Background: an optimization exercise with open tools, aiming at small area and a short achievable clock period. Do not read the settings as production practice. At most, simulation tests tie the RTL to the original design; equivalence was not proved. The series may have gaps, and a smaller design here may also do less where the tests do not look. Function not checked in runs 5 to 9: the RTL went through the layout flow alone.

--- flow/flow/run.sh ---
#!/bin/bash
# The standard layout (bash standard.sh), with these settings passed to its make:
#  - the port buffers are buf_1 cells;
#  - clock tree: clkbuf_8 cells, sink clusters of up to 16 flip-flops, no dummy loads.
# The make output goes to standard_flow.log; each tool's log is under orfs/logs/.
set -euo pipefail
MARGIN=252.8
bash standard.sh \
  "BUFFER_PORTS_ARGS=-buffer_cell sky130_fd_sc_hd__buf_1" \
  SETUP_SLACK_MARGIN=$MARGIN \
  "CTS_ARGS=-sink_clustering_enable -repair_clock_nets -buf_list sky130_fd_sc_hd__clkbuf_8 -sink_clustering_size 16 -sink_clustering_max_diameter 50 -dont_use_dummy_load" \
  finish > standard_flow.log 2>&1
--- flow/standard.sh ---
#!/bin/bash
# synth_recipe.tcl (not shown) runs the flow's synth.tcl, then flattens the netlist and writes it again
# the make line also repeats each setting of config.mk as NAME=value (left out here)
make -C /OpenROAD-flow-scripts/flow DESIGN_CONFIG=/design/flow/config.mk WORK_HOME=/design/flow/orfs CLKGATE_MAP_FILE= SYNTH_SCRIPT=/design/flow/synth_recipe.tcl "${@:-finish}"
--- flow/config.mk ---
export PLATFORM = sky130hd
export DESIGN_NAME = fpga_trading_core
export DESIGN_NICKNAME = fpga_trading_core
export VERILOG_FILES = /design/flow/design.v
export SDC_FILE = /design/flow/constraint.sdc
export NUM_CORES = 4
export LEC_CHECK = 0
export CAP_MARGIN = 20
export CORE_MARGIN = 2
export CORE_UTILIZATION = 40
export SLEW_MARGIN = 20
export SYNTH_HIERARCHICAL = 1
--- flow/constraint.sdc ---
create_clock -name core_clock -period 320.0 [get_ports {clk}]
set_input_delay 64.0000 -clock core_clock [delete_from_list [all_inputs] [get_ports {clk}]]
set_output_delay 64.0000 -clock core_clock [all_outputs]
set_load 0.01 [all_outputs]
--- flow/design.v ---
module order_book_poc (
    input  wire        clk,
    input  wire        rst_n,
    input  wire        valid_in,
    input  wire [31:0] price_in,
    input  wire [31:0] size_in,
    input  wire        side_in,      
    output reg  [31:0] best_bid_price,
    output reg  [31:0] best_bid_size,
    output reg  [31:0] best_ask_price,
    output reg  [31:0] best_ask_size
);
    wire bid_up = valid_in && !side_in && (price_in > best_bid_price);
    wire ask_up = valid_in &&  side_in && (price_in < best_ask_price);
    always @(posedge clk or negedge rst_n) begin
        if (!rst_n) begin
            best_bid_price <= 32'd0;
            best_bid_size  <= 32'd0;
            best_ask_price <= 32'hFFFFFFFF;
            best_ask_size  <= 32'd0;
        end else begin
            if (bid_up) begin
                best_bid_price <= price_in;
                best_bid_size  <= size_in;
            end
            if (ask_up) begin
                best_ask_price <= price_in;
                best_ask_size  <= size_in;
            end
        end
    end
endmodule
module hw_feature_engine (
    input  wire        clk,
    input  wire        rst_n,
    input  wire        event_valid,
    input  wire [31:0] event_size,
    input  wire [1:0]  event_type,  
    output reg  [10:0] book_imbalance,
    output reg  [7:0]  trade_intensity
);
    reg [9:0] decay_timer;
    wire decay = (decay_timer == 10'b1010110010);
    wire trade = event_valid && (event_type == 2'b10);
    always @(posedge clk or negedge rst_n) begin
        if (!rst_n) begin
            decay_timer     <= 10'd0;
            trade_intensity <= 8'd0;
        end else begin
            decay_timer <= decay ? 10'd0 : {decay_timer[8:0], ~(decay_timer[9] ^ decay_timer[6])};
            if (decay)
                trade_intensity <= (trade_intensity > 8'd1) ? trade_intensity - 8'd1 : 8'd0;
            else if (trade && trade_intensity != 8'hFF)
                trade_intensity <= trade_intensity + 8'd1;
        end
    end
    reg  [31:0] pend_size;    
    reg         pend_bid;     
    reg         pend_book;    
    always @(posedge clk) pend_size <= event_size;
    always @(posedge clk or negedge rst_n) begin
        if (!rst_n) begin
            pend_bid  <= 1'b0;
            pend_book <= 1'b0;
        end else begin
            pend_bid  <= event_valid && (event_type == 2'b00);
            pend_book <= event_valid && !event_type[1];
        end
    end
    reg  [47:0] tot_n;       
    reg         ask_zero;    
    reg         tot_zero;    
    wire [31:0] add_b = pend_size & {32{pend_bid}};
    wire [31:0] add_tn = ~(pend_size & {32{pend_book}});
    wire [47:0] tot_n_cur;  
    wire pend_nz  = |pend_size;
    wire ask_zero_cur = ask_zero & ~(pend_book & ~pend_bid & pend_nz);
    wire tot_zero_cur = tot_zero & ~(pend_book & pend_nz);
    always @(posedge clk or negedge rst_n) begin
        if (!rst_n) begin
            tot_n    <= {48{1'b1}};
            ask_zero <= 1'b1;
            tot_zero <= 1'b1;
        end else begin
            tot_n    <= tot_n_cur;
            ask_zero <= ask_zero_cur;
            tot_zero <= tot_zero_cur;
        end
    end
    reg  [47:0] bid_s;      
    reg  [5:0] bid_k;      
    wire [47:0] bid_s_cur;
    wire [5:0] bid_k_cur;
    wire [31:0] bv_c;
    assign bv_c[0] = 1'b0;
    assign bid_s_cur[0] = bid_s[0] ^ add_b[0] ^ bv_c[0];
    assign bv_c[1] = (bid_s[0] & add_b[0]) | (bv_c[0] & (bid_s[0] ^ add_b[0]));
    assign bid_s_cur[1] = bid_s[1] ^ add_b[1] ^ bv_c[1];
    assign bv_c[2] = (bid_s[1] & add_b[1]) | (bv_c[1] & (bid_s[1] ^ add_b[1]));
    assign bid_s_cur[2] = bid_s[2] ^ add_b[2] ^ bv_c[2];
    assign bv_c[3] = (bid_s[2] & add_b[2]) | (bv_c[2] & (bid_s[2] ^ add_b[2]));
    assign bid_s_cur[3] = bid_s[3] ^ add_b[3] ^ bv_c[3];
    assign bv_c[4] = (bid_s[3] & add_b[3]) | (bv_c[3] & (bid_s[3] ^ add_b[3]));
    assign bid_s_cur[4] = bid_s[4] ^ add_b[4] ^ bv_c[4];
    assign bid_k_cur[0] = (bid_s[4] & add_b[4]) | (bv_c[4] & (bid_s[4] ^ add_b[4]));
    assign bv_c[5] = bid_k[0];
    assign bid_s_cur[5] = bid_s[5] ^ add_b[5] ^ bv_c[5];
    assign bv_c[6] = (bid_s[5] & add_b[5]) | (bv_c[5] & (bid_s[5] ^ add_b[5]));
    assign bid_s_cur[6] = bid_s[6] ^ add_b[6] ^ bv_c[6];
    assign bv_c[7] = (bid_s[6] & add_b[6]) | (bv_c[6] & (bid_s[6] ^ add_b[6]));
    assign bid_s_cur[7] = bid_s[7] ^ add_b[7] ^ bv_c[7];
    assign bv_c[8] = (bid_s[7] & add_b[7]) | (bv_c[7] & (bid_s[7] ^ add_b[7]));
    assign bid_s_cur[8] = bid_s[8] ^ add_b[8] ^ bv_c[8];
    assign bv_c[9] = (bid_s[8] & add_b[8]) | (bv_c[8] & (bid_s[8] ^ add_b[8]));
    assign bid_s_cur[9] = bid_s[9] ^ add_b[9] ^ bv_c[9];
    assign bv_c[10] = (bid_s[9] & add_b[9]) | (bv_c[9] & (bid_s[9] ^ add_b[9]));
    assign bid_s_cur[10] = bid_s[10] ^ add_b[10] ^ bv_c[10];
    assign bid_k_cur[1] = (bid_s[10] & add_b[10]) | (bv_c[10] & (bid_s[10] ^ add_b[10]));
    assign bv_c[11] = bid_k[1];
    assign bid_s_cur[11] = bid_s[11] ^ add_b[11] ^ bv_c[11];
    assign bv_c[12] = (bid_s[11] & add_b[11]) | (bv_c[11] & (bid_s[11] ^ add_b[11]));
    assign bid_s_cur[12] = bid_s[12] ^ add_b[12] ^ bv_c[12];
    assign bv_c[13] = (bid_s[12] & add_b[12]) | (bv_c[12] & (bid_s[12] ^ add_b[12]));
    assign bid_s_cur[13] = bid_s[13] ^ add_b[13] ^ bv_c[13];
    assign bv_c[14] = (bid_s[13] & add_b[13]) | (bv_c[13] & (bid_s[13] ^ add_b[13]));
    assign bid_s_cur[14] = bid_s[14] ^ add_b[14] ^ bv_c[14];
    assign bv_c[15] = (bid_s[14] & add_b[14]) | (bv_c[14] & (bid_s[14] ^ add_b[14]));
    assign bid_s_cur[15] = bid_s[15] ^ add_b[15] ^ bv_c[15];
    assign bv_c[16] = (bid_s[15] & add_b[15]) | (bv_c[15] & (bid_s[15] ^ add_b[15]));
    assign bid_s_cur[16] = bid_s[16] ^ add_b[16] ^ bv_c[16];
    assign bid_k_cur[2] = (bid_s[16] & add_b[16]) | (bv_c[16] & (bid_s[16] ^ add_b[16]));
    assign bv_c[17] = bid_k[2];
    assign bid_s_cur[17] = bid_s[17] ^ add_b[17] ^ bv_c[17];
    assign bv_c[18] = (bid_s[17] & add_b[17]) | (bv_c[17] & (bid_s[17] ^ add_b[17]));
    assign bid_s_cur[18] = bid_s[18] ^ add_b[18] ^ bv_c[18];
    assign bv_c[19] = (bid_s[18] & add_b[18]) | (bv_c[18] & (bid_s[18] ^ add_b[18]));
    assign bid_s_cur[19] = bid_s[19] ^ add_b[19] ^ bv_c[19];
    assign bv_c[20] = (bid_s[19] & add_b[19]) | (bv_c[19] & (bid_s[19] ^ add_b[19]));
    assign bid_s_cur[20] = bid_s[20] ^ add_b[20] ^ bv_c[20];
    assign bv_c[21] = (bid_s[20] & add_b[20]) | (bv_c[20] & (bid_s[20] ^ add_b[20]));
    assign bid_s_cur[21] = bid_s[21] ^ add_b[21] ^ bv_c[21];
    assign bv_c[22] = (bid_s[21] & add_b[21]) | (bv_c[21] & (bid_s[21] ^ add_b[21]));
    assign bid_s_cur[22] = bid_s[22] ^ add_b[22] ^ bv_c[22];
    assign bid_k_cur[3] = (bid_s[22] & add_b[22]) | (bv_c[22] & (bid_s[22] ^ add_b[22]));
    assign bv_c[23] = bid_k[3];
    assign bid_s_cur[23] = bid_s[23] ^ add_b[23] ^ bv_c[23];
    assign bv_c[24] = (bid_s[23] & add_b[23]) | (bv_c[23] & (bid_s[23] ^ add_b[23]));
    assign bid_s_cur[24] = bid_s[24] ^ add_b[24] ^ bv_c[24];
    assign bv_c[25] = (bid_s[24] & add_b[24]) | (bv_c[24] & (bid_s[24] ^ add_b[24]));
    assign bid_s_cur[25] = bid_s[25] ^ add_b[25] ^ bv_c[25];
    assign bv_c[26] = (bid_s[25] & add_b[25]) | (bv_c[25] & (bid_s[25] ^ add_b[25]));
    assign bid_s_cur[26] = bid_s[26] ^ add_b[26] ^ bv_c[26];
    assign bv_c[27] = (bid_s[26] & add_b[26]) | (bv_c[26] & (bid_s[26] ^ add_b[26]));
    assign bid_s_cur[27] = bid_s[27] ^ add_b[27] ^ bv_c[27];
    assign bv_c[28] = (bid_s[27] & add_b[27]) | (bv_c[27] & (bid_s[27] ^ add_b[27]));
    assign bid_s_cur[28] = bid_s[28] ^ add_b[28] ^ bv_c[28];
    assign bid_k_cur[4] = (bid_s[28] & add_b[28]) | (bv_c[28] & (bid_s[28] ^ add_b[28]));
    assign bv_c[29] = bid_k[4];
    assign bid_s_cur[29] = bid_s[29] ^ add_b[29] ^ bv_c[29];
    assign bv_c[30] = (bid_s[29] & add_b[29]) | (bv_c[29] & (bid_s[29] ^ add_b[29]));
    assign bid_s_cur[30] = bid_s[30] ^ add_b[30] ^ bv_c[30];
    assign bv_c[31] = (bid_s[30] & add_b[30]) | (bv_c[30] & (bid_s[30] ^ add_b[30]));
    assign bid_s_cur[31] = bid_s[31] ^ add_b[31] ^ bv_c[31];
    assign bid_k_cur[5] = (bid_s[31] & add_b[31]) | (bv_c[31] & (bid_s[31] ^ add_b[31]));
    wire [48:32] bv_u;    
    assign bv_u[32] = bid_k[5];
    assign bid_s_cur[32] = bid_s[32] ^ bv_u[32];
    assign bv_u[33] = bid_s[32] & bv_u[32];
    assign bid_s_cur[33] = bid_s[33] ^ bv_u[33];
    assign bv_u[34] = bid_s[33] & bv_u[33];
    assign bid_s_cur[34] = bid_s[34] ^ bv_u[34];
    assign bv_u[35] = bid_s[34] & bv_u[34];
    assign bid_s_cur[35] = bid_s[35] ^ bv_u[35];
    assign bv_u[36] = bid_s[35] & bv_u[35];
    assign bid_s_cur[36] = bid_s[36] ^ bv_u[36];
    assign bv_u[37] = bid_s[36] & bv_u[36];
    assign bid_s_cur[37] = bid_s[37] ^ bv_u[37];
    assign bv_u[38] = bid_s[37] & bv_u[37];
    assign bid_s_cur[38] = bid_s[38] ^ bv_u[38];
    assign bv_u[39] = bid_s[38] & bv_u[38];
    assign bid_s_cur[39] = bid_s[39] ^ bv_u[39];
    assign bv_u[40] = bid_s[39] & bv_u[39];
    assign bid_s_cur[40] = bid_s[40] ^ bv_u[40];
    assign bv_u[41] = bid_s[40] & bv_u[40];
    assign bid_s_cur[41] = bid_s[41] ^ bv_u[41];
    assign bv_u[42] = bid_s[41] & bv_u[41];
    assign bid_s_cur[42] = bid_s[42] ^ bv_u[42];
    assign bv_u[43] = bid_s[42] & bv_u[42];
    assign bid_s_cur[43] = bid_s[43] ^ bv_u[43];
    assign bv_u[44] = bid_s[43] & bv_u[43];
    assign bid_s_cur[44] = bid_s[44] ^ bv_u[44];
    assign bv_u[45] = bid_s[44] & bv_u[44];
    assign bid_s_cur[45] = bid_s[45] ^ bv_u[45];
    assign bv_u[46] = bid_s[45] & bv_u[45];
    assign bid_s_cur[46] = bid_s[46] ^ bv_u[46];
    assign bv_u[47] = bid_s[46] & bv_u[46];
    assign bid_s_cur[47] = bid_s[47] ^ bv_u[47];
    assign bv_u[48] = bid_s[47] & bv_u[47];
    always @(posedge clk or negedge rst_n) begin
        if (!rst_n) begin
            bid_s <= 48'd0;
            bid_k <= 6'd0;
        end else begin
            bid_s <= bid_s_cur;
            bid_k <= bid_k_cur;
        end
    end
    wire [31:0] at_lo = tot_n[31:0];
    wire [32:0] at_c;
    assign at_c[0] = 1'b1;
    assign tot_n_cur[0] = at_lo[0] ^ add_tn[0] ^ at_c[0];
    assign at_c[1] = (at_lo[0] & add_tn[0]) | (at_c[0] & (at_lo[0] ^ add_tn[0]));
    assign tot_n_cur[1] = at_lo[1] ^ add_tn[1] ^ at_c[1];
    assign at_c[2] = (at_lo[1] & add_tn[1]) | (at_c[1] & (at_lo[1] ^ add_tn[1]));
    assign tot_n_cur[2] = at_lo[2] ^ add_tn[2] ^ at_c[2];
    assign at_c[3] = (at_lo[2] & add_tn[2]) | (at_c[2] & (at_lo[2] ^ add_tn[2]));
    assign tot_n_cur[3] = at_lo[3] ^ add_tn[3] ^ at_c[3];
    assign at_c[4] = (at_lo[3] & add_tn[3]) | (at_c[3] & (at_lo[3] ^ add_tn[3]));
    assign tot_n_cur[4] = at_lo[4] ^ add_tn[4] ^ at_c[4];
    assign at_c[5] = (at_lo[4] & add_tn[4]) | (at_c[4] & (at_lo[4] ^ add_tn[4]));
    assign tot_n_cur[5] = at_lo[5] ^ add_tn[5] ^ at_c[5];
    assign at_c[6] = (at_lo[5] & add_tn[5]) | (at_c[5] & (at_lo[5] ^ add_tn[5]));
    assign tot_n_cur[6] = at_lo[6] ^ add_tn[6] ^ at_c[6];
    assign at_c[7] = (at_lo[6] & add_tn[6]) | (at_c[6] & (at_lo[6] ^ add_tn[6]));
    assign tot_n_cur[7] = at_lo[7] ^ add_tn[7] ^ at_c[7];
    assign at_c[8] = (at_lo[7] & add_tn[7]) | (at_c[7] & (at_lo[7] ^ add_tn[7]));
    wire [16:8] at_k8, at_a8;
    wire [15:8] at_s8;
    assign at_k8[8] = 1'b0;
    assign at_a8[8] = 1'b1;
    assign at_s8[8] = at_lo[8] ^ add_tn[8];
    assign at_k8[9] = at_lo[8] & add_tn[8];
    assign at_a8[9] = at_a8[8] & at_s8[8];
    assign tot_n_cur[8] = at_s8[8] ^ (at_c[8] & at_a8[8]);
    assign at_s8[9] = at_lo[9] ^ add_tn[9] ^ at_k8[9];
    assign at_k8[10] = (at_lo[9] & add_tn[9]) | (at_k8[9] & (at_lo[9] ^ add_tn[9]));
    assign at_a8[10] = at_a8[9] & at_s8[9];
    assign tot_n_cur[9] = at_s8[9] ^ (at_c[8] & at_a8[9]);
    assign at_s8[10] = at_lo[10] ^ add_tn[10] ^ at_k8[10];
    assign at_k8[11] = (at_lo[10] & add_tn[10]) | (at_k8[10] & (at_lo[10] ^ add_tn[10]));
    assign at_a8[11] = at_a8[10] & at_s8[10];
    assign tot_n_cur[10] = at_s8[10] ^ (at_c[8] & at_a8[10]);
    assign at_s8[11] = at_lo[11] ^ add_tn[11] ^ at_k8[11];
    assign at_k8[12] = (at_lo[11] & add_tn[11]) | (at_k8[11] & (at_lo[11] ^ add_tn[11]));
    assign at_a8[12] = at_a8[11] & at_s8[11];
    assign tot_n_cur[11] = at_s8[11] ^ (at_c[8] & at_a8[11]);
    assign at_s8[12] = at_lo[12] ^ add_tn[12] ^ at_k8[12];
    assign at_k8[13] = (at_lo[12] & add_tn[12]) | (at_k8[12] & (at_lo[12] ^ add_tn[12]));
    assign at_a8[13] = at_a8[12] & at_s8[12];
    assign tot_n_cur[12] = at_s8[12] ^ (at_c[8] & at_a8[12]);
    assign at_s8[13] = at_lo[13] ^ add_tn[13] ^ at_k8[13];
    assign at_k8[14] = (at_lo[13] & add_tn[13]) | (at_k8[13] & (at_lo[13] ^ add_tn[13]));
    assign at_a8[14] = at_a8[13] & at_s8[13];
    assign tot_n_cur[13] = at_s8[13] ^ (at_c[8] & at_a8[13]);
    assign at_s8[14] = at_lo[14] ^ add_tn[14] ^ at_k8[14];
    assign at_k8[15] = (at_lo[14] & add_tn[14]) | (at_k8[14] & (at_lo[14] ^ add_tn[14]));
    assign at_a8[15] = at_a8[14] & at_s8[14];
    assign tot_n_cur[14] = at_s8[14] ^ (at_c[8] & at_a8[14]);
    assign at_s8[15] = at_lo[15] ^ add_tn[15] ^ at_k8[15];
    assign at_k8[16] = (at_lo[15] & add_tn[15]) | (at_k8[15] & (at_lo[15] ^ add_tn[15]));
    assign at_a8[16] = at_a8[15] & at_s8[15];
    assign tot_n_cur[15] = at_s8[15] ^ (at_c[8] & at_a8[15]);
    assign at_c[16] = at_k8[16] | (at_c[8] & at_a8[16]);
    wire [24:16] at_k16, at_a16;
    wire [23:16] at_s16;
    assign at_k16[16] = 1'b0;
    assign at_a16[16] = 1'b1;
    assign at_s16[16] = at_lo[16] ^ add_tn[16];
    assign at_k16[17] = at_lo[16] & add_tn[16];
    assign at_a16[17] = at_a16[16] & at_s16[16];
    assign tot_n_cur[16] = at_s16[16] ^ (at_c[16] & at_a16[16]);
    assign at_s16[17] = at_lo[17] ^ add_tn[17] ^ at_k16[17];
    assign at_k16[18] = (at_lo[17] & add_tn[17]) | (at_k16[17] & (at_lo[17] ^ add_tn[17]));
    assign at_a16[18] = at_a16[17] & at_s16[17];
    assign tot_n_cur[17] = at_s16[17] ^ (at_c[16] & at_a16[17]);
    assign at_s16[18] = at_lo[18] ^ add_tn[18] ^ at_k16[18];
    assign at_k16[19] = (at_lo[18] & add_tn[18]) | (at_k16[18] & (at_lo[18] ^ add_tn[18]));
    assign at_a16[19] = at_a16[18] & at_s16[18];
    assign tot_n_cur[18] = at_s16[18] ^ (at_c[16] & at_a16[18]);
    assign at_s16[19] = at_lo[19] ^ add_tn[19] ^ at_k16[19];
    assign at_k16[20] = (at_lo[19] & add_tn[19]) | (at_k16[19] & (at_lo[19] ^ add_tn[19]));
    assign at_a16[20] = at_a16[19] & at_s16[19];
    assign tot_n_cur[19] = at_s16[19] ^ (at_c[16] & at_a16[19]);
    assign at_s16[20] = at_lo[20] ^ add_tn[20] ^ at_k16[20];
    assign at_k16[21] = (at_lo[20] & add_tn[20]) | (at_k16[20] & (at_lo[20] ^ add_tn[20]));
    assign at_a16[21] = at_a16[20] & at_s16[20];
    assign tot_n_cur[20] = at_s16[20] ^ (at_c[16] & at_a16[20]);
    assign at_s16[21] = at_lo[21] ^ add_tn[21] ^ at_k16[21];
    assign at_k16[22] = (at_lo[21] & add_tn[21]) | (at_k16[21] & (at_lo[21] ^ add_tn[21]));
    assign at_a16[22] = at_a16[21] & at_s16[21];
    assign tot_n_cur[21] = at_s16[21] ^ (at_c[16] & at_a16[21]);
    assign at_s16[22] = at_lo[22] ^ add_tn[22] ^ at_k16[22];
    assign at_k16[23] = (at_lo[22] & add_tn[22]) | (at_k16[22] & (at_lo[22] ^ add_tn[22]));
    assign at_a16[23] = at_a16[22] & at_s16[22];
    assign tot_n_cur[22] = at_s16[22] ^ (at_c[16] & at_a16[22]);
    assign at_s16[23] = at_lo[23] ^ add_tn[23] ^ at_k16[23];
    assign at_k16[24] = (at_lo[23] & add_tn[23]) | (at_k16[23] & (at_lo[23] ^ add_tn[23]));
    assign at_a16[24] = at_a16[23] & at_s16[23];
    assign tot_n_cur[23] = at_s16[23] ^ (at_c[16] & at_a16[23]);
    assign at_c[24] = at_k16[24] | (at_c[16] & at_a16[24]);
    wire [32:24] at_k24, at_a24;
    wire [31:24] at_s24;
    assign at_k24[24] = 1'b0;
    assign at_a24[24] = 1'b1;
    assign at_s24[24] = at_lo[24] ^ add_tn[24];
    assign at_k24[25] = at_lo[24] & add_tn[24];
    assign at_a24[25] = at_a24[24] & at_s24[24];
    assign tot_n_cur[24] = at_s24[24] ^ (at_c[24] & at_a24[24]);
    assign at_s24[25] = at_lo[25] ^ add_tn[25] ^ at_k24[25];
    assign at_k24[26] = (at_lo[25] & add_tn[25]) | (at_k24[25] & (at_lo[25] ^ add_tn[25]));
    assign at_a24[26] = at_a24[25] & at_s24[25];
    assign tot_n_cur[25] = at_s24[25] ^ (at_c[24] & at_a24[25]);
    assign at_s24[26] = at_lo[26] ^ add_tn[26] ^ at_k24[26];
    assign at_k24[27] = (at_lo[26] & add_tn[26]) | (at_k24[26] & (at_lo[26] ^ add_tn[26]));
    assign at_a24[27] = at_a24[26] & at_s24[26];
    assign tot_n_cur[26] = at_s24[26] ^ (at_c[24] & at_a24[26]);
    assign at_s24[27] = at_lo[27] ^ add_tn[27] ^ at_k24[27];
    assign at_k24[28] = (at_lo[27] & add_tn[27]) | (at_k24[27] & (at_lo[27] ^ add_tn[27]));
    assign at_a24[28] = at_a24[27] & at_s24[27];
    assign tot_n_cur[27] = at_s24[27] ^ (at_c[24] & at_a24[27]);
    assign at_s24[28] = at_lo[28] ^ add_tn[28] ^ at_k24[28];
    assign at_k24[29] = (at_lo[28] & add_tn[28]) | (at_k24[28] & (at_lo[28] ^ add_tn[28]));
    assign at_a24[29] = at_a24[28] & at_s24[28];
    assign tot_n_cur[28] = at_s24[28] ^ (at_c[24] & at_a24[28]);
    assign at_s24[29] = at_lo[29] ^ add_tn[29] ^ at_k24[29];
    assign at_k24[30] = (at_lo[29] & add_tn[29]) | (at_k24[29] & (at_lo[29] ^ add_tn[29]));
    assign at_a24[30] = at_a24[29] & at_s24[29];
    assign tot_n_cur[29] = at_s24[29] ^ (at_c[24] & at_a24[29]);
    assign at_s24[30] = at_lo[30] ^ add_tn[30] ^ at_k24[30];
    assign at_k24[31] = (at_lo[30] & add_tn[30]) | (at_k24[30] & (at_lo[30] ^ add_tn[30]));
    assign at_a24[31] = at_a24[30] & at_s24[30];
    assign tot_n_cur[30] = at_s24[30] ^ (at_c[24] & at_a24[30]);
    assign at_s24[31] = at_lo[31] ^ add_tn[31] ^ at_k24[31];
    assign at_k24[32] = (at_lo[31] & add_tn[31]) | (at_k24[31] & (at_lo[31] ^ add_tn[31]));
    assign at_a24[32] = at_a24[31] & at_s24[31];
    assign tot_n_cur[31] = at_s24[31] ^ (at_c[24] & at_a24[31]);
    assign at_c[32] = at_k24[32] | (at_c[24] & at_a24[32]);
    wire [48:32] at_b;    
    assign at_b[32] = ~at_c[32];
    assign tot_n_cur[32] = tot_n[32] ^ at_b[32];
    assign at_b[33] = at_b[32] & ~tot_n[32];
    assign tot_n_cur[33] = tot_n[33] ^ at_b[33];
    assign at_b[34] = at_b[33] & ~tot_n[33];
    assign tot_n_cur[34] = tot_n[34] ^ at_b[34];
    assign at_b[35] = at_b[34] & ~tot_n[34];
    assign tot_n_cur[35] = tot_n[35] ^ at_b[35];
    assign at_b[36] = at_b[35] & ~tot_n[35];
    assign tot_n_cur[36] = tot_n[36] ^ at_b[36];
    assign at_b[37] = at_b[36] & ~tot_n[36];
    assign tot_n_cur[37] = tot_n[37] ^ at_b[37];
    assign at_b[38] = at_b[37] & ~tot_n[37];
    assign tot_n_cur[38] = tot_n[38] ^ at_b[38];
    assign at_b[39] = at_b[38] & ~tot_n[38];
    assign tot_n_cur[39] = tot_n[39] ^ at_b[39];
    assign at_b[40] = at_b[39] & ~tot_n[39];
    assign tot_n_cur[40] = tot_n[40] ^ at_b[40];
    assign at_b[41] = at_b[40] & ~tot_n[40];
    assign tot_n_cur[41] = tot_n[41] ^ at_b[41];
    assign at_b[42] = at_b[41] & ~tot_n[41];
    assign tot_n_cur[42] = tot_n[42] ^ at_b[42];
    assign at_b[43] = at_b[42] & ~tot_n[42];
    assign tot_n_cur[43] = tot_n[43] ^ at_b[43];
    assign at_b[44] = at_b[43] & ~tot_n[43];
    assign tot_n_cur[44] = tot_n[44] ^ at_b[44];
    assign at_b[45] = at_b[44] & ~tot_n[44];
    assign tot_n_cur[45] = tot_n[45] ^ at_b[45];
    assign at_b[46] = at_b[45] & ~tot_n[45];
    assign tot_n_cur[46] = tot_n[46] ^ at_b[46];
    assign at_b[47] = at_b[46] & ~tot_n[46];
    assign tot_n_cur[47] = tot_n[47] ^ at_b[47];
    assign at_b[48] = at_b[47] & ~tot_n[47];
    wire [9:0] quo;
    wire [47:0] dv_s0 = bid_s_cur;
    wire dv_sub0 = 1'b1;    
    wire [48:0] d0_x = {dv_s0, 1'b0};
    wire [48:0] d0_y = {1'b1, tot_n_cur} ^ {49{~dv_sub0}};    
    wire [48:0] d0_s;
    wire [48:0] d0_c;     
    assign d0_c[0] = dv_sub0;
    assign d0_s[0] = d0_x[0] ^ d0_y[0] ^ d0_c[0];
    assign d0_c[1] = (d0_x[0] & d0_y[0]) | (d0_c[0] & (d0_x[0] ^ d0_y[0]));
    assign d0_s[1] = d0_x[1] ^ d0_y[1] ^ d0_c[1];
    assign d0_c[2] = (d0_x[1] & d0_y[1]) | (d0_c[1] & (d0_x[1] ^ d0_y[1]));
    assign d0_s[2] = d0_x[2] ^ d0_y[2] ^ d0_c[2];
    assign d0_c[3] = (d0_x[2] & d0_y[2]) | (d0_c[2] & (d0_x[2] ^ d0_y[2]));
    assign d0_s[3] = d0_x[3] ^ d0_y[3] ^ d0_c[3];
    assign d0_c[4] = (d0_x[3] & d0_y[3]) | (d0_c[3] & (d0_x[3] ^ d0_y[3]));
    assign d0_s[4] = d0_x[4] ^ d0_y[4] ^ d0_c[4];
    assign d0_c[5] = (d0_x[4] & d0_y[4]) | (d0_c[4] & (d0_x[4] ^ d0_y[4]));
    assign d0_s[5] = d0_x[5] ^ d0_y[5] ^ d0_c[5];
    wire d0_k_0;    
    assign d0_k_0 = (d0_x[5] & d0_y[5]) | (d0_c[5] & (d0_x[5] ^ d0_y[5]));
    wire d0_p1_0 = &d0_s[5:0];
    wire d0_p2_0 = &d0_s[5:1];
    assign d0_c[6] = bid_k_cur[0];
    assign d0_s[6] = d0_x[6] ^ d0_y[6] ^ d0_c[6];
    assign d0_c[7] = (d0_x[6] & d0_y[6]) | (d0_c[6] & (d0_x[6] ^ d0_y[6]));
    assign d0_s[7] = d0_x[7] ^ d0_y[7] ^ d0_c[7];
    assign d0_c[8] = (d0_x[7] & d0_y[7]) | (d0_c[7] & (d0_x[7] ^ d0_y[7]));
    assign d0_s[8] = d0_x[8] ^ d0_y[8] ^ d0_c[8];
    assign d0_c[9] = (d0_x[8] & d0_y[8]) | (d0_c[8] & (d0_x[8] ^ d0_y[8]));
    assign d0_s[9] = d0_x[9] ^ d0_y[9] ^ d0_c[9];
    assign d0_c[10] = (d0_x[9] & d0_y[9]) | (d0_c[9] & (d0_x[9] ^ d0_y[9]));
    assign d0_s[10] = d0_x[10] ^ d0_y[10] ^ d0_c[10];
    assign d0_c[11] = (d0_x[10] & d0_y[10]) | (d0_c[10] & (d0_x[10] ^ d0_y[10]));
    assign d0_s[11] = d0_x[11] ^ d0_y[11] ^ d0_c[11];
    wire d0_k_1;    
    assign d0_k_1 = (d0_x[11] & d0_y[11]) | (d0_c[11] & (d0_x[11] ^ d0_y[11]));
    wire d0_p1_1 = &d0_s[11:6];
    wire d0_p2_1 = &d0_s[11:7];
    assign d0_c[12] = bid_k_cur[1];
    assign d0_s[12] = d0_x[12] ^ d0_y[12] ^ d0_c[12];
    assign d0_c[13] = (d0_x[12] & d0_y[12]) | (d0_c[12] & (d0_x[12] ^ d0_y[12]));
    assign d0_s[13] = d0_x[13] ^ d0_y[13] ^ d0_c[13];
    assign d0_c[14] = (d0_x[13] & d0_y[13]) | (d0_c[13] & (d0_x[13] ^ d0_y[13]));
    assign d0_s[14] = d0_x[14] ^ d0_y[14] ^ d0_c[14];
    assign d0_c[15] = (d0_x[14] & d0_y[14]) | (d0_c[14] & (d0_x[14] ^ d0_y[14]));
    assign d0_s[15] = d0_x[15] ^ d0_y[15] ^ d0_c[15];
    assign d0_c[16] = (d0_x[15] & d0_y[15]) | (d0_c[15] & (d0_x[15] ^ d0_y[15]));
    assign d0_s[16] = d0_x[16] ^ d0_y[16] ^ d0_c[16];
    assign d0_c[17] = (d0_x[16] & d0_y[16]) | (d0_c[16] & (d0_x[16] ^ d0_y[16]));
    assign d0_s[17] = d0_x[17] ^ d0_y[17] ^ d0_c[17];
    wire d0_k_2;    
    assign d0_k_2 = (d0_x[17] & d0_y[17]) | (d0_c[17] & (d0_x[17] ^ d0_y[17]));
    wire d0_p1_2 = &d0_s[17:12];
    wire d0_p2_2 = &d0_s[17:13];
    assign d0_c[18] = bid_k_cur[2];
    assign d0_s[18] = d0_x[18] ^ d0_y[18] ^ d0_c[18];
    assign d0_c[19] = (d0_x[18] & d0_y[18]) | (d0_c[18] & (d0_x[18] ^ d0_y[18]));
    assign d0_s[19] = d0_x[19] ^ d0_y[19] ^ d0_c[19];
    assign d0_c[20] = (d0_x[19] & d0_y[19]) | (d0_c[19] & (d0_x[19] ^ d0_y[19]));
    assign d0_s[20] = d0_x[20] ^ d0_y[20] ^ d0_c[20];
    assign d0_c[21] = (d0_x[20] & d0_y[20]) | (d0_c[20] & (d0_x[20] ^ d0_y[20]));
    assign d0_s[21] = d0_x[21] ^ d0_y[21] ^ d0_c[21];
    assign d0_c[22] = (d0_x[21] & d0_y[21]) | (d0_c[21] & (d0_x[21] ^ d0_y[21]));
    assign d0_s[22] = d0_x[22] ^ d0_y[22] ^ d0_c[22];
    assign d0_c[23] = (d0_x[22] & d0_y[22]) | (d0_c[22] & (d0_x[22] ^ d0_y[22]));
    assign d0_s[23] = d0_x[23] ^ d0_y[23] ^ d0_c[23];
    wire d0_k_3;    
    assign d0_k_3 = (d0_x[23] & d0_y[23]) | (d0_c[23] & (d0_x[23] ^ d0_y[23]));
    wire d0_p1_3 = &d0_s[23:18];
    wire d0_p2_3 = &d0_s[23:19];
    assign d0_c[24] = bid_k_cur[3];
    assign d0_s[24] = d0_x[24] ^ d0_y[24] ^ d0_c[24];
    assign d0_c[25] = (d0_x[24] & d0_y[24]) | (d0_c[24] & (d0_x[24] ^ d0_y[24]));
    assign d0_s[25] = d0_x[25] ^ d0_y[25] ^ d0_c[25];
    assign d0_c[26] = (d0_x[25] & d0_y[25]) | (d0_c[25] & (d0_x[25] ^ d0_y[25]));
    assign d0_s[26] = d0_x[26] ^ d0_y[26] ^ d0_c[26];
    assign d0_c[27] = (d0_x[26] & d0_y[26]) | (d0_c[26] & (d0_x[26] ^ d0_y[26]));
    assign d0_s[27] = d0_x[27] ^ d0_y[27] ^ d0_c[27];
    assign d0_c[28] = (d0_x[27] & d0_y[27]) | (d0_c[27] & (d0_x[27] ^ d0_y[27]));
    assign d0_s[28] = d0_x[28] ^ d0_y[28] ^ d0_c[28];
    assign d0_c[29] = (d0_x[28] & d0_y[28]) | (d0_c[28] & (d0_x[28] ^ d0_y[28]));
    assign d0_s[29] = d0_x[29] ^ d0_y[29] ^ d0_c[29];
    wire d0_k_4;    
    assign d0_k_4 = (d0_x[29] & d0_y[29]) | (d0_c[29] & (d0_x[29] ^ d0_y[29]));
    wire d0_p1_4 = &d0_s[29:24];
    wire d0_p2_4 = &d0_s[29:25];
    assign d0_c[30] = bid_k_cur[4];
    assign d0_s[30] = d0_x[30] ^ d0_y[30] ^ d0_c[30];
    assign d0_c[31] = (d0_x[30] & d0_y[30]) | (d0_c[30] & (d0_x[30] ^ d0_y[30]));
    assign d0_s[31] = d0_x[31] ^ d0_y[31] ^ d0_c[31];
    assign d0_c[32] = (d0_x[31] & d0_y[31]) | (d0_c[31] & (d0_x[31] ^ d0_y[31]));
    assign d0_s[32] = d0_x[32] ^ d0_y[32] ^ d0_c[32];
    wire d0_k_5;    
    assign d0_k_5 = (d0_x[32] & d0_y[32]) | (d0_c[32] & (d0_x[32] ^ d0_y[32]));
    wire d0_p1_5 = &d0_s[32:30];
    wire d0_p2_5 = &d0_s[32:31];
    assign d0_c[33] = bid_k_cur[5];
    assign d0_s[33] = d0_x[33] ^ d0_y[33] ^ d0_c[33];
    assign d0_c[34] = (d0_x[33] & d0_y[33]) | (d0_c[33] & (d0_x[33] ^ d0_y[33]));
    assign d0_s[34] = d0_x[34] ^ d0_y[34] ^ d0_c[34];
    assign d0_c[35] = (d0_x[34] & d0_y[34]) | (d0_c[34] & (d0_x[34] ^ d0_y[34]));
    assign d0_s[35] = d0_x[35] ^ d0_y[35] ^ d0_c[35];
    assign d0_c[36] = (d0_x[35] & d0_y[35]) | (d0_c[35] & (d0_x[35] ^ d0_y[35]));
    assign d0_s[36] = d0_x[36] ^ d0_y[36] ^ d0_c[36];
    assign d0_c[37] = (d0_x[36] & d0_y[36]) | (d0_c[36] & (d0_x[36] ^ d0_y[36]));
    assign d0_s[37] = d0_x[37] ^ d0_y[37] ^ d0_c[37];
    wire d0_k_6;    
    assign d0_k_6 = (d0_x[37] & d0_y[37]) | (d0_c[37] & (d0_x[37] ^ d0_y[37]));
    wire d0_p1_6 = &d0_s[37:33];
    wire d0_p2_6 = &d0_s[37:34];
    assign d0_c[38] = 1'b0;
    assign d0_s[38] = d0_x[38] ^ d0_y[38] ^ d0_c[38];
    assign d0_c[39] = (d0_x[38] & d0_y[38]) | (d0_c[38] & (d0_x[38] ^ d0_y[38]));
    assign d0_s[39] = d0_x[39] ^ d0_y[39] ^ d0_c[39];
    assign d0_c[40] = (d0_x[39] & d0_y[39]) | (d0_c[39] & (d0_x[39] ^ d0_y[39]));
    assign d0_s[40] = d0_x[40] ^ d0_y[40] ^ d0_c[40];
    assign d0_c[41] = (d0_x[40] & d0_y[40]) | (d0_c[40] & (d0_x[40] ^ d0_y[40]));
    assign d0_s[41] = d0_x[41] ^ d0_y[41] ^ d0_c[41];
    assign d0_c[42] = (d0_x[41] & d0_y[41]) | (d0_c[41] & (d0_x[41] ^ d0_y[41]));
    assign d0_s[42] = d0_x[42] ^ d0_y[42] ^ d0_c[42];
    wire d0_k_7;    
    assign d0_k_7 = (d0_x[42] & d0_y[42]) | (d0_c[42] & (d0_x[42] ^ d0_y[42]));
    wire d0_p1_7 = &d0_s[42:38];
    wire d0_p2_7 = &d0_s[42:39];
    assign d0_c[43] = 1'b0;
    assign d0_s[43] = d0_x[43] ^ d0_y[43] ^ d0_c[43];
    assign d0_c[44] = (d0_x[43] & d0_y[43]) | (d0_c[43] & (d0_x[43] ^ d0_y[43]));
    assign d0_s[44] = d0_x[44] ^ d0_y[44] ^ d0_c[44];
    assign d0_c[45] = (d0_x[44] & d0_y[44]) | (d0_c[44] & (d0_x[44] ^ d0_y[44]));
    assign d0_s[45] = d0_x[45] ^ d0_y[45] ^ d0_c[45];
    assign d0_c[46] = (d0_x[45] & d0_y[45]) | (d0_c[45] & (d0_x[45] ^ d0_y[45]));
    assign d0_s[46] = d0_x[46] ^ d0_y[46] ^ d0_c[46];
    assign d0_c[47] = (d0_x[46] & d0_y[46]) | (d0_c[46] & (d0_x[46] ^ d0_y[46]));
    assign d0_s[47] = d0_x[47] ^ d0_y[47] ^ d0_c[47];
    assign d0_c[48] = (d0_x[47] & d0_y[47]) | (d0_c[47] & (d0_x[47] ^ d0_y[47]));
    assign d0_s[48] = d0_x[48] ^ d0_y[48] ^ d0_c[48];
    wire d0_k_8;    
    assign d0_k_8 = (d0_x[48] & d0_y[48]) | (d0_c[48] & (d0_x[48] ^ d0_y[48]));
    wire d0_c1_1 = d0_k_0;
    wire d0_c2_1 = 1'b0;
    wire d0_u_1 = (d0_c1_1 & d0_p1_1) | (d0_c2_1 & d0_p2_1);
    wire d0_c1_2 = d0_k_1 | d0_u_1;
    wire d0_c2_2 = d0_k_1 & d0_u_1;
    wire d0_u_2 = (d0_c1_2 & d0_p1_2) | (d0_c2_2 & d0_p2_2);
    wire d0_c1_3 = d0_k_2 | d0_u_2;
    wire d0_c2_3 = d0_k_2 & d0_u_2;
    wire d0_u_3 = (d0_c1_3 & d0_p1_3) | (d0_c2_3 & d0_p2_3);
    wire d0_c1_4 = d0_k_3 | d0_u_3;
    wire d0_c2_4 = d0_k_3 & d0_u_3;
    wire d0_u_4 = (d0_c1_4 & d0_p1_4) | (d0_c2_4 & d0_p2_4);
    wire d0_c1_5 = d0_k_4 | d0_u_4;
    wire d0_c2_5 = d0_k_4 & d0_u_4;
    wire d0_u_5 = (d0_c1_5 & d0_p1_5) | (d0_c2_5 & d0_p2_5);
    wire d0_c1_6 = d0_k_5 | d0_u_5;
    wire d0_c2_6 = d0_k_5 & d0_u_5;
    wire d0_u_6 = (d0_c1_6 & d0_p1_6) | (d0_c2_6 & d0_p2_6);
    wire d0_c1_7 = d0_k_6 | d0_u_6;
    wire d0_c2_7 = d0_k_6 & d0_u_6;
    wire d0_u_7 = (d0_c1_7 & d0_p1_7) | (d0_c2_7 & d0_p2_7);
    wire d0_c1_8 = d0_k_7 | d0_u_7;
    wire d0_c2_8 = d0_k_7 & d0_u_7;
    wire d0_t1 = &d0_s[47:43];
    wire d0_t2 = &d0_s[47:44];
    wire d0_sign = d0_s[48] ^ ((d0_c1_8 & d0_t1) | (d0_c2_8 & d0_t2));
    wire d0_q = ~d0_sign;
    wire [47:0] dv_s1 = d0_s[47:0];
    wire dv_sub1 = d0_q;
    wire [48:0] d1_x = {dv_s1, 1'b0};
    wire [48:0] d1_y = {1'b1, tot_n_cur} ^ {49{~dv_sub1}};    
    wire [48:0] d1_s;
    wire [48:0] d1_c;     
    assign d1_c[0] = dv_sub1;
    assign d1_s[0] = d1_x[0] ^ d1_y[0] ^ d1_c[0];
    assign d1_c[1] = (d1_x[0] & d1_y[0]) | (d1_c[0] & (d1_x[0] ^ d1_y[0]));
    assign d1_s[1] = d1_x[1] ^ d1_y[1] ^ d1_c[1];
    assign d1_c[2] = (d1_x[1] & d1_y[1]) | (d1_c[1] & (d1_x[1] ^ d1_y[1]));
    assign d1_s[2] = d1_x[2] ^ d1_y[2] ^ d1_c[2];
    assign d1_c[3] = (d1_x[2] & d1_y[2]) | (d1_c[2] & (d1_x[2] ^ d1_y[2]));
    assign d1_s[3] = d1_x[3] ^ d1_y[3] ^ d1_c[3];
    assign d1_c[4] = (d1_x[3] & d1_y[3]) | (d1_c[3] & (d1_x[3] ^ d1_y[3]));
    assign d1_s[4] = d1_x[4] ^ d1_y[4] ^ d1_c[4];
    assign d1_c[5] = (d1_x[4] & d1_y[4]) | (d1_c[4] & (d1_x[4] ^ d1_y[4]));
    assign d1_s[5] = d1_x[5] ^ d1_y[5] ^ d1_c[5];
    assign d1_c[6] = (d1_x[5] & d1_y[5]) | (d1_c[5] & (d1_x[5] ^ d1_y[5]));
    assign d1_s[6] = d1_x[6] ^ d1_y[6] ^ d1_c[6];
    wire d1_k_0;    
    assign d1_k_0 = (d1_x[6] & d1_y[6]) | (d1_c[6] & (d1_x[6] ^ d1_y[6]));
    wire d1_p1_0 = &d1_s[6:0];
    wire d1_p2_0 = &d1_s[6:1];
    assign d1_c[7] = d0_k_0;
    assign d1_s[7] = d1_x[7] ^ d1_y[7] ^ d1_c[7];
    assign d1_c[8] = (d1_x[7] & d1_y[7]) | (d1_c[7] & (d1_x[7] ^ d1_y[7]));
    assign d1_s[8] = d1_x[8] ^ d1_y[8] ^ d1_c[8];
    assign d1_c[9] = (d1_x[8] & d1_y[8]) | (d1_c[8] & (d1_x[8] ^ d1_y[8]));
    assign d1_s[9] = d1_x[9] ^ d1_y[9] ^ d1_c[9];
    assign d1_c[10] = (d1_x[9] & d1_y[9]) | (d1_c[9] & (d1_x[9] ^ d1_y[9]));
    assign d1_s[10] = d1_x[10] ^ d1_y[10] ^ d1_c[10];
    assign d1_c[11] = (d1_x[10] & d1_y[10]) | (d1_c[10] & (d1_x[10] ^ d1_y[10]));
    assign d1_s[11] = d1_x[11] ^ d1_y[11] ^ d1_c[11];
    assign d1_c[12] = (d1_x[11] & d1_y[11]) | (d1_c[11] & (d1_x[11] ^ d1_y[11]));
    assign d1_s[12] = d1_x[12] ^ d1_y[12] ^ d1_c[12];
    wire d1_k_1;    
    assign d1_k_1 = (d1_x[12] & d1_y[12]) | (d1_c[12] & (d1_x[12] ^ d1_y[12]));
    wire d1_p1_1 = &d1_s[12:7];
    wire d1_p2_1 = &d1_s[12:8];
    assign d1_c[13] = d0_k_1;
    assign d1_s[13] = d1_x[13] ^ d1_y[13] ^ d1_c[13];
    assign d1_c[14] = (d1_x[13] & d1_y[13]) | (d1_c[13] & (d1_x[13] ^ d1_y[13]));
    assign d1_s[14] = d1_x[14] ^ d1_y[14] ^ d1_c[14];
    assign d1_c[15] = (d1_x[14] & d1_y[14]) | (d1_c[14] & (d1_x[14] ^ d1_y[14]));
    assign d1_s[15] = d1_x[15] ^ d1_y[15] ^ d1_c[15];
    assign d1_c[16] = (d1_x[15] & d1_y[15]) | (d1_c[15] & (d1_x[15] ^ d1_y[15]));
    assign d1_s[16] = d1_x[16] ^ d1_y[16] ^ d1_c[16];
    assign d1_c[17] = (d1_x[16] & d1_y[16]) | (d1_c[16] & (d1_x[16] ^ d1_y[16]));
    assign d1_s[17] = d1_x[17] ^ d1_y[17] ^ d1_c[17];
    assign d1_c[18] = (d1_x[17] & d1_y[17]) | (d1_c[17] & (d1_x[17] ^ d1_y[17]));
    assign d1_s[18] = d1_x[18] ^ d1_y[18] ^ d1_c[18];
    wire d1_k_2;    
    assign d1_k_2 = (d1_x[18] & d1_y[18]) | (d1_c[18] & (d1_x[18] ^ d1_y[18]));
    wire d1_p1_2 = &d1_s[18:13];
    wire d1_p2_2 = &d1_s[18:14];
    assign d1_c[19] = d0_k_2;
    assign d1_s[19] = d1_x[19] ^ d1_y[19] ^ d1_c[19];
    assign d1_c[20] = (d1_x[19] & d1_y[19]) | (d1_c[19] & (d1_x[19] ^ d1_y[19]));
    assign d1_s[20] = d1_x[20] ^ d1_y[20] ^ d1_c[20];
    assign d1_c[21] = (d1_x[20] & d1_y[20]) | (d1_c[20] & (d1_x[20] ^ d1_y[20]));
    assign d1_s[21] = d1_x[21] ^ d1_y[21] ^ d1_c[21];
    assign d1_c[22] = (d1_x[21] & d1_y[21]) | (d1_c[21] & (d1_x[21] ^ d1_y[21]));
    assign d1_s[22] = d1_x[22] ^ d1_y[22] ^ d1_c[22];
    assign d1_c[23] = (d1_x[22] & d1_y[22]) | (d1_c[22] & (d1_x[22] ^ d1_y[22]));
    assign d1_s[23] = d1_x[23] ^ d1_y[23] ^ d1_c[23];
    assign d1_c[24] = (d1_x[23] & d1_y[23]) | (d1_c[23] & (d1_x[23] ^ d1_y[23]));
    assign d1_s[24] = d1_x[24] ^ d1_y[24] ^ d1_c[24];
    wire d1_k_3;    
    assign d1_k_3 = (d1_x[24] & d1_y[24]) | (d1_c[24] & (d1_x[24] ^ d1_y[24]));
    wire d1_p1_3 = &d1_s[24:19];
    wire d1_p2_3 = &d1_s[24:20];
    assign d1_c[25] = d0_k_3;
    assign d1_s[25] = d1_x[25] ^ d1_y[25] ^ d1_c[25];
    assign d1_c[26] = (d1_x[25] & d1_y[25]) | (d1_c[25] & (d1_x[25] ^ d1_y[25]));
    assign d1_s[26] = d1_x[26] ^ d1_y[26] ^ d1_c[26];
    assign d1_c[27] = (d1_x[26] & d1_y[26]) | (d1_c[26] & (d1_x[26] ^ d1_y[26]));
    assign d1_s[27] = d1_x[27] ^ d1_y[27] ^ d1_c[27];
    assign d1_c[28] = (d1_x[27] & d1_y[27]) | (d1_c[27] & (d1_x[27] ^ d1_y[27]));
    assign d1_s[28] = d1_x[28] ^ d1_y[28] ^ d1_c[28];
    assign d1_c[29] = (d1_x[28] & d1_y[28]) | (d1_c[28] & (d1_x[28] ^ d1_y[28]));
    assign d1_s[29] = d1_x[29] ^ d1_y[29] ^ d1_c[29];
    assign d1_c[30] = (d1_x[29] & d1_y[29]) | (d1_c[29] & (d1_x[29] ^ d1_y[29]));
    assign d1_s[30] = d1_x[30] ^ d1_y[30] ^ d1_c[30];
    wire d1_k_4;    
    assign d1_k_4 = (d1_x[30] & d1_y[30]) | (d1_c[30] & (d1_x[30] ^ d1_y[30]));
    wire d1_p1_4 = &d1_s[30:25];
    wire d1_p2_4 = &d1_s[30:26];
    assign d1_c[31] = d0_k_4;
    assign d1_s[31] = d1_x[31] ^ d1_y[31] ^ d1_c[31];
    assign d1_c[32] = (d1_x[31] & d1_y[31]) | (d1_c[31] & (d1_x[31] ^ d1_y[31]));
    assign d1_s[32] = d1_x[32] ^ d1_y[32] ^ d1_c[32];
    assign d1_c[33] = (d1_x[32] & d1_y[32]) | (d1_c[32] & (d1_x[32] ^ d1_y[32]));
    assign d1_s[33] = d1_x[33] ^ d1_y[33] ^ d1_c[33];
    wire d1_k_5;    
    assign d1_k_5 = (d1_x[33] & d1_y[33]) | (d1_c[33] & (d1_x[33] ^ d1_y[33]));
    wire d1_p1_5 = &d1_s[33:31];
    wire d1_p2_5 = &d1_s[33:32];
    assign d1_c[34] = d0_k_5;
    assign d1_s[34] = d1_x[34] ^ d1_y[34] ^ d1_c[34];
    assign d1_c[35] = (d1_x[34] & d1_y[34]) | (d1_c[34] & (d1_x[34] ^ d1_y[34]));
    assign d1_s[35] = d1_x[35] ^ d1_y[35] ^ d1_c[35];
    assign d1_c[36] = (d1_x[35] & d1_y[35]) | (d1_c[35] & (d1_x[35] ^ d1_y[35]));
    assign d1_s[36] = d1_x[36] ^ d1_y[36] ^ d1_c[36];
    assign d1_c[37] = (d1_x[36] & d1_y[36]) | (d1_c[36] & (d1_x[36] ^ d1_y[36]));
    assign d1_s[37] = d1_x[37] ^ d1_y[37] ^ d1_c[37];
    assign d1_c[38] = (d1_x[37] & d1_y[37]) | (d1_c[37] & (d1_x[37] ^ d1_y[37]));
    assign d1_s[38] = d1_x[38] ^ d1_y[38] ^ d1_c[38];
    wire d1_k_6;    
    assign d1_k_6 = (d1_x[38] & d1_y[38]) | (d1_c[38] & (d1_x[38] ^ d1_y[38]));
    wire d1_p1_6 = &d1_s[38:34];
    wire d1_p2_6 = &d1_s[38:35];
    assign d1_c[39] = d0_k_6;
    assign d1_s[39] = d1_x[39] ^ d1_y[39] ^ d1_c[39];
    assign d1_c[40] = (d1_x[39] & d1_y[39]) | (d1_c[39] & (d1_x[39] ^ d1_y[39]));
    assign d1_s[40] = d1_x[40] ^ d1_y[40] ^ d1_c[40];
    assign d1_c[41] = (d1_x[40] & d1_y[40]) | (d1_c[40] & (d1_x[40] ^ d1_y[40]));
    assign d1_s[41] = d1_x[41] ^ d1_y[41] ^ d1_c[41];
    assign d1_c[42] = (d1_x[41] & d1_y[41]) | (d1_c[41] & (d1_x[41] ^ d1_y[41]));
    assign d1_s[42] = d1_x[42] ^ d1_y[42] ^ d1_c[42];
    assign d1_c[43] = (d1_x[42] & d1_y[42]) | (d1_c[42] & (d1_x[42] ^ d1_y[42]));
    assign d1_s[43] = d1_x[43] ^ d1_y[43] ^ d1_c[43];
    wire d1_k_7;    
    assign d1_k_7 = (d1_x[43] & d1_y[43]) | (d1_c[43] & (d1_x[43] ^ d1_y[43]));
    wire d1_p1_7 = &d1_s[43:39];
    wire d1_p2_7 = &d1_s[43:40];
    assign d1_c[44] = d0_k_7;
    assign d1_s[44] = d1_x[44] ^ d1_y[44] ^ d1_c[44];
    assign d1_c[45] = (d1_x[44] & d1_y[44]) | (d1_c[44] & (d1_x[44] ^ d1_y[44]));
    assign d1_s[45] = d1_x[45] ^ d1_y[45] ^ d1_c[45];
    assign d1_c[46] = (d1_x[45] & d1_y[45]) | (d1_c[45] & (d1_x[45] ^ d1_y[45]));
    assign d1_s[46] = d1_x[46] ^ d1_y[46] ^ d1_c[46];
    assign d1_c[47] = (d1_x[46] & d1_y[46]) | (d1_c[46] & (d1_x[46] ^ d1_y[46]));
    assign d1_s[47] = d1_x[47] ^ d1_y[47] ^ d1_c[47];
    assign d1_c[48] = (d1_x[47] & d1_y[47]) | (d1_c[47] & (d1_x[47] ^ d1_y[47]));
    assign d1_s[48] = d1_x[48] ^ d1_y[48] ^ d1_c[48];
    wire d1_k_8;    
    assign d1_k_8 = (d1_x[48] & d1_y[48]) | (d1_c[48] & (d1_x[48] ^ d1_y[48]));
    wire d1_c1_1 = d1_k_0;
    wire d1_c2_1 = 1'b0;
    wire d1_u_1 = (d1_c1_1 & d1_p1_1) | (d1_c2_1 & d1_p2_1);
    wire d1_c1_2 = d1_k_1 | d1_u_1;
    wire d1_c2_2 = d1_k_1 & d1_u_1;
    wire d1_u_2 = (d1_c1_2 & d1_p1_2) | (d1_c2_2 & d1_p2_2);
    wire d1_c1_3 = d1_k_2 | d1_u_2;
    wire d1_c2_3 = d1_k_2 & d1_u_2;
    wire d1_u_3 = (d1_c1_3 & d1_p1_3) | (d1_c2_3 & d1_p2_3);
    wire d1_c1_4 = d1_k_3 | d1_u_3;
    wire d1_c2_4 = d1_k_3 & d1_u_3;
    wire d1_u_4 = (d1_c1_4 & d1_p1_4) | (d1_c2_4 & d1_p2_4);
    wire d1_c1_5 = d1_k_4 | d1_u_4;
    wire d1_c2_5 = d1_k_4 & d1_u_4;
    wire d1_u_5 = (d1_c1_5 & d1_p1_5) | (d1_c2_5 & d1_p2_5);
    wire d1_c1_6 = d1_k_5 | d1_u_5;
    wire d1_c2_6 = d1_k_5 & d1_u_5;
    wire d1_u_6 = (d1_c1_6 & d1_p1_6) | (d1_c2_6 & d1_p2_6);
    wire d1_c1_7 = d1_k_6 | d1_u_6;
    wire d1_c2_7 = d1_k_6 & d1_u_6;
    wire d1_u_7 = (d1_c1_7 & d1_p1_7) | (d1_c2_7 & d1_p2_7);
    wire d1_c1_8 = d1_k_7 | d1_u_7;
    wire d1_c2_8 = d1_k_7 & d1_u_7;
    wire d1_t1 = &d1_s[47:44];
    wire d1_t2 = &d1_s[47:45];
    wire d1_sign = d1_s[48] ^ ((d1_c1_8 & d1_t1) | (d1_c2_8 & d1_t2));
    wire d1_q = ~d1_sign;
    wire [47:0] dv_s2 = d1_s[47:0];
    wire dv_sub2 = d1_q;
    wire [48:0] d2_x = {dv_s2, 1'b0};
    wire [48:0] d2_y = {1'b1, tot_n_cur} ^ {49{~dv_sub2}};    
    wire [48:0] d2_s;
    wire [48:0] d2_c;     
    assign d2_c[0] = dv_sub2;
    assign d2_s[0] = d2_x[0] ^ d2_y[0] ^ d2_c[0];
    assign d2_c[1] = (d2_x[0] & d2_y[0]) | (d2_c[0] & (d2_x[0] ^ d2_y[0]));
    assign d2_s[1] = d2_x[1] ^ d2_y[1] ^ d2_c[1];
    assign d2_c[2] = (d2_x[1] & d2_y[1]) | (d2_c[1] & (d2_x[1] ^ d2_y[1]));
    assign d2_s[2] = d2_x[2] ^ d2_y[2] ^ d2_c[2];
    assign d2_c[3] = (d2_x[2] & d2_y[2]) | (d2_c[2] & (d2_x[2] ^ d2_y[2]));
    assign d2_s[3] = d2_x[3] ^ d2_y[3] ^ d2_c[3];
    assign d2_c[4] = (d2_x[3] & d2_y[3]) | (d2_c[3] & (d2_x[3] ^ d2_y[3]));
    assign d2_s[4] = d2_x[4] ^ d2_y[4] ^ d2_c[4];
    assign d2_c[5] = (d2_x[4] & d2_y[4]) | (d2_c[4] & (d2_x[4] ^ d2_y[4]));
    assign d2_s[5] = d2_x[5] ^ d2_y[5] ^ d2_c[5];
    assign d2_c[6] = (d2_x[5] & d2_y[5]) | (d2_c[5] & (d2_x[5] ^ d2_y[5]));
    assign d2_s[6] = d2_x[6] ^ d2_y[6] ^ d2_c[6];
    assign d2_c[7] = (d2_x[6] & d2_y[6]) | (d2_c[6] & (d2_x[6] ^ d2_y[6]));
    assign d2_s[7] = d2_x[7] ^ d2_y[7] ^ d2_c[7];
    wire d2_k_0;    
    assign d2_k_0 = (d2_x[7] & d2_y[7]) | (d2_c[7] & (d2_x[7] ^ d2_y[7]));
    wire d2_p1_0 = &d2_s[7:0];
    wire d2_p2_0 = &d2_s[7:1];
    assign d2_c[8] = d1_k_0;
    assign d2_s[8] = d2_x[8] ^ d2_y[8] ^ d2_c[8];
    assign d2_c[9] = (d2_x[8] & d2_y[8]) | (d2_c[8] & (d2_x[8] ^ d2_y[8]));
    assign d2_s[9] = d2_x[9] ^ d2_y[9] ^ d2_c[9];
    assign d2_c[10] = (d2_x[9] & d2_y[9]) | (d2_c[9] & (d2_x[9] ^ d2_y[9]));
    assign d2_s[10] = d2_x[10] ^ d2_y[10] ^ d2_c[10];
    assign d2_c[11] = (d2_x[10] & d2_y[10]) | (d2_c[10] & (d2_x[10] ^ d2_y[10]));
    assign d2_s[11] = d2_x[11] ^ d2_y[11] ^ d2_c[11];
    assign d2_c[12] = (d2_x[11] & d2_y[11]) | (d2_c[11] & (d2_x[11] ^ d2_y[11]));
    assign d2_s[12] = d2_x[12] ^ d2_y[12] ^ d2_c[12];
    assign d2_c[13] = (d2_x[12] & d2_y[12]) | (d2_c[12] & (d2_x[12] ^ d2_y[12]));
    assign d2_s[13] = d2_x[13] ^ d2_y[13] ^ d2_c[13];
    wire d2_k_1;    
    assign d2_k_1 = (d2_x[13] & d2_y[13]) | (d2_c[13] & (d2_x[13] ^ d2_y[13]));
    wire d2_p1_1 = &d2_s[13:8];
    wire d2_p2_1 = &d2_s[13:9];
    assign d2_c[14] = d1_k_1;
    assign d2_s[14] = d2_x[14] ^ d2_y[14] ^ d2_c[14];
    assign d2_c[15] = (d2_x[14] & d2_y[14]) | (d2_c[14] & (d2_x[14] ^ d2_y[14]));
    assign d2_s[15] = d2_x[15] ^ d2_y[15] ^ d2_c[15];
    assign d2_c[16] = (d2_x[15] & d2_y[15]) | (d2_c[15] & (d2_x[15] ^ d2_y[15]));
    assign d2_s[16] = d2_x[16] ^ d2_y[16] ^ d2_c[16];
    assign d2_c[17] = (d2_x[16] & d2_y[16]) | (d2_c[16] & (d2_x[16] ^ d2_y[16]));
    assign d2_s[17] = d2_x[17] ^ d2_y[17] ^ d2_c[17];
    assign d2_c[18] = (d2_x[17] & d2_y[17]) | (d2_c[17] & (d2_x[17] ^ d2_y[17]));
    assign d2_s[18] = d2_x[18] ^ d2_y[18] ^ d2_c[18];
    assign d2_c[19] = (d2_x[18] & d2_y[18]) | (d2_c[18] & (d2_x[18] ^ d2_y[18]));
    assign d2_s[19] = d2_x[19] ^ d2_y[19] ^ d2_c[19];
    wire d2_k_2;    
    assign d2_k_2 = (d2_x[19] & d2_y[19]) | (d2_c[19] & (d2_x[19] ^ d2_y[19]));
    wire d2_p1_2 = &d2_s[19:14];
    wire d2_p2_2 = &d2_s[19:15];
    assign d2_c[20] = d1_k_2;
    assign d2_s[20] = d2_x[20] ^ d2_y[20] ^ d2_c[20];
    assign d2_c[21] = (d2_x[20] & d2_y[20]) | (d2_c[20] & (d2_x[20] ^ d2_y[20]));
    assign d2_s[21] = d2_x[21] ^ d2_y[21] ^ d2_c[21];
    assign d2_c[22] = (d2_x[21] & d2_y[21]) | (d2_c[21] & (d2_x[21] ^ d2_y[21]));
    assign d2_s[22] = d2_x[22] ^ d2_y[22] ^ d2_c[22];
    assign d2_c[23] = (d2_x[22] & d2_y[22]) | (d2_c[22] & (d2_x[22] ^ d2_y[22]));
    assign d2_s[23] = d2_x[23] ^ d2_y[23] ^ d2_c[23];
    assign d2_c[24] = (d2_x[23] & d2_y[23]) | (d2_c[23] & (d2_x[23] ^ d2_y[23]));
    assign d2_s[24] = d2_x[24] ^ d2_y[24] ^ d2_c[24];
    assign d2_c[25] = (d2_x[24] & d2_y[24]) | (d2_c[24] & (d2_x[24] ^ d2_y[24]));
    assign d2_s[25] = d2_x[25] ^ d2_y[25] ^ d2_c[25];
    wire d2_k_3;    
    assign d2_k_3 = (d2_x[25] & d2_y[25]) | (d2_c[25] & (d2_x[25] ^ d2_y[25]));
    wire d2_p1_3 = &d2_s[25:20];
    wire d2_p2_3 = &d2_s[25:21];
    assign d2_c[26] = d1_k_3;
    assign d2_s[26] = d2_x[26] ^ d2_y[26] ^ d2_c[26];
    assign d2_c[27] = (d2_x[26] & d2_y[26]) | (d2_c[26] & (d2_x[26] ^ d2_y[26]));
    assign d2_s[27] = d2_x[27] ^ d2_y[27] ^ d2_c[27];
    assign d2_c[28] = (d2_x[27] & d2_y[27]) | (d2_c[27] & (d2_x[27] ^ d2_y[27]));
    assign d2_s[28] = d2_x[28] ^ d2_y[28] ^ d2_c[28];
    assign d2_c[29] = (d2_x[28] & d2_y[28]) | (d2_c[28] & (d2_x[28] ^ d2_y[28]));
    assign d2_s[29] = d2_x[29] ^ d2_y[29] ^ d2_c[29];
    assign d2_c[30] = (d2_x[29] & d2_y[29]) | (d2_c[29] & (d2_x[29] ^ d2_y[29]));
    assign d2_s[30] = d2_x[30] ^ d2_y[30] ^ d2_c[30];
    assign d2_c[31] = (d2_x[30] & d2_y[30]) | (d2_c[30] & (d2_x[30] ^ d2_y[30]));
    assign d2_s[31] = d2_x[31] ^ d2_y[31] ^ d2_c[31];
    wire d2_k_4;    
    assign d2_k_4 = (d2_x[31] & d2_y[31]) | (d2_c[31] & (d2_x[31] ^ d2_y[31]));
    wire d2_p1_4 = &d2_s[31:26];
    wire d2_p2_4 = &d2_s[31:27];
    assign d2_c[32] = d1_k_4;
    assign d2_s[32] = d2_x[32] ^ d2_y[32] ^ d2_c[32];
    assign d2_c[33] = (d2_x[32] & d2_y[32]) | (d2_c[32] & (d2_x[32] ^ d2_y[32]));
    assign d2_s[33] = d2_x[33] ^ d2_y[33] ^ d2_c[33];
    assign d2_c[34] = (d2_x[33] & d2_y[33]) | (d2_c[33] & (d2_x[33] ^ d2_y[33]));
    assign d2_s[34] = d2_x[34] ^ d2_y[34] ^ d2_c[34];
    wire d2_k_5;    
    assign d2_k_5 = (d2_x[34] & d2_y[34]) | (d2_c[34] & (d2_x[34] ^ d2_y[34]));
    wire d2_p1_5 = &d2_s[34:32];
    wire d2_p2_5 = &d2_s[34:33];
    assign d2_c[35] = d1_k_5;
    assign d2_s[35] = d2_x[35] ^ d2_y[35] ^ d2_c[35];
    assign d2_c[36] = (d2_x[35] & d2_y[35]) | (d2_c[35] & (d2_x[35] ^ d2_y[35]));
    assign d2_s[36] = d2_x[36] ^ d2_y[36] ^ d2_c[36];
    assign d2_c[37] = (d2_x[36] & d2_y[36]) | (d2_c[36] & (d2_x[36] ^ d2_y[36]));
    assign d2_s[37] = d2_x[37] ^ d2_y[37] ^ d2_c[37];
    assign d2_c[38] = (d2_x[37] & d2_y[37]) | (d2_c[37] & (d2_x[37] ^ d2_y[37]));
    assign d2_s[38] = d2_x[38] ^ d2_y[38] ^ d2_c[38];
    assign d2_c[39] = (d2_x[38] & d2_y[38]) | (d2_c[38] & (d2_x[38] ^ d2_y[38]));
    assign d2_s[39] = d2_x[39] ^ d2_y[39] ^ d2_c[39];
    wire d2_k_6;    
    assign d2_k_6 = (d2_x[39] & d2_y[39]) | (d2_c[39] & (d2_x[39] ^ d2_y[39]));
    wire d2_p1_6 = &d2_s[39:35];
    wire d2_p2_6 = &d2_s[39:36];
    assign d2_c[40] = d1_k_6;
    assign d2_s[40] = d2_x[40] ^ d2_y[40] ^ d2_c[40];
    assign d2_c[41] = (d2_x[40] & d2_y[40]) | (d2_c[40] & (d2_x[40] ^ d2_y[40]));
    assign d2_s[41] = d2_x[41] ^ d2_y[41] ^ d2_c[41];
    assign d2_c[42] = (d2_x[41] & d2_y[41]) | (d2_c[41] & (d2_x[41] ^ d2_y[41]));
    assign d2_s[42] = d2_x[42] ^ d2_y[42] ^ d2_c[42];
    assign d2_c[43] = (d2_x[42] & d2_y[42]) | (d2_c[42] & (d2_x[42] ^ d2_y[42]));
    assign d2_s[43] = d2_x[43] ^ d2_y[43] ^ d2_c[43];
    assign d2_c[44] = (d2_x[43] & d2_y[43]) | (d2_c[43] & (d2_x[43] ^ d2_y[43]));
    assign d2_s[44] = d2_x[44] ^ d2_y[44] ^ d2_c[44];
    wire d2_k_7;    
    assign d2_k_7 = (d2_x[44] & d2_y[44]) | (d2_c[44] & (d2_x[44] ^ d2_y[44]));
    wire d2_p1_7 = &d2_s[44:40];
    wire d2_p2_7 = &d2_s[44:41];
    assign d2_c[45] = d1_k_7;
    assign d2_s[45] = d2_x[45] ^ d2_y[45] ^ d2_c[45];
    assign d2_c[46] = (d2_x[45] & d2_y[45]) | (d2_c[45] & (d2_x[45] ^ d2_y[45]));
    assign d2_s[46] = d2_x[46] ^ d2_y[46] ^ d2_c[46];
    assign d2_c[47] = (d2_x[46] & d2_y[46]) | (d2_c[46] & (d2_x[46] ^ d2_y[46]));
    assign d2_s[47] = d2_x[47] ^ d2_y[47] ^ d2_c[47];
    assign d2_c[48] = (d2_x[47] & d2_y[47]) | (d2_c[47] & (d2_x[47] ^ d2_y[47]));
    assign d2_s[48] = d2_x[48] ^ d2_y[48] ^ d2_c[48];
    wire d2_k_8;    
    assign d2_k_8 = (d2_x[48] & d2_y[48]) | (d2_c[48] & (d2_x[48] ^ d2_y[48]));
    wire d2_c1_1 = d2_k_0;
    wire d2_c2_1 = 1'b0;
    wire d2_u_1 = (d2_c1_1 & d2_p1_1) | (d2_c2_1 & d2_p2_1);
    wire d2_c1_2 = d2_k_1 | d2_u_1;
    wire d2_c2_2 = d2_k_1 & d2_u_1;
    wire d2_u_2 = (d2_c1_2 & d2_p1_2) | (d2_c2_2 & d2_p2_2);
    wire d2_c1_3 = d2_k_2 | d2_u_2;
    wire d2_c2_3 = d2_k_2 & d2_u_2;
    wire d2_u_3 = (d2_c1_3 & d2_p1_3) | (d2_c2_3 & d2_p2_3);
    wire d2_c1_4 = d2_k_3 | d2_u_3;
    wire d2_c2_4 = d2_k_3 & d2_u_3;
    wire d2_u_4 = (d2_c1_4 & d2_p1_4) | (d2_c2_4 & d2_p2_4);
    wire d2_c1_5 = d2_k_4 | d2_u_4;
    wire d2_c2_5 = d2_k_4 & d2_u_4;
    wire d2_u_5 = (d2_c1_5 & d2_p1_5) | (d2_c2_5 & d2_p2_5);
    wire d2_c1_6 = d2_k_5 | d2_u_5;
    wire d2_c2_6 = d2_k_5 & d2_u_5;
    wire d2_u_6 = (d2_c1_6 & d2_p1_6) | (d2_c2_6 & d2_p2_6);
    wire d2_c1_7 = d2_k_6 | d2_u_6;
    wire d2_c2_7 = d2_k_6 & d2_u_6;
    wire d2_u_7 = (d2_c1_7 & d2_p1_7) | (d2_c2_7 & d2_p2_7);
    wire d2_c1_8 = d2_k_7 | d2_u_7;
    wire d2_c2_8 = d2_k_7 & d2_u_7;
    wire d2_t1 = &d2_s[47:45];
    wire d2_t2 = &d2_s[47:46];
    wire d2_sign = d2_s[48] ^ ((d2_c1_8 & d2_t1) | (d2_c2_8 & d2_t2));
    wire d2_q = ~d2_sign;
    wire [47:0] dv_s3 = d2_s[47:0];
    wire dv_sub3 = d2_q;
    wire [48:0] d3_x = {dv_s3, 1'b0};
    wire [48:0] d3_y = {1'b1, tot_n_cur} ^ {49{~dv_sub3}};    
    wire [48:0] d3_s;
    wire [48:0] d3_c;     
    assign d3_c[0] = dv_sub3;
    assign d3_s[0] = d3_x[0] ^ d3_y[0] ^ d3_c[0];
    assign d3_c[1] = (d3_x[0] & d3_y[0]) | (d3_c[0] & (d3_x[0] ^ d3_y[0]));
    assign d3_s[1] = d3_x[1] ^ d3_y[1] ^ d3_c[1];
    assign d3_c[2] = (d3_x[1] & d3_y[1]) | (d3_c[1] & (d3_x[1] ^ d3_y[1]));
    assign d3_s[2] = d3_x[2] ^ d3_y[2] ^ d3_c[2];
    assign d3_c[3] = (d3_x[2] & d3_y[2]) | (d3_c[2] & (d3_x[2] ^ d3_y[2]));
    assign d3_s[3] = d3_x[3] ^ d3_y[3] ^ d3_c[3];
    assign d3_c[4] = (d3_x[3] & d3_y[3]) | (d3_c[3] & (d3_x[3] ^ d3_y[3]));
    assign d3_s[4] = d3_x[4] ^ d3_y[4] ^ d3_c[4];
    assign d3_c[5] = (d3_x[4] & d3_y[4]) | (d3_c[4] & (d3_x[4] ^ d3_y[4]));
    assign d3_s[5] = d3_x[5] ^ d3_y[5] ^ d3_c[5];
    assign d3_c[6] = (d3_x[5] & d3_y[5]) | (d3_c[5] & (d3_x[5] ^ d3_y[5]));
    assign d3_s[6] = d3_x[6] ^ d3_y[6] ^ d3_c[6];
    assign d3_c[7] = (d3_x[6] & d3_y[6]) | (d3_c[6] & (d3_x[6] ^ d3_y[6]));
    assign d3_s[7] = d3_x[7] ^ d3_y[7] ^ d3_c[7];
    assign d3_c[8] = (d3_x[7] & d3_y[7]) | (d3_c[7] & (d3_x[7] ^ d3_y[7]));
    assign d3_s[8] = d3_x[8] ^ d3_y[8] ^ d3_c[8];
    wire d3_k_0;    
    assign d3_k_0 = (d3_x[8] & d3_y[8]) | (d3_c[8] & (d3_x[8] ^ d3_y[8]));
    wire d3_p1_0 = &d3_s[8:0];
    wire d3_p2_0 = &d3_s[8:1];
    assign d3_c[9] = d2_k_0;
    assign d3_s[9] = d3_x[9] ^ d3_y[9] ^ d3_c[9];
    assign d3_c[10] = (d3_x[9] & d3_y[9]) | (d3_c[9] & (d3_x[9] ^ d3_y[9]));
    assign d3_s[10] = d3_x[10] ^ d3_y[10] ^ d3_c[10];
    assign d3_c[11] = (d3_x[10] & d3_y[10]) | (d3_c[10] & (d3_x[10] ^ d3_y[10]));
    assign d3_s[11] = d3_x[11] ^ d3_y[11] ^ d3_c[11];
    assign d3_c[12] = (d3_x[11] & d3_y[11]) | (d3_c[11] & (d3_x[11] ^ d3_y[11]));
    assign d3_s[12] = d3_x[12] ^ d3_y[12] ^ d3_c[12];
    assign d3_c[13] = (d3_x[12] & d3_y[12]) | (d3_c[12] & (d3_x[12] ^ d3_y[12]));
    assign d3_s[13] = d3_x[13] ^ d3_y[13] ^ d3_c[13];
    assign d3_c[14] = (d3_x[13] & d3_y[13]) | (d3_c[13] & (d3_x[13] ^ d3_y[13]));
    assign d3_s[14] = d3_x[14] ^ d3_y[14] ^ d3_c[14];
    wire d3_k_1;    
    assign d3_k_1 = (d3_x[14] & d3_y[14]) | (d3_c[14] & (d3_x[14] ^ d3_y[14]));
    wire d3_p1_1 = &d3_s[14:9];
    wire d3_p2_1 = &d3_s[14:10];
    assign d3_c[15] = d2_k_1;
    assign d3_s[15] = d3_x[15] ^ d3_y[15] ^ d3_c[15];
    assign d3_c[16] = (d3_x[15] & d3_y[15]) | (d3_c[15] & (d3_x[15] ^ d3_y[15]));
    assign d3_s[16] = d3_x[16] ^ d3_y[16] ^ d3_c[16];
    assign d3_c[17] = (d3_x[16] & d3_y[16]) | (d3_c[16] & (d3_x[16] ^ d3_y[16]));
    assign d3_s[17] = d3_x[17] ^ d3_y[17] ^ d3_c[17];
    assign d3_c[18] = (d3_x[17] & d3_y[17]) | (d3_c[17] & (d3_x[17] ^ d3_y[17]));
    assign d3_s[18] = d3_x[18] ^ d3_y[18] ^ d3_c[18];
    assign d3_c[19] = (d3_x[18] & d3_y[18]) | (d3_c[18] & (d3_x[18] ^ d3_y[18]));
    assign d3_s[19] = d3_x[19] ^ d3_y[19] ^ d3_c[19];
    assign d3_c[20] = (d3_x[19] & d3_y[19]) | (d3_c[19] & (d3_x[19] ^ d3_y[19]));
    assign d3_s[20] = d3_x[20] ^ d3_y[20] ^ d3_c[20];
    wire d3_k_2;    
    assign d3_k_2 = (d3_x[20] & d3_y[20]) | (d3_c[20] & (d3_x[20] ^ d3_y[20]));
    wire d3_p1_2 = &d3_s[20:15];
    wire d3_p2_2 = &d3_s[20:16];
    assign d3_c[21] = d2_k_2;
    assign d3_s[21] = d3_x[21] ^ d3_y[21] ^ d3_c[21];
    assign d3_c[22] = (d3_x[21] & d3_y[21]) | (d3_c[21] & (d3_x[21] ^ d3_y[21]));
    assign d3_s[22] = d3_x[22] ^ d3_y[22] ^ d3_c[22];
    assign d3_c[23] = (d3_x[22] & d3_y[22]) | (d3_c[22] & (d3_x[22] ^ d3_y[22]));
    assign d3_s[23] = d3_x[23] ^ d3_y[23] ^ d3_c[23];
    assign d3_c[24] = (d3_x[23] & d3_y[23]) | (d3_c[23] & (d3_x[23] ^ d3_y[23]));
    assign d3_s[24] = d3_x[24] ^ d3_y[24] ^ d3_c[24];
    assign d3_c[25] = (d3_x[24] & d3_y[24]) | (d3_c[24] & (d3_x[24] ^ d3_y[24]));
    assign d3_s[25] = d3_x[25] ^ d3_y[25] ^ d3_c[25];
    assign d3_c[26] = (d3_x[25] & d3_y[25]) | (d3_c[25] & (d3_x[25] ^ d3_y[25]));
    assign d3_s[26] = d3_x[26] ^ d3_y[26] ^ d3_c[26];
    wire d3_k_3;    
    assign d3_k_3 = (d3_x[26] & d3_y[26]) | (d3_c[26] & (d3_x[26] ^ d3_y[26]));
    wire d3_p1_3 = &d3_s[26:21];
    wire d3_p2_3 = &d3_s[26:22];
    assign d3_c[27] = d2_k_3;
    assign d3_s[27] = d3_x[27] ^ d3_y[27] ^ d3_c[27];
    assign d3_c[28] = (d3_x[27] & d3_y[27]) | (d3_c[27] & (d3_x[27] ^ d3_y[27]));
    assign d3_s[28] = d3_x[28] ^ d3_y[28] ^ d3_c[28];
    assign d3_c[29] = (d3_x[28] & d3_y[28]) | (d3_c[28] & (d3_x[28] ^ d3_y[28]));
    assign d3_s[29] = d3_x[29] ^ d3_y[29] ^ d3_c[29];
    assign d3_c[30] = (d3_x[29] & d3_y[29]) | (d3_c[29] & (d3_x[29] ^ d3_y[29]));
    assign d3_s[30] = d3_x[30] ^ d3_y[30] ^ d3_c[30];
    assign d3_c[31] = (d3_x[30] & d3_y[30]) | (d3_c[30] & (d3_x[30] ^ d3_y[30]));
    assign d3_s[31] = d3_x[31] ^ d3_y[31] ^ d3_c[31];
    assign d3_c[32] = (d3_x[31] & d3_y[31]) | (d3_c[31] & (d3_x[31] ^ d3_y[31]));
    assign d3_s[32] = d3_x[32] ^ d3_y[32] ^ d3_c[32];
    wire d3_k_4;    
    assign d3_k_4 = (d3_x[32] & d3_y[32]) | (d3_c[32] & (d3_x[32] ^ d3_y[32]));
    wire d3_p1_4 = &d3_s[32:27];
    wire d3_p2_4 = &d3_s[32:28];
    assign d3_c[33] = d2_k_4;
    assign d3_s[33] = d3_x[33] ^ d3_y[33] ^ d3_c[33];
    assign d3_c[34] = (d3_x[33] & d3_y[33]) | (d3_c[33] & (d3_x[33] ^ d3_y[33]));
    assign d3_s[34] = d3_x[34] ^ d3_y[34] ^ d3_c[34];
    assign d3_c[35] = (d3_x[34] & d3_y[34]) | (d3_c[34] & (d3_x[34] ^ d3_y[34]));
    assign d3_s[35] = d3_x[35] ^ d3_y[35] ^ d3_c[35];
    wire d3_k_5;    
    assign d3_k_5 = (d3_x[35] & d3_y[35]) | (d3_c[35] & (d3_x[35] ^ d3_y[35]));
    wire d3_p1_5 = &d3_s[35:33];
    wire d3_p2_5 = &d3_s[35:34];
    assign d3_c[36] = d2_k_5;
    assign d3_s[36] = d3_x[36] ^ d3_y[36] ^ d3_c[36];
    assign d3_c[37] = (d3_x[36] & d3_y[36]) | (d3_c[36] & (d3_x[36] ^ d3_y[36]));
    assign d3_s[37] = d3_x[37] ^ d3_y[37] ^ d3_c[37];
    assign d3_c[38] = (d3_x[37] & d3_y[37]) | (d3_c[37] & (d3_x[37] ^ d3_y[37]));
    assign d3_s[38] = d3_x[38] ^ d3_y[38] ^ d3_c[38];
    assign d3_c[39] = (d3_x[38] & d3_y[38]) | (d3_c[38] & (d3_x[38] ^ d3_y[38]));
    assign d3_s[39] = d3_x[39] ^ d3_y[39] ^ d3_c[39];
    assign d3_c[40] = (d3_x[39] & d3_y[39]) | (d3_c[39] & (d3_x[39] ^ d3_y[39]));
    assign d3_s[40] = d3_x[40] ^ d3_y[40] ^ d3_c[40];
    wire d3_k_6;    
    assign d3_k_6 = (d3_x[40] & d3_y[40]) | (d3_c[40] & (d3_x[40] ^ d3_y[40]));
    wire d3_p1_6 = &d3_s[40:36];
    wire d3_p2_6 = &d3_s[40:37];
    assign d3_c[41] = d2_k_6;
    assign d3_s[41] = d3_x[41] ^ d3_y[41] ^ d3_c[41];
    assign d3_c[42] = (d3_x[41] & d3_y[41]) | (d3_c[41] & (d3_x[41] ^ d3_y[41]));
    assign d3_s[42] = d3_x[42] ^ d3_y[42] ^ d3_c[42];
    assign d3_c[43] = (d3_x[42] & d3_y[42]) | (d3_c[42] & (d3_x[42] ^ d3_y[42]));
    assign d3_s[43] = d3_x[43] ^ d3_y[43] ^ d3_c[43];
    assign d3_c[44] = (d3_x[43] & d3_y[43]) | (d3_c[43] & (d3_x[43] ^ d3_y[43]));
    assign d3_s[44] = d3_x[44] ^ d3_y[44] ^ d3_c[44];
    assign d3_c[45] = (d3_x[44] & d3_y[44]) | (d3_c[44] & (d3_x[44] ^ d3_y[44]));
    assign d3_s[45] = d3_x[45] ^ d3_y[45] ^ d3_c[45];
    wire d3_k_7;    
    assign d3_k_7 = (d3_x[45] & d3_y[45]) | (d3_c[45] & (d3_x[45] ^ d3_y[45]));
    wire d3_p1_7 = &d3_s[45:41];
    wire d3_p2_7 = &d3_s[45:42];
    assign d3_c[46] = d2_k_7;
    assign d3_s[46] = d3_x[46] ^ d3_y[46] ^ d3_c[46];
    assign d3_c[47] = (d3_x[46] & d3_y[46]) | (d3_c[46] & (d3_x[46] ^ d3_y[46]));
    assign d3_s[47] = d3_x[47] ^ d3_y[47] ^ d3_c[47];
    assign d3_c[48] = (d3_x[47] & d3_y[47]) | (d3_c[47] & (d3_x[47] ^ d3_y[47]));
    assign d3_s[48] = d3_x[48] ^ d3_y[48] ^ d3_c[48];
    wire d3_k_8;    
    assign d3_k_8 = (d3_x[48] & d3_y[48]) | (d3_c[48] & (d3_x[48] ^ d3_y[48]));
    wire d3_c1_1 = d3_k_0;
    wire d3_c2_1 = 1'b0;
    wire d3_u_1 = (d3_c1_1 & d3_p1_1) | (d3_c2_1 & d3_p2_1);
    wire d3_c1_2 = d3_k_1 | d3_u_1;
    wire d3_c2_2 = d3_k_1 & d3_u_1;
    wire d3_u_2 = (d3_c1_2 & d3_p1_2) | (d3_c2_2 & d3_p2_2);
    wire d3_c1_3 = d3_k_2 | d3_u_2;
    wire d3_c2_3 = d3_k_2 & d3_u_2;
    wire d3_u_3 = (d3_c1_3 & d3_p1_3) | (d3_c2_3 & d3_p2_3);
    wire d3_c1_4 = d3_k_3 | d3_u_3;
    wire d3_c2_4 = d3_k_3 & d3_u_3;
    wire d3_u_4 = (d3_c1_4 & d3_p1_4) | (d3_c2_4 & d3_p2_4);
    wire d3_c1_5 = d3_k_4 | d3_u_4;
    wire d3_c2_5 = d3_k_4 & d3_u_4;
    wire d3_u_5 = (d3_c1_5 & d3_p1_5) | (d3_c2_5 & d3_p2_5);
    wire d3_c1_6 = d3_k_5 | d3_u_5;
    wire d3_c2_6 = d3_k_5 & d3_u_5;
    wire d3_u_6 = (d3_c1_6 & d3_p1_6) | (d3_c2_6 & d3_p2_6);
    wire d3_c1_7 = d3_k_6 | d3_u_6;
    wire d3_c2_7 = d3_k_6 & d3_u_6;
    wire d3_u_7 = (d3_c1_7 & d3_p1_7) | (d3_c2_7 & d3_p2_7);
    wire d3_c1_8 = d3_k_7 | d3_u_7;
    wire d3_c2_8 = d3_k_7 & d3_u_7;
    wire d3_t1 = &d3_s[47:46];
    wire d3_t2 = &d3_s[47:47];
    wire d3_sign = d3_s[48] ^ ((d3_c1_8 & d3_t1) | (d3_c2_8 & d3_t2));
    wire d3_q = ~d3_sign;
    wire [47:0] dv_s4 = d3_s[47:0];
    wire dv_sub4 = d3_q;
    wire [48:0] d4_x = {dv_s4, 1'b0};
    wire [48:0] d4_y = {1'b1, tot_n_cur} ^ {49{~dv_sub4}};    
    wire [48:0] d4_s;
    wire [48:0] d4_c;     
    assign d4_c[0] = dv_sub4;
    assign d4_s[0] = d4_x[0] ^ d4_y[0] ^ d4_c[0];
    assign d4_c[1] = (d4_x[0] & d4_y[0]) | (d4_c[0] & (d4_x[0] ^ d4_y[0]));
    assign d4_s[1] = d4_x[1] ^ d4_y[1] ^ d4_c[1];
    assign d4_c[2] = (d4_x[1] & d4_y[1]) | (d4_c[1] & (d4_x[1] ^ d4_y[1]));
    assign d4_s[2] = d4_x[2] ^ d4_y[2] ^ d4_c[2];
    assign d4_c[3] = (d4_x[2] & d4_y[2]) | (d4_c[2] & (d4_x[2] ^ d4_y[2]));
    assign d4_s[3] = d4_x[3] ^ d4_y[3] ^ d4_c[3];
    assign d4_c[4] = (d4_x[3] & d4_y[3]) | (d4_c[3] & (d4_x[3] ^ d4_y[3]));
    assign d4_s[4] = d4_x[4] ^ d4_y[4] ^ d4_c[4];
    assign d4_c[5] = (d4_x[4] & d4_y[4]) | (d4_c[4] & (d4_x[4] ^ d4_y[4]));
    assign d4_s[5] = d4_x[5] ^ d4_y[5] ^ d4_c[5];
    assign d4_c[6] = (d4_x[5] & d4_y[5]) | (d4_c[5] & (d4_x[5] ^ d4_y[5]));
    assign d4_s[6] = d4_x[6] ^ d4_y[6] ^ d4_c[6];
    assign d4_c[7] = (d4_x[6] & d4_y[6]) | (d4_c[6] & (d4_x[6] ^ d4_y[6]));
    assign d4_s[7] = d4_x[7] ^ d4_y[7] ^ d4_c[7];
    assign d4_c[8] = (d4_x[7] & d4_y[7]) | (d4_c[7] & (d4_x[7] ^ d4_y[7]));
    assign d4_s[8] = d4_x[8] ^ d4_y[8] ^ d4_c[8];
    assign d4_c[9] = (d4_x[8] & d4_y[8]) | (d4_c[8] & (d4_x[8] ^ d4_y[8]));
    assign d4_s[9] = d4_x[9] ^ d4_y[9] ^ d4_c[9];
    wire d4_k_0;    
    assign d4_k_0 = (d4_x[9] & d4_y[9]) | (d4_c[9] & (d4_x[9] ^ d4_y[9]));
    wire d4_p1_0 = &d4_s[9:0];
    wire d4_p2_0 = &d4_s[9:1];
    assign d4_c[10] = d3_k_0;
    assign d4_s[10] = d4_x[10] ^ d4_y[10] ^ d4_c[10];
    assign d4_c[11] = (d4_x[10] & d4_y[10]) | (d4_c[10] & (d4_x[10] ^ d4_y[10]));
    assign d4_s[11] = d4_x[11] ^ d4_y[11] ^ d4_c[11];
    assign d4_c[12] = (d4_x[11] & d4_y[11]) | (d4_c[11] & (d4_x[11] ^ d4_y[11]));
    assign d4_s[12] = d4_x[12] ^ d4_y[12] ^ d4_c[12];
    assign d4_c[13] = (d4_x[12] & d4_y[12]) | (d4_c[12] & (d4_x[12] ^ d4_y[12]));
    assign d4_s[13] = d4_x[13] ^ d4_y[13] ^ d4_c[13];
    assign d4_c[14] = (d4_x[13] & d4_y[13]) | (d4_c[13] & (d4_x[13] ^ d4_y[13]));
    assign d4_s[14] = d4_x[14] ^ d4_y[14] ^ d4_c[14];
    assign d4_c[15] = (d4_x[14] & d4_y[14]) | (d4_c[14] & (d4_x[14] ^ d4_y[14]));
    assign d4_s[15] = d4_x[15] ^ d4_y[15] ^ d4_c[15];
    wire d4_k_1;    
    assign d4_k_1 = (d4_x[15] & d4_y[15]) | (d4_c[15] & (d4_x[15] ^ d4_y[15]));
    wire d4_p1_1 = &d4_s[15:10];
    wire d4_p2_1 = &d4_s[15:11];
    assign d4_c[16] = d3_k_1;
    assign d4_s[16] = d4_x[16] ^ d4_y[16] ^ d4_c[16];
    assign d4_c[17] = (d4_x[16] & d4_y[16]) | (d4_c[16] & (d4_x[16] ^ d4_y[16]));
    assign d4_s[17] = d4_x[17] ^ d4_y[17] ^ d4_c[17];
    assign d4_c[18] = (d4_x[17] & d4_y[17]) | (d4_c[17] & (d4_x[17] ^ d4_y[17]));
    assign d4_s[18] = d4_x[18] ^ d4_y[18] ^ d4_c[18];
    assign d4_c[19] = (d4_x[18] & d4_y[18]) | (d4_c[18] & (d4_x[18] ^ d4_y[18]));
    assign d4_s[19] = d4_x[19] ^ d4_y[19] ^ d4_c[19];
    assign d4_c[20] = (d4_x[19] & d4_y[19]) | (d4_c[19] & (d4_x[19] ^ d4_y[19]));
    assign d4_s[20] = d4_x[20] ^ d4_y[20] ^ d4_c[20];
    assign d4_c[21] = (d4_x[20] & d4_y[20]) | (d4_c[20] & (d4_x[20] ^ d4_y[20]));
    assign d4_s[21] = d4_x[21] ^ d4_y[21] ^ d4_c[21];
    wire d4_k_2;    
    assign d4_k_2 = (d4_x[21] & d4_y[21]) | (d4_c[21] & (d4_x[21] ^ d4_y[21]));
    wire d4_p1_2 = &d4_s[21:16];
    wire d4_p2_2 = &d4_s[21:17];
    assign d4_c[22] = d3_k_2;
    assign d4_s[22] = d4_x[22] ^ d4_y[22] ^ d4_c[22];
    assign d4_c[23] = (d4_x[22] & d4_y[22]) | (d4_c[22] & (d4_x[22] ^ d4_y[22]));
    assign d4_s[23] = d4_x[23] ^ d4_y[23] ^ d4_c[23];
    assign d4_c[24] = (d4_x[23] & d4_y[23]) | (d4_c[23] & (d4_x[23] ^ d4_y[23]));
    assign d4_s[24] = d4_x[24] ^ d4_y[24] ^ d4_c[24];
    assign d4_c[25] = (d4_x[24] & d4_y[24]) | (d4_c[24] & (d4_x[24] ^ d4_y[24]));
    assign d4_s[25] = d4_x[25] ^ d4_y[25] ^ d4_c[25];
    assign d4_c[26] = (d4_x[25] & d4_y[25]) | (d4_c[25] & (d4_x[25] ^ d4_y[25]));
    assign d4_s[26] = d4_x[26] ^ d4_y[26] ^ d4_c[26];
    assign d4_c[27] = (d4_x[26] & d4_y[26]) | (d4_c[26] & (d4_x[26] ^ d4_y[26]));
    assign d4_s[27] = d4_x[27] ^ d4_y[27] ^ d4_c[27];
    wire d4_k_3;    
    assign d4_k_3 = (d4_x[27] & d4_y[27]) | (d4_c[27] & (d4_x[27] ^ d4_y[27]));
    wire d4_p1_3 = &d4_s[27:22];
    wire d4_p2_3 = &d4_s[27:23];
    assign d4_c[28] = d3_k_3;
    assign d4_s[28] = d4_x[28] ^ d4_y[28] ^ d4_c[28];
    assign d4_c[29] = (d4_x[28] & d4_y[28]) | (d4_c[28] & (d4_x[28] ^ d4_y[28]));
    assign d4_s[29] = d4_x[29] ^ d4_y[29] ^ d4_c[29];
    assign d4_c[30] = (d4_x[29] & d4_y[29]) | (d4_c[29] & (d4_x[29] ^ d4_y[29]));
    assign d4_s[30] = d4_x[30] ^ d4_y[30] ^ d4_c[30];
    assign d4_c[31] = (d4_x[30] & d4_y[30]) | (d4_c[30] & (d4_x[30] ^ d4_y[30]));
    assign d4_s[31] = d4_x[31] ^ d4_y[31] ^ d4_c[31];
    assign d4_c[32] = (d4_x[31] & d4_y[31]) | (d4_c[31] & (d4_x[31] ^ d4_y[31]));
    assign d4_s[32] = d4_x[32] ^ d4_y[32] ^ d4_c[32];
    assign d4_c[33] = (d4_x[32] & d4_y[32]) | (d4_c[32] & (d4_x[32] ^ d4_y[32]));
    assign d4_s[33] = d4_x[33] ^ d4_y[33] ^ d4_c[33];
    wire d4_k_4;    
    assign d4_k_4 = (d4_x[33] & d4_y[33]) | (d4_c[33] & (d4_x[33] ^ d4_y[33]));
    wire d4_p1_4 = &d4_s[33:28];
    wire d4_p2_4 = &d4_s[33:29];
    assign d4_c[34] = d3_k_4;
    assign d4_s[34] = d4_x[34] ^ d4_y[34] ^ d4_c[34];
    assign d4_c[35] = (d4_x[34] & d4_y[34]) | (d4_c[34] & (d4_x[34] ^ d4_y[34]));
    assign d4_s[35] = d4_x[35] ^ d4_y[35] ^ d4_c[35];
    assign d4_c[36] = (d4_x[35] & d4_y[35]) | (d4_c[35] & (d4_x[35] ^ d4_y[35]));
    assign d4_s[36] = d4_x[36] ^ d4_y[36] ^ d4_c[36];
    wire d4_k_5;    
    assign d4_k_5 = (d4_x[36] & d4_y[36]) | (d4_c[36] & (d4_x[36] ^ d4_y[36]));
    wire d4_p1_5 = &d4_s[36:34];
    wire d4_p2_5 = &d4_s[36:35];
    assign d4_c[37] = d3_k_5;
    assign d4_s[37] = d4_x[37] ^ d4_y[37] ^ d4_c[37];
    assign d4_c[38] = (d4_x[37] & d4_y[37]) | (d4_c[37] & (d4_x[37] ^ d4_y[37]));
    assign d4_s[38] = d4_x[38] ^ d4_y[38] ^ d4_c[38];
    assign d4_c[39] = (d4_x[38] & d4_y[38]) | (d4_c[38] & (d4_x[38] ^ d4_y[38]));
    assign d4_s[39] = d4_x[39] ^ d4_y[39] ^ d4_c[39];
    assign d4_c[40] = (d4_x[39] & d4_y[39]) | (d4_c[39] & (d4_x[39] ^ d4_y[39]));
    assign d4_s[40] = d4_x[40] ^ d4_y[40] ^ d4_c[40];
    assign d4_c[41] = (d4_x[40] & d4_y[40]) | (d4_c[40] & (d4_x[40] ^ d4_y[40]));
    assign d4_s[41] = d4_x[41] ^ d4_y[41] ^ d4_c[41];
    wire d4_k_6;    
    assign d4_k_6 = (d4_x[41] & d4_y[41]) | (d4_c[41] & (d4_x[41] ^ d4_y[41]));
    wire d4_p1_6 = &d4_s[41:37];
    wire d4_p2_6 = &d4_s[41:38];
    assign d4_c[42] = d3_k_6;
    assign d4_s[42] = d4_x[42] ^ d4_y[42] ^ d4_c[42];
    assign d4_c[43] = (d4_x[42] & d4_y[42]) | (d4_c[42] & (d4_x[42] ^ d4_y[42]));
    assign d4_s[43] = d4_x[43] ^ d4_y[43] ^ d4_c[43];
    assign d4_c[44] = (d4_x[43] & d4_y[43]) | (d4_c[43] & (d4_x[43] ^ d4_y[43]));
    assign d4_s[44] = d4_x[44] ^ d4_y[44] ^ d4_c[44];
    assign d4_c[45] = (d4_x[44] & d4_y[44]) | (d4_c[44] & (d4_x[44] ^ d4_y[44]));
    assign d4_s[45] = d4_x[45] ^ d4_y[45] ^ d4_c[45];
    assign d4_c[46] = (d4_x[45] & d4_y[45]) | (d4_c[45] & (d4_x[45] ^ d4_y[45]));
    assign d4_s[46] = d4_x[46] ^ d4_y[46] ^ d4_c[46];
    wire d4_k_7;    
    assign d4_k_7 = (d4_x[46] & d4_y[46]) | (d4_c[46] & (d4_x[46] ^ d4_y[46]));
    wire d4_p1_7 = &d4_s[46:42];
    wire d4_p2_7 = &d4_s[46:43];
    assign d4_c[47] = d3_k_7;
    assign d4_s[47] = d4_x[47] ^ d4_y[47] ^ d4_c[47];
    assign d4_c[48] = (d4_x[47] & d4_y[47]) | (d4_c[47] & (d4_x[47] ^ d4_y[47]));
    assign d4_s[48] = d4_x[48] ^ d4_y[48] ^ d4_c[48];
    wire d4_k_8;    
    assign d4_k_8 = (d4_x[48] & d4_y[48]) | (d4_c[48] & (d4_x[48] ^ d4_y[48]));
    wire d4_c1_1 = d4_k_0;
    wire d4_c2_1 = 1'b0;
    wire d4_u_1 = (d4_c1_1 & d4_p1_1) | (d4_c2_1 & d4_p2_1);
    wire d4_c1_2 = d4_k_1 | d4_u_1;
    wire d4_c2_2 = d4_k_1 & d4_u_1;
    wire d4_u_2 = (d4_c1_2 & d4_p1_2) | (d4_c2_2 & d4_p2_2);
    wire d4_c1_3 = d4_k_2 | d4_u_2;
    wire d4_c2_3 = d4_k_2 & d4_u_2;
    wire d4_u_3 = (d4_c1_3 & d4_p1_3) | (d4_c2_3 & d4_p2_3);
    wire d4_c1_4 = d4_k_3 | d4_u_3;
    wire d4_c2_4 = d4_k_3 & d4_u_3;
    wire d4_u_4 = (d4_c1_4 & d4_p1_4) | (d4_c2_4 & d4_p2_4);
    wire d4_c1_5 = d4_k_4 | d4_u_4;
    wire d4_c2_5 = d4_k_4 & d4_u_4;
    wire d4_u_5 = (d4_c1_5 & d4_p1_5) | (d4_c2_5 & d4_p2_5);
    wire d4_c1_6 = d4_k_5 | d4_u_5;
    wire d4_c2_6 = d4_k_5 & d4_u_5;
    wire d4_u_6 = (d4_c1_6 & d4_p1_6) | (d4_c2_6 & d4_p2_6);
    wire d4_c1_7 = d4_k_6 | d4_u_6;
    wire d4_c2_7 = d4_k_6 & d4_u_6;
    wire d4_u_7 = (d4_c1_7 & d4_p1_7) | (d4_c2_7 & d4_p2_7);
    wire d4_c1_8 = d4_k_7 | d4_u_7;
    wire d4_c2_8 = d4_k_7 & d4_u_7;
    wire d4_t1 = &d4_s[47:47];
    wire d4_t2 = 1'b1;
    wire d4_sign = d4_s[48] ^ ((d4_c1_8 & d4_t1) | (d4_c2_8 & d4_t2));
    wire d4_q = ~d4_sign;
    wire [47:0] dv_s5 = d4_s[47:0];
    wire dv_sub5 = d4_q;
    wire [48:0] d5_x = {dv_s5, 1'b0};
    wire [48:0] d5_y = {1'b1, tot_n_cur} ^ {49{~dv_sub5}};    
    wire [48:0] d5_s;
    wire [48:0] d5_c;     
    assign d5_c[0] = dv_sub5;
    assign d5_s[0] = d5_x[0] ^ d5_y[0] ^ d5_c[0];
    assign d5_c[1] = (d5_x[0] & d5_y[0]) | (d5_c[0] & (d5_x[0] ^ d5_y[0]));
    assign d5_s[1] = d5_x[1] ^ d5_y[1] ^ d5_c[1];
    assign d5_c[2] = (d5_x[1] & d5_y[1]) | (d5_c[1] & (d5_x[1] ^ d5_y[1]));
    assign d5_s[2] = d5_x[2] ^ d5_y[2] ^ d5_c[2];
    assign d5_c[3] = (d5_x[2] & d5_y[2]) | (d5_c[2] & (d5_x[2] ^ d5_y[2]));
    assign d5_s[3] = d5_x[3] ^ d5_y[3] ^ d5_c[3];
    wire d5_k_0;    
    assign d5_k_0 = (d5_x[3] & d5_y[3]) | (d5_c[3] & (d5_x[3] ^ d5_y[3]));
    wire d5_p1_0 = &d5_s[3:0];
    wire d5_p2_0 = &d5_s[3:1];
    assign d5_c[4] = 1'b0;
    assign d5_s[4] = d5_x[4] ^ d5_y[4] ^ d5_c[4];
    assign d5_c[5] = (d5_x[4] & d5_y[4]) | (d5_c[4] & (d5_x[4] ^ d5_y[4]));
    assign d5_s[5] = d5_x[5] ^ d5_y[5] ^ d5_c[5];
    assign d5_c[6] = (d5_x[5] & d5_y[5]) | (d5_c[5] & (d5_x[5] ^ d5_y[5]));
    assign d5_s[6] = d5_x[6] ^ d5_y[6] ^ d5_c[6];
    assign d5_c[7] = (d5_x[6] & d5_y[6]) | (d5_c[6] & (d5_x[6] ^ d5_y[6]));
    assign d5_s[7] = d5_x[7] ^ d5_y[7] ^ d5_c[7];
    assign d5_c[8] = (d5_x[7] & d5_y[7]) | (d5_c[7] & (d5_x[7] ^ d5_y[7]));
    assign d5_s[8] = d5_x[8] ^ d5_y[8] ^ d5_c[8];
    assign d5_c[9] = (d5_x[8] & d5_y[8]) | (d5_c[8] & (d5_x[8] ^ d5_y[8]));
    assign d5_s[9] = d5_x[9] ^ d5_y[9] ^ d5_c[9];
    assign d5_c[10] = (d5_x[9] & d5_y[9]) | (d5_c[9] & (d5_x[9] ^ d5_y[9]));
    assign d5_s[10] = d5_x[10] ^ d5_y[10] ^ d5_c[10];
    wire d5_k_1;    
    assign d5_k_1 = (d5_x[10] & d5_y[10]) | (d5_c[10] & (d5_x[10] ^ d5_y[10]));
    wire d5_p1_1 = &d5_s[10:4];
    wire d5_p2_1 = &d5_s[10:5];
    assign d5_c[11] = d4_k_0;
    assign d5_s[11] = d5_x[11] ^ d5_y[11] ^ d5_c[11];
    assign d5_c[12] = (d5_x[11] & d5_y[11]) | (d5_c[11] & (d5_x[11] ^ d5_y[11]));
    assign d5_s[12] = d5_x[12] ^ d5_y[12] ^ d5_c[12];
    assign d5_c[13] = (d5_x[12] & d5_y[12]) | (d5_c[12] & (d5_x[12] ^ d5_y[12]));
    assign d5_s[13] = d5_x[13] ^ d5_y[13] ^ d5_c[13];
    assign d5_c[14] = (d5_x[13] & d5_y[13]) | (d5_c[13] & (d5_x[13] ^ d5_y[13]));
    assign d5_s[14] = d5_x[14] ^ d5_y[14] ^ d5_c[14];
    assign d5_c[15] = (d5_x[14] & d5_y[14]) | (d5_c[14] & (d5_x[14] ^ d5_y[14]));
    assign d5_s[15] = d5_x[15] ^ d5_y[15] ^ d5_c[15];
    assign d5_c[16] = (d5_x[15] & d5_y[15]) | (d5_c[15] & (d5_x[15] ^ d5_y[15]));
    assign d5_s[16] = d5_x[16] ^ d5_y[16] ^ d5_c[16];
    wire d5_k_2;    
    assign d5_k_2 = (d5_x[16] & d5_y[16]) | (d5_c[16] & (d5_x[16] ^ d5_y[16]));
    wire d5_p1_2 = &d5_s[16:11];
    wire d5_p2_2 = &d5_s[16:12];
    assign d5_c[17] = d4_k_1;
    assign d5_s[17] = d5_x[17] ^ d5_y[17] ^ d5_c[17];
    assign d5_c[18] = (d5_x[17] & d5_y[17]) | (d5_c[17] & (d5_x[17] ^ d5_y[17]));
    assign d5_s[18] = d5_x[18] ^ d5_y[18] ^ d5_c[18];
    assign d5_c[19] = (d5_x[18] & d5_y[18]) | (d5_c[18] & (d5_x[18] ^ d5_y[18]));
    assign d5_s[19] = d5_x[19] ^ d5_y[19] ^ d5_c[19];
    assign d5_c[20] = (d5_x[19] & d5_y[19]) | (d5_c[19] & (d5_x[19] ^ d5_y[19]));
    assign d5_s[20] = d5_x[20] ^ d5_y[20] ^ d5_c[20];
    assign d5_c[21] = (d5_x[20] & d5_y[20]) | (d5_c[20] & (d5_x[20] ^ d5_y[20]));
    assign d5_s[21] = d5_x[21] ^ d5_y[21] ^ d5_c[21];
    assign d5_c[22] = (d5_x[21] & d5_y[21]) | (d5_c[21] & (d5_x[21] ^ d5_y[21]));
    assign d5_s[22] = d5_x[22] ^ d5_y[22] ^ d5_c[22];
    wire d5_k_3;    
    assign d5_k_3 = (d5_x[22] & d5_y[22]) | (d5_c[22] & (d5_x[22] ^ d5_y[22]));
    wire d5_p1_3 = &d5_s[22:17];
    wire d5_p2_3 = &d5_s[22:18];
    assign d5_c[23] = d4_k_2;
    assign d5_s[23] = d5_x[23] ^ d5_y[23] ^ d5_c[23];
    assign d5_c[24] = (d5_x[23] & d5_y[23]) | (d5_c[23] & (d5_x[23] ^ d5_y[23]));
    assign d5_s[24] = d5_x[24] ^ d5_y[24] ^ d5_c[24];
    assign d5_c[25] = (d5_x[24] & d5_y[24]) | (d5_c[24] & (d5_x[24] ^ d5_y[24]));
    assign d5_s[25] = d5_x[25] ^ d5_y[25] ^ d5_c[25];
    assign d5_c[26] = (d5_x[25] & d5_y[25]) | (d5_c[25] & (d5_x[25] ^ d5_y[25]));
    assign d5_s[26] = d5_x[26] ^ d5_y[26] ^ d5_c[26];
    assign d5_c[27] = (d5_x[26] & d5_y[26]) | (d5_c[26] & (d5_x[26] ^ d5_y[26]));
    assign d5_s[27] = d5_x[27] ^ d5_y[27] ^ d5_c[27];
    assign d5_c[28] = (d5_x[27] & d5_y[27]) | (d5_c[27] & (d5_x[27] ^ d5_y[27]));
    assign d5_s[28] = d5_x[28] ^ d5_y[28] ^ d5_c[28];
    wire d5_k_4;    
    assign d5_k_4 = (d5_x[28] & d5_y[28]) | (d5_c[28] & (d5_x[28] ^ d5_y[28]));
    wire d5_p1_4 = &d5_s[28:23];
    wire d5_p2_4 = &d5_s[28:24];
    assign d5_c[29] = d4_k_3;
    assign d5_s[29] = d5_x[29] ^ d5_y[29] ^ d5_c[29];
    assign d5_c[30] = (d5_x[29] & d5_y[29]) | (d5_c[29] & (d5_x[29] ^ d5_y[29]));
    assign d5_s[30] = d5_x[30] ^ d5_y[30] ^ d5_c[30];
    assign d5_c[31] = (d5_x[30] & d5_y[30]) | (d5_c[30] & (d5_x[30] ^ d5_y[30]));
    assign d5_s[31] = d5_x[31] ^ d5_y[31] ^ d5_c[31];
    assign d5_c[32] = (d5_x[31] & d5_y[31]) | (d5_c[31] & (d5_x[31] ^ d5_y[31]));
    assign d5_s[32] = d5_x[32] ^ d5_y[32] ^ d5_c[32];
    assign d5_c[33] = (d5_x[32] & d5_y[32]) | (d5_c[32] & (d5_x[32] ^ d5_y[32]));
    assign d5_s[33] = d5_x[33] ^ d5_y[33] ^ d5_c[33];
    assign d5_c[34] = (d5_x[33] & d5_y[33]) | (d5_c[33] & (d5_x[33] ^ d5_y[33]));
    assign d5_s[34] = d5_x[34] ^ d5_y[34] ^ d5_c[34];
    wire d5_k_5;    
    assign d5_k_5 = (d5_x[34] & d5_y[34]) | (d5_c[34] & (d5_x[34] ^ d5_y[34]));
    wire d5_p1_5 = &d5_s[34:29];
    wire d5_p2_5 = &d5_s[34:30];
    assign d5_c[35] = d4_k_4;
    assign d5_s[35] = d5_x[35] ^ d5_y[35] ^ d5_c[35];
    assign d5_c[36] = (d5_x[35] & d5_y[35]) | (d5_c[35] & (d5_x[35] ^ d5_y[35]));
    assign d5_s[36] = d5_x[36] ^ d5_y[36] ^ d5_c[36];
    assign d5_c[37] = (d5_x[36] & d5_y[36]) | (d5_c[36] & (d5_x[36] ^ d5_y[36]));
    assign d5_s[37] = d5_x[37] ^ d5_y[37] ^ d5_c[37];
    wire d5_k_6;    
    assign d5_k_6 = (d5_x[37] & d5_y[37]) | (d5_c[37] & (d5_x[37] ^ d5_y[37]));
    wire d5_p1_6 = &d5_s[37:35];
    wire d5_p2_6 = &d5_s[37:36];
    assign d5_c[38] = d4_k_5;
    assign d5_s[38] = d5_x[38] ^ d5_y[38] ^ d5_c[38];
    assign d5_c[39] = (d5_x[38] & d5_y[38]) | (d5_c[38] & (d5_x[38] ^ d5_y[38]));
    assign d5_s[39] = d5_x[39] ^ d5_y[39] ^ d5_c[39];
    assign d5_c[40] = (d5_x[39] & d5_y[39]) | (d5_c[39] & (d5_x[39] ^ d5_y[39]));
    assign d5_s[40] = d5_x[40] ^ d5_y[40] ^ d5_c[40];
    assign d5_c[41] = (d5_x[40] & d5_y[40]) | (d5_c[40] & (d5_x[40] ^ d5_y[40]));
    assign d5_s[41] = d5_x[41] ^ d5_y[41] ^ d5_c[41];
    assign d5_c[42] = (d5_x[41] & d5_y[41]) | (d5_c[41] & (d5_x[41] ^ d5_y[41]));
    assign d5_s[42] = d5_x[42] ^ d5_y[42] ^ d5_c[42];
    wire d5_k_7;    
    assign d5_k_7 = (d5_x[42] & d5_y[42]) | (d5_c[42] & (d5_x[42] ^ d5_y[42]));
    wire d5_p1_7 = &d5_s[42:38];
    wire d5_p2_7 = &d5_s[42:39];
    assign d5_c[43] = d4_k_6;
    assign d5_s[43] = d5_x[43] ^ d5_y[43] ^ d5_c[43];
    assign d5_c[44] = (d5_x[43] & d5_y[43]) | (d5_c[43] & (d5_x[43] ^ d5_y[43]));
    assign d5_s[44] = d5_x[44] ^ d5_y[44] ^ d5_c[44];
    assign d5_c[45] = (d5_x[44] & d5_y[44]) | (d5_c[44] & (d5_x[44] ^ d5_y[44]));
    assign d5_s[45] = d5_x[45] ^ d5_y[45] ^ d5_c[45];
    assign d5_c[46] = (d5_x[45] & d5_y[45]) | (d5_c[45] & (d5_x[45] ^ d5_y[45]));
    assign d5_s[46] = d5_x[46] ^ d5_y[46] ^ d5_c[46];
    assign d5_c[47] = (d5_x[46] & d5_y[46]) | (d5_c[46] & (d5_x[46] ^ d5_y[46]));
    assign d5_s[47] = d5_x[47] ^ d5_y[47] ^ d5_c[47];
    wire d5_k_8;    
    assign d5_k_8 = (d5_x[47] & d5_y[47]) | (d5_c[47] & (d5_x[47] ^ d5_y[47]));
    wire d5_p1_8 = &d5_s[47:43];
    wire d5_p2_8 = &d5_s[47:44];
    assign d5_c[48] = d4_k_7;
    assign d5_s[48] = d5_x[48] ^ d5_y[48] ^ d5_c[48];
    wire d5_k_9;    
    assign d5_k_9 = (d5_x[48] & d5_y[48]) | (d5_c[48] & (d5_x[48] ^ d5_y[48]));
    wire d5_c1_1 = d5_k_0;
    wire d5_c2_1 = 1'b0;
    wire d5_u_1 = (d5_c1_1 & d5_p1_1) | (d5_c2_1 & d5_p2_1);
    wire d5_c1_2 = d5_k_1 | d5_u_1;
    wire d5_c2_2 = d5_k_1 & d5_u_1;
    wire d5_u_2 = (d5_c1_2 & d5_p1_2) | (d5_c2_2 & d5_p2_2);
    wire d5_c1_3 = d5_k_2 | d5_u_2;
    wire d5_c2_3 = d5_k_2 & d5_u_2;
    wire d5_u_3 = (d5_c1_3 & d5_p1_3) | (d5_c2_3 & d5_p2_3);
    wire d5_c1_4 = d5_k_3 | d5_u_3;
    wire d5_c2_4 = d5_k_3 & d5_u_3;
    wire d5_u_4 = (d5_c1_4 & d5_p1_4) | (d5_c2_4 & d5_p2_4);
    wire d5_c1_5 = d5_k_4 | d5_u_4;
    wire d5_c2_5 = d5_k_4 & d5_u_4;
    wire d5_u_5 = (d5_c1_5 & d5_p1_5) | (d5_c2_5 & d5_p2_5);
    wire d5_c1_6 = d5_k_5 | d5_u_5;
    wire d5_c2_6 = d5_k_5 & d5_u_5;
    wire d5_u_6 = (d5_c1_6 & d5_p1_6) | (d5_c2_6 & d5_p2_6);
    wire d5_c1_7 = d5_k_6 | d5_u_6;
    wire d5_c2_7 = d5_k_6 & d5_u_6;
    wire d5_u_7 = (d5_c1_7 & d5_p1_7) | (d5_c2_7 & d5_p2_7);
    wire d5_c1_8 = d5_k_7 | d5_u_7;
    wire d5_c2_8 = d5_k_7 & d5_u_7;
    wire d5_u_8 = (d5_c1_8 & d5_p1_8) | (d5_c2_8 & d5_p2_8);
    wire d5_c1_9 = d5_k_8 | d5_u_8;
    wire d5_c2_9 = d5_k_8 & d5_u_8;
    wire d5_sign = d5_s[48] ^ (d5_c1_9 & ~d5_c2_9);
    wire d5_q = ~d5_sign;
    wire [47:0] dv_s6 = d5_s[47:0];
    wire dv_sub6 = d5_q;
    wire [48:0] d6_x = {dv_s6, 1'b0};
    wire [48:0] d6_y = {1'b1, tot_n_cur} ^ {49{~dv_sub6}};    
    wire [48:0] d6_s;
    wire [48:0] d6_c;     
    assign d6_c[0] = dv_sub6;
    assign d6_s[0] = d6_x[0] ^ d6_y[0] ^ d6_c[0];
    assign d6_c[1] = (d6_x[0] & d6_y[0]) | (d6_c[0] & (d6_x[0] ^ d6_y[0]));
    assign d6_s[1] = d6_x[1] ^ d6_y[1] ^ d6_c[1];
    assign d6_c[2] = (d6_x[1] & d6_y[1]) | (d6_c[1] & (d6_x[1] ^ d6_y[1]));
    assign d6_s[2] = d6_x[2] ^ d6_y[2] ^ d6_c[2];
    assign d6_c[3] = (d6_x[2] & d6_y[2]) | (d6_c[2] & (d6_x[2] ^ d6_y[2]));
    assign d6_s[3] = d6_x[3] ^ d6_y[3] ^ d6_c[3];
    assign d6_c[4] = (d6_x[3] & d6_y[3]) | (d6_c[3] & (d6_x[3] ^ d6_y[3]));
    assign d6_s[4] = d6_x[4] ^ d6_y[4] ^ d6_c[4];
    wire d6_k_0;    
    assign d6_k_0 = (d6_x[4] & d6_y[4]) | (d6_c[4] & (d6_x[4] ^ d6_y[4]));
    wire d6_p1_0 = &d6_s[4:0];
    wire d6_p2_0 = &d6_s[4:1];
    assign d6_c[5] = d5_k_0;
    assign d6_s[5] = d6_x[5] ^ d6_y[5] ^ d6_c[5];
    assign d6_c[6] = (d6_x[5] & d6_y[5]) | (d6_c[5] & (d6_x[5] ^ d6_y[5]));
    assign d6_s[6] = d6_x[6] ^ d6_y[6] ^ d6_c[6];
    assign d6_c[7] = (d6_x[6] & d6_y[6]) | (d6_c[6] & (d6_x[6] ^ d6_y[6]));
    assign d6_s[7] = d6_x[7] ^ d6_y[7] ^ d6_c[7];
    assign d6_c[8] = (d6_x[7] & d6_y[7]) | (d6_c[7] & (d6_x[7] ^ d6_y[7]));
    assign d6_s[8] = d6_x[8] ^ d6_y[8] ^ d6_c[8];
    assign d6_c[9] = (d6_x[8] & d6_y[8]) | (d6_c[8] & (d6_x[8] ^ d6_y[8]));
    assign d6_s[9] = d6_x[9] ^ d6_y[9] ^ d6_c[9];
    assign d6_c[10] = (d6_x[9] & d6_y[9]) | (d6_c[9] & (d6_x[9] ^ d6_y[9]));
    assign d6_s[10] = d6_x[10] ^ d6_y[10] ^ d6_c[10];
    assign d6_c[11] = (d6_x[10] & d6_y[10]) | (d6_c[10] & (d6_x[10] ^ d6_y[10]));
    assign d6_s[11] = d6_x[11] ^ d6_y[11] ^ d6_c[11];
    wire d6_k_1;    
    assign d6_k_1 = (d6_x[11] & d6_y[11]) | (d6_c[11] & (d6_x[11] ^ d6_y[11]));
    wire d6_p1_1 = &d6_s[11:5];
    wire d6_p2_1 = &d6_s[11:6];
    assign d6_c[12] = d5_k_1;
    assign d6_s[12] = d6_x[12] ^ d6_y[12] ^ d6_c[12];
    assign d6_c[13] = (d6_x[12] & d6_y[12]) | (d6_c[12] & (d6_x[12] ^ d6_y[12]));
    assign d6_s[13] = d6_x[13] ^ d6_y[13] ^ d6_c[13];
    assign d6_c[14] = (d6_x[13] & d6_y[13]) | (d6_c[13] & (d6_x[13] ^ d6_y[13]));
    assign d6_s[14] = d6_x[14] ^ d6_y[14] ^ d6_c[14];
    assign d6_c[15] = (d6_x[14] & d6_y[14]) | (d6_c[14] & (d6_x[14] ^ d6_y[14]));
    assign d6_s[15] = d6_x[15] ^ d6_y[15] ^ d6_c[15];
    assign d6_c[16] = (d6_x[15] & d6_y[15]) | (d6_c[15] & (d6_x[15] ^ d6_y[15]));
    assign d6_s[16] = d6_x[16] ^ d6_y[16] ^ d6_c[16];
    assign d6_c[17] = (d6_x[16] & d6_y[16]) | (d6_c[16] & (d6_x[16] ^ d6_y[16]));
    assign d6_s[17] = d6_x[17] ^ d6_y[17] ^ d6_c[17];
    wire d6_k_2;    
    assign d6_k_2 = (d6_x[17] & d6_y[17]) | (d6_c[17] & (d6_x[17] ^ d6_y[17]));
    wire d6_p1_2 = &d6_s[17:12];
    wire d6_p2_2 = &d6_s[17:13];
    assign d6_c[18] = d5_k_2;
    assign d6_s[18] = d6_x[18] ^ d6_y[18] ^ d6_c[18];
    assign d6_c[19] = (d6_x[18] & d6_y[18]) | (d6_c[18] & (d6_x[18] ^ d6_y[18]));
    assign d6_s[19] = d6_x[19] ^ d6_y[19] ^ d6_c[19];
    assign d6_c[20] = (d6_x[19] & d6_y[19]) | (d6_c[19] & (d6_x[19] ^ d6_y[19]));
    assign d6_s[20] = d6_x[20] ^ d6_y[20] ^ d6_c[20];
    assign d6_c[21] = (d6_x[20] & d6_y[20]) | (d6_c[20] & (d6_x[20] ^ d6_y[20]));
    assign d6_s[21] = d6_x[21] ^ d6_y[21] ^ d6_c[21];
    assign d6_c[22] = (d6_x[21] & d6_y[21]) | (d6_c[21] & (d6_x[21] ^ d6_y[21]));
    assign d6_s[22] = d6_x[22] ^ d6_y[22] ^ d6_c[22];
    assign d6_c[23] = (d6_x[22] & d6_y[22]) | (d6_c[22] & (d6_x[22] ^ d6_y[22]));
    assign d6_s[23] = d6_x[23] ^ d6_y[23] ^ d6_c[23];
    wire d6_k_3;    
    assign d6_k_3 = (d6_x[23] & d6_y[23]) | (d6_c[23] & (d6_x[23] ^ d6_y[23]));
    wire d6_p1_3 = &d6_s[23:18];
    wire d6_p2_3 = &d6_s[23:19];
    assign d6_c[24] = d5_k_3;
    assign d6_s[24] = d6_x[24] ^ d6_y[24] ^ d6_c[24];
    assign d6_c[25] = (d6_x[24] & d6_y[24]) | (d6_c[24] & (d6_x[24] ^ d6_y[24]));
    assign d6_s[25] = d6_x[25] ^ d6_y[25] ^ d6_c[25];
    assign d6_c[26] = (d6_x[25] & d6_y[25]) | (d6_c[25] & (d6_x[25] ^ d6_y[25]));
    assign d6_s[26] = d6_x[26] ^ d6_y[26] ^ d6_c[26];
    assign d6_c[27] = (d6_x[26] & d6_y[26]) | (d6_c[26] & (d6_x[26] ^ d6_y[26]));
    assign d6_s[27] = d6_x[27] ^ d6_y[27] ^ d6_c[27];
    assign d6_c[28] = (d6_x[27] & d6_y[27]) | (d6_c[27] & (d6_x[27] ^ d6_y[27]));
    assign d6_s[28] = d6_x[28] ^ d6_y[28] ^ d6_c[28];
    assign d6_c[29] = (d6_x[28] & d6_y[28]) | (d6_c[28] & (d6_x[28] ^ d6_y[28]));
    assign d6_s[29] = d6_x[29] ^ d6_y[29] ^ d6_c[29];
    wire d6_k_4;    
    assign d6_k_4 = (d6_x[29] & d6_y[29]) | (d6_c[29] & (d6_x[29] ^ d6_y[29]));
    wire d6_p1_4 = &d6_s[29:24];
    wire d6_p2_4 = &d6_s[29:25];
    assign d6_c[30] = d5_k_4;
    assign d6_s[30] = d6_x[30] ^ d6_y[30] ^ d6_c[30];
    assign d6_c[31] = (d6_x[30] & d6_y[30]) | (d6_c[30] & (d6_x[30] ^ d6_y[30]));
    assign d6_s[31] = d6_x[31] ^ d6_y[31] ^ d6_c[31];
    assign d6_c[32] = (d6_x[31] & d6_y[31]) | (d6_c[31] & (d6_x[31] ^ d6_y[31]));
    assign d6_s[32] = d6_x[32] ^ d6_y[32] ^ d6_c[32];
    assign d6_c[33] = (d6_x[32] & d6_y[32]) | (d6_c[32] & (d6_x[32] ^ d6_y[32]));
    assign d6_s[33] = d6_x[33] ^ d6_y[33] ^ d6_c[33];
    assign d6_c[34] = (d6_x[33] & d6_y[33]) | (d6_c[33] & (d6_x[33] ^ d6_y[33]));
    assign d6_s[34] = d6_x[34] ^ d6_y[34] ^ d6_c[34];
    assign d6_c[35] = (d6_x[34] & d6_y[34]) | (d6_c[34] & (d6_x[34] ^ d6_y[34]));
    assign d6_s[35] = d6_x[35] ^ d6_y[35] ^ d6_c[35];
    wire d6_k_5;    
    assign d6_k_5 = (d6_x[35] & d6_y[35]) | (d6_c[35] & (d6_x[35] ^ d6_y[35]));
    wire d6_p1_5 = &d6_s[35:30];
    wire d6_p2_5 = &d6_s[35:31];
    assign d6_c[36] = d5_k_5;
    assign d6_s[36] = d6_x[36] ^ d6_y[36] ^ d6_c[36];
    assign d6_c[37] = (d6_x[36] & d6_y[36]) | (d6_c[36] & (d6_x[36] ^ d6_y[36]));
    assign d6_s[37] = d6_x[37] ^ d6_y[37] ^ d6_c[37];
    assign d6_c[38] = (d6_x[37] & d6_y[37]) | (d6_c[37] & (d6_x[37] ^ d6_y[37]));
    assign d6_s[38] = d6_x[38] ^ d6_y[38] ^ d6_c[38];
    wire d6_k_6;    
    assign d6_k_6 = (d6_x[38] & d6_y[38]) | (d6_c[38] & (d6_x[38] ^ d6_y[38]));
    wire d6_p1_6 = &d6_s[38:36];
    wire d6_p2_6 = &d6_s[38:37];
    assign d6_c[39] = d5_k_6;
    assign d6_s[39] = d6_x[39] ^ d6_y[39] ^ d6_c[39];
    assign d6_c[40] = (d6_x[39] & d6_y[39]) | (d6_c[39] & (d6_x[39] ^ d6_y[39]));
    assign d6_s[40] = d6_x[40] ^ d6_y[40] ^ d6_c[40];
    assign d6_c[41] = (d6_x[40] & d6_y[40]) | (d6_c[40] & (d6_x[40] ^ d6_y[40]));
    assign d6_s[41] = d6_x[41] ^ d6_y[41] ^ d6_c[41];
    assign d6_c[42] = (d6_x[41] & d6_y[41]) | (d6_c[41] & (d6_x[41] ^ d6_y[41]));
    assign d6_s[42] = d6_x[42] ^ d6_y[42] ^ d6_c[42];
    assign d6_c[43] = (d6_x[42] & d6_y[42]) | (d6_c[42] & (d6_x[42] ^ d6_y[42]));
    assign d6_s[43] = d6_x[43] ^ d6_y[43] ^ d6_c[43];
    wire d6_k_7;    
    assign d6_k_7 = (d6_x[43] & d6_y[43]) | (d6_c[43] & (d6_x[43] ^ d6_y[43]));
    wire d6_p1_7 = &d6_s[43:39];
    wire d6_p2_7 = &d6_s[43:40];
    assign d6_c[44] = d5_k_7;
    assign d6_s[44] = d6_x[44] ^ d6_y[44] ^ d6_c[44];
    assign d6_c[45] = (d6_x[44] & d6_y[44]) | (d6_c[44] & (d6_x[44] ^ d6_y[44]));
    assign d6_s[45] = d6_x[45] ^ d6_y[45] ^ d6_c[45];
    assign d6_c[46] = (d6_x[45] & d6_y[45]) | (d6_c[45] & (d6_x[45] ^ d6_y[45]));
    assign d6_s[46] = d6_x[46] ^ d6_y[46] ^ d6_c[46];
    assign d6_c[47] = (d6_x[46] & d6_y[46]) | (d6_c[46] & (d6_x[46] ^ d6_y[46]));
    assign d6_s[47] = d6_x[47] ^ d6_y[47] ^ d6_c[47];
    assign d6_c[48] = (d6_x[47] & d6_y[47]) | (d6_c[47] & (d6_x[47] ^ d6_y[47]));
    assign d6_s[48] = d6_x[48] ^ d6_y[48] ^ d6_c[48];
    wire d6_k_8;    
    assign d6_k_8 = (d6_x[48] & d6_y[48]) | (d6_c[48] & (d6_x[48] ^ d6_y[48]));
    wire d6_c1_1 = d6_k_0;
    wire d6_c2_1 = 1'b0;
    wire d6_u_1 = (d6_c1_1 & d6_p1_1) | (d6_c2_1 & d6_p2_1);
    wire d6_c1_2 = d6_k_1 | d6_u_1;
    wire d6_c2_2 = d6_k_1 & d6_u_1;
    wire d6_u_2 = (d6_c1_2 & d6_p1_2) | (d6_c2_2 & d6_p2_2);
    wire d6_c1_3 = d6_k_2 | d6_u_2;
    wire d6_c2_3 = d6_k_2 & d6_u_2;
    wire d6_u_3 = (d6_c1_3 & d6_p1_3) | (d6_c2_3 & d6_p2_3);
    wire d6_c1_4 = d6_k_3 | d6_u_3;
    wire d6_c2_4 = d6_k_3 & d6_u_3;
    wire d6_u_4 = (d6_c1_4 & d6_p1_4) | (d6_c2_4 & d6_p2_4);
    wire d6_c1_5 = d6_k_4 | d6_u_4;
    wire d6_c2_5 = d6_k_4 & d6_u_4;
    wire d6_u_5 = (d6_c1_5 & d6_p1_5) | (d6_c2_5 & d6_p2_5);
    wire d6_c1_6 = d6_k_5 | d6_u_5;
    wire d6_c2_6 = d6_k_5 & d6_u_5;
    wire d6_u_6 = (d6_c1_6 & d6_p1_6) | (d6_c2_6 & d6_p2_6);
    wire d6_c1_7 = d6_k_6 | d6_u_6;
    wire d6_c2_7 = d6_k_6 & d6_u_6;
    wire d6_u_7 = (d6_c1_7 & d6_p1_7) | (d6_c2_7 & d6_p2_7);
    wire d6_c1_8 = d6_k_7 | d6_u_7;
    wire d6_c2_8 = d6_k_7 & d6_u_7;
    wire d6_t1 = &d6_s[47:44];
    wire d6_t2 = &d6_s[47:45];
    wire d6_sign = d6_s[48] ^ ((d6_c1_8 & d6_t1) | (d6_c2_8 & d6_t2));
    wire d6_q = ~d6_sign;
    wire [47:0] dv_s7 = d6_s[47:0];
    wire dv_sub7 = d6_q;
    wire [48:0] d7_x = {dv_s7, 1'b0};
    wire [48:0] d7_y = {1'b1, tot_n_cur} ^ {49{~dv_sub7}};    
    wire [48:0] d7_s;
    wire [48:0] d7_c;     
    assign d7_c[0] = dv_sub7;
    assign d7_s[0] = d7_x[0] ^ d7_y[0] ^ d7_c[0];
    assign d7_c[1] = (d7_x[0] & d7_y[0]) | (d7_c[0] & (d7_x[0] ^ d7_y[0]));
    assign d7_s[1] = d7_x[1] ^ d7_y[1] ^ d7_c[1];
    assign d7_c[2] = (d7_x[1] & d7_y[1]) | (d7_c[1] & (d7_x[1] ^ d7_y[1]));
    assign d7_s[2] = d7_x[2] ^ d7_y[2] ^ d7_c[2];
    assign d7_c[3] = (d7_x[2] & d7_y[2]) | (d7_c[2] & (d7_x[2] ^ d7_y[2]));
    assign d7_s[3] = d7_x[3] ^ d7_y[3] ^ d7_c[3];
    assign d7_c[4] = (d7_x[3] & d7_y[3]) | (d7_c[3] & (d7_x[3] ^ d7_y[3]));
    assign d7_s[4] = d7_x[4] ^ d7_y[4] ^ d7_c[4];
    assign d7_c[5] = (d7_x[4] & d7_y[4]) | (d7_c[4] & (d7_x[4] ^ d7_y[4]));
    assign d7_s[5] = d7_x[5] ^ d7_y[5] ^ d7_c[5];
    wire d7_k_0;    
    assign d7_k_0 = (d7_x[5] & d7_y[5]) | (d7_c[5] & (d7_x[5] ^ d7_y[5]));
    wire d7_p1_0 = &d7_s[5:0];
    wire d7_p2_0 = &d7_s[5:1];
    assign d7_c[6] = d6_k_0;
    assign d7_s[6] = d7_x[6] ^ d7_y[6] ^ d7_c[6];
    assign d7_c[7] = (d7_x[6] & d7_y[6]) | (d7_c[6] & (d7_x[6] ^ d7_y[6]));
    assign d7_s[7] = d7_x[7] ^ d7_y[7] ^ d7_c[7];
    assign d7_c[8] = (d7_x[7] & d7_y[7]) | (d7_c[7] & (d7_x[7] ^ d7_y[7]));
    assign d7_s[8] = d7_x[8] ^ d7_y[8] ^ d7_c[8];
    assign d7_c[9] = (d7_x[8] & d7_y[8]) | (d7_c[8] & (d7_x[8] ^ d7_y[8]));
    assign d7_s[9] = d7_x[9] ^ d7_y[9] ^ d7_c[9];
    assign d7_c[10] = (d7_x[9] & d7_y[9]) | (d7_c[9] & (d7_x[9] ^ d7_y[9]));
    assign d7_s[10] = d7_x[10] ^ d7_y[10] ^ d7_c[10];
    assign d7_c[11] = (d7_x[10] & d7_y[10]) | (d7_c[10] & (d7_x[10] ^ d7_y[10]));
    assign d7_s[11] = d7_x[11] ^ d7_y[11] ^ d7_c[11];
    assign d7_c[12] = (d7_x[11] & d7_y[11]) | (d7_c[11] & (d7_x[11] ^ d7_y[11]));
    assign d7_s[12] = d7_x[12] ^ d7_y[12] ^ d7_c[12];
    wire d7_k_1;    
    assign d7_k_1 = (d7_x[12] & d7_y[12]) | (d7_c[12] & (d7_x[12] ^ d7_y[12]));
    wire d7_p1_1 = &d7_s[12:6];
    wire d7_p2_1 = &d7_s[12:7];
    assign d7_c[13] = d6_k_1;
    assign d7_s[13] = d7_x[13] ^ d7_y[13] ^ d7_c[13];
    assign d7_c[14] = (d7_x[13] & d7_y[13]) | (d7_c[13] & (d7_x[13] ^ d7_y[13]));
    assign d7_s[14] = d7_x[14] ^ d7_y[14] ^ d7_c[14];
    assign d7_c[15] = (d7_x[14] & d7_y[14]) | (d7_c[14] & (d7_x[14] ^ d7_y[14]));
    assign d7_s[15] = d7_x[15] ^ d7_y[15] ^ d7_c[15];
    assign d7_c[16] = (d7_x[15] & d7_y[15]) | (d7_c[15] & (d7_x[15] ^ d7_y[15]));
    assign d7_s[16] = d7_x[16] ^ d7_y[16] ^ d7_c[16];
    assign d7_c[17] = (d7_x[16] & d7_y[16]) | (d7_c[16] & (d7_x[16] ^ d7_y[16]));
    assign d7_s[17] = d7_x[17] ^ d7_y[17] ^ d7_c[17];
    assign d7_c[18] = (d7_x[17] & d7_y[17]) | (d7_c[17] & (d7_x[17] ^ d7_y[17]));
    assign d7_s[18] = d7_x[18] ^ d7_y[18] ^ d7_c[18];
    wire d7_k_2;    
    assign d7_k_2 = (d7_x[18] & d7_y[18]) | (d7_c[18] & (d7_x[18] ^ d7_y[18]));
    wire d7_p1_2 = &d7_s[18:13];
    wire d7_p2_2 = &d7_s[18:14];
    assign d7_c[19] = d6_k_2;
    assign d7_s[19] = d7_x[19] ^ d7_y[19] ^ d7_c[19];
    assign d7_c[20] = (d7_x[19] & d7_y[19]) | (d7_c[19] & (d7_x[19] ^ d7_y[19]));
    assign d7_s[20] = d7_x[20] ^ d7_y[20] ^ d7_c[20];
    assign d7_c[21] = (d7_x[20] & d7_y[20]) | (d7_c[20] & (d7_x[20] ^ d7_y[20]));
    assign d7_s[21] = d7_x[21] ^ d7_y[21] ^ d7_c[21];
    assign d7_c[22] = (d7_x[21] & d7_y[21]) | (d7_c[21] & (d7_x[21] ^ d7_y[21]));
    assign d7_s[22] = d7_x[22] ^ d7_y[22] ^ d7_c[22];
    assign d7_c[23] = (d7_x[22] & d7_y[22]) | (d7_c[22] & (d7_x[22] ^ d7_y[22]));
    assign d7_s[23] = d7_x[23] ^ d7_y[23] ^ d7_c[23];
    assign d7_c[24] = (d7_x[23] & d7_y[23]) | (d7_c[23] & (d7_x[23] ^ d7_y[23]));
    assign d7_s[24] = d7_x[24] ^ d7_y[24] ^ d7_c[24];
    wire d7_k_3;    
    assign d7_k_3 = (d7_x[24] & d7_y[24]) | (d7_c[24] & (d7_x[24] ^ d7_y[24]));
    wire d7_p1_3 = &d7_s[24:19];
    wire d7_p2_3 = &d7_s[24:20];
    assign d7_c[25] = d6_k_3;
    assign d7_s[25] = d7_x[25] ^ d7_y[25] ^ d7_c[25];
    assign d7_c[26] = (d7_x[25] & d7_y[25]) | (d7_c[25] & (d7_x[25] ^ d7_y[25]));
    assign d7_s[26] = d7_x[26] ^ d7_y[26] ^ d7_c[26];
    assign d7_c[27] = (d7_x[26] & d7_y[26]) | (d7_c[26] & (d7_x[26] ^ d7_y[26]));
    assign d7_s[27] = d7_x[27] ^ d7_y[27] ^ d7_c[27];
    assign d7_c[28] = (d7_x[27] & d7_y[27]) | (d7_c[27] & (d7_x[27] ^ d7_y[27]));
    assign d7_s[28] = d7_x[28] ^ d7_y[28] ^ d7_c[28];
    assign d7_c[29] = (d7_x[28] & d7_y[28]) | (d7_c[28] & (d7_x[28] ^ d7_y[28]));
    assign d7_s[29] = d7_x[29] ^ d7_y[29] ^ d7_c[29];
    assign d7_c[30] = (d7_x[29] & d7_y[29]) | (d7_c[29] & (d7_x[29] ^ d7_y[29]));
    assign d7_s[30] = d7_x[30] ^ d7_y[30] ^ d7_c[30];
    wire d7_k_4;    
    assign d7_k_4 = (d7_x[30] & d7_y[30]) | (d7_c[30] & (d7_x[30] ^ d7_y[30]));
    wire d7_p1_4 = &d7_s[30:25];
    wire d7_p2_4 = &d7_s[30:26];
    assign d7_c[31] = d6_k_4;
    assign d7_s[31] = d7_x[31] ^ d7_y[31] ^ d7_c[31];
    assign d7_c[32] = (d7_x[31] & d7_y[31]) | (d7_c[31] & (d7_x[31] ^ d7_y[31]));
    assign d7_s[32] = d7_x[32] ^ d7_y[32] ^ d7_c[32];
    assign d7_c[33] = (d7_x[32] & d7_y[32]) | (d7_c[32] & (d7_x[32] ^ d7_y[32]));
    assign d7_s[33] = d7_x[33] ^ d7_y[33] ^ d7_c[33];
    assign d7_c[34] = (d7_x[33] & d7_y[33]) | (d7_c[33] & (d7_x[33] ^ d7_y[33]));
    assign d7_s[34] = d7_x[34] ^ d7_y[34] ^ d7_c[34];
    assign d7_c[35] = (d7_x[34] & d7_y[34]) | (d7_c[34] & (d7_x[34] ^ d7_y[34]));
    assign d7_s[35] = d7_x[35] ^ d7_y[35] ^ d7_c[35];
    assign d7_c[36] = (d7_x[35] & d7_y[35]) | (d7_c[35] & (d7_x[35] ^ d7_y[35]));
    assign d7_s[36] = d7_x[36] ^ d7_y[36] ^ d7_c[36];
    wire d7_k_5;    
    assign d7_k_5 = (d7_x[36] & d7_y[36]) | (d7_c[36] & (d7_x[36] ^ d7_y[36]));
    wire d7_p1_5 = &d7_s[36:31];
    wire d7_p2_5 = &d7_s[36:32];
    assign d7_c[37] = d6_k_5;
    assign d7_s[37] = d7_x[37] ^ d7_y[37] ^ d7_c[37];
    assign d7_c[38] = (d7_x[37] & d7_y[37]) | (d7_c[37] & (d7_x[37] ^ d7_y[37]));
    assign d7_s[38] = d7_x[38] ^ d7_y[38] ^ d7_c[38];
    assign d7_c[39] = (d7_x[38] & d7_y[38]) | (d7_c[38] & (d7_x[38] ^ d7_y[38]));
    assign d7_s[39] = d7_x[39] ^ d7_y[39] ^ d7_c[39];
    wire d7_k_6;    
    assign d7_k_6 = (d7_x[39] & d7_y[39]) | (d7_c[39] & (d7_x[39] ^ d7_y[39]));
    wire d7_p1_6 = &d7_s[39:37];
    wire d7_p2_6 = &d7_s[39:38];
    assign d7_c[40] = d6_k_6;
    assign d7_s[40] = d7_x[40] ^ d7_y[40] ^ d7_c[40];
    assign d7_c[41] = (d7_x[40] & d7_y[40]) | (d7_c[40] & (d7_x[40] ^ d7_y[40]));
    assign d7_s[41] = d7_x[41] ^ d7_y[41] ^ d7_c[41];
    assign d7_c[42] = (d7_x[41] & d7_y[41]) | (d7_c[41] & (d7_x[41] ^ d7_y[41]));
    assign d7_s[42] = d7_x[42] ^ d7_y[42] ^ d7_c[42];
    assign d7_c[43] = (d7_x[42] & d7_y[42]) | (d7_c[42] & (d7_x[42] ^ d7_y[42]));
    assign d7_s[43] = d7_x[43] ^ d7_y[43] ^ d7_c[43];
    assign d7_c[44] = (d7_x[43] & d7_y[43]) | (d7_c[43] & (d7_x[43] ^ d7_y[43]));
    assign d7_s[44] = d7_x[44] ^ d7_y[44] ^ d7_c[44];
    wire d7_k_7;    
    assign d7_k_7 = (d7_x[44] & d7_y[44]) | (d7_c[44] & (d7_x[44] ^ d7_y[44]));
    wire d7_p1_7 = &d7_s[44:40];
    wire d7_p2_7 = &d7_s[44:41];
    assign d7_c[45] = d6_k_7;
    assign d7_s[45] = d7_x[45] ^ d7_y[45] ^ d7_c[45];
    assign d7_c[46] = (d7_x[45] & d7_y[45]) | (d7_c[45] & (d7_x[45] ^ d7_y[45]));
    assign d7_s[46] = d7_x[46] ^ d7_y[46] ^ d7_c[46];
    assign d7_c[47] = (d7_x[46] & d7_y[46]) | (d7_c[46] & (d7_x[46] ^ d7_y[46]));
    assign d7_s[47] = d7_x[47] ^ d7_y[47] ^ d7_c[47];
    assign d7_c[48] = (d7_x[47] & d7_y[47]) | (d7_c[47] & (d7_x[47] ^ d7_y[47]));
    assign d7_s[48] = d7_x[48] ^ d7_y[48] ^ d7_c[48];
    wire d7_k_8;    
    assign d7_k_8 = (d7_x[48] & d7_y[48]) | (d7_c[48] & (d7_x[48] ^ d7_y[48]));
    wire d7_c1_1 = d7_k_0;
    wire d7_c2_1 = 1'b0;
    wire d7_u_1 = (d7_c1_1 & d7_p1_1) | (d7_c2_1 & d7_p2_1);
    wire d7_c1_2 = d7_k_1 | d7_u_1;
    wire d7_c2_2 = d7_k_1 & d7_u_1;
    wire d7_u_2 = (d7_c1_2 & d7_p1_2) | (d7_c2_2 & d7_p2_2);
    wire d7_c1_3 = d7_k_2 | d7_u_2;
    wire d7_c2_3 = d7_k_2 & d7_u_2;
    wire d7_u_3 = (d7_c1_3 & d7_p1_3) | (d7_c2_3 & d7_p2_3);
    wire d7_c1_4 = d7_k_3 | d7_u_3;
    wire d7_c2_4 = d7_k_3 & d7_u_3;
    wire d7_u_4 = (d7_c1_4 & d7_p1_4) | (d7_c2_4 & d7_p2_4);
    wire d7_c1_5 = d7_k_4 | d7_u_4;
    wire d7_c2_5 = d7_k_4 & d7_u_4;
    wire d7_u_5 = (d7_c1_5 & d7_p1_5) | (d7_c2_5 & d7_p2_5);
    wire d7_c1_6 = d7_k_5 | d7_u_5;
    wire d7_c2_6 = d7_k_5 & d7_u_5;
    wire d7_u_6 = (d7_c1_6 & d7_p1_6) | (d7_c2_6 & d7_p2_6);
    wire d7_c1_7 = d7_k_6 | d7_u_6;
    wire d7_c2_7 = d7_k_6 & d7_u_6;
    wire d7_u_7 = (d7_c1_7 & d7_p1_7) | (d7_c2_7 & d7_p2_7);
    wire d7_c1_8 = d7_k_7 | d7_u_7;
    wire d7_c2_8 = d7_k_7 & d7_u_7;
    wire d7_t1 = &d7_s[47:45];
    wire d7_t2 = &d7_s[47:46];
    wire d7_sign = d7_s[48] ^ ((d7_c1_8 & d7_t1) | (d7_c2_8 & d7_t2));
    wire d7_q = ~d7_sign;
    wire [47:0] dv_s8 = d7_s[47:0];
    wire dv_sub8 = d7_q;
    wire [48:0] d8_x = {dv_s8, 1'b0};
    wire [48:0] d8_y = {1'b1, tot_n_cur} ^ {49{~dv_sub8}};    
    wire [48:0] d8_s;
    wire [48:0] d8_c;     
    assign d8_c[0] = dv_sub8;
    assign d8_s[0] = d8_x[0] ^ d8_y[0] ^ d8_c[0];
    assign d8_c[1] = (d8_x[0] & d8_y[0]) | (d8_c[0] & (d8_x[0] ^ d8_y[0]));
    assign d8_s[1] = d8_x[1] ^ d8_y[1] ^ d8_c[1];
    assign d8_c[2] = (d8_x[1] & d8_y[1]) | (d8_c[1] & (d8_x[1] ^ d8_y[1]));
    assign d8_s[2] = d8_x[2] ^ d8_y[2] ^ d8_c[2];
    assign d8_c[3] = (d8_x[2] & d8_y[2]) | (d8_c[2] & (d8_x[2] ^ d8_y[2]));
    assign d8_s[3] = d8_x[3] ^ d8_y[3] ^ d8_c[3];
    assign d8_c[4] = (d8_x[3] & d8_y[3]) | (d8_c[3] & (d8_x[3] ^ d8_y[3]));
    assign d8_s[4] = d8_x[4] ^ d8_y[4] ^ d8_c[4];
    assign d8_c[5] = (d8_x[4] & d8_y[4]) | (d8_c[4] & (d8_x[4] ^ d8_y[4]));
    assign d8_s[5] = d8_x[5] ^ d8_y[5] ^ d8_c[5];
    assign d8_c[6] = (d8_x[5] & d8_y[5]) | (d8_c[5] & (d8_x[5] ^ d8_y[5]));
    assign d8_s[6] = d8_x[6] ^ d8_y[6] ^ d8_c[6];
    wire d8_k_0;    
    assign d8_k_0 = (d8_x[6] & d8_y[6]) | (d8_c[6] & (d8_x[6] ^ d8_y[6]));
    wire d8_p1_0 = &d8_s[6:0];
    wire d8_p2_0 = &d8_s[6:1];
    assign d8_c[7] = d7_k_0;
    assign d8_s[7] = d8_x[7] ^ d8_y[7] ^ d8_c[7];
    assign d8_c[8] = (d8_x[7] & d8_y[7]) | (d8_c[7] & (d8_x[7] ^ d8_y[7]));
    assign d8_s[8] = d8_x[8] ^ d8_y[8] ^ d8_c[8];
    assign d8_c[9] = (d8_x[8] & d8_y[8]) | (d8_c[8] & (d8_x[8] ^ d8_y[8]));
    assign d8_s[9] = d8_x[9] ^ d8_y[9] ^ d8_c[9];
    assign d8_c[10] = (d8_x[9] & d8_y[9]) | (d8_c[9] & (d8_x[9] ^ d8_y[9]));
    assign d8_s[10] = d8_x[10] ^ d8_y[10] ^ d8_c[10];
    assign d8_c[11] = (d8_x[10] & d8_y[10]) | (d8_c[10] & (d8_x[10] ^ d8_y[10]));
    assign d8_s[11] = d8_x[11] ^ d8_y[11] ^ d8_c[11];
    assign d8_c[12] = (d8_x[11] & d8_y[11]) | (d8_c[11] & (d8_x[11] ^ d8_y[11]));
    assign d8_s[12] = d8_x[12] ^ d8_y[12] ^ d8_c[12];
    assign d8_c[13] = (d8_x[12] & d8_y[12]) | (d8_c[12] & (d8_x[12] ^ d8_y[12]));
    assign d8_s[13] = d8_x[13] ^ d8_y[13] ^ d8_c[13];
    wire d8_k_1;    
    assign d8_k_1 = (d8_x[13] & d8_y[13]) | (d8_c[13] & (d8_x[13] ^ d8_y[13]));
    wire d8_p1_1 = &d8_s[13:7];
    wire d8_p2_1 = &d8_s[13:8];
    assign d8_c[14] = d7_k_1;
    assign d8_s[14] = d8_x[14] ^ d8_y[14] ^ d8_c[14];
    assign d8_c[15] = (d8_x[14] & d8_y[14]) | (d8_c[14] & (d8_x[14] ^ d8_y[14]));
    assign d8_s[15] = d8_x[15] ^ d8_y[15] ^ d8_c[15];
    assign d8_c[16] = (d8_x[15] & d8_y[15]) | (d8_c[15] & (d8_x[15] ^ d8_y[15]));
    assign d8_s[16] = d8_x[16] ^ d8_y[16] ^ d8_c[16];
    assign d8_c[17] = (d8_x[16] & d8_y[16]) | (d8_c[16] & (d8_x[16] ^ d8_y[16]));
    assign d8_s[17] = d8_x[17] ^ d8_y[17] ^ d8_c[17];
    assign d8_c[18] = (d8_x[17] & d8_y[17]) | (d8_c[17] & (d8_x[17] ^ d8_y[17]));
    assign d8_s[18] = d8_x[18] ^ d8_y[18] ^ d8_c[18];
    assign d8_c[19] = (d8_x[18] & d8_y[18]) | (d8_c[18] & (d8_x[18] ^ d8_y[18]));
    assign d8_s[19] = d8_x[19] ^ d8_y[19] ^ d8_c[19];
    wire d8_k_2;    
    assign d8_k_2 = (d8_x[19] & d8_y[19]) | (d8_c[19] & (d8_x[19] ^ d8_y[19]));
    wire d8_p1_2 = &d8_s[19:14];
    wire d8_p2_2 = &d8_s[19:15];
    assign d8_c[20] = d7_k_2;
    assign d8_s[20] = d8_x[20] ^ d8_y[20] ^ d8_c[20];
    assign d8_c[21] = (d8_x[20] & d8_y[20]) | (d8_c[20] & (d8_x[20] ^ d8_y[20]));
    assign d8_s[21] = d8_x[21] ^ d8_y[21] ^ d8_c[21];
    assign d8_c[22] = (d8_x[21] & d8_y[21]) | (d8_c[21] & (d8_x[21] ^ d8_y[21]));
    assign d8_s[22] = d8_x[22] ^ d8_y[22] ^ d8_c[22];
    assign d8_c[23] = (d8_x[22] & d8_y[22]) | (d8_c[22] & (d8_x[22] ^ d8_y[22]));
    assign d8_s[23] = d8_x[23] ^ d8_y[23] ^ d8_c[23];
    assign d8_c[24] = (d8_x[23] & d8_y[23]) | (d8_c[23] & (d8_x[23] ^ d8_y[23]));
    assign d8_s[24] = d8_x[24] ^ d8_y[24] ^ d8_c[24];
    assign d8_c[25] = (d8_x[24] & d8_y[24]) | (d8_c[24] & (d8_x[24] ^ d8_y[24]));
    assign d8_s[25] = d8_x[25] ^ d8_y[25] ^ d8_c[25];
    wire d8_k_3;    
    assign d8_k_3 = (d8_x[25] & d8_y[25]) | (d8_c[25] & (d8_x[25] ^ d8_y[25]));
    wire d8_p1_3 = &d8_s[25:20];
    wire d8_p2_3 = &d8_s[25:21];
    assign d8_c[26] = d7_k_3;
    assign d8_s[26] = d8_x[26] ^ d8_y[26] ^ d8_c[26];
    assign d8_c[27] = (d8_x[26] & d8_y[26]) | (d8_c[26] & (d8_x[26] ^ d8_y[26]));
    assign d8_s[27] = d8_x[27] ^ d8_y[27] ^ d8_c[27];
    assign d8_c[28] = (d8_x[27] & d8_y[27]) | (d8_c[27] & (d8_x[27] ^ d8_y[27]));
    assign d8_s[28] = d8_x[28] ^ d8_y[28] ^ d8_c[28];
    assign d8_c[29] = (d8_x[28] & d8_y[28]) | (d8_c[28] & (d8_x[28] ^ d8_y[28]));
    assign d8_s[29] = d8_x[29] ^ d8_y[29] ^ d8_c[29];
    assign d8_c[30] = (d8_x[29] & d8_y[29]) | (d8_c[29] & (d8_x[29] ^ d8_y[29]));
    assign d8_s[30] = d8_x[30] ^ d8_y[30] ^ d8_c[30];
    assign d8_c[31] = (d8_x[30] & d8_y[30]) | (d8_c[30] & (d8_x[30] ^ d8_y[30]));
    assign d8_s[31] = d8_x[31] ^ d8_y[31] ^ d8_c[31];
    wire d8_k_4;    
    assign d8_k_4 = (d8_x[31] & d8_y[31]) | (d8_c[31] & (d8_x[31] ^ d8_y[31]));
    wire d8_p1_4 = &d8_s[31:26];
    wire d8_p2_4 = &d8_s[31:27];
    assign d8_c[32] = d7_k_4;
    assign d8_s[32] = d8_x[32] ^ d8_y[32] ^ d8_c[32];
    assign d8_c[33] = (d8_x[32] & d8_y[32]) | (d8_c[32] & (d8_x[32] ^ d8_y[32]));
    assign d8_s[33] = d8_x[33] ^ d8_y[33] ^ d8_c[33];
    assign d8_c[34] = (d8_x[33] & d8_y[33]) | (d8_c[33] & (d8_x[33] ^ d8_y[33]));
    assign d8_s[34] = d8_x[34] ^ d8_y[34] ^ d8_c[34];
    assign d8_c[35] = (d8_x[34] & d8_y[34]) | (d8_c[34] & (d8_x[34] ^ d8_y[34]));
    assign d8_s[35] = d8_x[35] ^ d8_y[35] ^ d8_c[35];
    assign d8_c[36] = (d8_x[35] & d8_y[35]) | (d8_c[35] & (d8_x[35] ^ d8_y[35]));
    assign d8_s[36] = d8_x[36] ^ d8_y[36] ^ d8_c[36];
    assign d8_c[37] = (d8_x[36] & d8_y[36]) | (d8_c[36] & (d8_x[36] ^ d8_y[36]));
    assign d8_s[37] = d8_x[37] ^ d8_y[37] ^ d8_c[37];
    wire d8_k_5;    
    assign d8_k_5 = (d8_x[37] & d8_y[37]) | (d8_c[37] & (d8_x[37] ^ d8_y[37]));
    wire d8_p1_5 = &d8_s[37:32];
    wire d8_p2_5 = &d8_s[37:33];
    assign d8_c[38] = d7_k_5;
    assign d8_s[38] = d8_x[38] ^ d8_y[38] ^ d8_c[38];
    assign d8_c[39] = (d8_x[38] & d8_y[38]) | (d8_c[38] & (d8_x[38] ^ d8_y[38]));
    assign d8_s[39] = d8_x[39] ^ d8_y[39] ^ d8_c[39];
    assign d8_c[40] = (d8_x[39] & d8_y[39]) | (d8_c[39] & (d8_x[39] ^ d8_y[39]));
    assign d8_s[40] = d8_x[40] ^ d8_y[40] ^ d8_c[40];
    wire d8_k_6;    
    assign d8_k_6 = (d8_x[40] & d8_y[40]) | (d8_c[40] & (d8_x[40] ^ d8_y[40]));
    wire d8_p1_6 = &d8_s[40:38];
    wire d8_p2_6 = &d8_s[40:39];
    assign d8_c[41] = d7_k_6;
    assign d8_s[41] = d8_x[41] ^ d8_y[41] ^ d8_c[41];
    assign d8_c[42] = (d8_x[41] & d8_y[41]) | (d8_c[41] & (d8_x[41] ^ d8_y[41]));
    assign d8_s[42] = d8_x[42] ^ d8_y[42] ^ d8_c[42];
    assign d8_c[43] = (d8_x[42] & d8_y[42]) | (d8_c[42] & (d8_x[42] ^ d8_y[42]));
    assign d8_s[43] = d8_x[43] ^ d8_y[43] ^ d8_c[43];
    assign d8_c[44] = (d8_x[43] & d8_y[43]) | (d8_c[43] & (d8_x[43] ^ d8_y[43]));
    assign d8_s[44] = d8_x[44] ^ d8_y[44] ^ d8_c[44];
    assign d8_c[45] = (d8_x[44] & d8_y[44]) | (d8_c[44] & (d8_x[44] ^ d8_y[44]));
    assign d8_s[45] = d8_x[45] ^ d8_y[45] ^ d8_c[45];
    wire d8_k_7;    
    assign d8_k_7 = (d8_x[45] & d8_y[45]) | (d8_c[45] & (d8_x[45] ^ d8_y[45]));
    wire d8_p1_7 = &d8_s[45:41];
    wire d8_p2_7 = &d8_s[45:42];
    assign d8_c[46] = d7_k_7;
    assign d8_s[46] = d8_x[46] ^ d8_y[46] ^ d8_c[46];
    assign d8_c[47] = (d8_x[46] & d8_y[46]) | (d8_c[46] & (d8_x[46] ^ d8_y[46]));
    assign d8_s[47] = d8_x[47] ^ d8_y[47] ^ d8_c[47];
    assign d8_c[48] = (d8_x[47] & d8_y[47]) | (d8_c[47] & (d8_x[47] ^ d8_y[47]));
    assign d8_s[48] = d8_x[48] ^ d8_y[48] ^ d8_c[48];
    wire d8_k_8;    
    assign d8_k_8 = (d8_x[48] & d8_y[48]) | (d8_c[48] & (d8_x[48] ^ d8_y[48]));
    wire d8_c1_1 = d8_k_0;
    wire d8_c2_1 = 1'b0;
    wire d8_u_1 = (d8_c1_1 & d8_p1_1) | (d8_c2_1 & d8_p2_1);
    wire d8_c1_2 = d8_k_1 | d8_u_1;
    wire d8_c2_2 = d8_k_1 & d8_u_1;
    wire d8_u_2 = (d8_c1_2 & d8_p1_2) | (d8_c2_2 & d8_p2_2);
    wire d8_c1_3 = d8_k_2 | d8_u_2;
    wire d8_c2_3 = d8_k_2 & d8_u_2;
    wire d8_u_3 = (d8_c1_3 & d8_p1_3) | (d8_c2_3 & d8_p2_3);
    wire d8_c1_4 = d8_k_3 | d8_u_3;
    wire d8_c2_4 = d8_k_3 & d8_u_3;
    wire d8_u_4 = (d8_c1_4 & d8_p1_4) | (d8_c2_4 & d8_p2_4);
    wire d8_c1_5 = d8_k_4 | d8_u_4;
    wire d8_c2_5 = d8_k_4 & d8_u_4;
    wire d8_u_5 = (d8_c1_5 & d8_p1_5) | (d8_c2_5 & d8_p2_5);
    wire d8_c1_6 = d8_k_5 | d8_u_5;
    wire d8_c2_6 = d8_k_5 & d8_u_5;
    wire d8_u_6 = (d8_c1_6 & d8_p1_6) | (d8_c2_6 & d8_p2_6);
    wire d8_c1_7 = d8_k_6 | d8_u_6;
    wire d8_c2_7 = d8_k_6 & d8_u_6;
    wire d8_u_7 = (d8_c1_7 & d8_p1_7) | (d8_c2_7 & d8_p2_7);
    wire d8_c1_8 = d8_k_7 | d8_u_7;
    wire d8_c2_8 = d8_k_7 & d8_u_7;
    wire d8_t1 = &d8_s[47:46];
    wire d8_t2 = &d8_s[47:47];
    wire d8_sign = d8_s[48] ^ ((d8_c1_8 & d8_t1) | (d8_c2_8 & d8_t2));
    wire d8_q = ~d8_sign;
    wire [47:0] dv_s9 = d8_s[47:0];
    wire dv_sub9 = d8_q;
    wire [48:0] d9_x = {dv_s9, 1'b0};
    wire [48:0] d9_y = {1'b1, tot_n_cur} ^ {49{~dv_sub9}};    
    wire [48:0] d9_s;
    wire [48:0] d9_c;     
    assign d9_c[0] = dv_sub9;
    assign d9_s[0] = d9_x[0] ^ d9_y[0] ^ d9_c[0];
    assign d9_c[1] = (d9_x[0] & d9_y[0]) | (d9_c[0] & (d9_x[0] ^ d9_y[0]));
    assign d9_s[1] = d9_x[1] ^ d9_y[1] ^ d9_c[1];
    assign d9_c[2] = (d9_x[1] & d9_y[1]) | (d9_c[1] & (d9_x[1] ^ d9_y[1]));
    assign d9_s[2] = d9_x[2] ^ d9_y[2] ^ d9_c[2];
    assign d9_c[3] = (d9_x[2] & d9_y[2]) | (d9_c[2] & (d9_x[2] ^ d9_y[2]));
    assign d9_s[3] = d9_x[3] ^ d9_y[3] ^ d9_c[3];
    wire d9_k_0;    
    assign d9_k_0 = (d9_x[3] & d9_y[3]) | (d9_c[3] & (d9_x[3] ^ d9_y[3]));
    wire d9_p1_0 = &d9_s[3:0];
    wire d9_p2_0 = &d9_s[3:1];
    assign d9_c[4] = 1'b0;
    assign d9_s[4] = d9_x[4] ^ d9_y[4] ^ d9_c[4];
    assign d9_c[5] = (d9_x[4] & d9_y[4]) | (d9_c[4] & (d9_x[4] ^ d9_y[4]));
    assign d9_s[5] = d9_x[5] ^ d9_y[5] ^ d9_c[5];
    assign d9_c[6] = (d9_x[5] & d9_y[5]) | (d9_c[5] & (d9_x[5] ^ d9_y[5]));
    assign d9_s[6] = d9_x[6] ^ d9_y[6] ^ d9_c[6];
    assign d9_c[7] = (d9_x[6] & d9_y[6]) | (d9_c[6] & (d9_x[6] ^ d9_y[6]));
    assign d9_s[7] = d9_x[7] ^ d9_y[7] ^ d9_c[7];
    wire d9_k_1;    
    assign d9_k_1 = (d9_x[7] & d9_y[7]) | (d9_c[7] & (d9_x[7] ^ d9_y[7]));
    wire d9_p1_1 = &d9_s[7:4];
    wire d9_p2_1 = &d9_s[7:5];
    assign d9_c[8] = d8_k_0;
    assign d9_s[8] = d9_x[8] ^ d9_y[8] ^ d9_c[8];
    assign d9_c[9] = (d9_x[8] & d9_y[8]) | (d9_c[8] & (d9_x[8] ^ d9_y[8]));
    assign d9_s[9] = d9_x[9] ^ d9_y[9] ^ d9_c[9];
    assign d9_c[10] = (d9_x[9] & d9_y[9]) | (d9_c[9] & (d9_x[9] ^ d9_y[9]));
    assign d9_s[10] = d9_x[10] ^ d9_y[10] ^ d9_c[10];
    assign d9_c[11] = (d9_x[10] & d9_y[10]) | (d9_c[10] & (d9_x[10] ^ d9_y[10]));
    assign d9_s[11] = d9_x[11] ^ d9_y[11] ^ d9_c[11];
    assign d9_c[12] = (d9_x[11] & d9_y[11]) | (d9_c[11] & (d9_x[11] ^ d9_y[11]));
    assign d9_s[12] = d9_x[12] ^ d9_y[12] ^ d9_c[12];
    assign d9_c[13] = (d9_x[12] & d9_y[12]) | (d9_c[12] & (d9_x[12] ^ d9_y[12]));
    assign d9_s[13] = d9_x[13] ^ d9_y[13] ^ d9_c[13];
    assign d9_c[14] = (d9_x[13] & d9_y[13]) | (d9_c[13] & (d9_x[13] ^ d9_y[13]));
    assign d9_s[14] = d9_x[14] ^ d9_y[14] ^ d9_c[14];
    wire d9_k_2;    
    assign d9_k_2 = (d9_x[14] & d9_y[14]) | (d9_c[14] & (d9_x[14] ^ d9_y[14]));
    wire d9_p1_2 = &d9_s[14:8];
    wire d9_p2_2 = &d9_s[14:9];
    assign d9_c[15] = d8_k_1;
    assign d9_s[15] = d9_x[15] ^ d9_y[15] ^ d9_c[15];
    assign d9_c[16] = (d9_x[15] & d9_y[15]) | (d9_c[15] & (d9_x[15] ^ d9_y[15]));
    assign d9_s[16] = d9_x[16] ^ d9_y[16] ^ d9_c[16];
    assign d9_c[17] = (d9_x[16] & d9_y[16]) | (d9_c[16] & (d9_x[16] ^ d9_y[16]));
    assign d9_s[17] = d9_x[17] ^ d9_y[17] ^ d9_c[17];
    assign d9_c[18] = (d9_x[17] & d9_y[17]) | (d9_c[17] & (d9_x[17] ^ d9_y[17]));
    assign d9_s[18] = d9_x[18] ^ d9_y[18] ^ d9_c[18];
    assign d9_c[19] = (d9_x[18] & d9_y[18]) | (d9_c[18] & (d9_x[18] ^ d9_y[18]));
    assign d9_s[19] = d9_x[19] ^ d9_y[19] ^ d9_c[19];
    assign d9_c[20] = (d9_x[19] & d9_y[19]) | (d9_c[19] & (d9_x[19] ^ d9_y[19]));
    assign d9_s[20] = d9_x[20] ^ d9_y[20] ^ d9_c[20];
    wire d9_k_3;    
    assign d9_k_3 = (d9_x[20] & d9_y[20]) | (d9_c[20] & (d9_x[20] ^ d9_y[20]));
    wire d9_p1_3 = &d9_s[20:15];
    wire d9_p2_3 = &d9_s[20:16];
    assign d9_c[21] = d8_k_2;
    assign d9_s[21] = d9_x[21] ^ d9_y[21] ^ d9_c[21];
    assign d9_c[22] = (d9_x[21] & d9_y[21]) | (d9_c[21] & (d9_x[21] ^ d9_y[21]));
    assign d9_s[22] = d9_x[22] ^ d9_y[22] ^ d9_c[22];
    assign d9_c[23] = (d9_x[22] & d9_y[22]) | (d9_c[22] & (d9_x[22] ^ d9_y[22]));
    assign d9_s[23] = d9_x[23] ^ d9_y[23] ^ d9_c[23];
    assign d9_c[24] = (d9_x[23] & d9_y[23]) | (d9_c[23] & (d9_x[23] ^ d9_y[23]));
    assign d9_s[24] = d9_x[24] ^ d9_y[24] ^ d9_c[24];
    assign d9_c[25] = (d9_x[24] & d9_y[24]) | (d9_c[24] & (d9_x[24] ^ d9_y[24]));
    assign d9_s[25] = d9_x[25] ^ d9_y[25] ^ d9_c[25];
    assign d9_c[26] = (d9_x[25] & d9_y[25]) | (d9_c[25] & (d9_x[25] ^ d9_y[25]));
    assign d9_s[26] = d9_x[26] ^ d9_y[26] ^ d9_c[26];
    wire d9_k_4;    
    assign d9_k_4 = (d9_x[26] & d9_y[26]) | (d9_c[26] & (d9_x[26] ^ d9_y[26]));
    wire d9_p1_4 = &d9_s[26:21];
    wire d9_p2_4 = &d9_s[26:22];
    assign d9_c[27] = d8_k_3;
    assign d9_s[27] = d9_x[27] ^ d9_y[27] ^ d9_c[27];
    assign d9_c[28] = (d9_x[27] & d9_y[27]) | (d9_c[27] & (d9_x[27] ^ d9_y[27]));
    assign d9_s[28] = d9_x[28] ^ d9_y[28] ^ d9_c[28];
    assign d9_c[29] = (d9_x[28] & d9_y[28]) | (d9_c[28] & (d9_x[28] ^ d9_y[28]));
    assign d9_s[29] = d9_x[29] ^ d9_y[29] ^ d9_c[29];
    assign d9_c[30] = (d9_x[29] & d9_y[29]) | (d9_c[29] & (d9_x[29] ^ d9_y[29]));
    assign d9_s[30] = d9_x[30] ^ d9_y[30] ^ d9_c[30];
    assign d9_c[31] = (d9_x[30] & d9_y[30]) | (d9_c[30] & (d9_x[30] ^ d9_y[30]));
    assign d9_s[31] = d9_x[31] ^ d9_y[31] ^ d9_c[31];
    assign d9_c[32] = (d9_x[31] & d9_y[31]) | (d9_c[31] & (d9_x[31] ^ d9_y[31]));
    assign d9_s[32] = d9_x[32] ^ d9_y[32] ^ d9_c[32];
    wire d9_k_5;    
    assign d9_k_5 = (d9_x[32] & d9_y[32]) | (d9_c[32] & (d9_x[32] ^ d9_y[32]));
    wire d9_p1_5 = &d9_s[32:27];
    wire d9_p2_5 = &d9_s[32:28];
    assign d9_c[33] = d8_k_4;
    assign d9_s[33] = d9_x[33] ^ d9_y[33] ^ d9_c[33];
    assign d9_c[34] = (d9_x[33] & d9_y[33]) | (d9_c[33] & (d9_x[33] ^ d9_y[33]));
    assign d9_s[34] = d9_x[34] ^ d9_y[34] ^ d9_c[34];
    assign d9_c[35] = (d9_x[34] & d9_y[34]) | (d9_c[34] & (d9_x[34] ^ d9_y[34]));
    assign d9_s[35] = d9_x[35] ^ d9_y[35] ^ d9_c[35];
    assign d9_c[36] = (d9_x[35] & d9_y[35]) | (d9_c[35] & (d9_x[35] ^ d9_y[35]));
    assign d9_s[36] = d9_x[36] ^ d9_y[36] ^ d9_c[36];
    assign d9_c[37] = (d9_x[36] & d9_y[36]) | (d9_c[36] & (d9_x[36] ^ d9_y[36]));
    assign d9_s[37] = d9_x[37] ^ d9_y[37] ^ d9_c[37];
    assign d9_c[38] = (d9_x[37] & d9_y[37]) | (d9_c[37] & (d9_x[37] ^ d9_y[37]));
    assign d9_s[38] = d9_x[38] ^ d9_y[38] ^ d9_c[38];
    wire d9_k_6;    
    assign d9_k_6 = (d9_x[38] & d9_y[38]) | (d9_c[38] & (d9_x[38] ^ d9_y[38]));
    wire d9_p1_6 = &d9_s[38:33];
    wire d9_p2_6 = &d9_s[38:34];
    assign d9_c[39] = d8_k_5;
    assign d9_s[39] = d9_x[39] ^ d9_y[39] ^ d9_c[39];
    assign d9_c[40] = (d9_x[39] & d9_y[39]) | (d9_c[39] & (d9_x[39] ^ d9_y[39]));
    assign d9_s[40] = d9_x[40] ^ d9_y[40] ^ d9_c[40];
    assign d9_c[41] = (d9_x[40] & d9_y[40]) | (d9_c[40] & (d9_x[40] ^ d9_y[40]));
    assign d9_s[41] = d9_x[41] ^ d9_y[41] ^ d9_c[41];
    wire d9_k_7;    
    assign d9_k_7 = (d9_x[41] & d9_y[41]) | (d9_c[41] & (d9_x[41] ^ d9_y[41]));
    wire d9_p1_7 = &d9_s[41:39];
    wire d9_p2_7 = &d9_s[41:40];
    assign d9_c[42] = d8_k_6;
    assign d9_s[42] = d9_x[42] ^ d9_y[42] ^ d9_c[42];
    assign d9_c[43] = (d9_x[42] & d9_y[42]) | (d9_c[42] & (d9_x[42] ^ d9_y[42]));
    assign d9_s[43] = d9_x[43] ^ d9_y[43] ^ d9_c[43];
    assign d9_c[44] = (d9_x[43] & d9_y[43]) | (d9_c[43] & (d9_x[43] ^ d9_y[43]));
    assign d9_s[44] = d9_x[44] ^ d9_y[44] ^ d9_c[44];
    assign d9_c[45] = (d9_x[44] & d9_y[44]) | (d9_c[44] & (d9_x[44] ^ d9_y[44]));
    assign d9_s[45] = d9_x[45] ^ d9_y[45] ^ d9_c[45];
    assign d9_c[46] = (d9_x[45] & d9_y[45]) | (d9_c[45] & (d9_x[45] ^ d9_y[45]));
    assign d9_s[46] = d9_x[46] ^ d9_y[46] ^ d9_c[46];
    wire d9_k_8;    
    assign d9_k_8 = (d9_x[46] & d9_y[46]) | (d9_c[46] & (d9_x[46] ^ d9_y[46]));
    wire d9_p1_8 = &d9_s[46:42];
    wire d9_p2_8 = &d9_s[46:43];
    assign d9_c[47] = d8_k_7;
    assign d9_s[47] = d9_x[47] ^ d9_y[47] ^ d9_c[47];
    assign d9_c[48] = (d9_x[47] & d9_y[47]) | (d9_c[47] & (d9_x[47] ^ d9_y[47]));
    assign d9_s[48] = d9_x[48] ^ d9_y[48] ^ d9_c[48];
    wire d9_k_9;    
    assign d9_k_9 = (d9_x[48] & d9_y[48]) | (d9_c[48] & (d9_x[48] ^ d9_y[48]));
    wire d9_c1_1 = d9_k_0;
    wire d9_c2_1 = 1'b0;
    wire d9_u_1 = (d9_c1_1 & d9_p1_1) | (d9_c2_1 & d9_p2_1);
    wire d9_c1_2 = d9_k_1 | d9_u_1;
    wire d9_c2_2 = d9_k_1 & d9_u_1;
    wire d9_u_2 = (d9_c1_2 & d9_p1_2) | (d9_c2_2 & d9_p2_2);
    wire d9_c1_3 = d9_k_2 | d9_u_2;
    wire d9_c2_3 = d9_k_2 & d9_u_2;
    wire d9_u_3 = (d9_c1_3 & d9_p1_3) | (d9_c2_3 & d9_p2_3);
    wire d9_c1_4 = d9_k_3 | d9_u_3;
    wire d9_c2_4 = d9_k_3 & d9_u_3;
    wire d9_u_4 = (d9_c1_4 & d9_p1_4) | (d9_c2_4 & d9_p2_4);
    wire d9_c1_5 = d9_k_4 | d9_u_4;
    wire d9_c2_5 = d9_k_4 & d9_u_4;
    wire d9_u_5 = (d9_c1_5 & d9_p1_5) | (d9_c2_5 & d9_p2_5);
    wire d9_c1_6 = d9_k_5 | d9_u_5;
    wire d9_c2_6 = d9_k_5 & d9_u_5;
    wire d9_u_6 = (d9_c1_6 & d9_p1_6) | (d9_c2_6 & d9_p2_6);
    wire d9_c1_7 = d9_k_6 | d9_u_6;
    wire d9_c2_7 = d9_k_6 & d9_u_6;
    wire d9_u_7 = (d9_c1_7 & d9_p1_7) | (d9_c2_7 & d9_p2_7);
    wire d9_c1_8 = d9_k_7 | d9_u_7;
    wire d9_c2_8 = d9_k_7 & d9_u_7;
    wire d9_u_8 = (d9_c1_8 & d9_p1_8) | (d9_c2_8 & d9_p2_8);
    wire d9_c1_9 = d9_k_8 | d9_u_8;
    wire d9_c2_9 = d9_k_8 & d9_u_8;
    wire d9_t1 = &d9_s[47:47];
    wire d9_t2 = 1'b1;
    wire d9_sign = d9_s[48] ^ ((d9_c1_9 & d9_t1) | (d9_c2_9 & d9_t2));
    wire d9_q = ~d9_sign;
    assign quo = {d0_q, d1_q, d2_q, d3_q, d4_q, d5_q, d6_q, d7_q, d8_q, d9_q};
    always @(posedge clk or negedge rst_n) begin
        if (!rst_n)
            book_imbalance <= 11'd0;
        else
            book_imbalance <= {ask_zero_cur & ~tot_zero_cur, quo & {10{~ask_zero_cur}}};
    end
endmodule
module fpga_inference_engine (
    input  wire [10:0] book_imbalance,
    input  wire [7:0]  trade_intensity,
    output wire        prediction
);
    assign prediction = (book_imbalance > 11'd614) && (trade_intensity > 8'd25);
endmodule
module fpga_trading_core (
    input  wire        clk,
    input  wire        rst_n,
    input  wire        market_data_valid,
    input  wire [31:0] market_data_price,
    input  wire [31:0] market_data_size,
    input  wire [1:0]  market_data_type,  
    output reg         send_order,
    output wire [31:0] best_bid_price,
    output wire [31:0] best_bid_size,
    output wire [31:0] best_ask_price,
    output wire [31:0] best_ask_size,
    output wire [15:0] book_imbalance_fixed,
    output wire [7:0]  trade_intensity,
    output wire        ai_prediction
);
    wire [10:0] imb;
    order_book_poc order_book (
        .clk(clk), .rst_n(rst_n),
        .valid_in(market_data_valid && !market_data_type[1]),
        .price_in(market_data_price),
        .size_in(market_data_size),
        .side_in(market_data_type[0]),
        .best_bid_price(best_bid_price), .best_bid_size(best_bid_size),
        .best_ask_price(best_ask_price), .best_ask_size(best_ask_size)
    );
    hw_feature_engine feature_engine (
        .clk(clk), .rst_n(rst_n),
        .event_valid(market_data_valid),
        .event_size(market_data_size),
        .event_type(market_data_type),
        .book_imbalance(imb),
        .trade_intensity(trade_intensity)
    );
    assign book_imbalance_fixed = {5'd0, imb};
    fpga_inference_engine inference_engine (
        .book_imbalance(imb),
        .trade_intensity(trade_intensity),
        .prediction(ai_prediction)
    );
    wire [31:0] spread;
    wire [32:0] sc;
    assign sc[0] = 1'b1;
    genvar i;
    generate
        for (i = 0; i < 32; i = i + 1) begin : sub
            wire bn = ~best_bid_price[i];
            assign spread[i] = best_ask_price[i] ^ bn ^ sc[i];
            assign sc[i+1]   = (best_ask_price[i] & bn) | (best_ask_price[i] & sc[i]) | (bn & sc[i]);
        end
    endgenerate
    wire spread_wide = |spread[31:3] | (spread[2] & spread[1]);
    always @(posedge clk or negedge rst_n) begin
        if (!rst_n) send_order <= 1'b0;
        else        send_order <= spread_wide & ai_prediction;
    end
endmodule
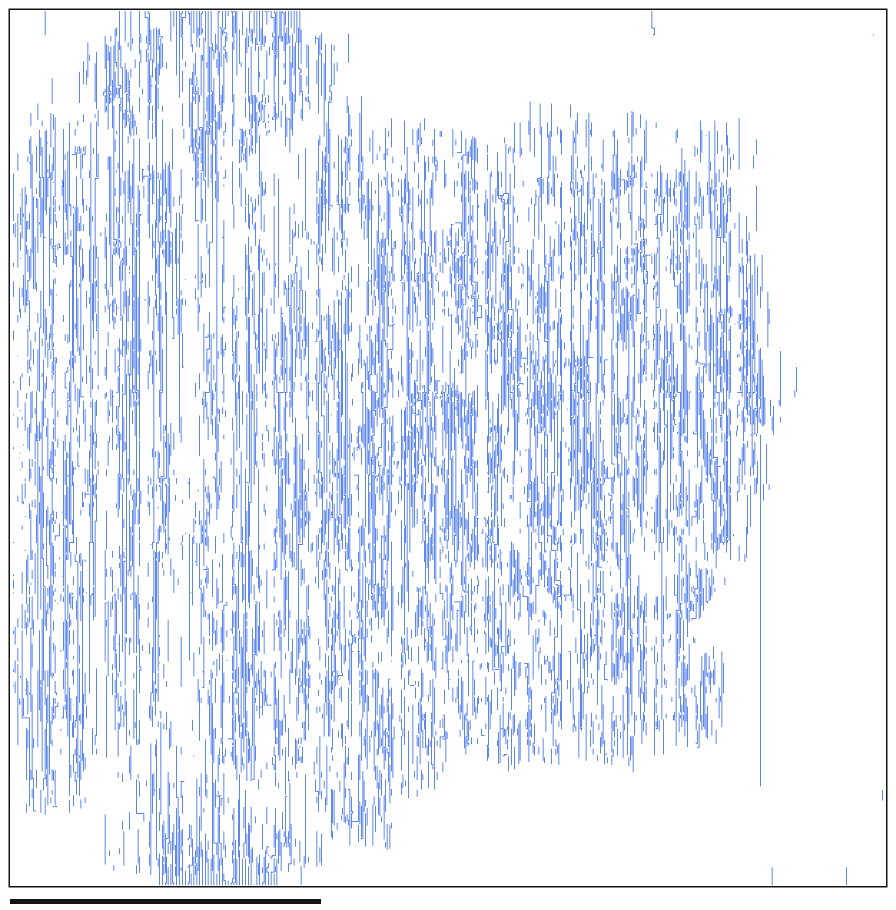
*Metal 2, run 1*
Scale bar: 100 microns.
main direction = vertical
share of all routed wire = 49%
longest straight run = 128 microns
nets with wire on the layer = 3168
via count: 19729
M2 GR Usage: 35.68%
routed wire length: 80.03 mm

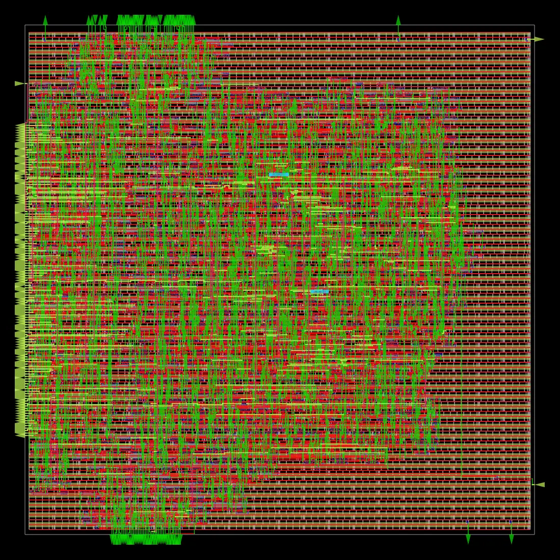
*Wires after detailed routing, run 1*
Top Layer Used: met5
wl on met1: 33.83 mm

==> results_dict.tcl, run 1 <==
set metrics [dict create \
    wl_per_cell_microns 20.91 \
    place.gp.congestion 0.9162 \
    cpMostUsedCell "a21o_1" \
    die_h_microns 281.6 \
    hold_viol 0 \
    synth_xor_area_share_pct 13.75 \
    nWellTaps 1030 \
    yosysTopAreaCellShare_pct 35.86 \
    area_growth_pct 8.976 \
    yosys.area_share.simple_pct 6.881 \
    critical_path.cell_chain "buf_1 -> ha_1 -> a21o_1 -> a21o_1 -> a211oi_1 -> o221ai_1 -> a21oi_4 -> buf_4 -> mux2_2" \
    clock-root-buffer "clkbuf_8" \
    hold_path_depth 0 \
    slowest_delay_ns 0.80 \
    seq_share_pct 21.88 \
    ys_types 80 \
    clk_pin_slew_ns 0.09 \
    fin_crit_sh_pct 20.95 \
    final_util_pct 44.15 \
    synth_top_family_by_area "adder cells" \
    worst_pin_slew_ns 1.096 \
    n_antenna_cell 1 \
    synth_commonest_cells "552 x fa_1, 407 x xnor2_1, 303 x inv_1" \
    final-nonclk-buf-share_pct 3.588 \
    first_pass_iters 5 \
    rrSetupSlack_ns 255.64 \
    clock_cell_area_share_pct 1.680 \
    clock-sinks 296 \
    antenna_left 0 \
    via_per_inst 5.154 \
    nNonClkInverters 313 \
    rsz0062_at_grt "no" \
    fin_setup_tns_ns 0 \
    rr_worst_depth 203 \
    finalNonFillerCells 3828 \
    status "no timing/DRC/antenna violations" \
    grt_pass1_vias 22514 \
    cp-start-kind "input pin" \
    dp_hpwl_mm 66.55 \
    antenna_found_initial 3 \
    slowest_stage "a21oi_4" \
    final_common_cell "fa_1" \
    cts_tree "yes" \
    multi_input_area_sq_um 22000 \
    yosysSeqAreaShare_pct 23.85 \
    post-route-min-period_ns 67.05 \
]
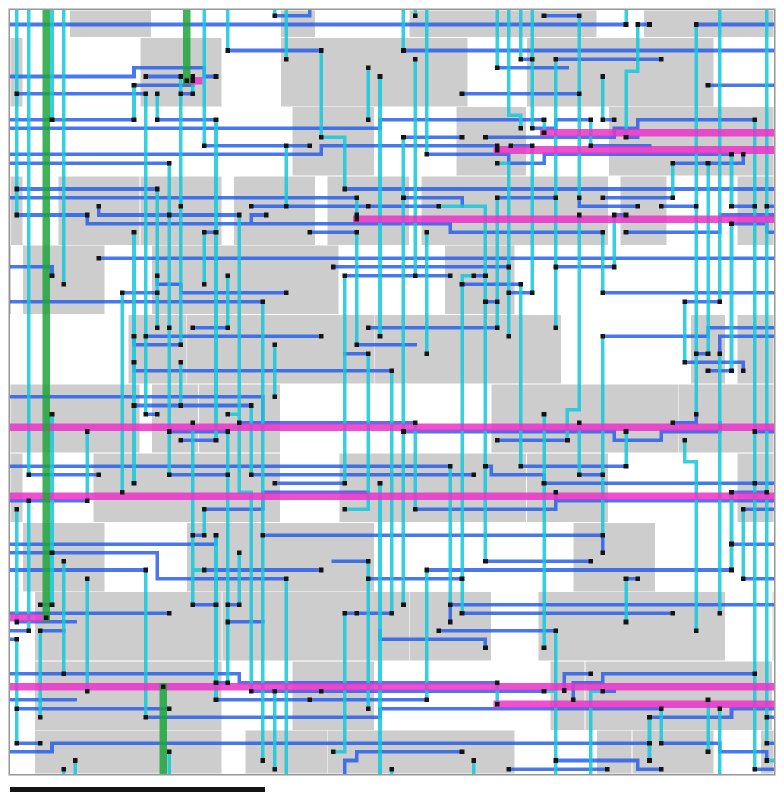
*Layout detail, run 1*
Scale bar: 10 microns. Window x 126 to 156, y 69 to 99 microns. Cells in gray, sequential cells in the stronger gray; small squares are vias.
cyan -> met2
blue -> met1
green -> met4
magenta -> met3
sequential cells in the window = 0
cells with their middle in the window = 43
most frequent = fa_1 (20), xnor2_1 (14)

==> run 2: changes to the inputs <==
--- a/flow/flow/run.sh
+++ b/flow/flow/run.sh
@@ -6,3 +6,3 @@
 set -euo pipefail
-MARGIN=252.8
+MARGIN=253.3
 bash standard.sh \
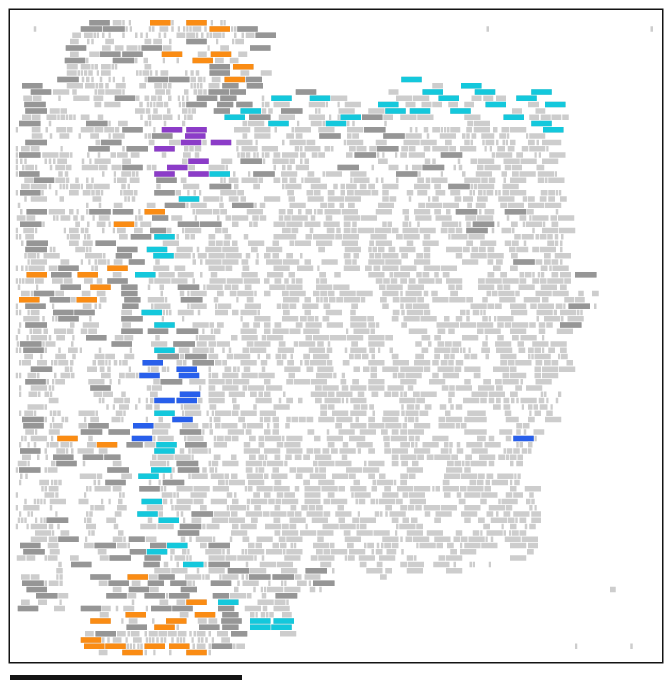
*Register map, names as in the netlist, run 2*
Scale bar: 100 microns.
orange -> order_book.best_ask_size  # sequential cells 32, where a column on the left
cyan -> feature_engine.bid_s  # sequential cells 48
purple -> feature_engine.decay_timer  # sequential cells 10, where top left
blue -> feature_engine.book_imbalance  # sequential cells 11, where left middle
fin util: 44.23%
fraction of area in registers: 21.84%
FF/Latch Area: 7350 sq um

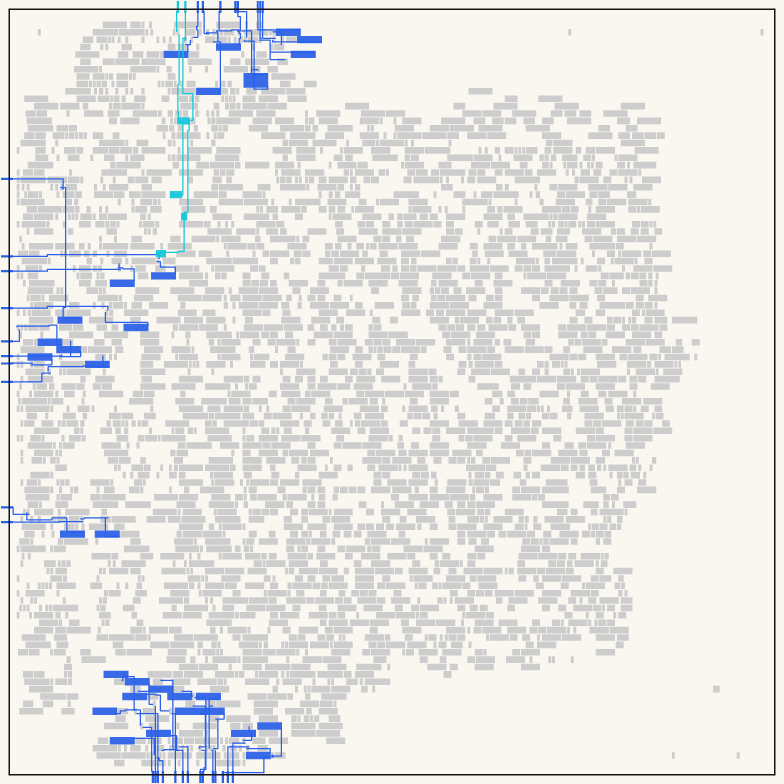
*I/O nets highlighted, run 2*
blue -> best_bid_size  # bits 32, direction output, end cells 32, buffers 32, wire 1220 microns
cyan -> market_data_type  # bits 2, direction input, end cells 7, buffers 2, wire 186 microns
I/O Pins: 223
# port buffers: 217

==> run 2 against run 1 <==
Still clean on timing, DRC and antenna. Synthesized area unchanged. Register-to-register slack improved by 0.51 ns. Critical path depth unchanged. Global-route usage increased by 0.081 points. Count of clock-buffer cells in the layout unchanged. Hold slack got worse by 0.0028 ns.
==> results_dict.tcl, run 2 <==
set metrics [dict create \
    status "no timing/DRC/antenna violations" \
    cp.depth 9 \
    rrSetupSlack_ns 256.15 \
    end_kind "register" \
    hold_viol 0 \
    cp-endpoint "order_book.best_ask_size[2]$_DFFE_PN0P_" \
    area_growth_pct 9.171 \
    critical_path.top_delay_family "compound AO/OA/AOI/OAI gates" \
    num_vias 19685 \
    synth_commonest_cells "552 x fa_1, 407 x xnor2_1, 303 x inv_1" \
    clock_path_buffers 3 \
    final-nonclk-buf-share_pct 3.637 \
    post-route-min-period_ns 66.55 \
    r2r_start "feature_engine.pend_book$_DFF_PN0_" \
    synth_xor_area_share_pct 13.75 \
    yosys.area_share.simple_pct 6.881 \
    drc_errors 0 \
    use_met2_pct 35.47 \
    ys_types 80 \
    fin_crit_sh_pct 20.80 \
    cp-start-kind "input pin" \
    cts_tree "yes" \
    fin_setup_tns_ns 0 \
    grt_pass1_vias 22548 \
    dp_hpwl_mm 66.55 \
    via_per_inst 5.140 \
    nNonClkInverters 313 \
    critical_path.cell_chain "buf_1 -> ha_1 -> a21o_1 -> a21o_1 -> a211oi_1 -> o221ai_1 -> a21oi_4 -> buf_4 -> mux2_2" \
    finalNonFillerCells 3830 \
    yosysTopAreaCellShare_pct 35.86 \
    antenna_left 0 \
    synth_top_family_by_area "adder cells" \
    place.gp.congestion 0.9162 \
    dpl_worst_slack_ns 252.32 \
    routed.top_layer "met5" \
    yosysSeqAreaShare_pct 23.85 \
    drt-met1-wl_mm 33.35 \
    routed_wirelength_mm 80.46 \
    final_common_cell "fa_1" \
    min-delay-start "feature_engine.decay_timer[2]$_DFF_PN0_" \
    slowest_stage "buf_4" \
    first_pass_iters 5 \
    die_h_microns 281.6 \
    hold_path_depth 0 \
    wl_per_cell_microns 21.01 \
    nWellTaps 1030 \
    syn_area_sq_um 30820 \
    n_antenna_cell 1 \
    cpMostUsedCell "a21o_1" \
    multi_input_area_sq_um 22040 \
    worst_pin_slew_ns 1.102 \
    clock-root-buffer "clkbuf_8" \
    rsz0062_at_grt "no" \
    antenna_found_initial 3 \
    clock-sinks 296 \
    most-common-layout-cells "552 x fa_1, 400 x xnor2_1, 303 x inv_1" \
]
==> run 3: changes to the inputs <==
--- a/flow/flow/run.sh
+++ b/flow/flow/run.sh
@@ -6,3 +6,3 @@
 set -euo pipefail
-MARGIN=253.3
+MARGIN=253.7
 bash standard.sh \
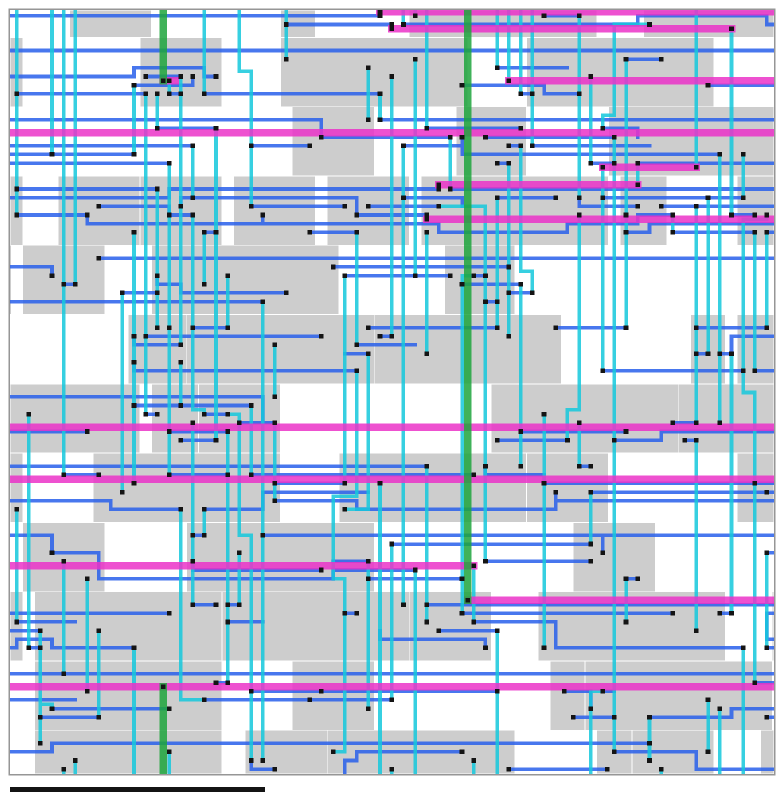
*Layout detail, run 3*
Scale bar: 10 microns. Window x 126 to 156, y 69 to 99 microns. Cells in gray, sequential cells in the stronger gray; small squares are vias.
cyan -> met2
magenta -> met3
green -> met4
blue -> met1
most frequent = fa_1 (20), xnor2_1 (14)
sequential cells in the window = 0
cells with their middle in the window = 43

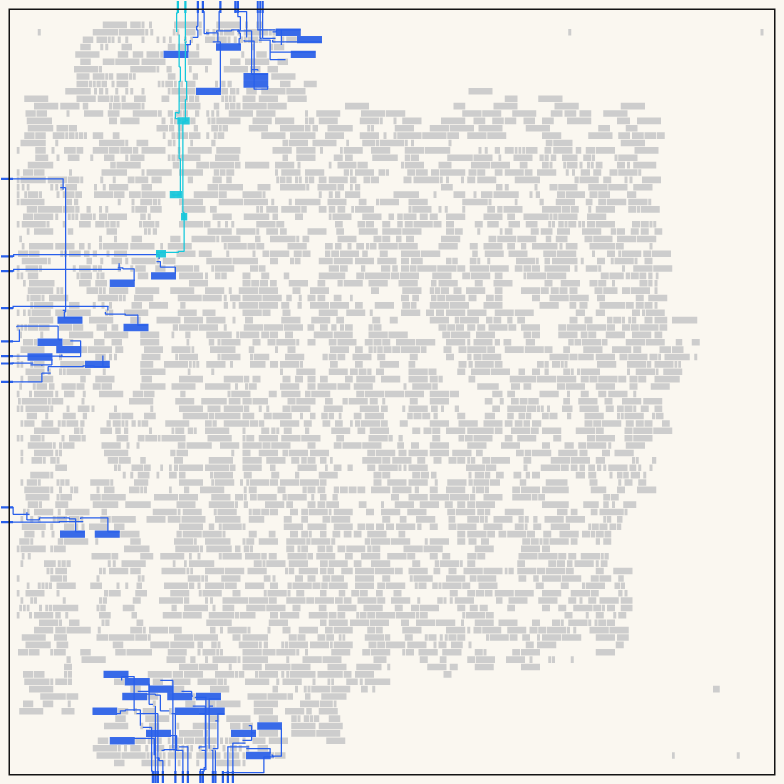
*I/O nets highlighted, run 3*

==> run 3 against run 2 <==
Still clean on timing, DRC and antenna. Hold slack better by 0.0039 ns. Final cell count increased by 0.23%. Non-clock buffer count increased by 9. Synthesized cell count stayed put. Global-route usage did not move. First-iteration DRC count up 1.5%. Critical path depth unchanged. Design area up 0.36%. Maximum frequency rose by 0.48%. Register-to-register slack better by 0.23 ns. Count of clock-buffer cells in the layout unchanged. Highest routed layer unchanged.
==> results_dict.tcl, run 3 <==
set metrics [dict create \
    status "no timing/DRC/antenna violations" \
    fin_crit_sh_pct 20.70 \
    dpl_worst_slack_ns 252.32 \
    finalNonFillerCells 3839 \
    slowest_stage "nor4_2" \
    r2r_start "feature_engine.pend_book$_DFF_PN0_" \
    yosysTopAreaCellShare_pct 35.86 \
    antenna_found_initial 3 \
    cp.depth 9 \
    cp-endpoint "order_book.best_bid_size[2]$_DFFE_PN0P_" \
    register_area_sq_um 7350 \
    use_met2_pct 35.16 \
    n_antenna_cell 1 \
    synth_xor_area_share_pct 13.75 \
    post-route-min-period_ns 66.24 \
    worst_pin_slew_ns 1.113 \
    clock-root-buffer "clkbuf_8" \
    yosysSeqAreaShare_pct 23.85 \
    io_buffers 217 \
    cts_tree "yes" \
    via_per_inst 5.139 \
    syn_area_sq_um 30820 \
    synth_commonest_cells "552 x fa_1, 407 x xnor2_1, 303 x inv_1" \
    hold_viol 0 \
    fin_setup_tns_ns 0 \
    critical_path.top_delay_family "simple AND/OR/NAND/NOR gates" \
    drc_errors 0 \
    final-nonclk-buf-share_pct 3.880 \
    critical_path.cell_chain "buf_1 -> ha_1 -> nand4_1 -> nor4_2 -> a21oi_1 -> a21boi_0 -> a31oi_4 -> buf_12 -> mux2_1" \
    cp-start-kind "input pin" \
    min-delay-start "feature_engine.decay_timer[2]$_DFF_PN0_" \
    area_growth_pct 9.565 \
    clock-sinks 296 \
    clock_path_buffers 3 \
    rrSetupSlack_ns 256.38 \
    seq_share_pct 21.77 \
]
==> run 4: changes to the inputs <==
--- a/flow/config.mk
+++ b/flow/config.mk
@@ -7,6 +7,6 @@
 export LEC_CHECK = 0
-export CAP_MARGIN = 20
+export CAP_MARGIN = 5
 export CORE_MARGIN = 2
 export CORE_UTILIZATION = 40
-export SLEW_MARGIN = 20
+export SLEW_MARGIN = 5
 export SYNTH_HIERARCHICAL = 1
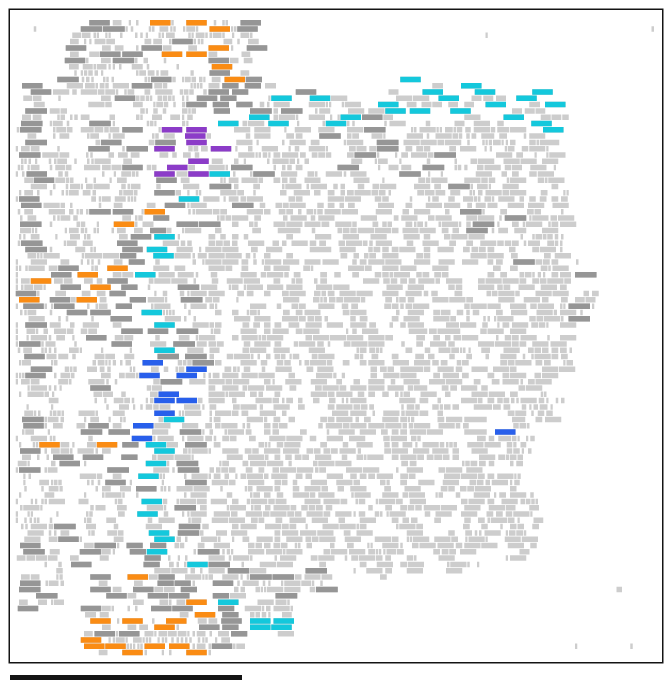
*Register map, names as in the netlist, run 4*
Scale bar: 100 microns.
fin util: 44.29%
fraction of area in registers: 21.81%

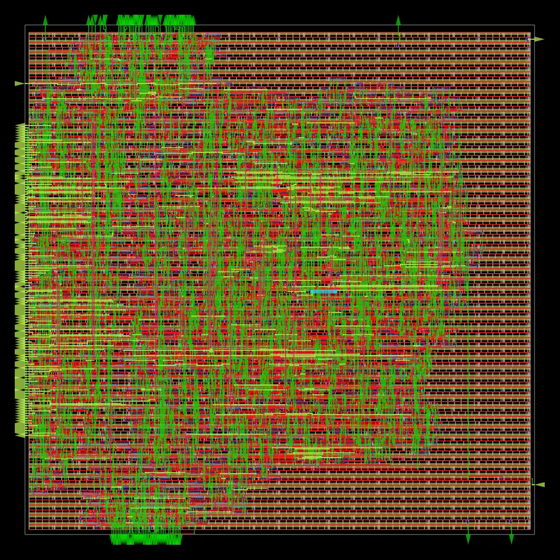
*Wires after detailed routing, run 4*
Tot GR Track Use: 21.02%
DR WL met2: 39.08 mm

==> run 4 against run 3 <==
Register-to-register slack improved by 0.37 ns. Wire length about the same. Clock skew decreased by 0.022 ns. Hold slack improved by 0.0099 ns. Sequential cell count unchanged. First-iteration DRC count fell by 1.8%. Synthesized area stayed put. Non-clock buffer count decreased by 3. Die area stayed put. Final cell count is 0.10% lower. Global-route usage increased by 0.060 points. Highest routed layer unchanged.
==> results_dict.tcl, run 4 <==
set metrics [dict create \
    synth_compound_area_share_pct 4.486 \
    critical_path.top_delay_family "simple AND/OR/NAND/NOR gates" \
    first_pass_iters 5 \
    yosysTopAreaCellShare_pct 35.86 \
    post-route-min-period_ns 66.21 \
    synthArstFlopShare_pct 89.19 \
    synth_xor_area_share_pct 13.75 \
    dp.cells 3773 \
    fill_cells 7208 \
    via_per_inst 5.129 \
    synth_commonest_cells "552 x fa_1, 407 x xnor2_1, 303 x inv_1" \
    worst_pin_slew_ns 1.271 \
    clock_path_buffers 3 \
    use_met2_pct 35.43 \
    cts_setup_buffers 1 \
    min-delay-start "feature_engine.decay_timer[2]$_DFF_PN0_" \
    clock-sinks 296 \
    crit_arrival_ns 66.69 \
    rrSetupSlack_ns 256.75 \
    status "no timing/DRC/antenna violations" \
    slowest_stage "nor4_2" \
    cts_tree "yes" \
    antenna_left 0 \
    antenna_found_initial 3 \
    r2r_start "feature_engine.pend_book$_DFF_PN0_" \
    syn_area_sq_um 30820 \
    clock-root-buffer "clkbuf_8" \
    yosysSeqAreaShare_pct 23.85 \
    clock_cell_area_share_pct 1.634 \
    critical_path.cell_chain "buf_1 -> ha_1 -> nand4_1 -> nor4_2 -> a21oi_1 -> a21boi_0 -> a31oi_4 -> buf_12 -> mux2_2" \
    fin_setup_tns_ns 0 \
    n_antenna_cell 1 \
    final-nonclk-buf-share_pct 3.847 \
    fin_crit_sh_pct 20.69 \
    die_area_sq_um 79280 \
    finalSetupViolCount 0 \
    area_growth_pct 9.333 \
    dpl_worst_slack_ns 252.34 \
    io_buffers 217 \
    register_area_sq_um 7350 \
    drc_errors 0 \
    cp-endpoint "order_book.best_bid_size[11]$_DFFE_PN0P_" \
    hold_viol 0 \
    cts_made_buffers 40 \
    finalNonFillerCells 3835 \
    ys_warn_count 9 \
]
--- run 5 (changed files replaced; the others as in run 4) ---
removed: flow/flow/run.sh
removed: flow/standard.sh
==> flow/design.v <==
module order_book_poc (
    input wire clk,          
    input wire rst_n,        
    input wire        valid_in,      
    input wire [31:0] price_in,      
    input wire [31:0] size_in,       
    input wire        side_in,       
    output reg [31:0] best_bid_price,  
    output reg [31:0] best_bid_size,   
    output reg [31:0] best_ask_price,  
    output reg [31:0] best_ask_size    
);
    reg [31:0] internal_best_bid_price;
    reg [31:0] internal_best_bid_size;
    reg [31:0] internal_best_ask_price;
    reg [31:0] internal_best_ask_size;
    always @* begin
        best_bid_price = internal_best_bid_price;
        best_bid_size  = internal_best_bid_size;
        best_ask_price = internal_best_ask_price;
        best_ask_size  = internal_best_ask_size;
    end
    always @(posedge clk or negedge rst_n) begin
        if (!rst_n) begin
            internal_best_bid_price <= 32'd0;
            internal_best_bid_size  <= 32'd0;
            internal_best_ask_price <= 32'hFFFFFFFF;
            internal_best_ask_size  <= 32'd0;
        end else begin
            if (valid_in) begin
                if (side_in == 0) begin  
                    if (price_in > internal_best_bid_price) begin
                        internal_best_bid_price <= price_in;
                        internal_best_bid_size  <= size_in;
                    end
                end else begin  
                    if (price_in < internal_best_ask_price) begin
                        internal_best_ask_price <= price_in;
                        internal_best_ask_size  <= size_in;
                    end
                end
            end
        end
    end
endmodule
module hw_feature_engine (
    input wire clk,
    input wire rst_n,
    input wire        event_valid,
    input wire [31:0] event_price,
    input wire [31:0] event_size,
    input wire [1:0]  event_type,  
    output reg [15:0] book_imbalance_fixed,
    output reg [7:0]  trade_intensity
);
    reg [63:0] total_bid_volume;
    reg [63:0] total_ask_volume;
    reg [7:0]  trade_count_window;
    localparam COUNT_DECAY_RATE = 8'd1;  
    localparam CYCLES_PER_DECAY = 1000;  
    reg [15:0] decay_timer;
    always @(posedge clk or negedge rst_n) begin
        if (!rst_n) begin
            trade_count_window <= 8'd0;
            decay_timer <= 0;
        end else begin
            if (event_valid && event_type == 2'b10) begin
                if (trade_count_window < 8'hFF) begin
                    trade_count_window <= trade_count_window + 1;
                end
            end
            if (decay_timer == CYCLES_PER_DECAY - 1) begin
                if (trade_count_window > COUNT_DECAY_RATE) begin
                    trade_count_window <= trade_count_window - COUNT_DECAY_RATE;
                end else begin
                    trade_count_window <= 8'd0;
                end
                decay_timer <= 0;
            end else begin
                decay_timer <= decay_timer + 1;
            end
        end
    end
    always @(posedge clk or negedge rst_n) begin
        if (!rst_n) begin
            total_bid_volume <= 64'd0;
            total_ask_volume <= 64'd0;
            book_imbalance_fixed <= 16'd0;
        end else begin
            if (event_valid) begin
                case (event_type)
                    2'b00: total_bid_volume <= total_bid_volume + event_size;  
                    2'b01: total_ask_volume <= total_ask_volume + event_size;  
                endcase
            end
            if ((total_bid_volume + total_ask_volume) > 0) begin
                book_imbalance_fixed <= (total_bid_volume * 1024) / (total_bid_volume + total_ask_volume);
            end else begin
                book_imbalance_fixed <= 16'd0;
            end
        end
    end
    always @* begin
        trade_intensity = trade_count_window;
    end
endmodule
module fpga_inference_engine (
    input wire clk,
    input wire rst_n,
    input wire [15:0] book_imbalance_fixed,
    input wire [7:0]  trade_intensity,
    output reg prediction
);
    localparam [15:0] IMBALANCE_THRESHOLD = 16'd614;
    localparam [7:0]  INTENSITY_THRESHOLD = 8'd25;
    always @* begin
        prediction = 1'b0;
        if (book_imbalance_fixed > IMBALANCE_THRESHOLD) begin
            if (trade_intensity > INTENSITY_THRESHOLD) begin
                prediction = 1'b1;
            end else begin
                prediction = 1'b0;
            end
        end else begin
            prediction = 1'b0;
        end
    end
endmodule
module fpga_trading_core (
    input wire clk,
    input wire rst_n,
    input wire        market_data_valid,
    input wire [31:0] market_data_price,
    input wire [31:0] market_data_size,
    input wire [1:0]  market_data_type,  
    output reg send_order,
    output wire [31:0] best_bid_price,
    output wire [31:0] best_bid_size,
    output wire [31:0] best_ask_price,
    output wire [31:0] best_ask_size,
    output wire [15:0] book_imbalance_fixed,
    output wire [7:0]  trade_intensity,
    output wire        ai_prediction
);
    localparam SPREAD_THRESHOLD = 32'd5;
    order_book_poc order_book (
        .clk(clk),
        .rst_n(rst_n),
        .valid_in(market_data_valid && (market_data_type == 2'b00 || market_data_type == 2'b01)),
        .price_in(market_data_price),
        .size_in(market_data_size),
        .side_in(market_data_type[0]),  
        .best_bid_price(best_bid_price),
        .best_bid_size(best_bid_size),
        .best_ask_price(best_ask_price),
        .best_ask_size(best_ask_size)
    );
    hw_feature_engine feature_engine (
        .clk(clk),
        .rst_n(rst_n),
        .event_valid(market_data_valid),
        .event_price(market_data_price),
        .event_size(market_data_size),
        .event_type(market_data_type),
        .book_imbalance_fixed(book_imbalance_fixed),
        .trade_intensity(trade_intensity)
    );
    fpga_inference_engine inference_engine (
        .clk(clk),
        .rst_n(rst_n),
        .book_imbalance_fixed(book_imbalance_fixed),
        .trade_intensity(trade_intensity),
        .prediction(ai_prediction)
    );
    always @(posedge clk or negedge rst_n) begin
        if (!rst_n) begin
            send_order <= 1'b0;
        end else begin
            send_order <= 1'b0;
            if ((best_ask_price - best_bid_price) > SPREAD_THRESHOLD) begin
                if (ai_prediction == 1'b1) begin
                    send_order <= 1'b1;
                end
            end
        end
    end
endmodule
==> flow/run.sh <==
#!/bin/bash
# synth_recipe.tcl (not shown) runs the flow's synth.tcl, then flattens the netlist and writes it again
# the make line also repeats each setting of config.mk as NAME=value (left out here)
make -C /OpenROAD-flow-scripts/flow DESIGN_CONFIG=/design/flow/config.mk WORK_HOME=/design/flow/orfs CLKGATE_MAP_FILE= SYNTH_SCRIPT=/design/flow/synth_recipe.tcl finish
==> flow/config.mk <==
export PLATFORM = sky130hd
export DESIGN_NAME = fpga_trading_core
export DESIGN_NICKNAME = fpga_trading_core
export VERILOG_FILES = /design/flow/design.v
export SDC_FILE = /design/flow/constraint.sdc
export NUM_CORES = 4
export LEC_CHECK = 0
export CAP_MARGIN = 20
export CORE_MARGIN = 2
export CORE_UTILIZATION = 40
export SLEW_MARGIN = 20
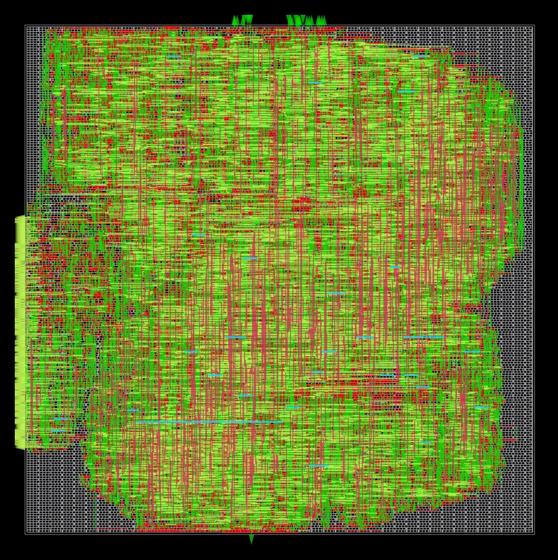
*Wires after detailed routing, run 5*
via count: 165936
Tot GR Track Use: 41.22%
WL met3: 109.4 mm

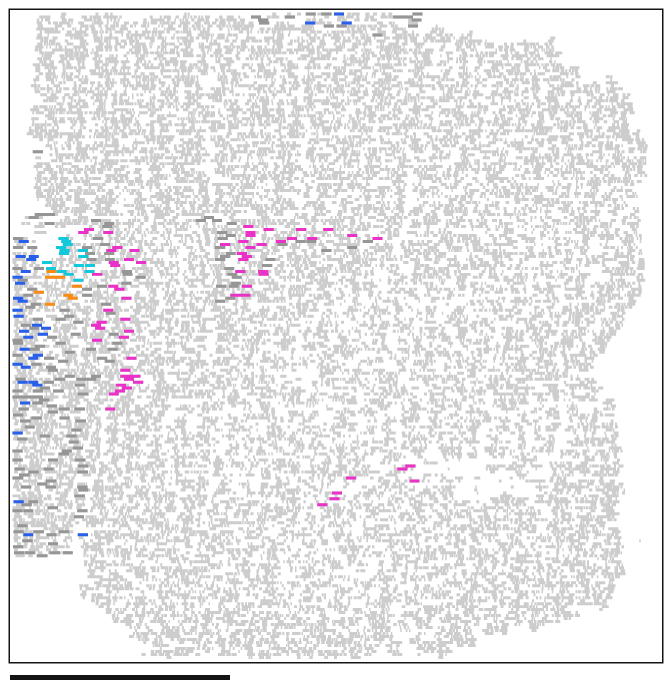
*Register map, names as in the netlist, run 5*
Scale bar: 200 microns.
fin util: 43.48%
FF/Latch Area: 7472 sq um

==> run 5 against run 4 <==
Synthesized area rose to 4.5 times the previous value. Synthesized cell count rose to 7.8 times the previous value. Register-to-register slack lost 200 ns. Largest cell class unchanged. Core utilization down 0.82 points. Maximum frequency decreased by 75%. Clock skew is 0.042 ns lower. Global-route usage grew 20 points. Sequential cell count rose by 1. Non-clock buffer count rose by 447. Wire length increased to 9.4 times the previous value.
==> results_dict.tcl, run 5 <==
set metrics [dict create \
    syn_area_sq_um 138500 \
    via_per_inst 6.628 \
    worst_pin_slew_ns 1.302 \
    drc_errors 0 \
    yosysTopAreaCellShare_pct 20.73 \
    finalSetupViolCount 0 \
    yosysSeqAreaShare_pct 5.394 \
    area_growth_pct 8.405 \
    r2r_start "feature_engine.total_bid_volume[0]$_DFFE_PN0P_" \
    cts_made_buffers 39 \
    clock-sinks 297 \
    antenna_found_initial 74 \
    synth_compound_area_share_pct 31.11 \
    min-delay-start "feature_engine.decay_timer[15]$_DFF_PN0_" \
    clock_cell_area_share_pct 0.9082 \
    dp.cells 24922 \
    cp-endpoint "feature_engine.book_imbalance_fixed[0]$_DFF_PN0_" \
    fin_setup_tns_ns 0 \
    synth_commonest_cells "2330 x nand2_1, 2295 x ha_1, 2258 x nor2_1" \
    post-route-min-period_ns 264.10 \
    cts_setup_buffers 0 \
    seq_share_pct 4.976 \
    status "no timing/DRC/antenna violations" \
    clock_path_buffers 3 \
    crit_arrival_ns 264.69 \
    fin_crit_sh_pct 82.53 \
    critical_path.top_delay_family "compound AO/OA/AOI/OAI gates" \
    clock-root-buffer "clkbuf_16" \
    n_antenna_cell 41 \
    synthArstFlopShare_pct 100.0 \
    antenna_left 0 \
]
==> run 6: too many edits to list; what changed since run 5 <==
flow/design.v: 187 -> 2553 lines; modules unchanged: 0
  order_book_poc: edited, 45 -> 32 lines
  hw_feature_engine: edited, 61 -> 69 lines
  imb_div: new, 2178 lines
  vol_add: new, 210 lines
  fpga_inference_engine: edited, 22 -> 7 lines
  fpga_trading_core: edited, 59 -> 57 lines
==> module hw_feature_engine as of run 6 <==
module hw_feature_engine (
    input  wire        clk,
    input  wire        rst_n,
    input  wire        event_valid,
    input  wire [31:0] event_size,
    input  wire [1:0]  event_type,  
    output reg  [10:0] book_imbalance,
    output reg  [7:0]  trade_intensity
);
    reg [9:0] decay_timer;
    wire decay = (decay_timer == 10'd999);
    wire trade = event_valid && (event_type == 2'b10);
    always @(posedge clk or negedge rst_n) begin
        if (!rst_n) begin
            decay_timer     <= 10'd0;
            trade_intensity <= 8'd0;
        end else begin
            decay_timer <= decay ? 10'd0 : decay_timer + 10'd1;
            if (decay)
                trade_intensity <= (trade_intensity > 8'd1) ? trade_intensity - 8'd1 : 8'd0;
            else if (trade && trade_intensity != 8'hFF)
                trade_intensity <= trade_intensity + 8'd1;
        end
    end
    reg  [31:0] pend_size;    
    reg         pend_bid;     
    reg         pend_book;    
    always @(posedge clk) pend_size <= event_size;
    always @(posedge clk or negedge rst_n) begin
        if (!rst_n) begin
            pend_bid  <= 1'b0;
            pend_book <= 1'b0;
        end else begin
            pend_bid  <= event_valid && (event_type == 2'b00);
            pend_book <= event_valid && !event_type[1];
        end
    end
    reg  [47:0] bid_vol;     
    reg  [47:0] tot_vol;     
    reg         ask_zero;    
    reg         tot_zero;    
    wire [47:0] bid_cur, tot_cur;
    vol_add add_bid (.a(bid_vol), .b(pend_size & {32{pend_bid}}),  .s(bid_cur));
    vol_add add_tot (.a(tot_vol), .b(pend_size & {32{pend_book}}), .s(tot_cur));
    wire pend_nz  = |pend_size;
    wire ask_zero_cur = ask_zero & ~(pend_book & ~pend_bid & pend_nz);
    wire tot_zero_cur = tot_zero & ~(pend_book & pend_nz);
    always @(posedge clk or negedge rst_n) begin
        if (!rst_n) begin
            bid_vol  <= 48'd0;
            tot_vol  <= 48'd0;
            ask_zero <= 1'b1;
            tot_zero <= 1'b1;
        end else begin
            bid_vol  <= bid_cur;
            tot_vol  <= tot_cur;
            ask_zero <= ask_zero_cur;
            tot_zero <= tot_zero_cur;
        end
    end
    wire [9:0] quo;
    imb_div div (.b(bid_cur), .t(tot_cur), .q(quo));
    always @(posedge clk or negedge rst_n) begin
        if (!rst_n)
            book_imbalance <= 11'd0;
        else
            book_imbalance <= {ask_zero_cur & ~tot_zero_cur, quo & {10{~ask_zero_cur}}};
    end
endmodule
==> module order_book_poc as of run 6 <==
module order_book_poc (
    input  wire        clk,
    input  wire        rst_n,
    input  wire        valid_in,
    input  wire [31:0] price_in,
    input  wire [31:0] size_in,
    input  wire        side_in,      
    output reg  [31:0] best_bid_price,
    output reg  [31:0] best_bid_size,
    output reg  [31:0] best_ask_price,
    output reg  [31:0] best_ask_size
);
    wire bid_up = valid_in && !side_in && (price_in > best_bid_price);
    wire ask_up = valid_in &&  side_in && (price_in < best_ask_price);
    always @(posedge clk or negedge rst_n) begin
        if (!rst_n) begin
            best_bid_price <= 32'd0;
            best_bid_size  <= 32'd0;
            best_ask_price <= 32'hFFFFFFFF;
            best_ask_size  <= 32'd0;
        end else begin
            if (bid_up) begin
                best_bid_price <= price_in;
                best_bid_size  <= size_in;
            end
            if (ask_up) begin
                best_ask_price <= price_in;
                best_ask_size  <= size_in;
            end
        end
    end
endmodule
==> module fpga_trading_core as of run 6 <==
module fpga_trading_core (
    input  wire        clk,
    input  wire        rst_n,
    input  wire        market_data_valid,
    input  wire [31:0] market_data_price,
    input  wire [31:0] market_data_size,
    input  wire [1:0]  market_data_type,  
    output reg         send_order,
    output wire [31:0] best_bid_price,
    output wire [31:0] best_bid_size,
    output wire [31:0] best_ask_price,
    output wire [31:0] best_ask_size,
    output wire [15:0] book_imbalance_fixed,
    output wire [7:0]  trade_intensity,
    output wire        ai_prediction
);
    wire [10:0] imb;
    order_book_poc order_book (
        .clk(clk), .rst_n(rst_n),
        .valid_in(market_data_valid && !market_data_type[1]),
        .price_in(market_data_price),
        .size_in(market_data_size),
        .side_in(market_data_type[0]),
        .best_bid_price(best_bid_price), .best_bid_size(best_bid_size),
        .best_ask_price(best_ask_price), .best_ask_size(best_ask_size)
    );
    hw_feature_engine feature_engine (
        .clk(clk), .rst_n(rst_n),
        .event_valid(market_data_valid),
        .event_size(market_data_size),
        .event_type(market_data_type),
        .book_imbalance(imb),
        .trade_intensity(trade_intensity)
    );
    assign book_imbalance_fixed = {5'd0, imb};
    fpga_inference_engine inference_engine (
        .book_imbalance(imb),
        .trade_intensity(trade_intensity),
        .prediction(ai_prediction)
    );
    wire [31:0] spread;
    wire [32:0] sc;
    assign sc[0] = 1'b1;
    genvar i;
    generate
        for (i = 0; i < 32; i = i + 1) begin : sub
            wire bn = ~best_bid_price[i];
            assign spread[i] = best_ask_price[i] ^ bn ^ sc[i];
            assign sc[i+1]   = (best_ask_price[i] & bn) | (best_ask_price[i] & sc[i]) | (bn & sc[i]);
        end
    endgenerate
    wire spread_wide = |spread[31:3] | (spread[2] & spread[1]);
    always @(posedge clk or negedge rst_n) begin
        if (!rst_n) send_order <= 1'b0;
        else        send_order <= spread_wide & ai_prediction;
    end
endmodule
==> module fpga_inference_engine as of run 6 <==
module fpga_inference_engine (
    input  wire [10:0] book_imbalance,
    input  wire [7:0]  trade_intensity,
    output wire        prediction
);
    assign prediction = (book_imbalance > 11'd614) && (trade_intensity > 8'd25);
endmodule
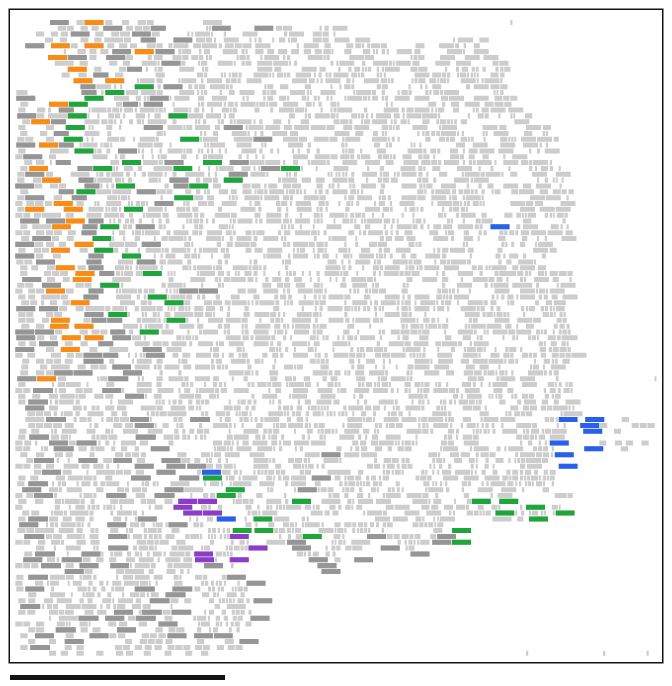
*Register map, names as in the netlist, run 6*
Scale bar: 100 microns.
purple -> feature_engine.decay_timer  # sequential cells 10
orange -> order_book.best_ask_size  # sequential cells 32
green -> feature_engine.tot_vol  # sequential cells 48, where all over the die
blue -> feature_engine.book_imbalance  # sequential cells 11
FF/Latch Area: 7139 sq um
fraction of area in registers: 17.50%

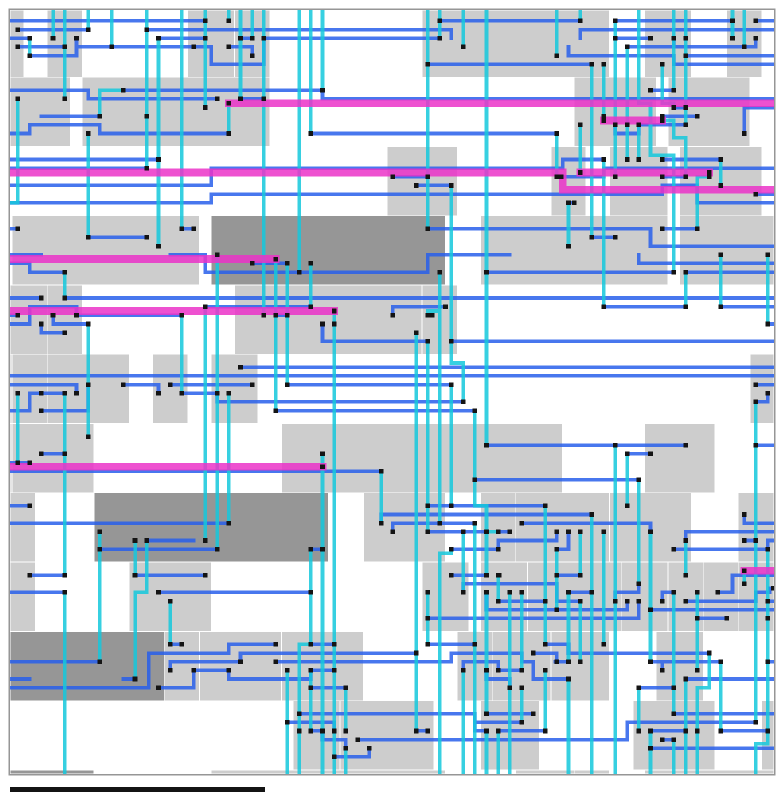
*Layout detail, run 6*
Scale bar: 10 microns. Window x 137 to 167, y 76 to 106 microns. Cells in gray, sequential cells in the stronger gray; small squares are vias.
magenta -> met3
blue -> met1
cyan -> met2
sequential cells in the window = 3
cells with their middle in the window = 53
netlist names of flops here include = feature_engine.bid_vol (3)
most frequent = nand2_1 (9)

==> run 6 against run 5 <==
Sequential cell count is 7 lower. Worst setup slack better by 190 ns.
==> results_dict.tcl, run 6 <==
set metrics [dict create \
    status "no timing/DRC/antenna violations" \
    clock-sinks 290 \
    biggestCellCategory "multi-input gates" \
    synth_xor_area_share_pct 9.048 \
    yosysTopAreaCellShare_pct 27.65 \
    cp-endpoint "feature_engine.book_imbalance[0]$_DFF_PN0_" \
    post-route-min-period_ns 69.86 \
    finalSetupViolCount 0 \
    hold-worst-slack_ns 0.4856 \
    cts_setup_buffers 0 \
    crit_arrival_ns 70.35 \
    synthAdderAreaFrac_pct 34.09 \
    synth_commonest_cells "496 x fa_1, 439 x inv_1, 366 x nand2_1" \
    clock-root-buffer "clkbuf_16" \
    clkbuf_count 54 \
    area_growth_pct 13.59 \
    rrSetupSlack_ns 250.14 \
    synth.avg_cell_area_sq_um 9.548 \
    nNonClkInverters 440 \
    track_usage_pct 20.24 \
    num_vias 26683 \
    min-delay-start "feature_engine.tot_vol[37]$_DFF_PN0_" \
    wl_met3_mm 4.647 \
    antenna_left 0 \
    fin_setup_tns_ns 0 \
    syn_area_sq_um 35910 \
    clock_cell_area_share_pct 2.963 \
    via_per_inst 5.190 \
    synth_top_family_by_area "adder cells" \
    n_antenna_cell 1 \
    yosysSeqAreaShare_pct 19.88 \
    synth_compound_area_share_pct 8.488 \
    critical_path.top_delay_family "adder cells" \
    holdPathEnd "feature_engine.tot_vol[37]$_DFF_PN0_" \
    drc_errors 0 \
    slowest_delay_ns 0.75 \
    final_util_pct 46.01 \
    critPathKind "register to register" \
    r2r_start "feature_engine.pend_book$_DFF_PN0_" \
    hold_viol 0 \
    worst_pin_slew_ns 1.040 \
    num-multi-input-gates 2918 \
    clock_path_buffers 3 \
    dp.cells 5074 \
    place.gp.congestion 0.8753 \
    critPathBufInv 29 \
    antenna_found_initial 2 \
    grt_use_met3_pct 3.519 \
]
==> run 7: changes to the inputs <==
==> flow/flow/run.sh (new file) <==
#!/bin/bash
set -euo pipefail
MARGIN=${MARGIN:-254}
bash standard.sh SETUP_SLACK_MARGIN=$MARGIN finish > standard_flow.log 2>&1
==> flow/standard.sh (new file) <==
#!/bin/bash
# synth_recipe.tcl (not shown) runs the flow's synth.tcl, then flattens the netlist and writes it again
# the make line also repeats each setting of config.mk as NAME=value (left out here)
make -C /OpenROAD-flow-scripts/flow DESIGN_CONFIG=/design/flow/config.mk WORK_HOME=/design/flow/orfs CLKGATE_MAP_FILE= SYNTH_SCRIPT=/design/flow/synth_recipe.tcl "${@:-finish}"
removed: flow/run.sh
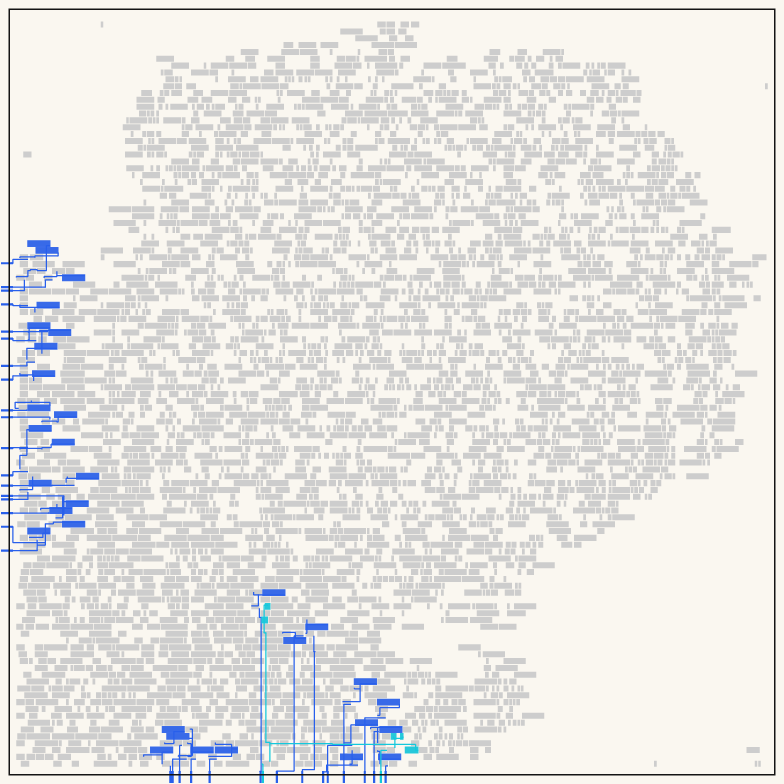
*I/O nets highlighted, run 7*
blue -> best_bid_size  # bits 32, direction output, end cells 32, buffers 32, wire 1180 microns
cyan -> market_data_type  # bits 2, direction input, end cells 5, buffers 2, wire 152 microns

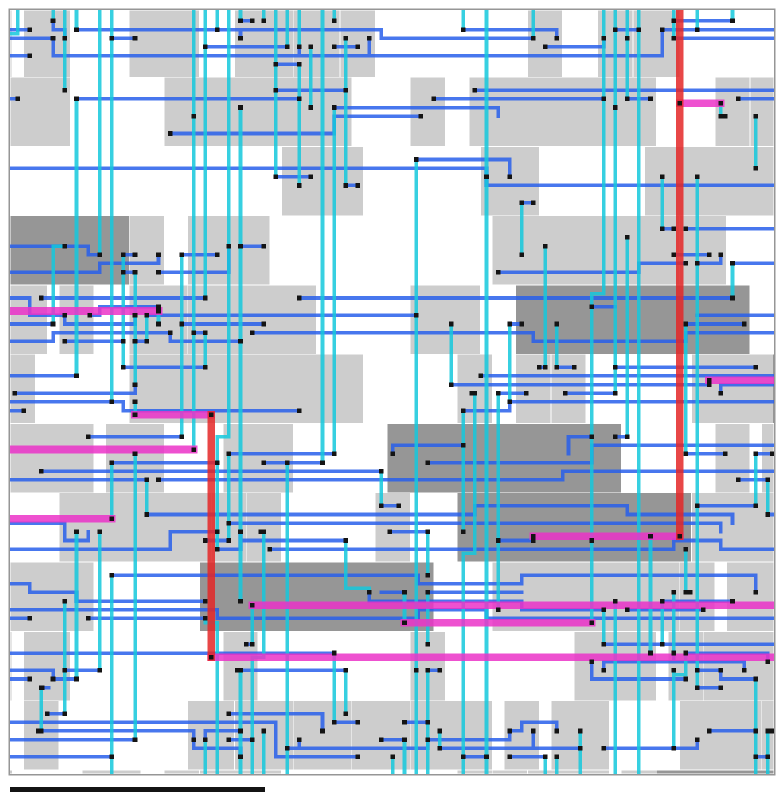
*Layout detail, run 7*
Scale bar: 10 microns. Window x 137 to 167, y 76 to 106 microns. Cells in gray, sequential cells in the stronger gray; small squares are vias.
cyan -> met2
red -> met4
blue -> met1
magenta -> met3
cells with their middle in the window = 60
netlist names of flops here include = feature_engine.bid_vol (3), feature_engine.tot_vol (2)
most frequent = inv_1 (12), nand2_1 (6), dfrtp_1 (5)
sequential cells in the window = 5

==> run 7 against run 6 <==
Final cell count rose by 1.3%. Global-route usage is 1.5 points higher. Clock skew is 0.011 ns higher. Sequential share of layout area down 0.86 points. Worst setup slack improved by 2.3 ns. Still clean. Critical path type is now input pin to register. Maximum frequency increased by 3.5%. Synthesized cell count is the same. Largest cell class unchanged. Via count increased by 2.7%. Die area is the same. First-iteration DRC count is 2.2% lower.
==> results_dict.tcl, run 7 <==
set metrics [dict create \
    status "no timing/DRC/antenna violations" \
    syn_area_sq_um 35910 \
    n_antenna_cell 2 \
    num_vias 27398 \
    crit_arrival_ns 68.04 \
    num-multi-input-gates 2919 \
    critPathKind "input pin to register" \
    fin_setup_tns_ns 0 \
    yosysTopAreaCellShare_pct 27.65 \
    antenna_found_initial 3 \
    place.gp.congestion 0.8881 \
    yosysSeqAreaShare_pct 19.88 \
    critical_path.top_delay_family "compound AO/OA/AOI/OAI gates" \
    post-route-min-period_ns 67.52 \
    synthAdderAreaFrac_pct 34.09 \
    min-delay-start "feature_engine.decay_timer[0]$_DFF_PN0_" \
    synth_xor_area_share_pct 9.048 \
    r2r_start "feature_engine.pend_book$_DFF_PN0_" \
    hold_viol 0 \
    worst_pin_slew_ns 1.137 \
    clock-sinks 290 \
    slowest_delay_ns 0.29 \
    clock_path_buffers 3 \
]
==> run 8: changes to the inputs <==
==> flow/flow/run.sh (replaced) <==
#!/bin/bash
set -euo pipefail
bash standard.sh "BUFFER_PORTS_ARGS=-buffer_cell sky130_fd_sc_hd__buf_1" SETUP_SLACK_MARGIN=252 finish > standard_flow.log 2>&1
--- a/flow/config.mk
+++ b/flow/config.mk
@@ -10,2 +10,3 @@
 export CORE_UTILIZATION = 40
+export CTS_BUF_LIST = sky130_fd_sc_hd__clkbuf_4
 export SLEW_MARGIN = 20
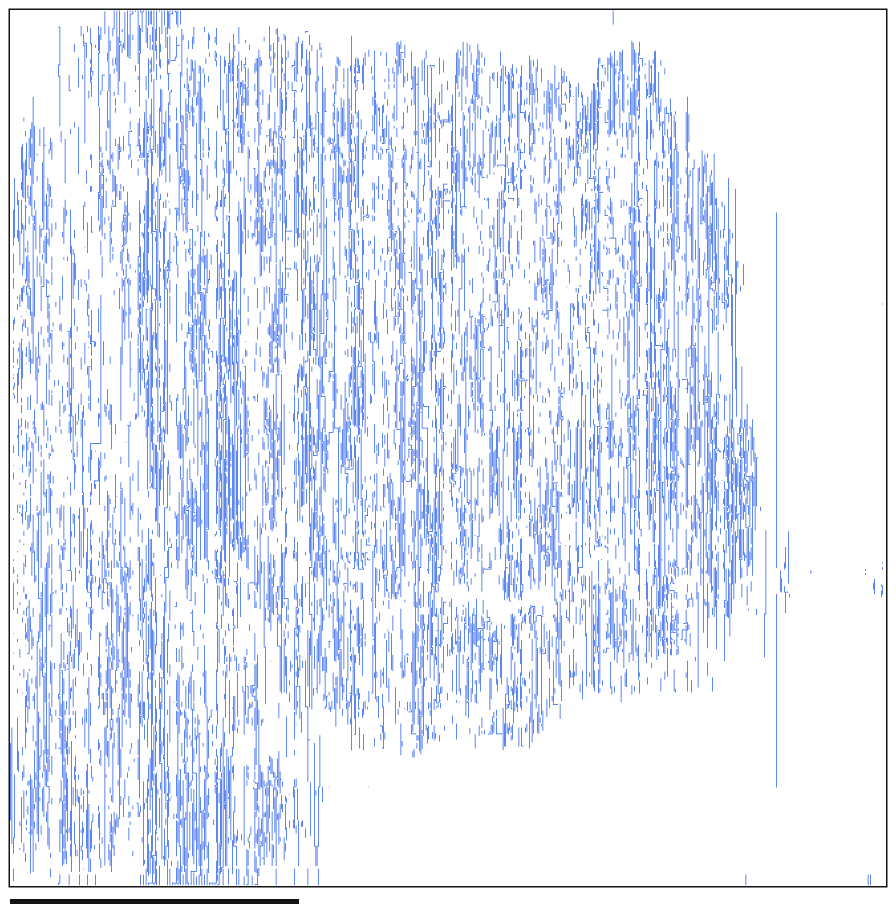
*Metal 2, run 8*
Scale bar: 100 microns.
main direction = vertical
wire length on this layer = 42.9 mm
nets with wire on the layer = 3983
M2 GR Usage: 32.79%
routed wire length: 91.60 mm
via count: 26918

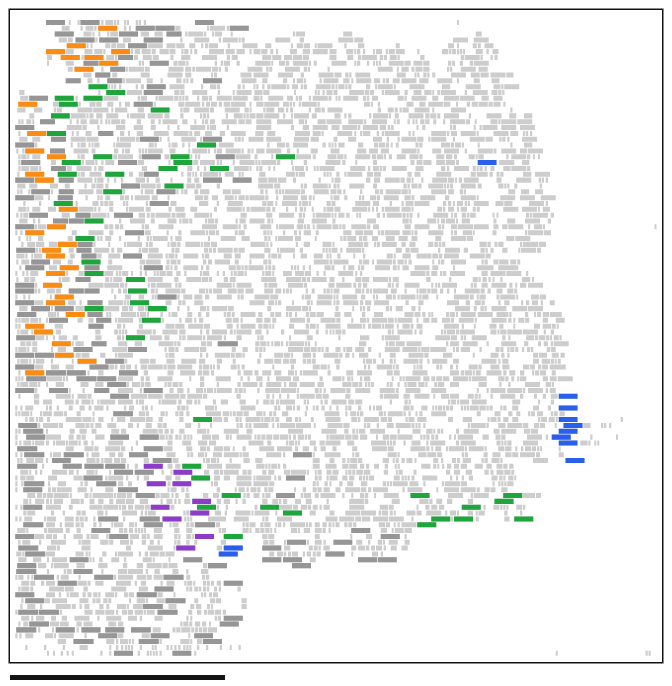
*Register map, names as in the netlist, run 8*
Scale bar: 100 microns.
purple -> feature_engine.decay_timer  # sequential cells 10, where bottom left
green -> feature_engine.tot_vol  # sequential cells 48
blue -> feature_engine.book_imbalance  # sequential cells 11
orange -> order_book.best_ask_size  # sequential cells 32
not colored = 189
fin util: 44.67%
fraction of area in registers: 18.03%

==> run 8 against run 7 <==
Clock skew increased by 0.068 ns. Design area shrank 7.7%. Still clean on timing, DRC and antenna. Critical path type unchanged. Critical endpoint is now order_book.best_ask_size[22]$_DFFE_PN0P_. Sequential share of layout area increased by 1.4 points. Register-to-register slack worse by 0.13 ns. Maximum frequency decreased by 0.56%.
==> results_dict.tcl, run 8 <==
set metrics [dict create \
    status "no timing/DRC/antenna violations" \
    via_per_inst 5.139 \
    hold_viol 0 \
    yosysSeqAreaShare_pct 19.88 \
    r2r_start "feature_engine.pend_book$_DFF_PN0_" \
    worst_pin_slew_ns 1.064 \
    met2_length_mm 42.88 \
    fmax_mhz 14.73 \
    die_width_microns 303.6 \
    n_antenna_cell 3 \
    dp.cells 5073 \
    post-route-min-period_ns 67.90 \
    dp_hpwl_mm 75.15 \
    cap_violations 0 \
    most-common-layout-cells "496 x fa_1, 437 x inv_1, 366 x nand2_1" \
    crit_arrival_ns 68.55 \
    placed_area_sq_um 38210 \
    clock-sinks 290 \
    cts_setup_buffers 1 \
    synth_seq_cells 290 \
    yosysTopAreaCellShare_pct 27.65 \
    num-multi-input-gates 2919 \
    critical_path.top_delay_family "compound AO/OA/AOI/OAI gates" \
    clock_path_buffers 3 \
    synth.avg_cell_area_sq_um 9.548 \
    slew_headroom_pct 28.29 \
    clock-root-buffer "clkbuf_4" \
    syn_area_sq_um 35910 \
    drc_errors 0 \
    synthArstFlopShare_pct 88.97 \
    slowest_delay_ns 0.37 \
    critPathKind "input pin to register" \
    min_path_type "register to register" \
    cp-start-kind "input pin" \
    layout-drive-gt1-share_pct 12.11 \
    place.gp.congestion 0.8752 \
    synthAdderAreaFrac_pct 34.09 \
    synth_xor_area_share_pct 9.048 \
    antenna_found_initial 5 \
    io_pins 223 \
    fin_setup_tns_ns 0 \
    register_area_sq_um 7139 \
    min-delay-start "feature_engine.tot_vol[46]$_DFF_PN0_" \
]
==> run 9: changes to the inputs <==
==> flow/flow/run.sh (replaced) <==
#!/bin/bash
# Standard layout; the port buffers are buf_1 cells.
set -euo pipefail
bash standard.sh "BUFFER_PORTS_ARGS=-buffer_cell sky130_fd_sc_hd__buf_1" finish > standard_flow.log 2>&1
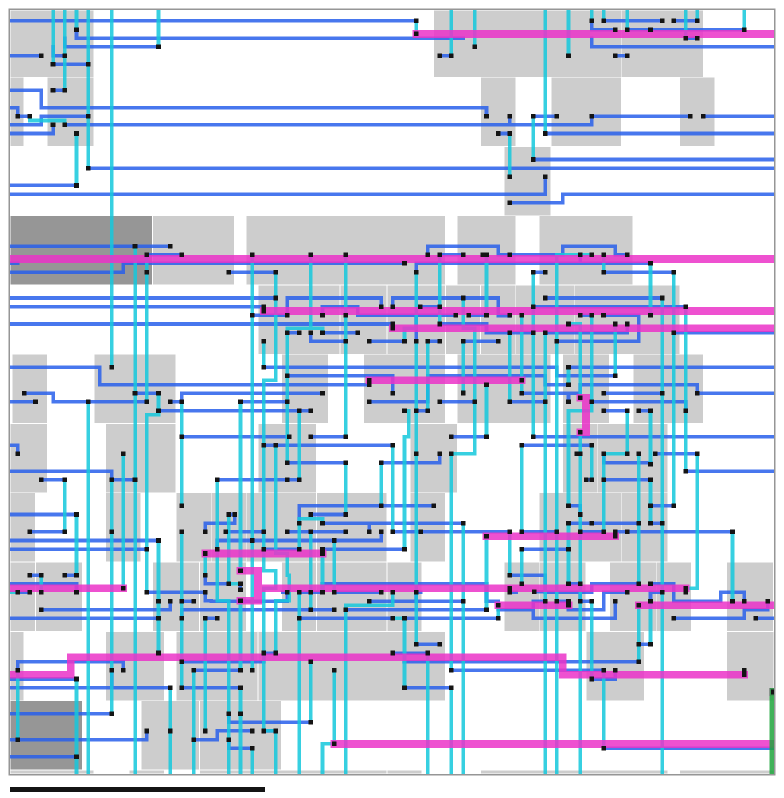
*Layout detail, run 9*
Scale bar: 10 microns. Window x 137 to 167, y 76 to 106 microns. Cells in gray, sequential cells in the stronger gray; small squares are vias.
blue -> met1
green -> met4
magenta -> met3
cyan -> met2
most frequent = inv_1 (6), nand2_1 (6), o21ai_0 (5)
netlist names of flops here include = feature_engine.bid_vol (1)
cells with their middle in the window = 59
sequential cells in the window = 1

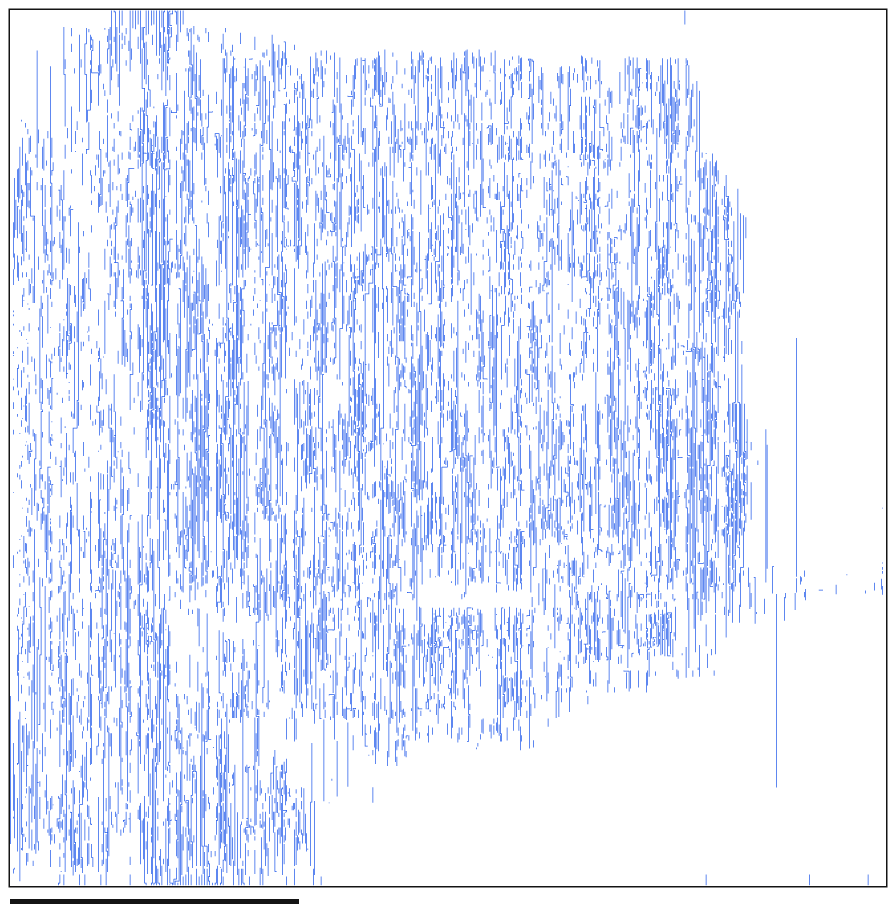
*Metal 2, run 9*
Scale bar: 100 microns.
main direction = vertical
nets with wire on the layer = 3992
longest straight run = 110 microns
via count: 26960
M2 GR Usage: 32.50%
routed wire length: 89.67 mm

==> run 9 against run 8 <==
Via count rose by 0.16%. Synthesized cell count did not move. Final cell count barely moved. Largest cell class unchanged. Non-clock buffer count fell by 6.
==> results_dict.tcl, run 9 <==
set metrics [dict create \
    critical_path.top_delay_family "adder cells" \
    synthAdderAreaFrac_pct 34.09 \
    min-delay-start "feature_engine.tot_vol[46]$_DFF_PN0_" \
    final_util_pct 44.46 \
    die_width_microns 303.6 \
    critPathKind "register to register" \
    placed_area_sq_um 38230 \
    n_antenna_cell 4 \
    seq_share_pct 18.12 \
    hold_viol 0 \
    synth_seq_cells 290 \
    drc_errors 0 \
    slowest_delay_ns 0.73 \
    r2r_start "feature_engine.pend_book$_DFF_PN0_" \
    most-common-layout-cells "496 x fa_1, 439 x inv_1, 366 x nand2_1" \
    cp-start-kind "register" \
    status "no timing/DRC/antenna violations" \
    synth_xor_area_share_pct 9.048 \
    slew_headroom_pct 34.92 \
    io_pins 223 \
    via_per_inst 5.150 \
    met2_length_mm 41.91 \
    fmax_mhz 14.36 \
    clock-sinks 290 \
    dp_hpwl_mm 75.39 \
    clock-root-buffer "clkbuf_4" \
    yosysSeqAreaShare_pct 19.88 \
    synthArstFlopShare_pct 88.97 \
    place.gp.congestion 0.8588 \
    clock_path_buffers 3 \
    register_area_sq_um 7139 \
    fin_setup_tns_ns 0 \
    worst_pin_slew_ns 0.9660 \
    layout-drive-gt1-share_pct 11.61 \
    antenna_found_initial 4 \
]

## Gallery

Layout detail.
Plate I
Scale bar: 10 microns. Window x 137 to 167, y 76 to 106 microns. Cells in gray, sequential cells in the stronger gray; small squares are vias.
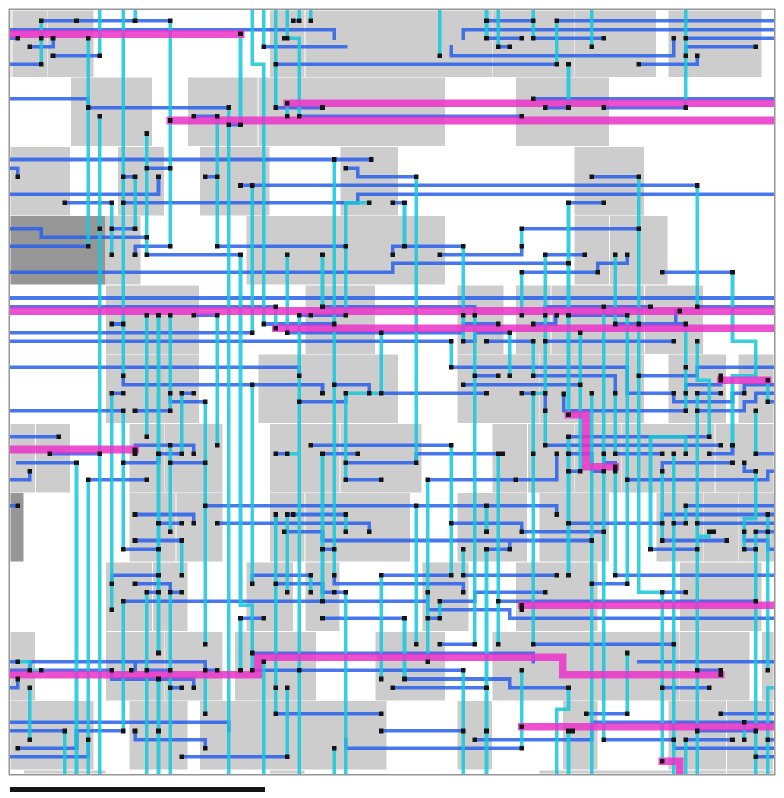
Plate II
Scale bar: 10 microns. Window x 126 to 156, y 69 to 99 microns. Cells in gray, sequential cells in the stronger gray; small squares are vias.
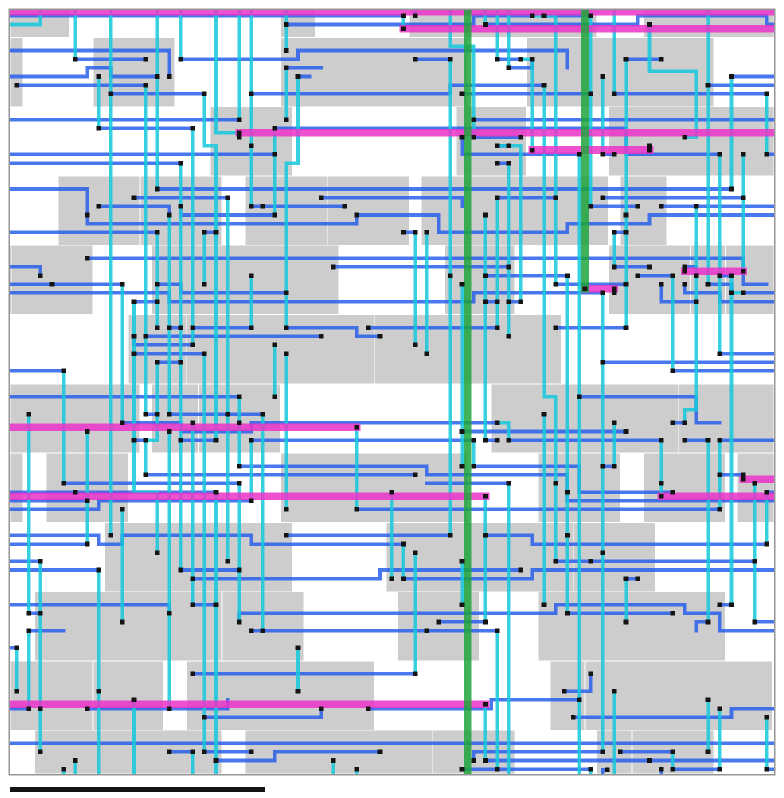
Plate III
Scale bar: 10 microns. Window x 281 to 311, y 163 to 193 microns. Cells in gray, sequential cells in the stronger gray; small squares are vias.
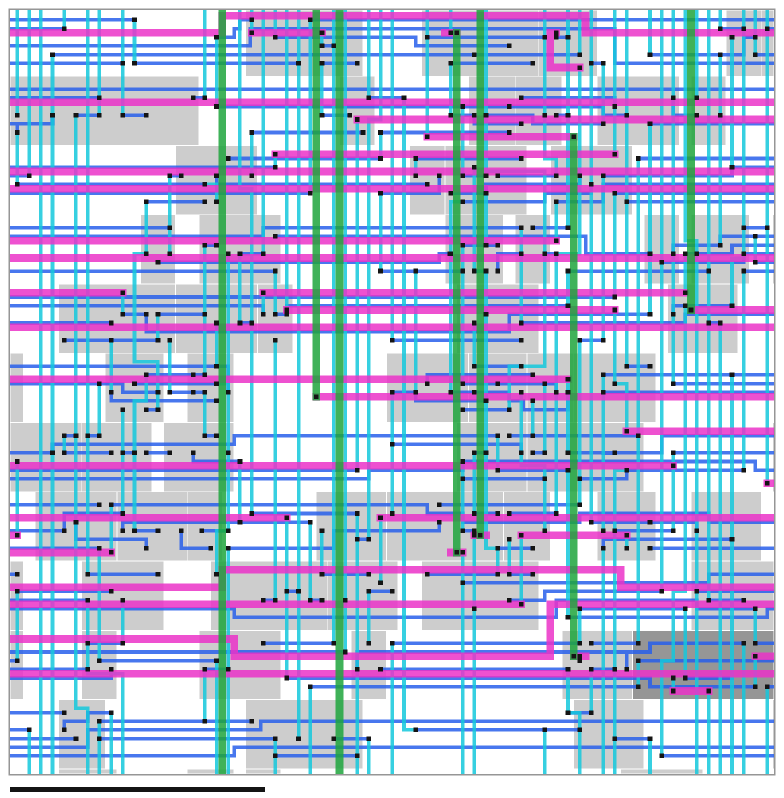
Plate IV
Scale bar: 10 microns. Window x 126 to 156, y 69 to 99 microns. Cells in gray, sequential cells in the stronger gray; small squares are vias.
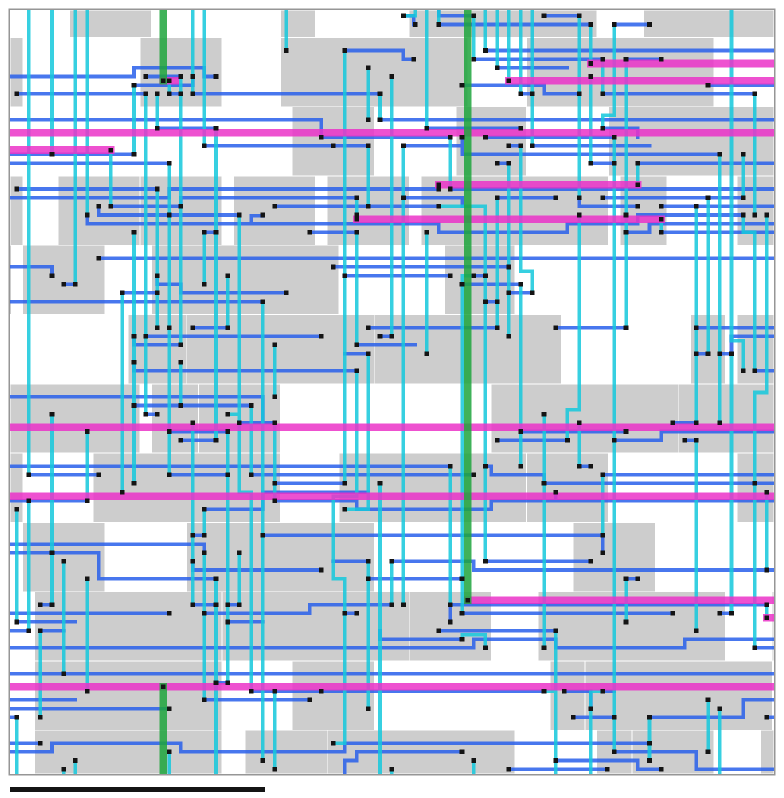
Plate I: run 8
Plate III: run 5
Plate IV: run 2
Plate II: run 4

Key to Plate I:
blue -> met1
cyan -> met2
magenta -> met3
most frequent = inv_1 (7), nand2_1 (6), a21oi_1 (5)
cells with their middle in the window = 72
sequential cells in the window = 0


==> notes/layouts.md <==
Pictures saved along the way, in no particular order.

Wires after detailed routing.
picture 1
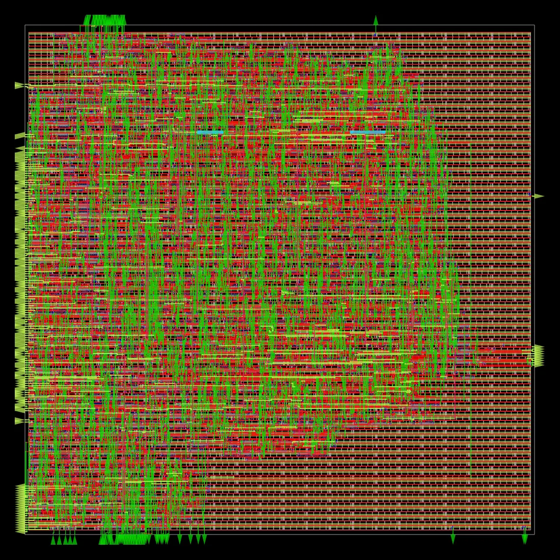
picture 2
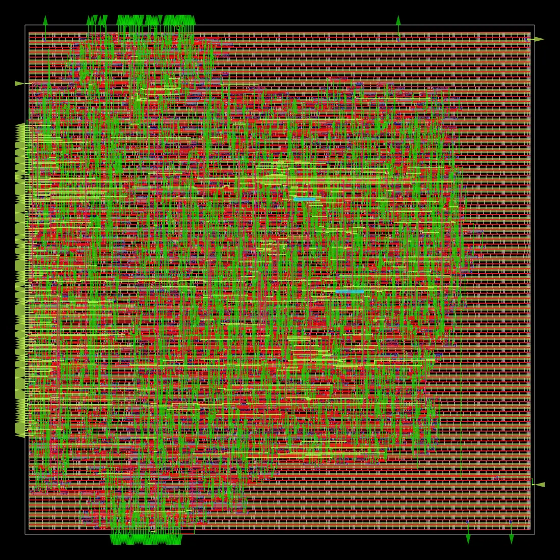
The one with the most wire per cell is picture 2.
Picture 2 is run 2.
Picture 1 is run 8.

[afterwards: timing with drivers on the ports]
In the flow no input, the clock included, has a driving cell. The finished layouts below were timed again as built, in two steps.
Step 1: set_driving_cell puts a clkbuf_16 on clk and a buf_2 on each other input, an assumption about the parent block.
Step 2 adds t to the input delays and takes it off the output delays; t is the mean of the earliest and latest rising clock arrival at the registers after step 1. Input paths then give back, and output paths get back, about the clock's delay inside the block.
a / b / c = no drivers / after step 1 / after step 2; a / b = the first two.
run | t, ns | setup slack, ns | hold slack, ns | cell pins on the clock port's net
run 1 | 0.654 | 252.953 / 252.982 / 252.327 | 0.367 / 0.367 / 0.367 | 1
run 2 | 0.656 | 253.449 / 253.480 / 252.823 | 0.364 / 0.364 / 0.364 | 1
run 3 | 0.655 | 253.764 / 253.794 / 253.139 | 0.368 / 0.368 / 0.368 | 1
run 4 | 0.669 | 253.791 / 253.823 / 253.160 | 0.378 / 0.378 / 0.378 | 1
run 5 | 0.764 | 55.901 / 55.901 / 55.901 | 0.455 / 0.455 / 0.455 | 1
run 6 | 0.619 | 250.137 / 250.137 / 250.075 | 0.486 / 0.486 / 0.486 | 1
run 7 | 0.629 | 252.482 / 252.498 / 251.870 | 0.490 / 0.490 / 0.490 | 1
run 8 | 0.872 | 252.102 / 252.111 / 251.240 | 0.484 / 0.484 / 0.484 | 1
run 9 | 0.887 | 250.340 / 250.340 / 250.340 | 0.481 / 0.481 / 0.481 | 1
After both steps setup and hold are still met in every run listed. The setup slack of run 8, which loses most, moves by +0.009 ns with the drivers and by -0.862 ns with both steps.
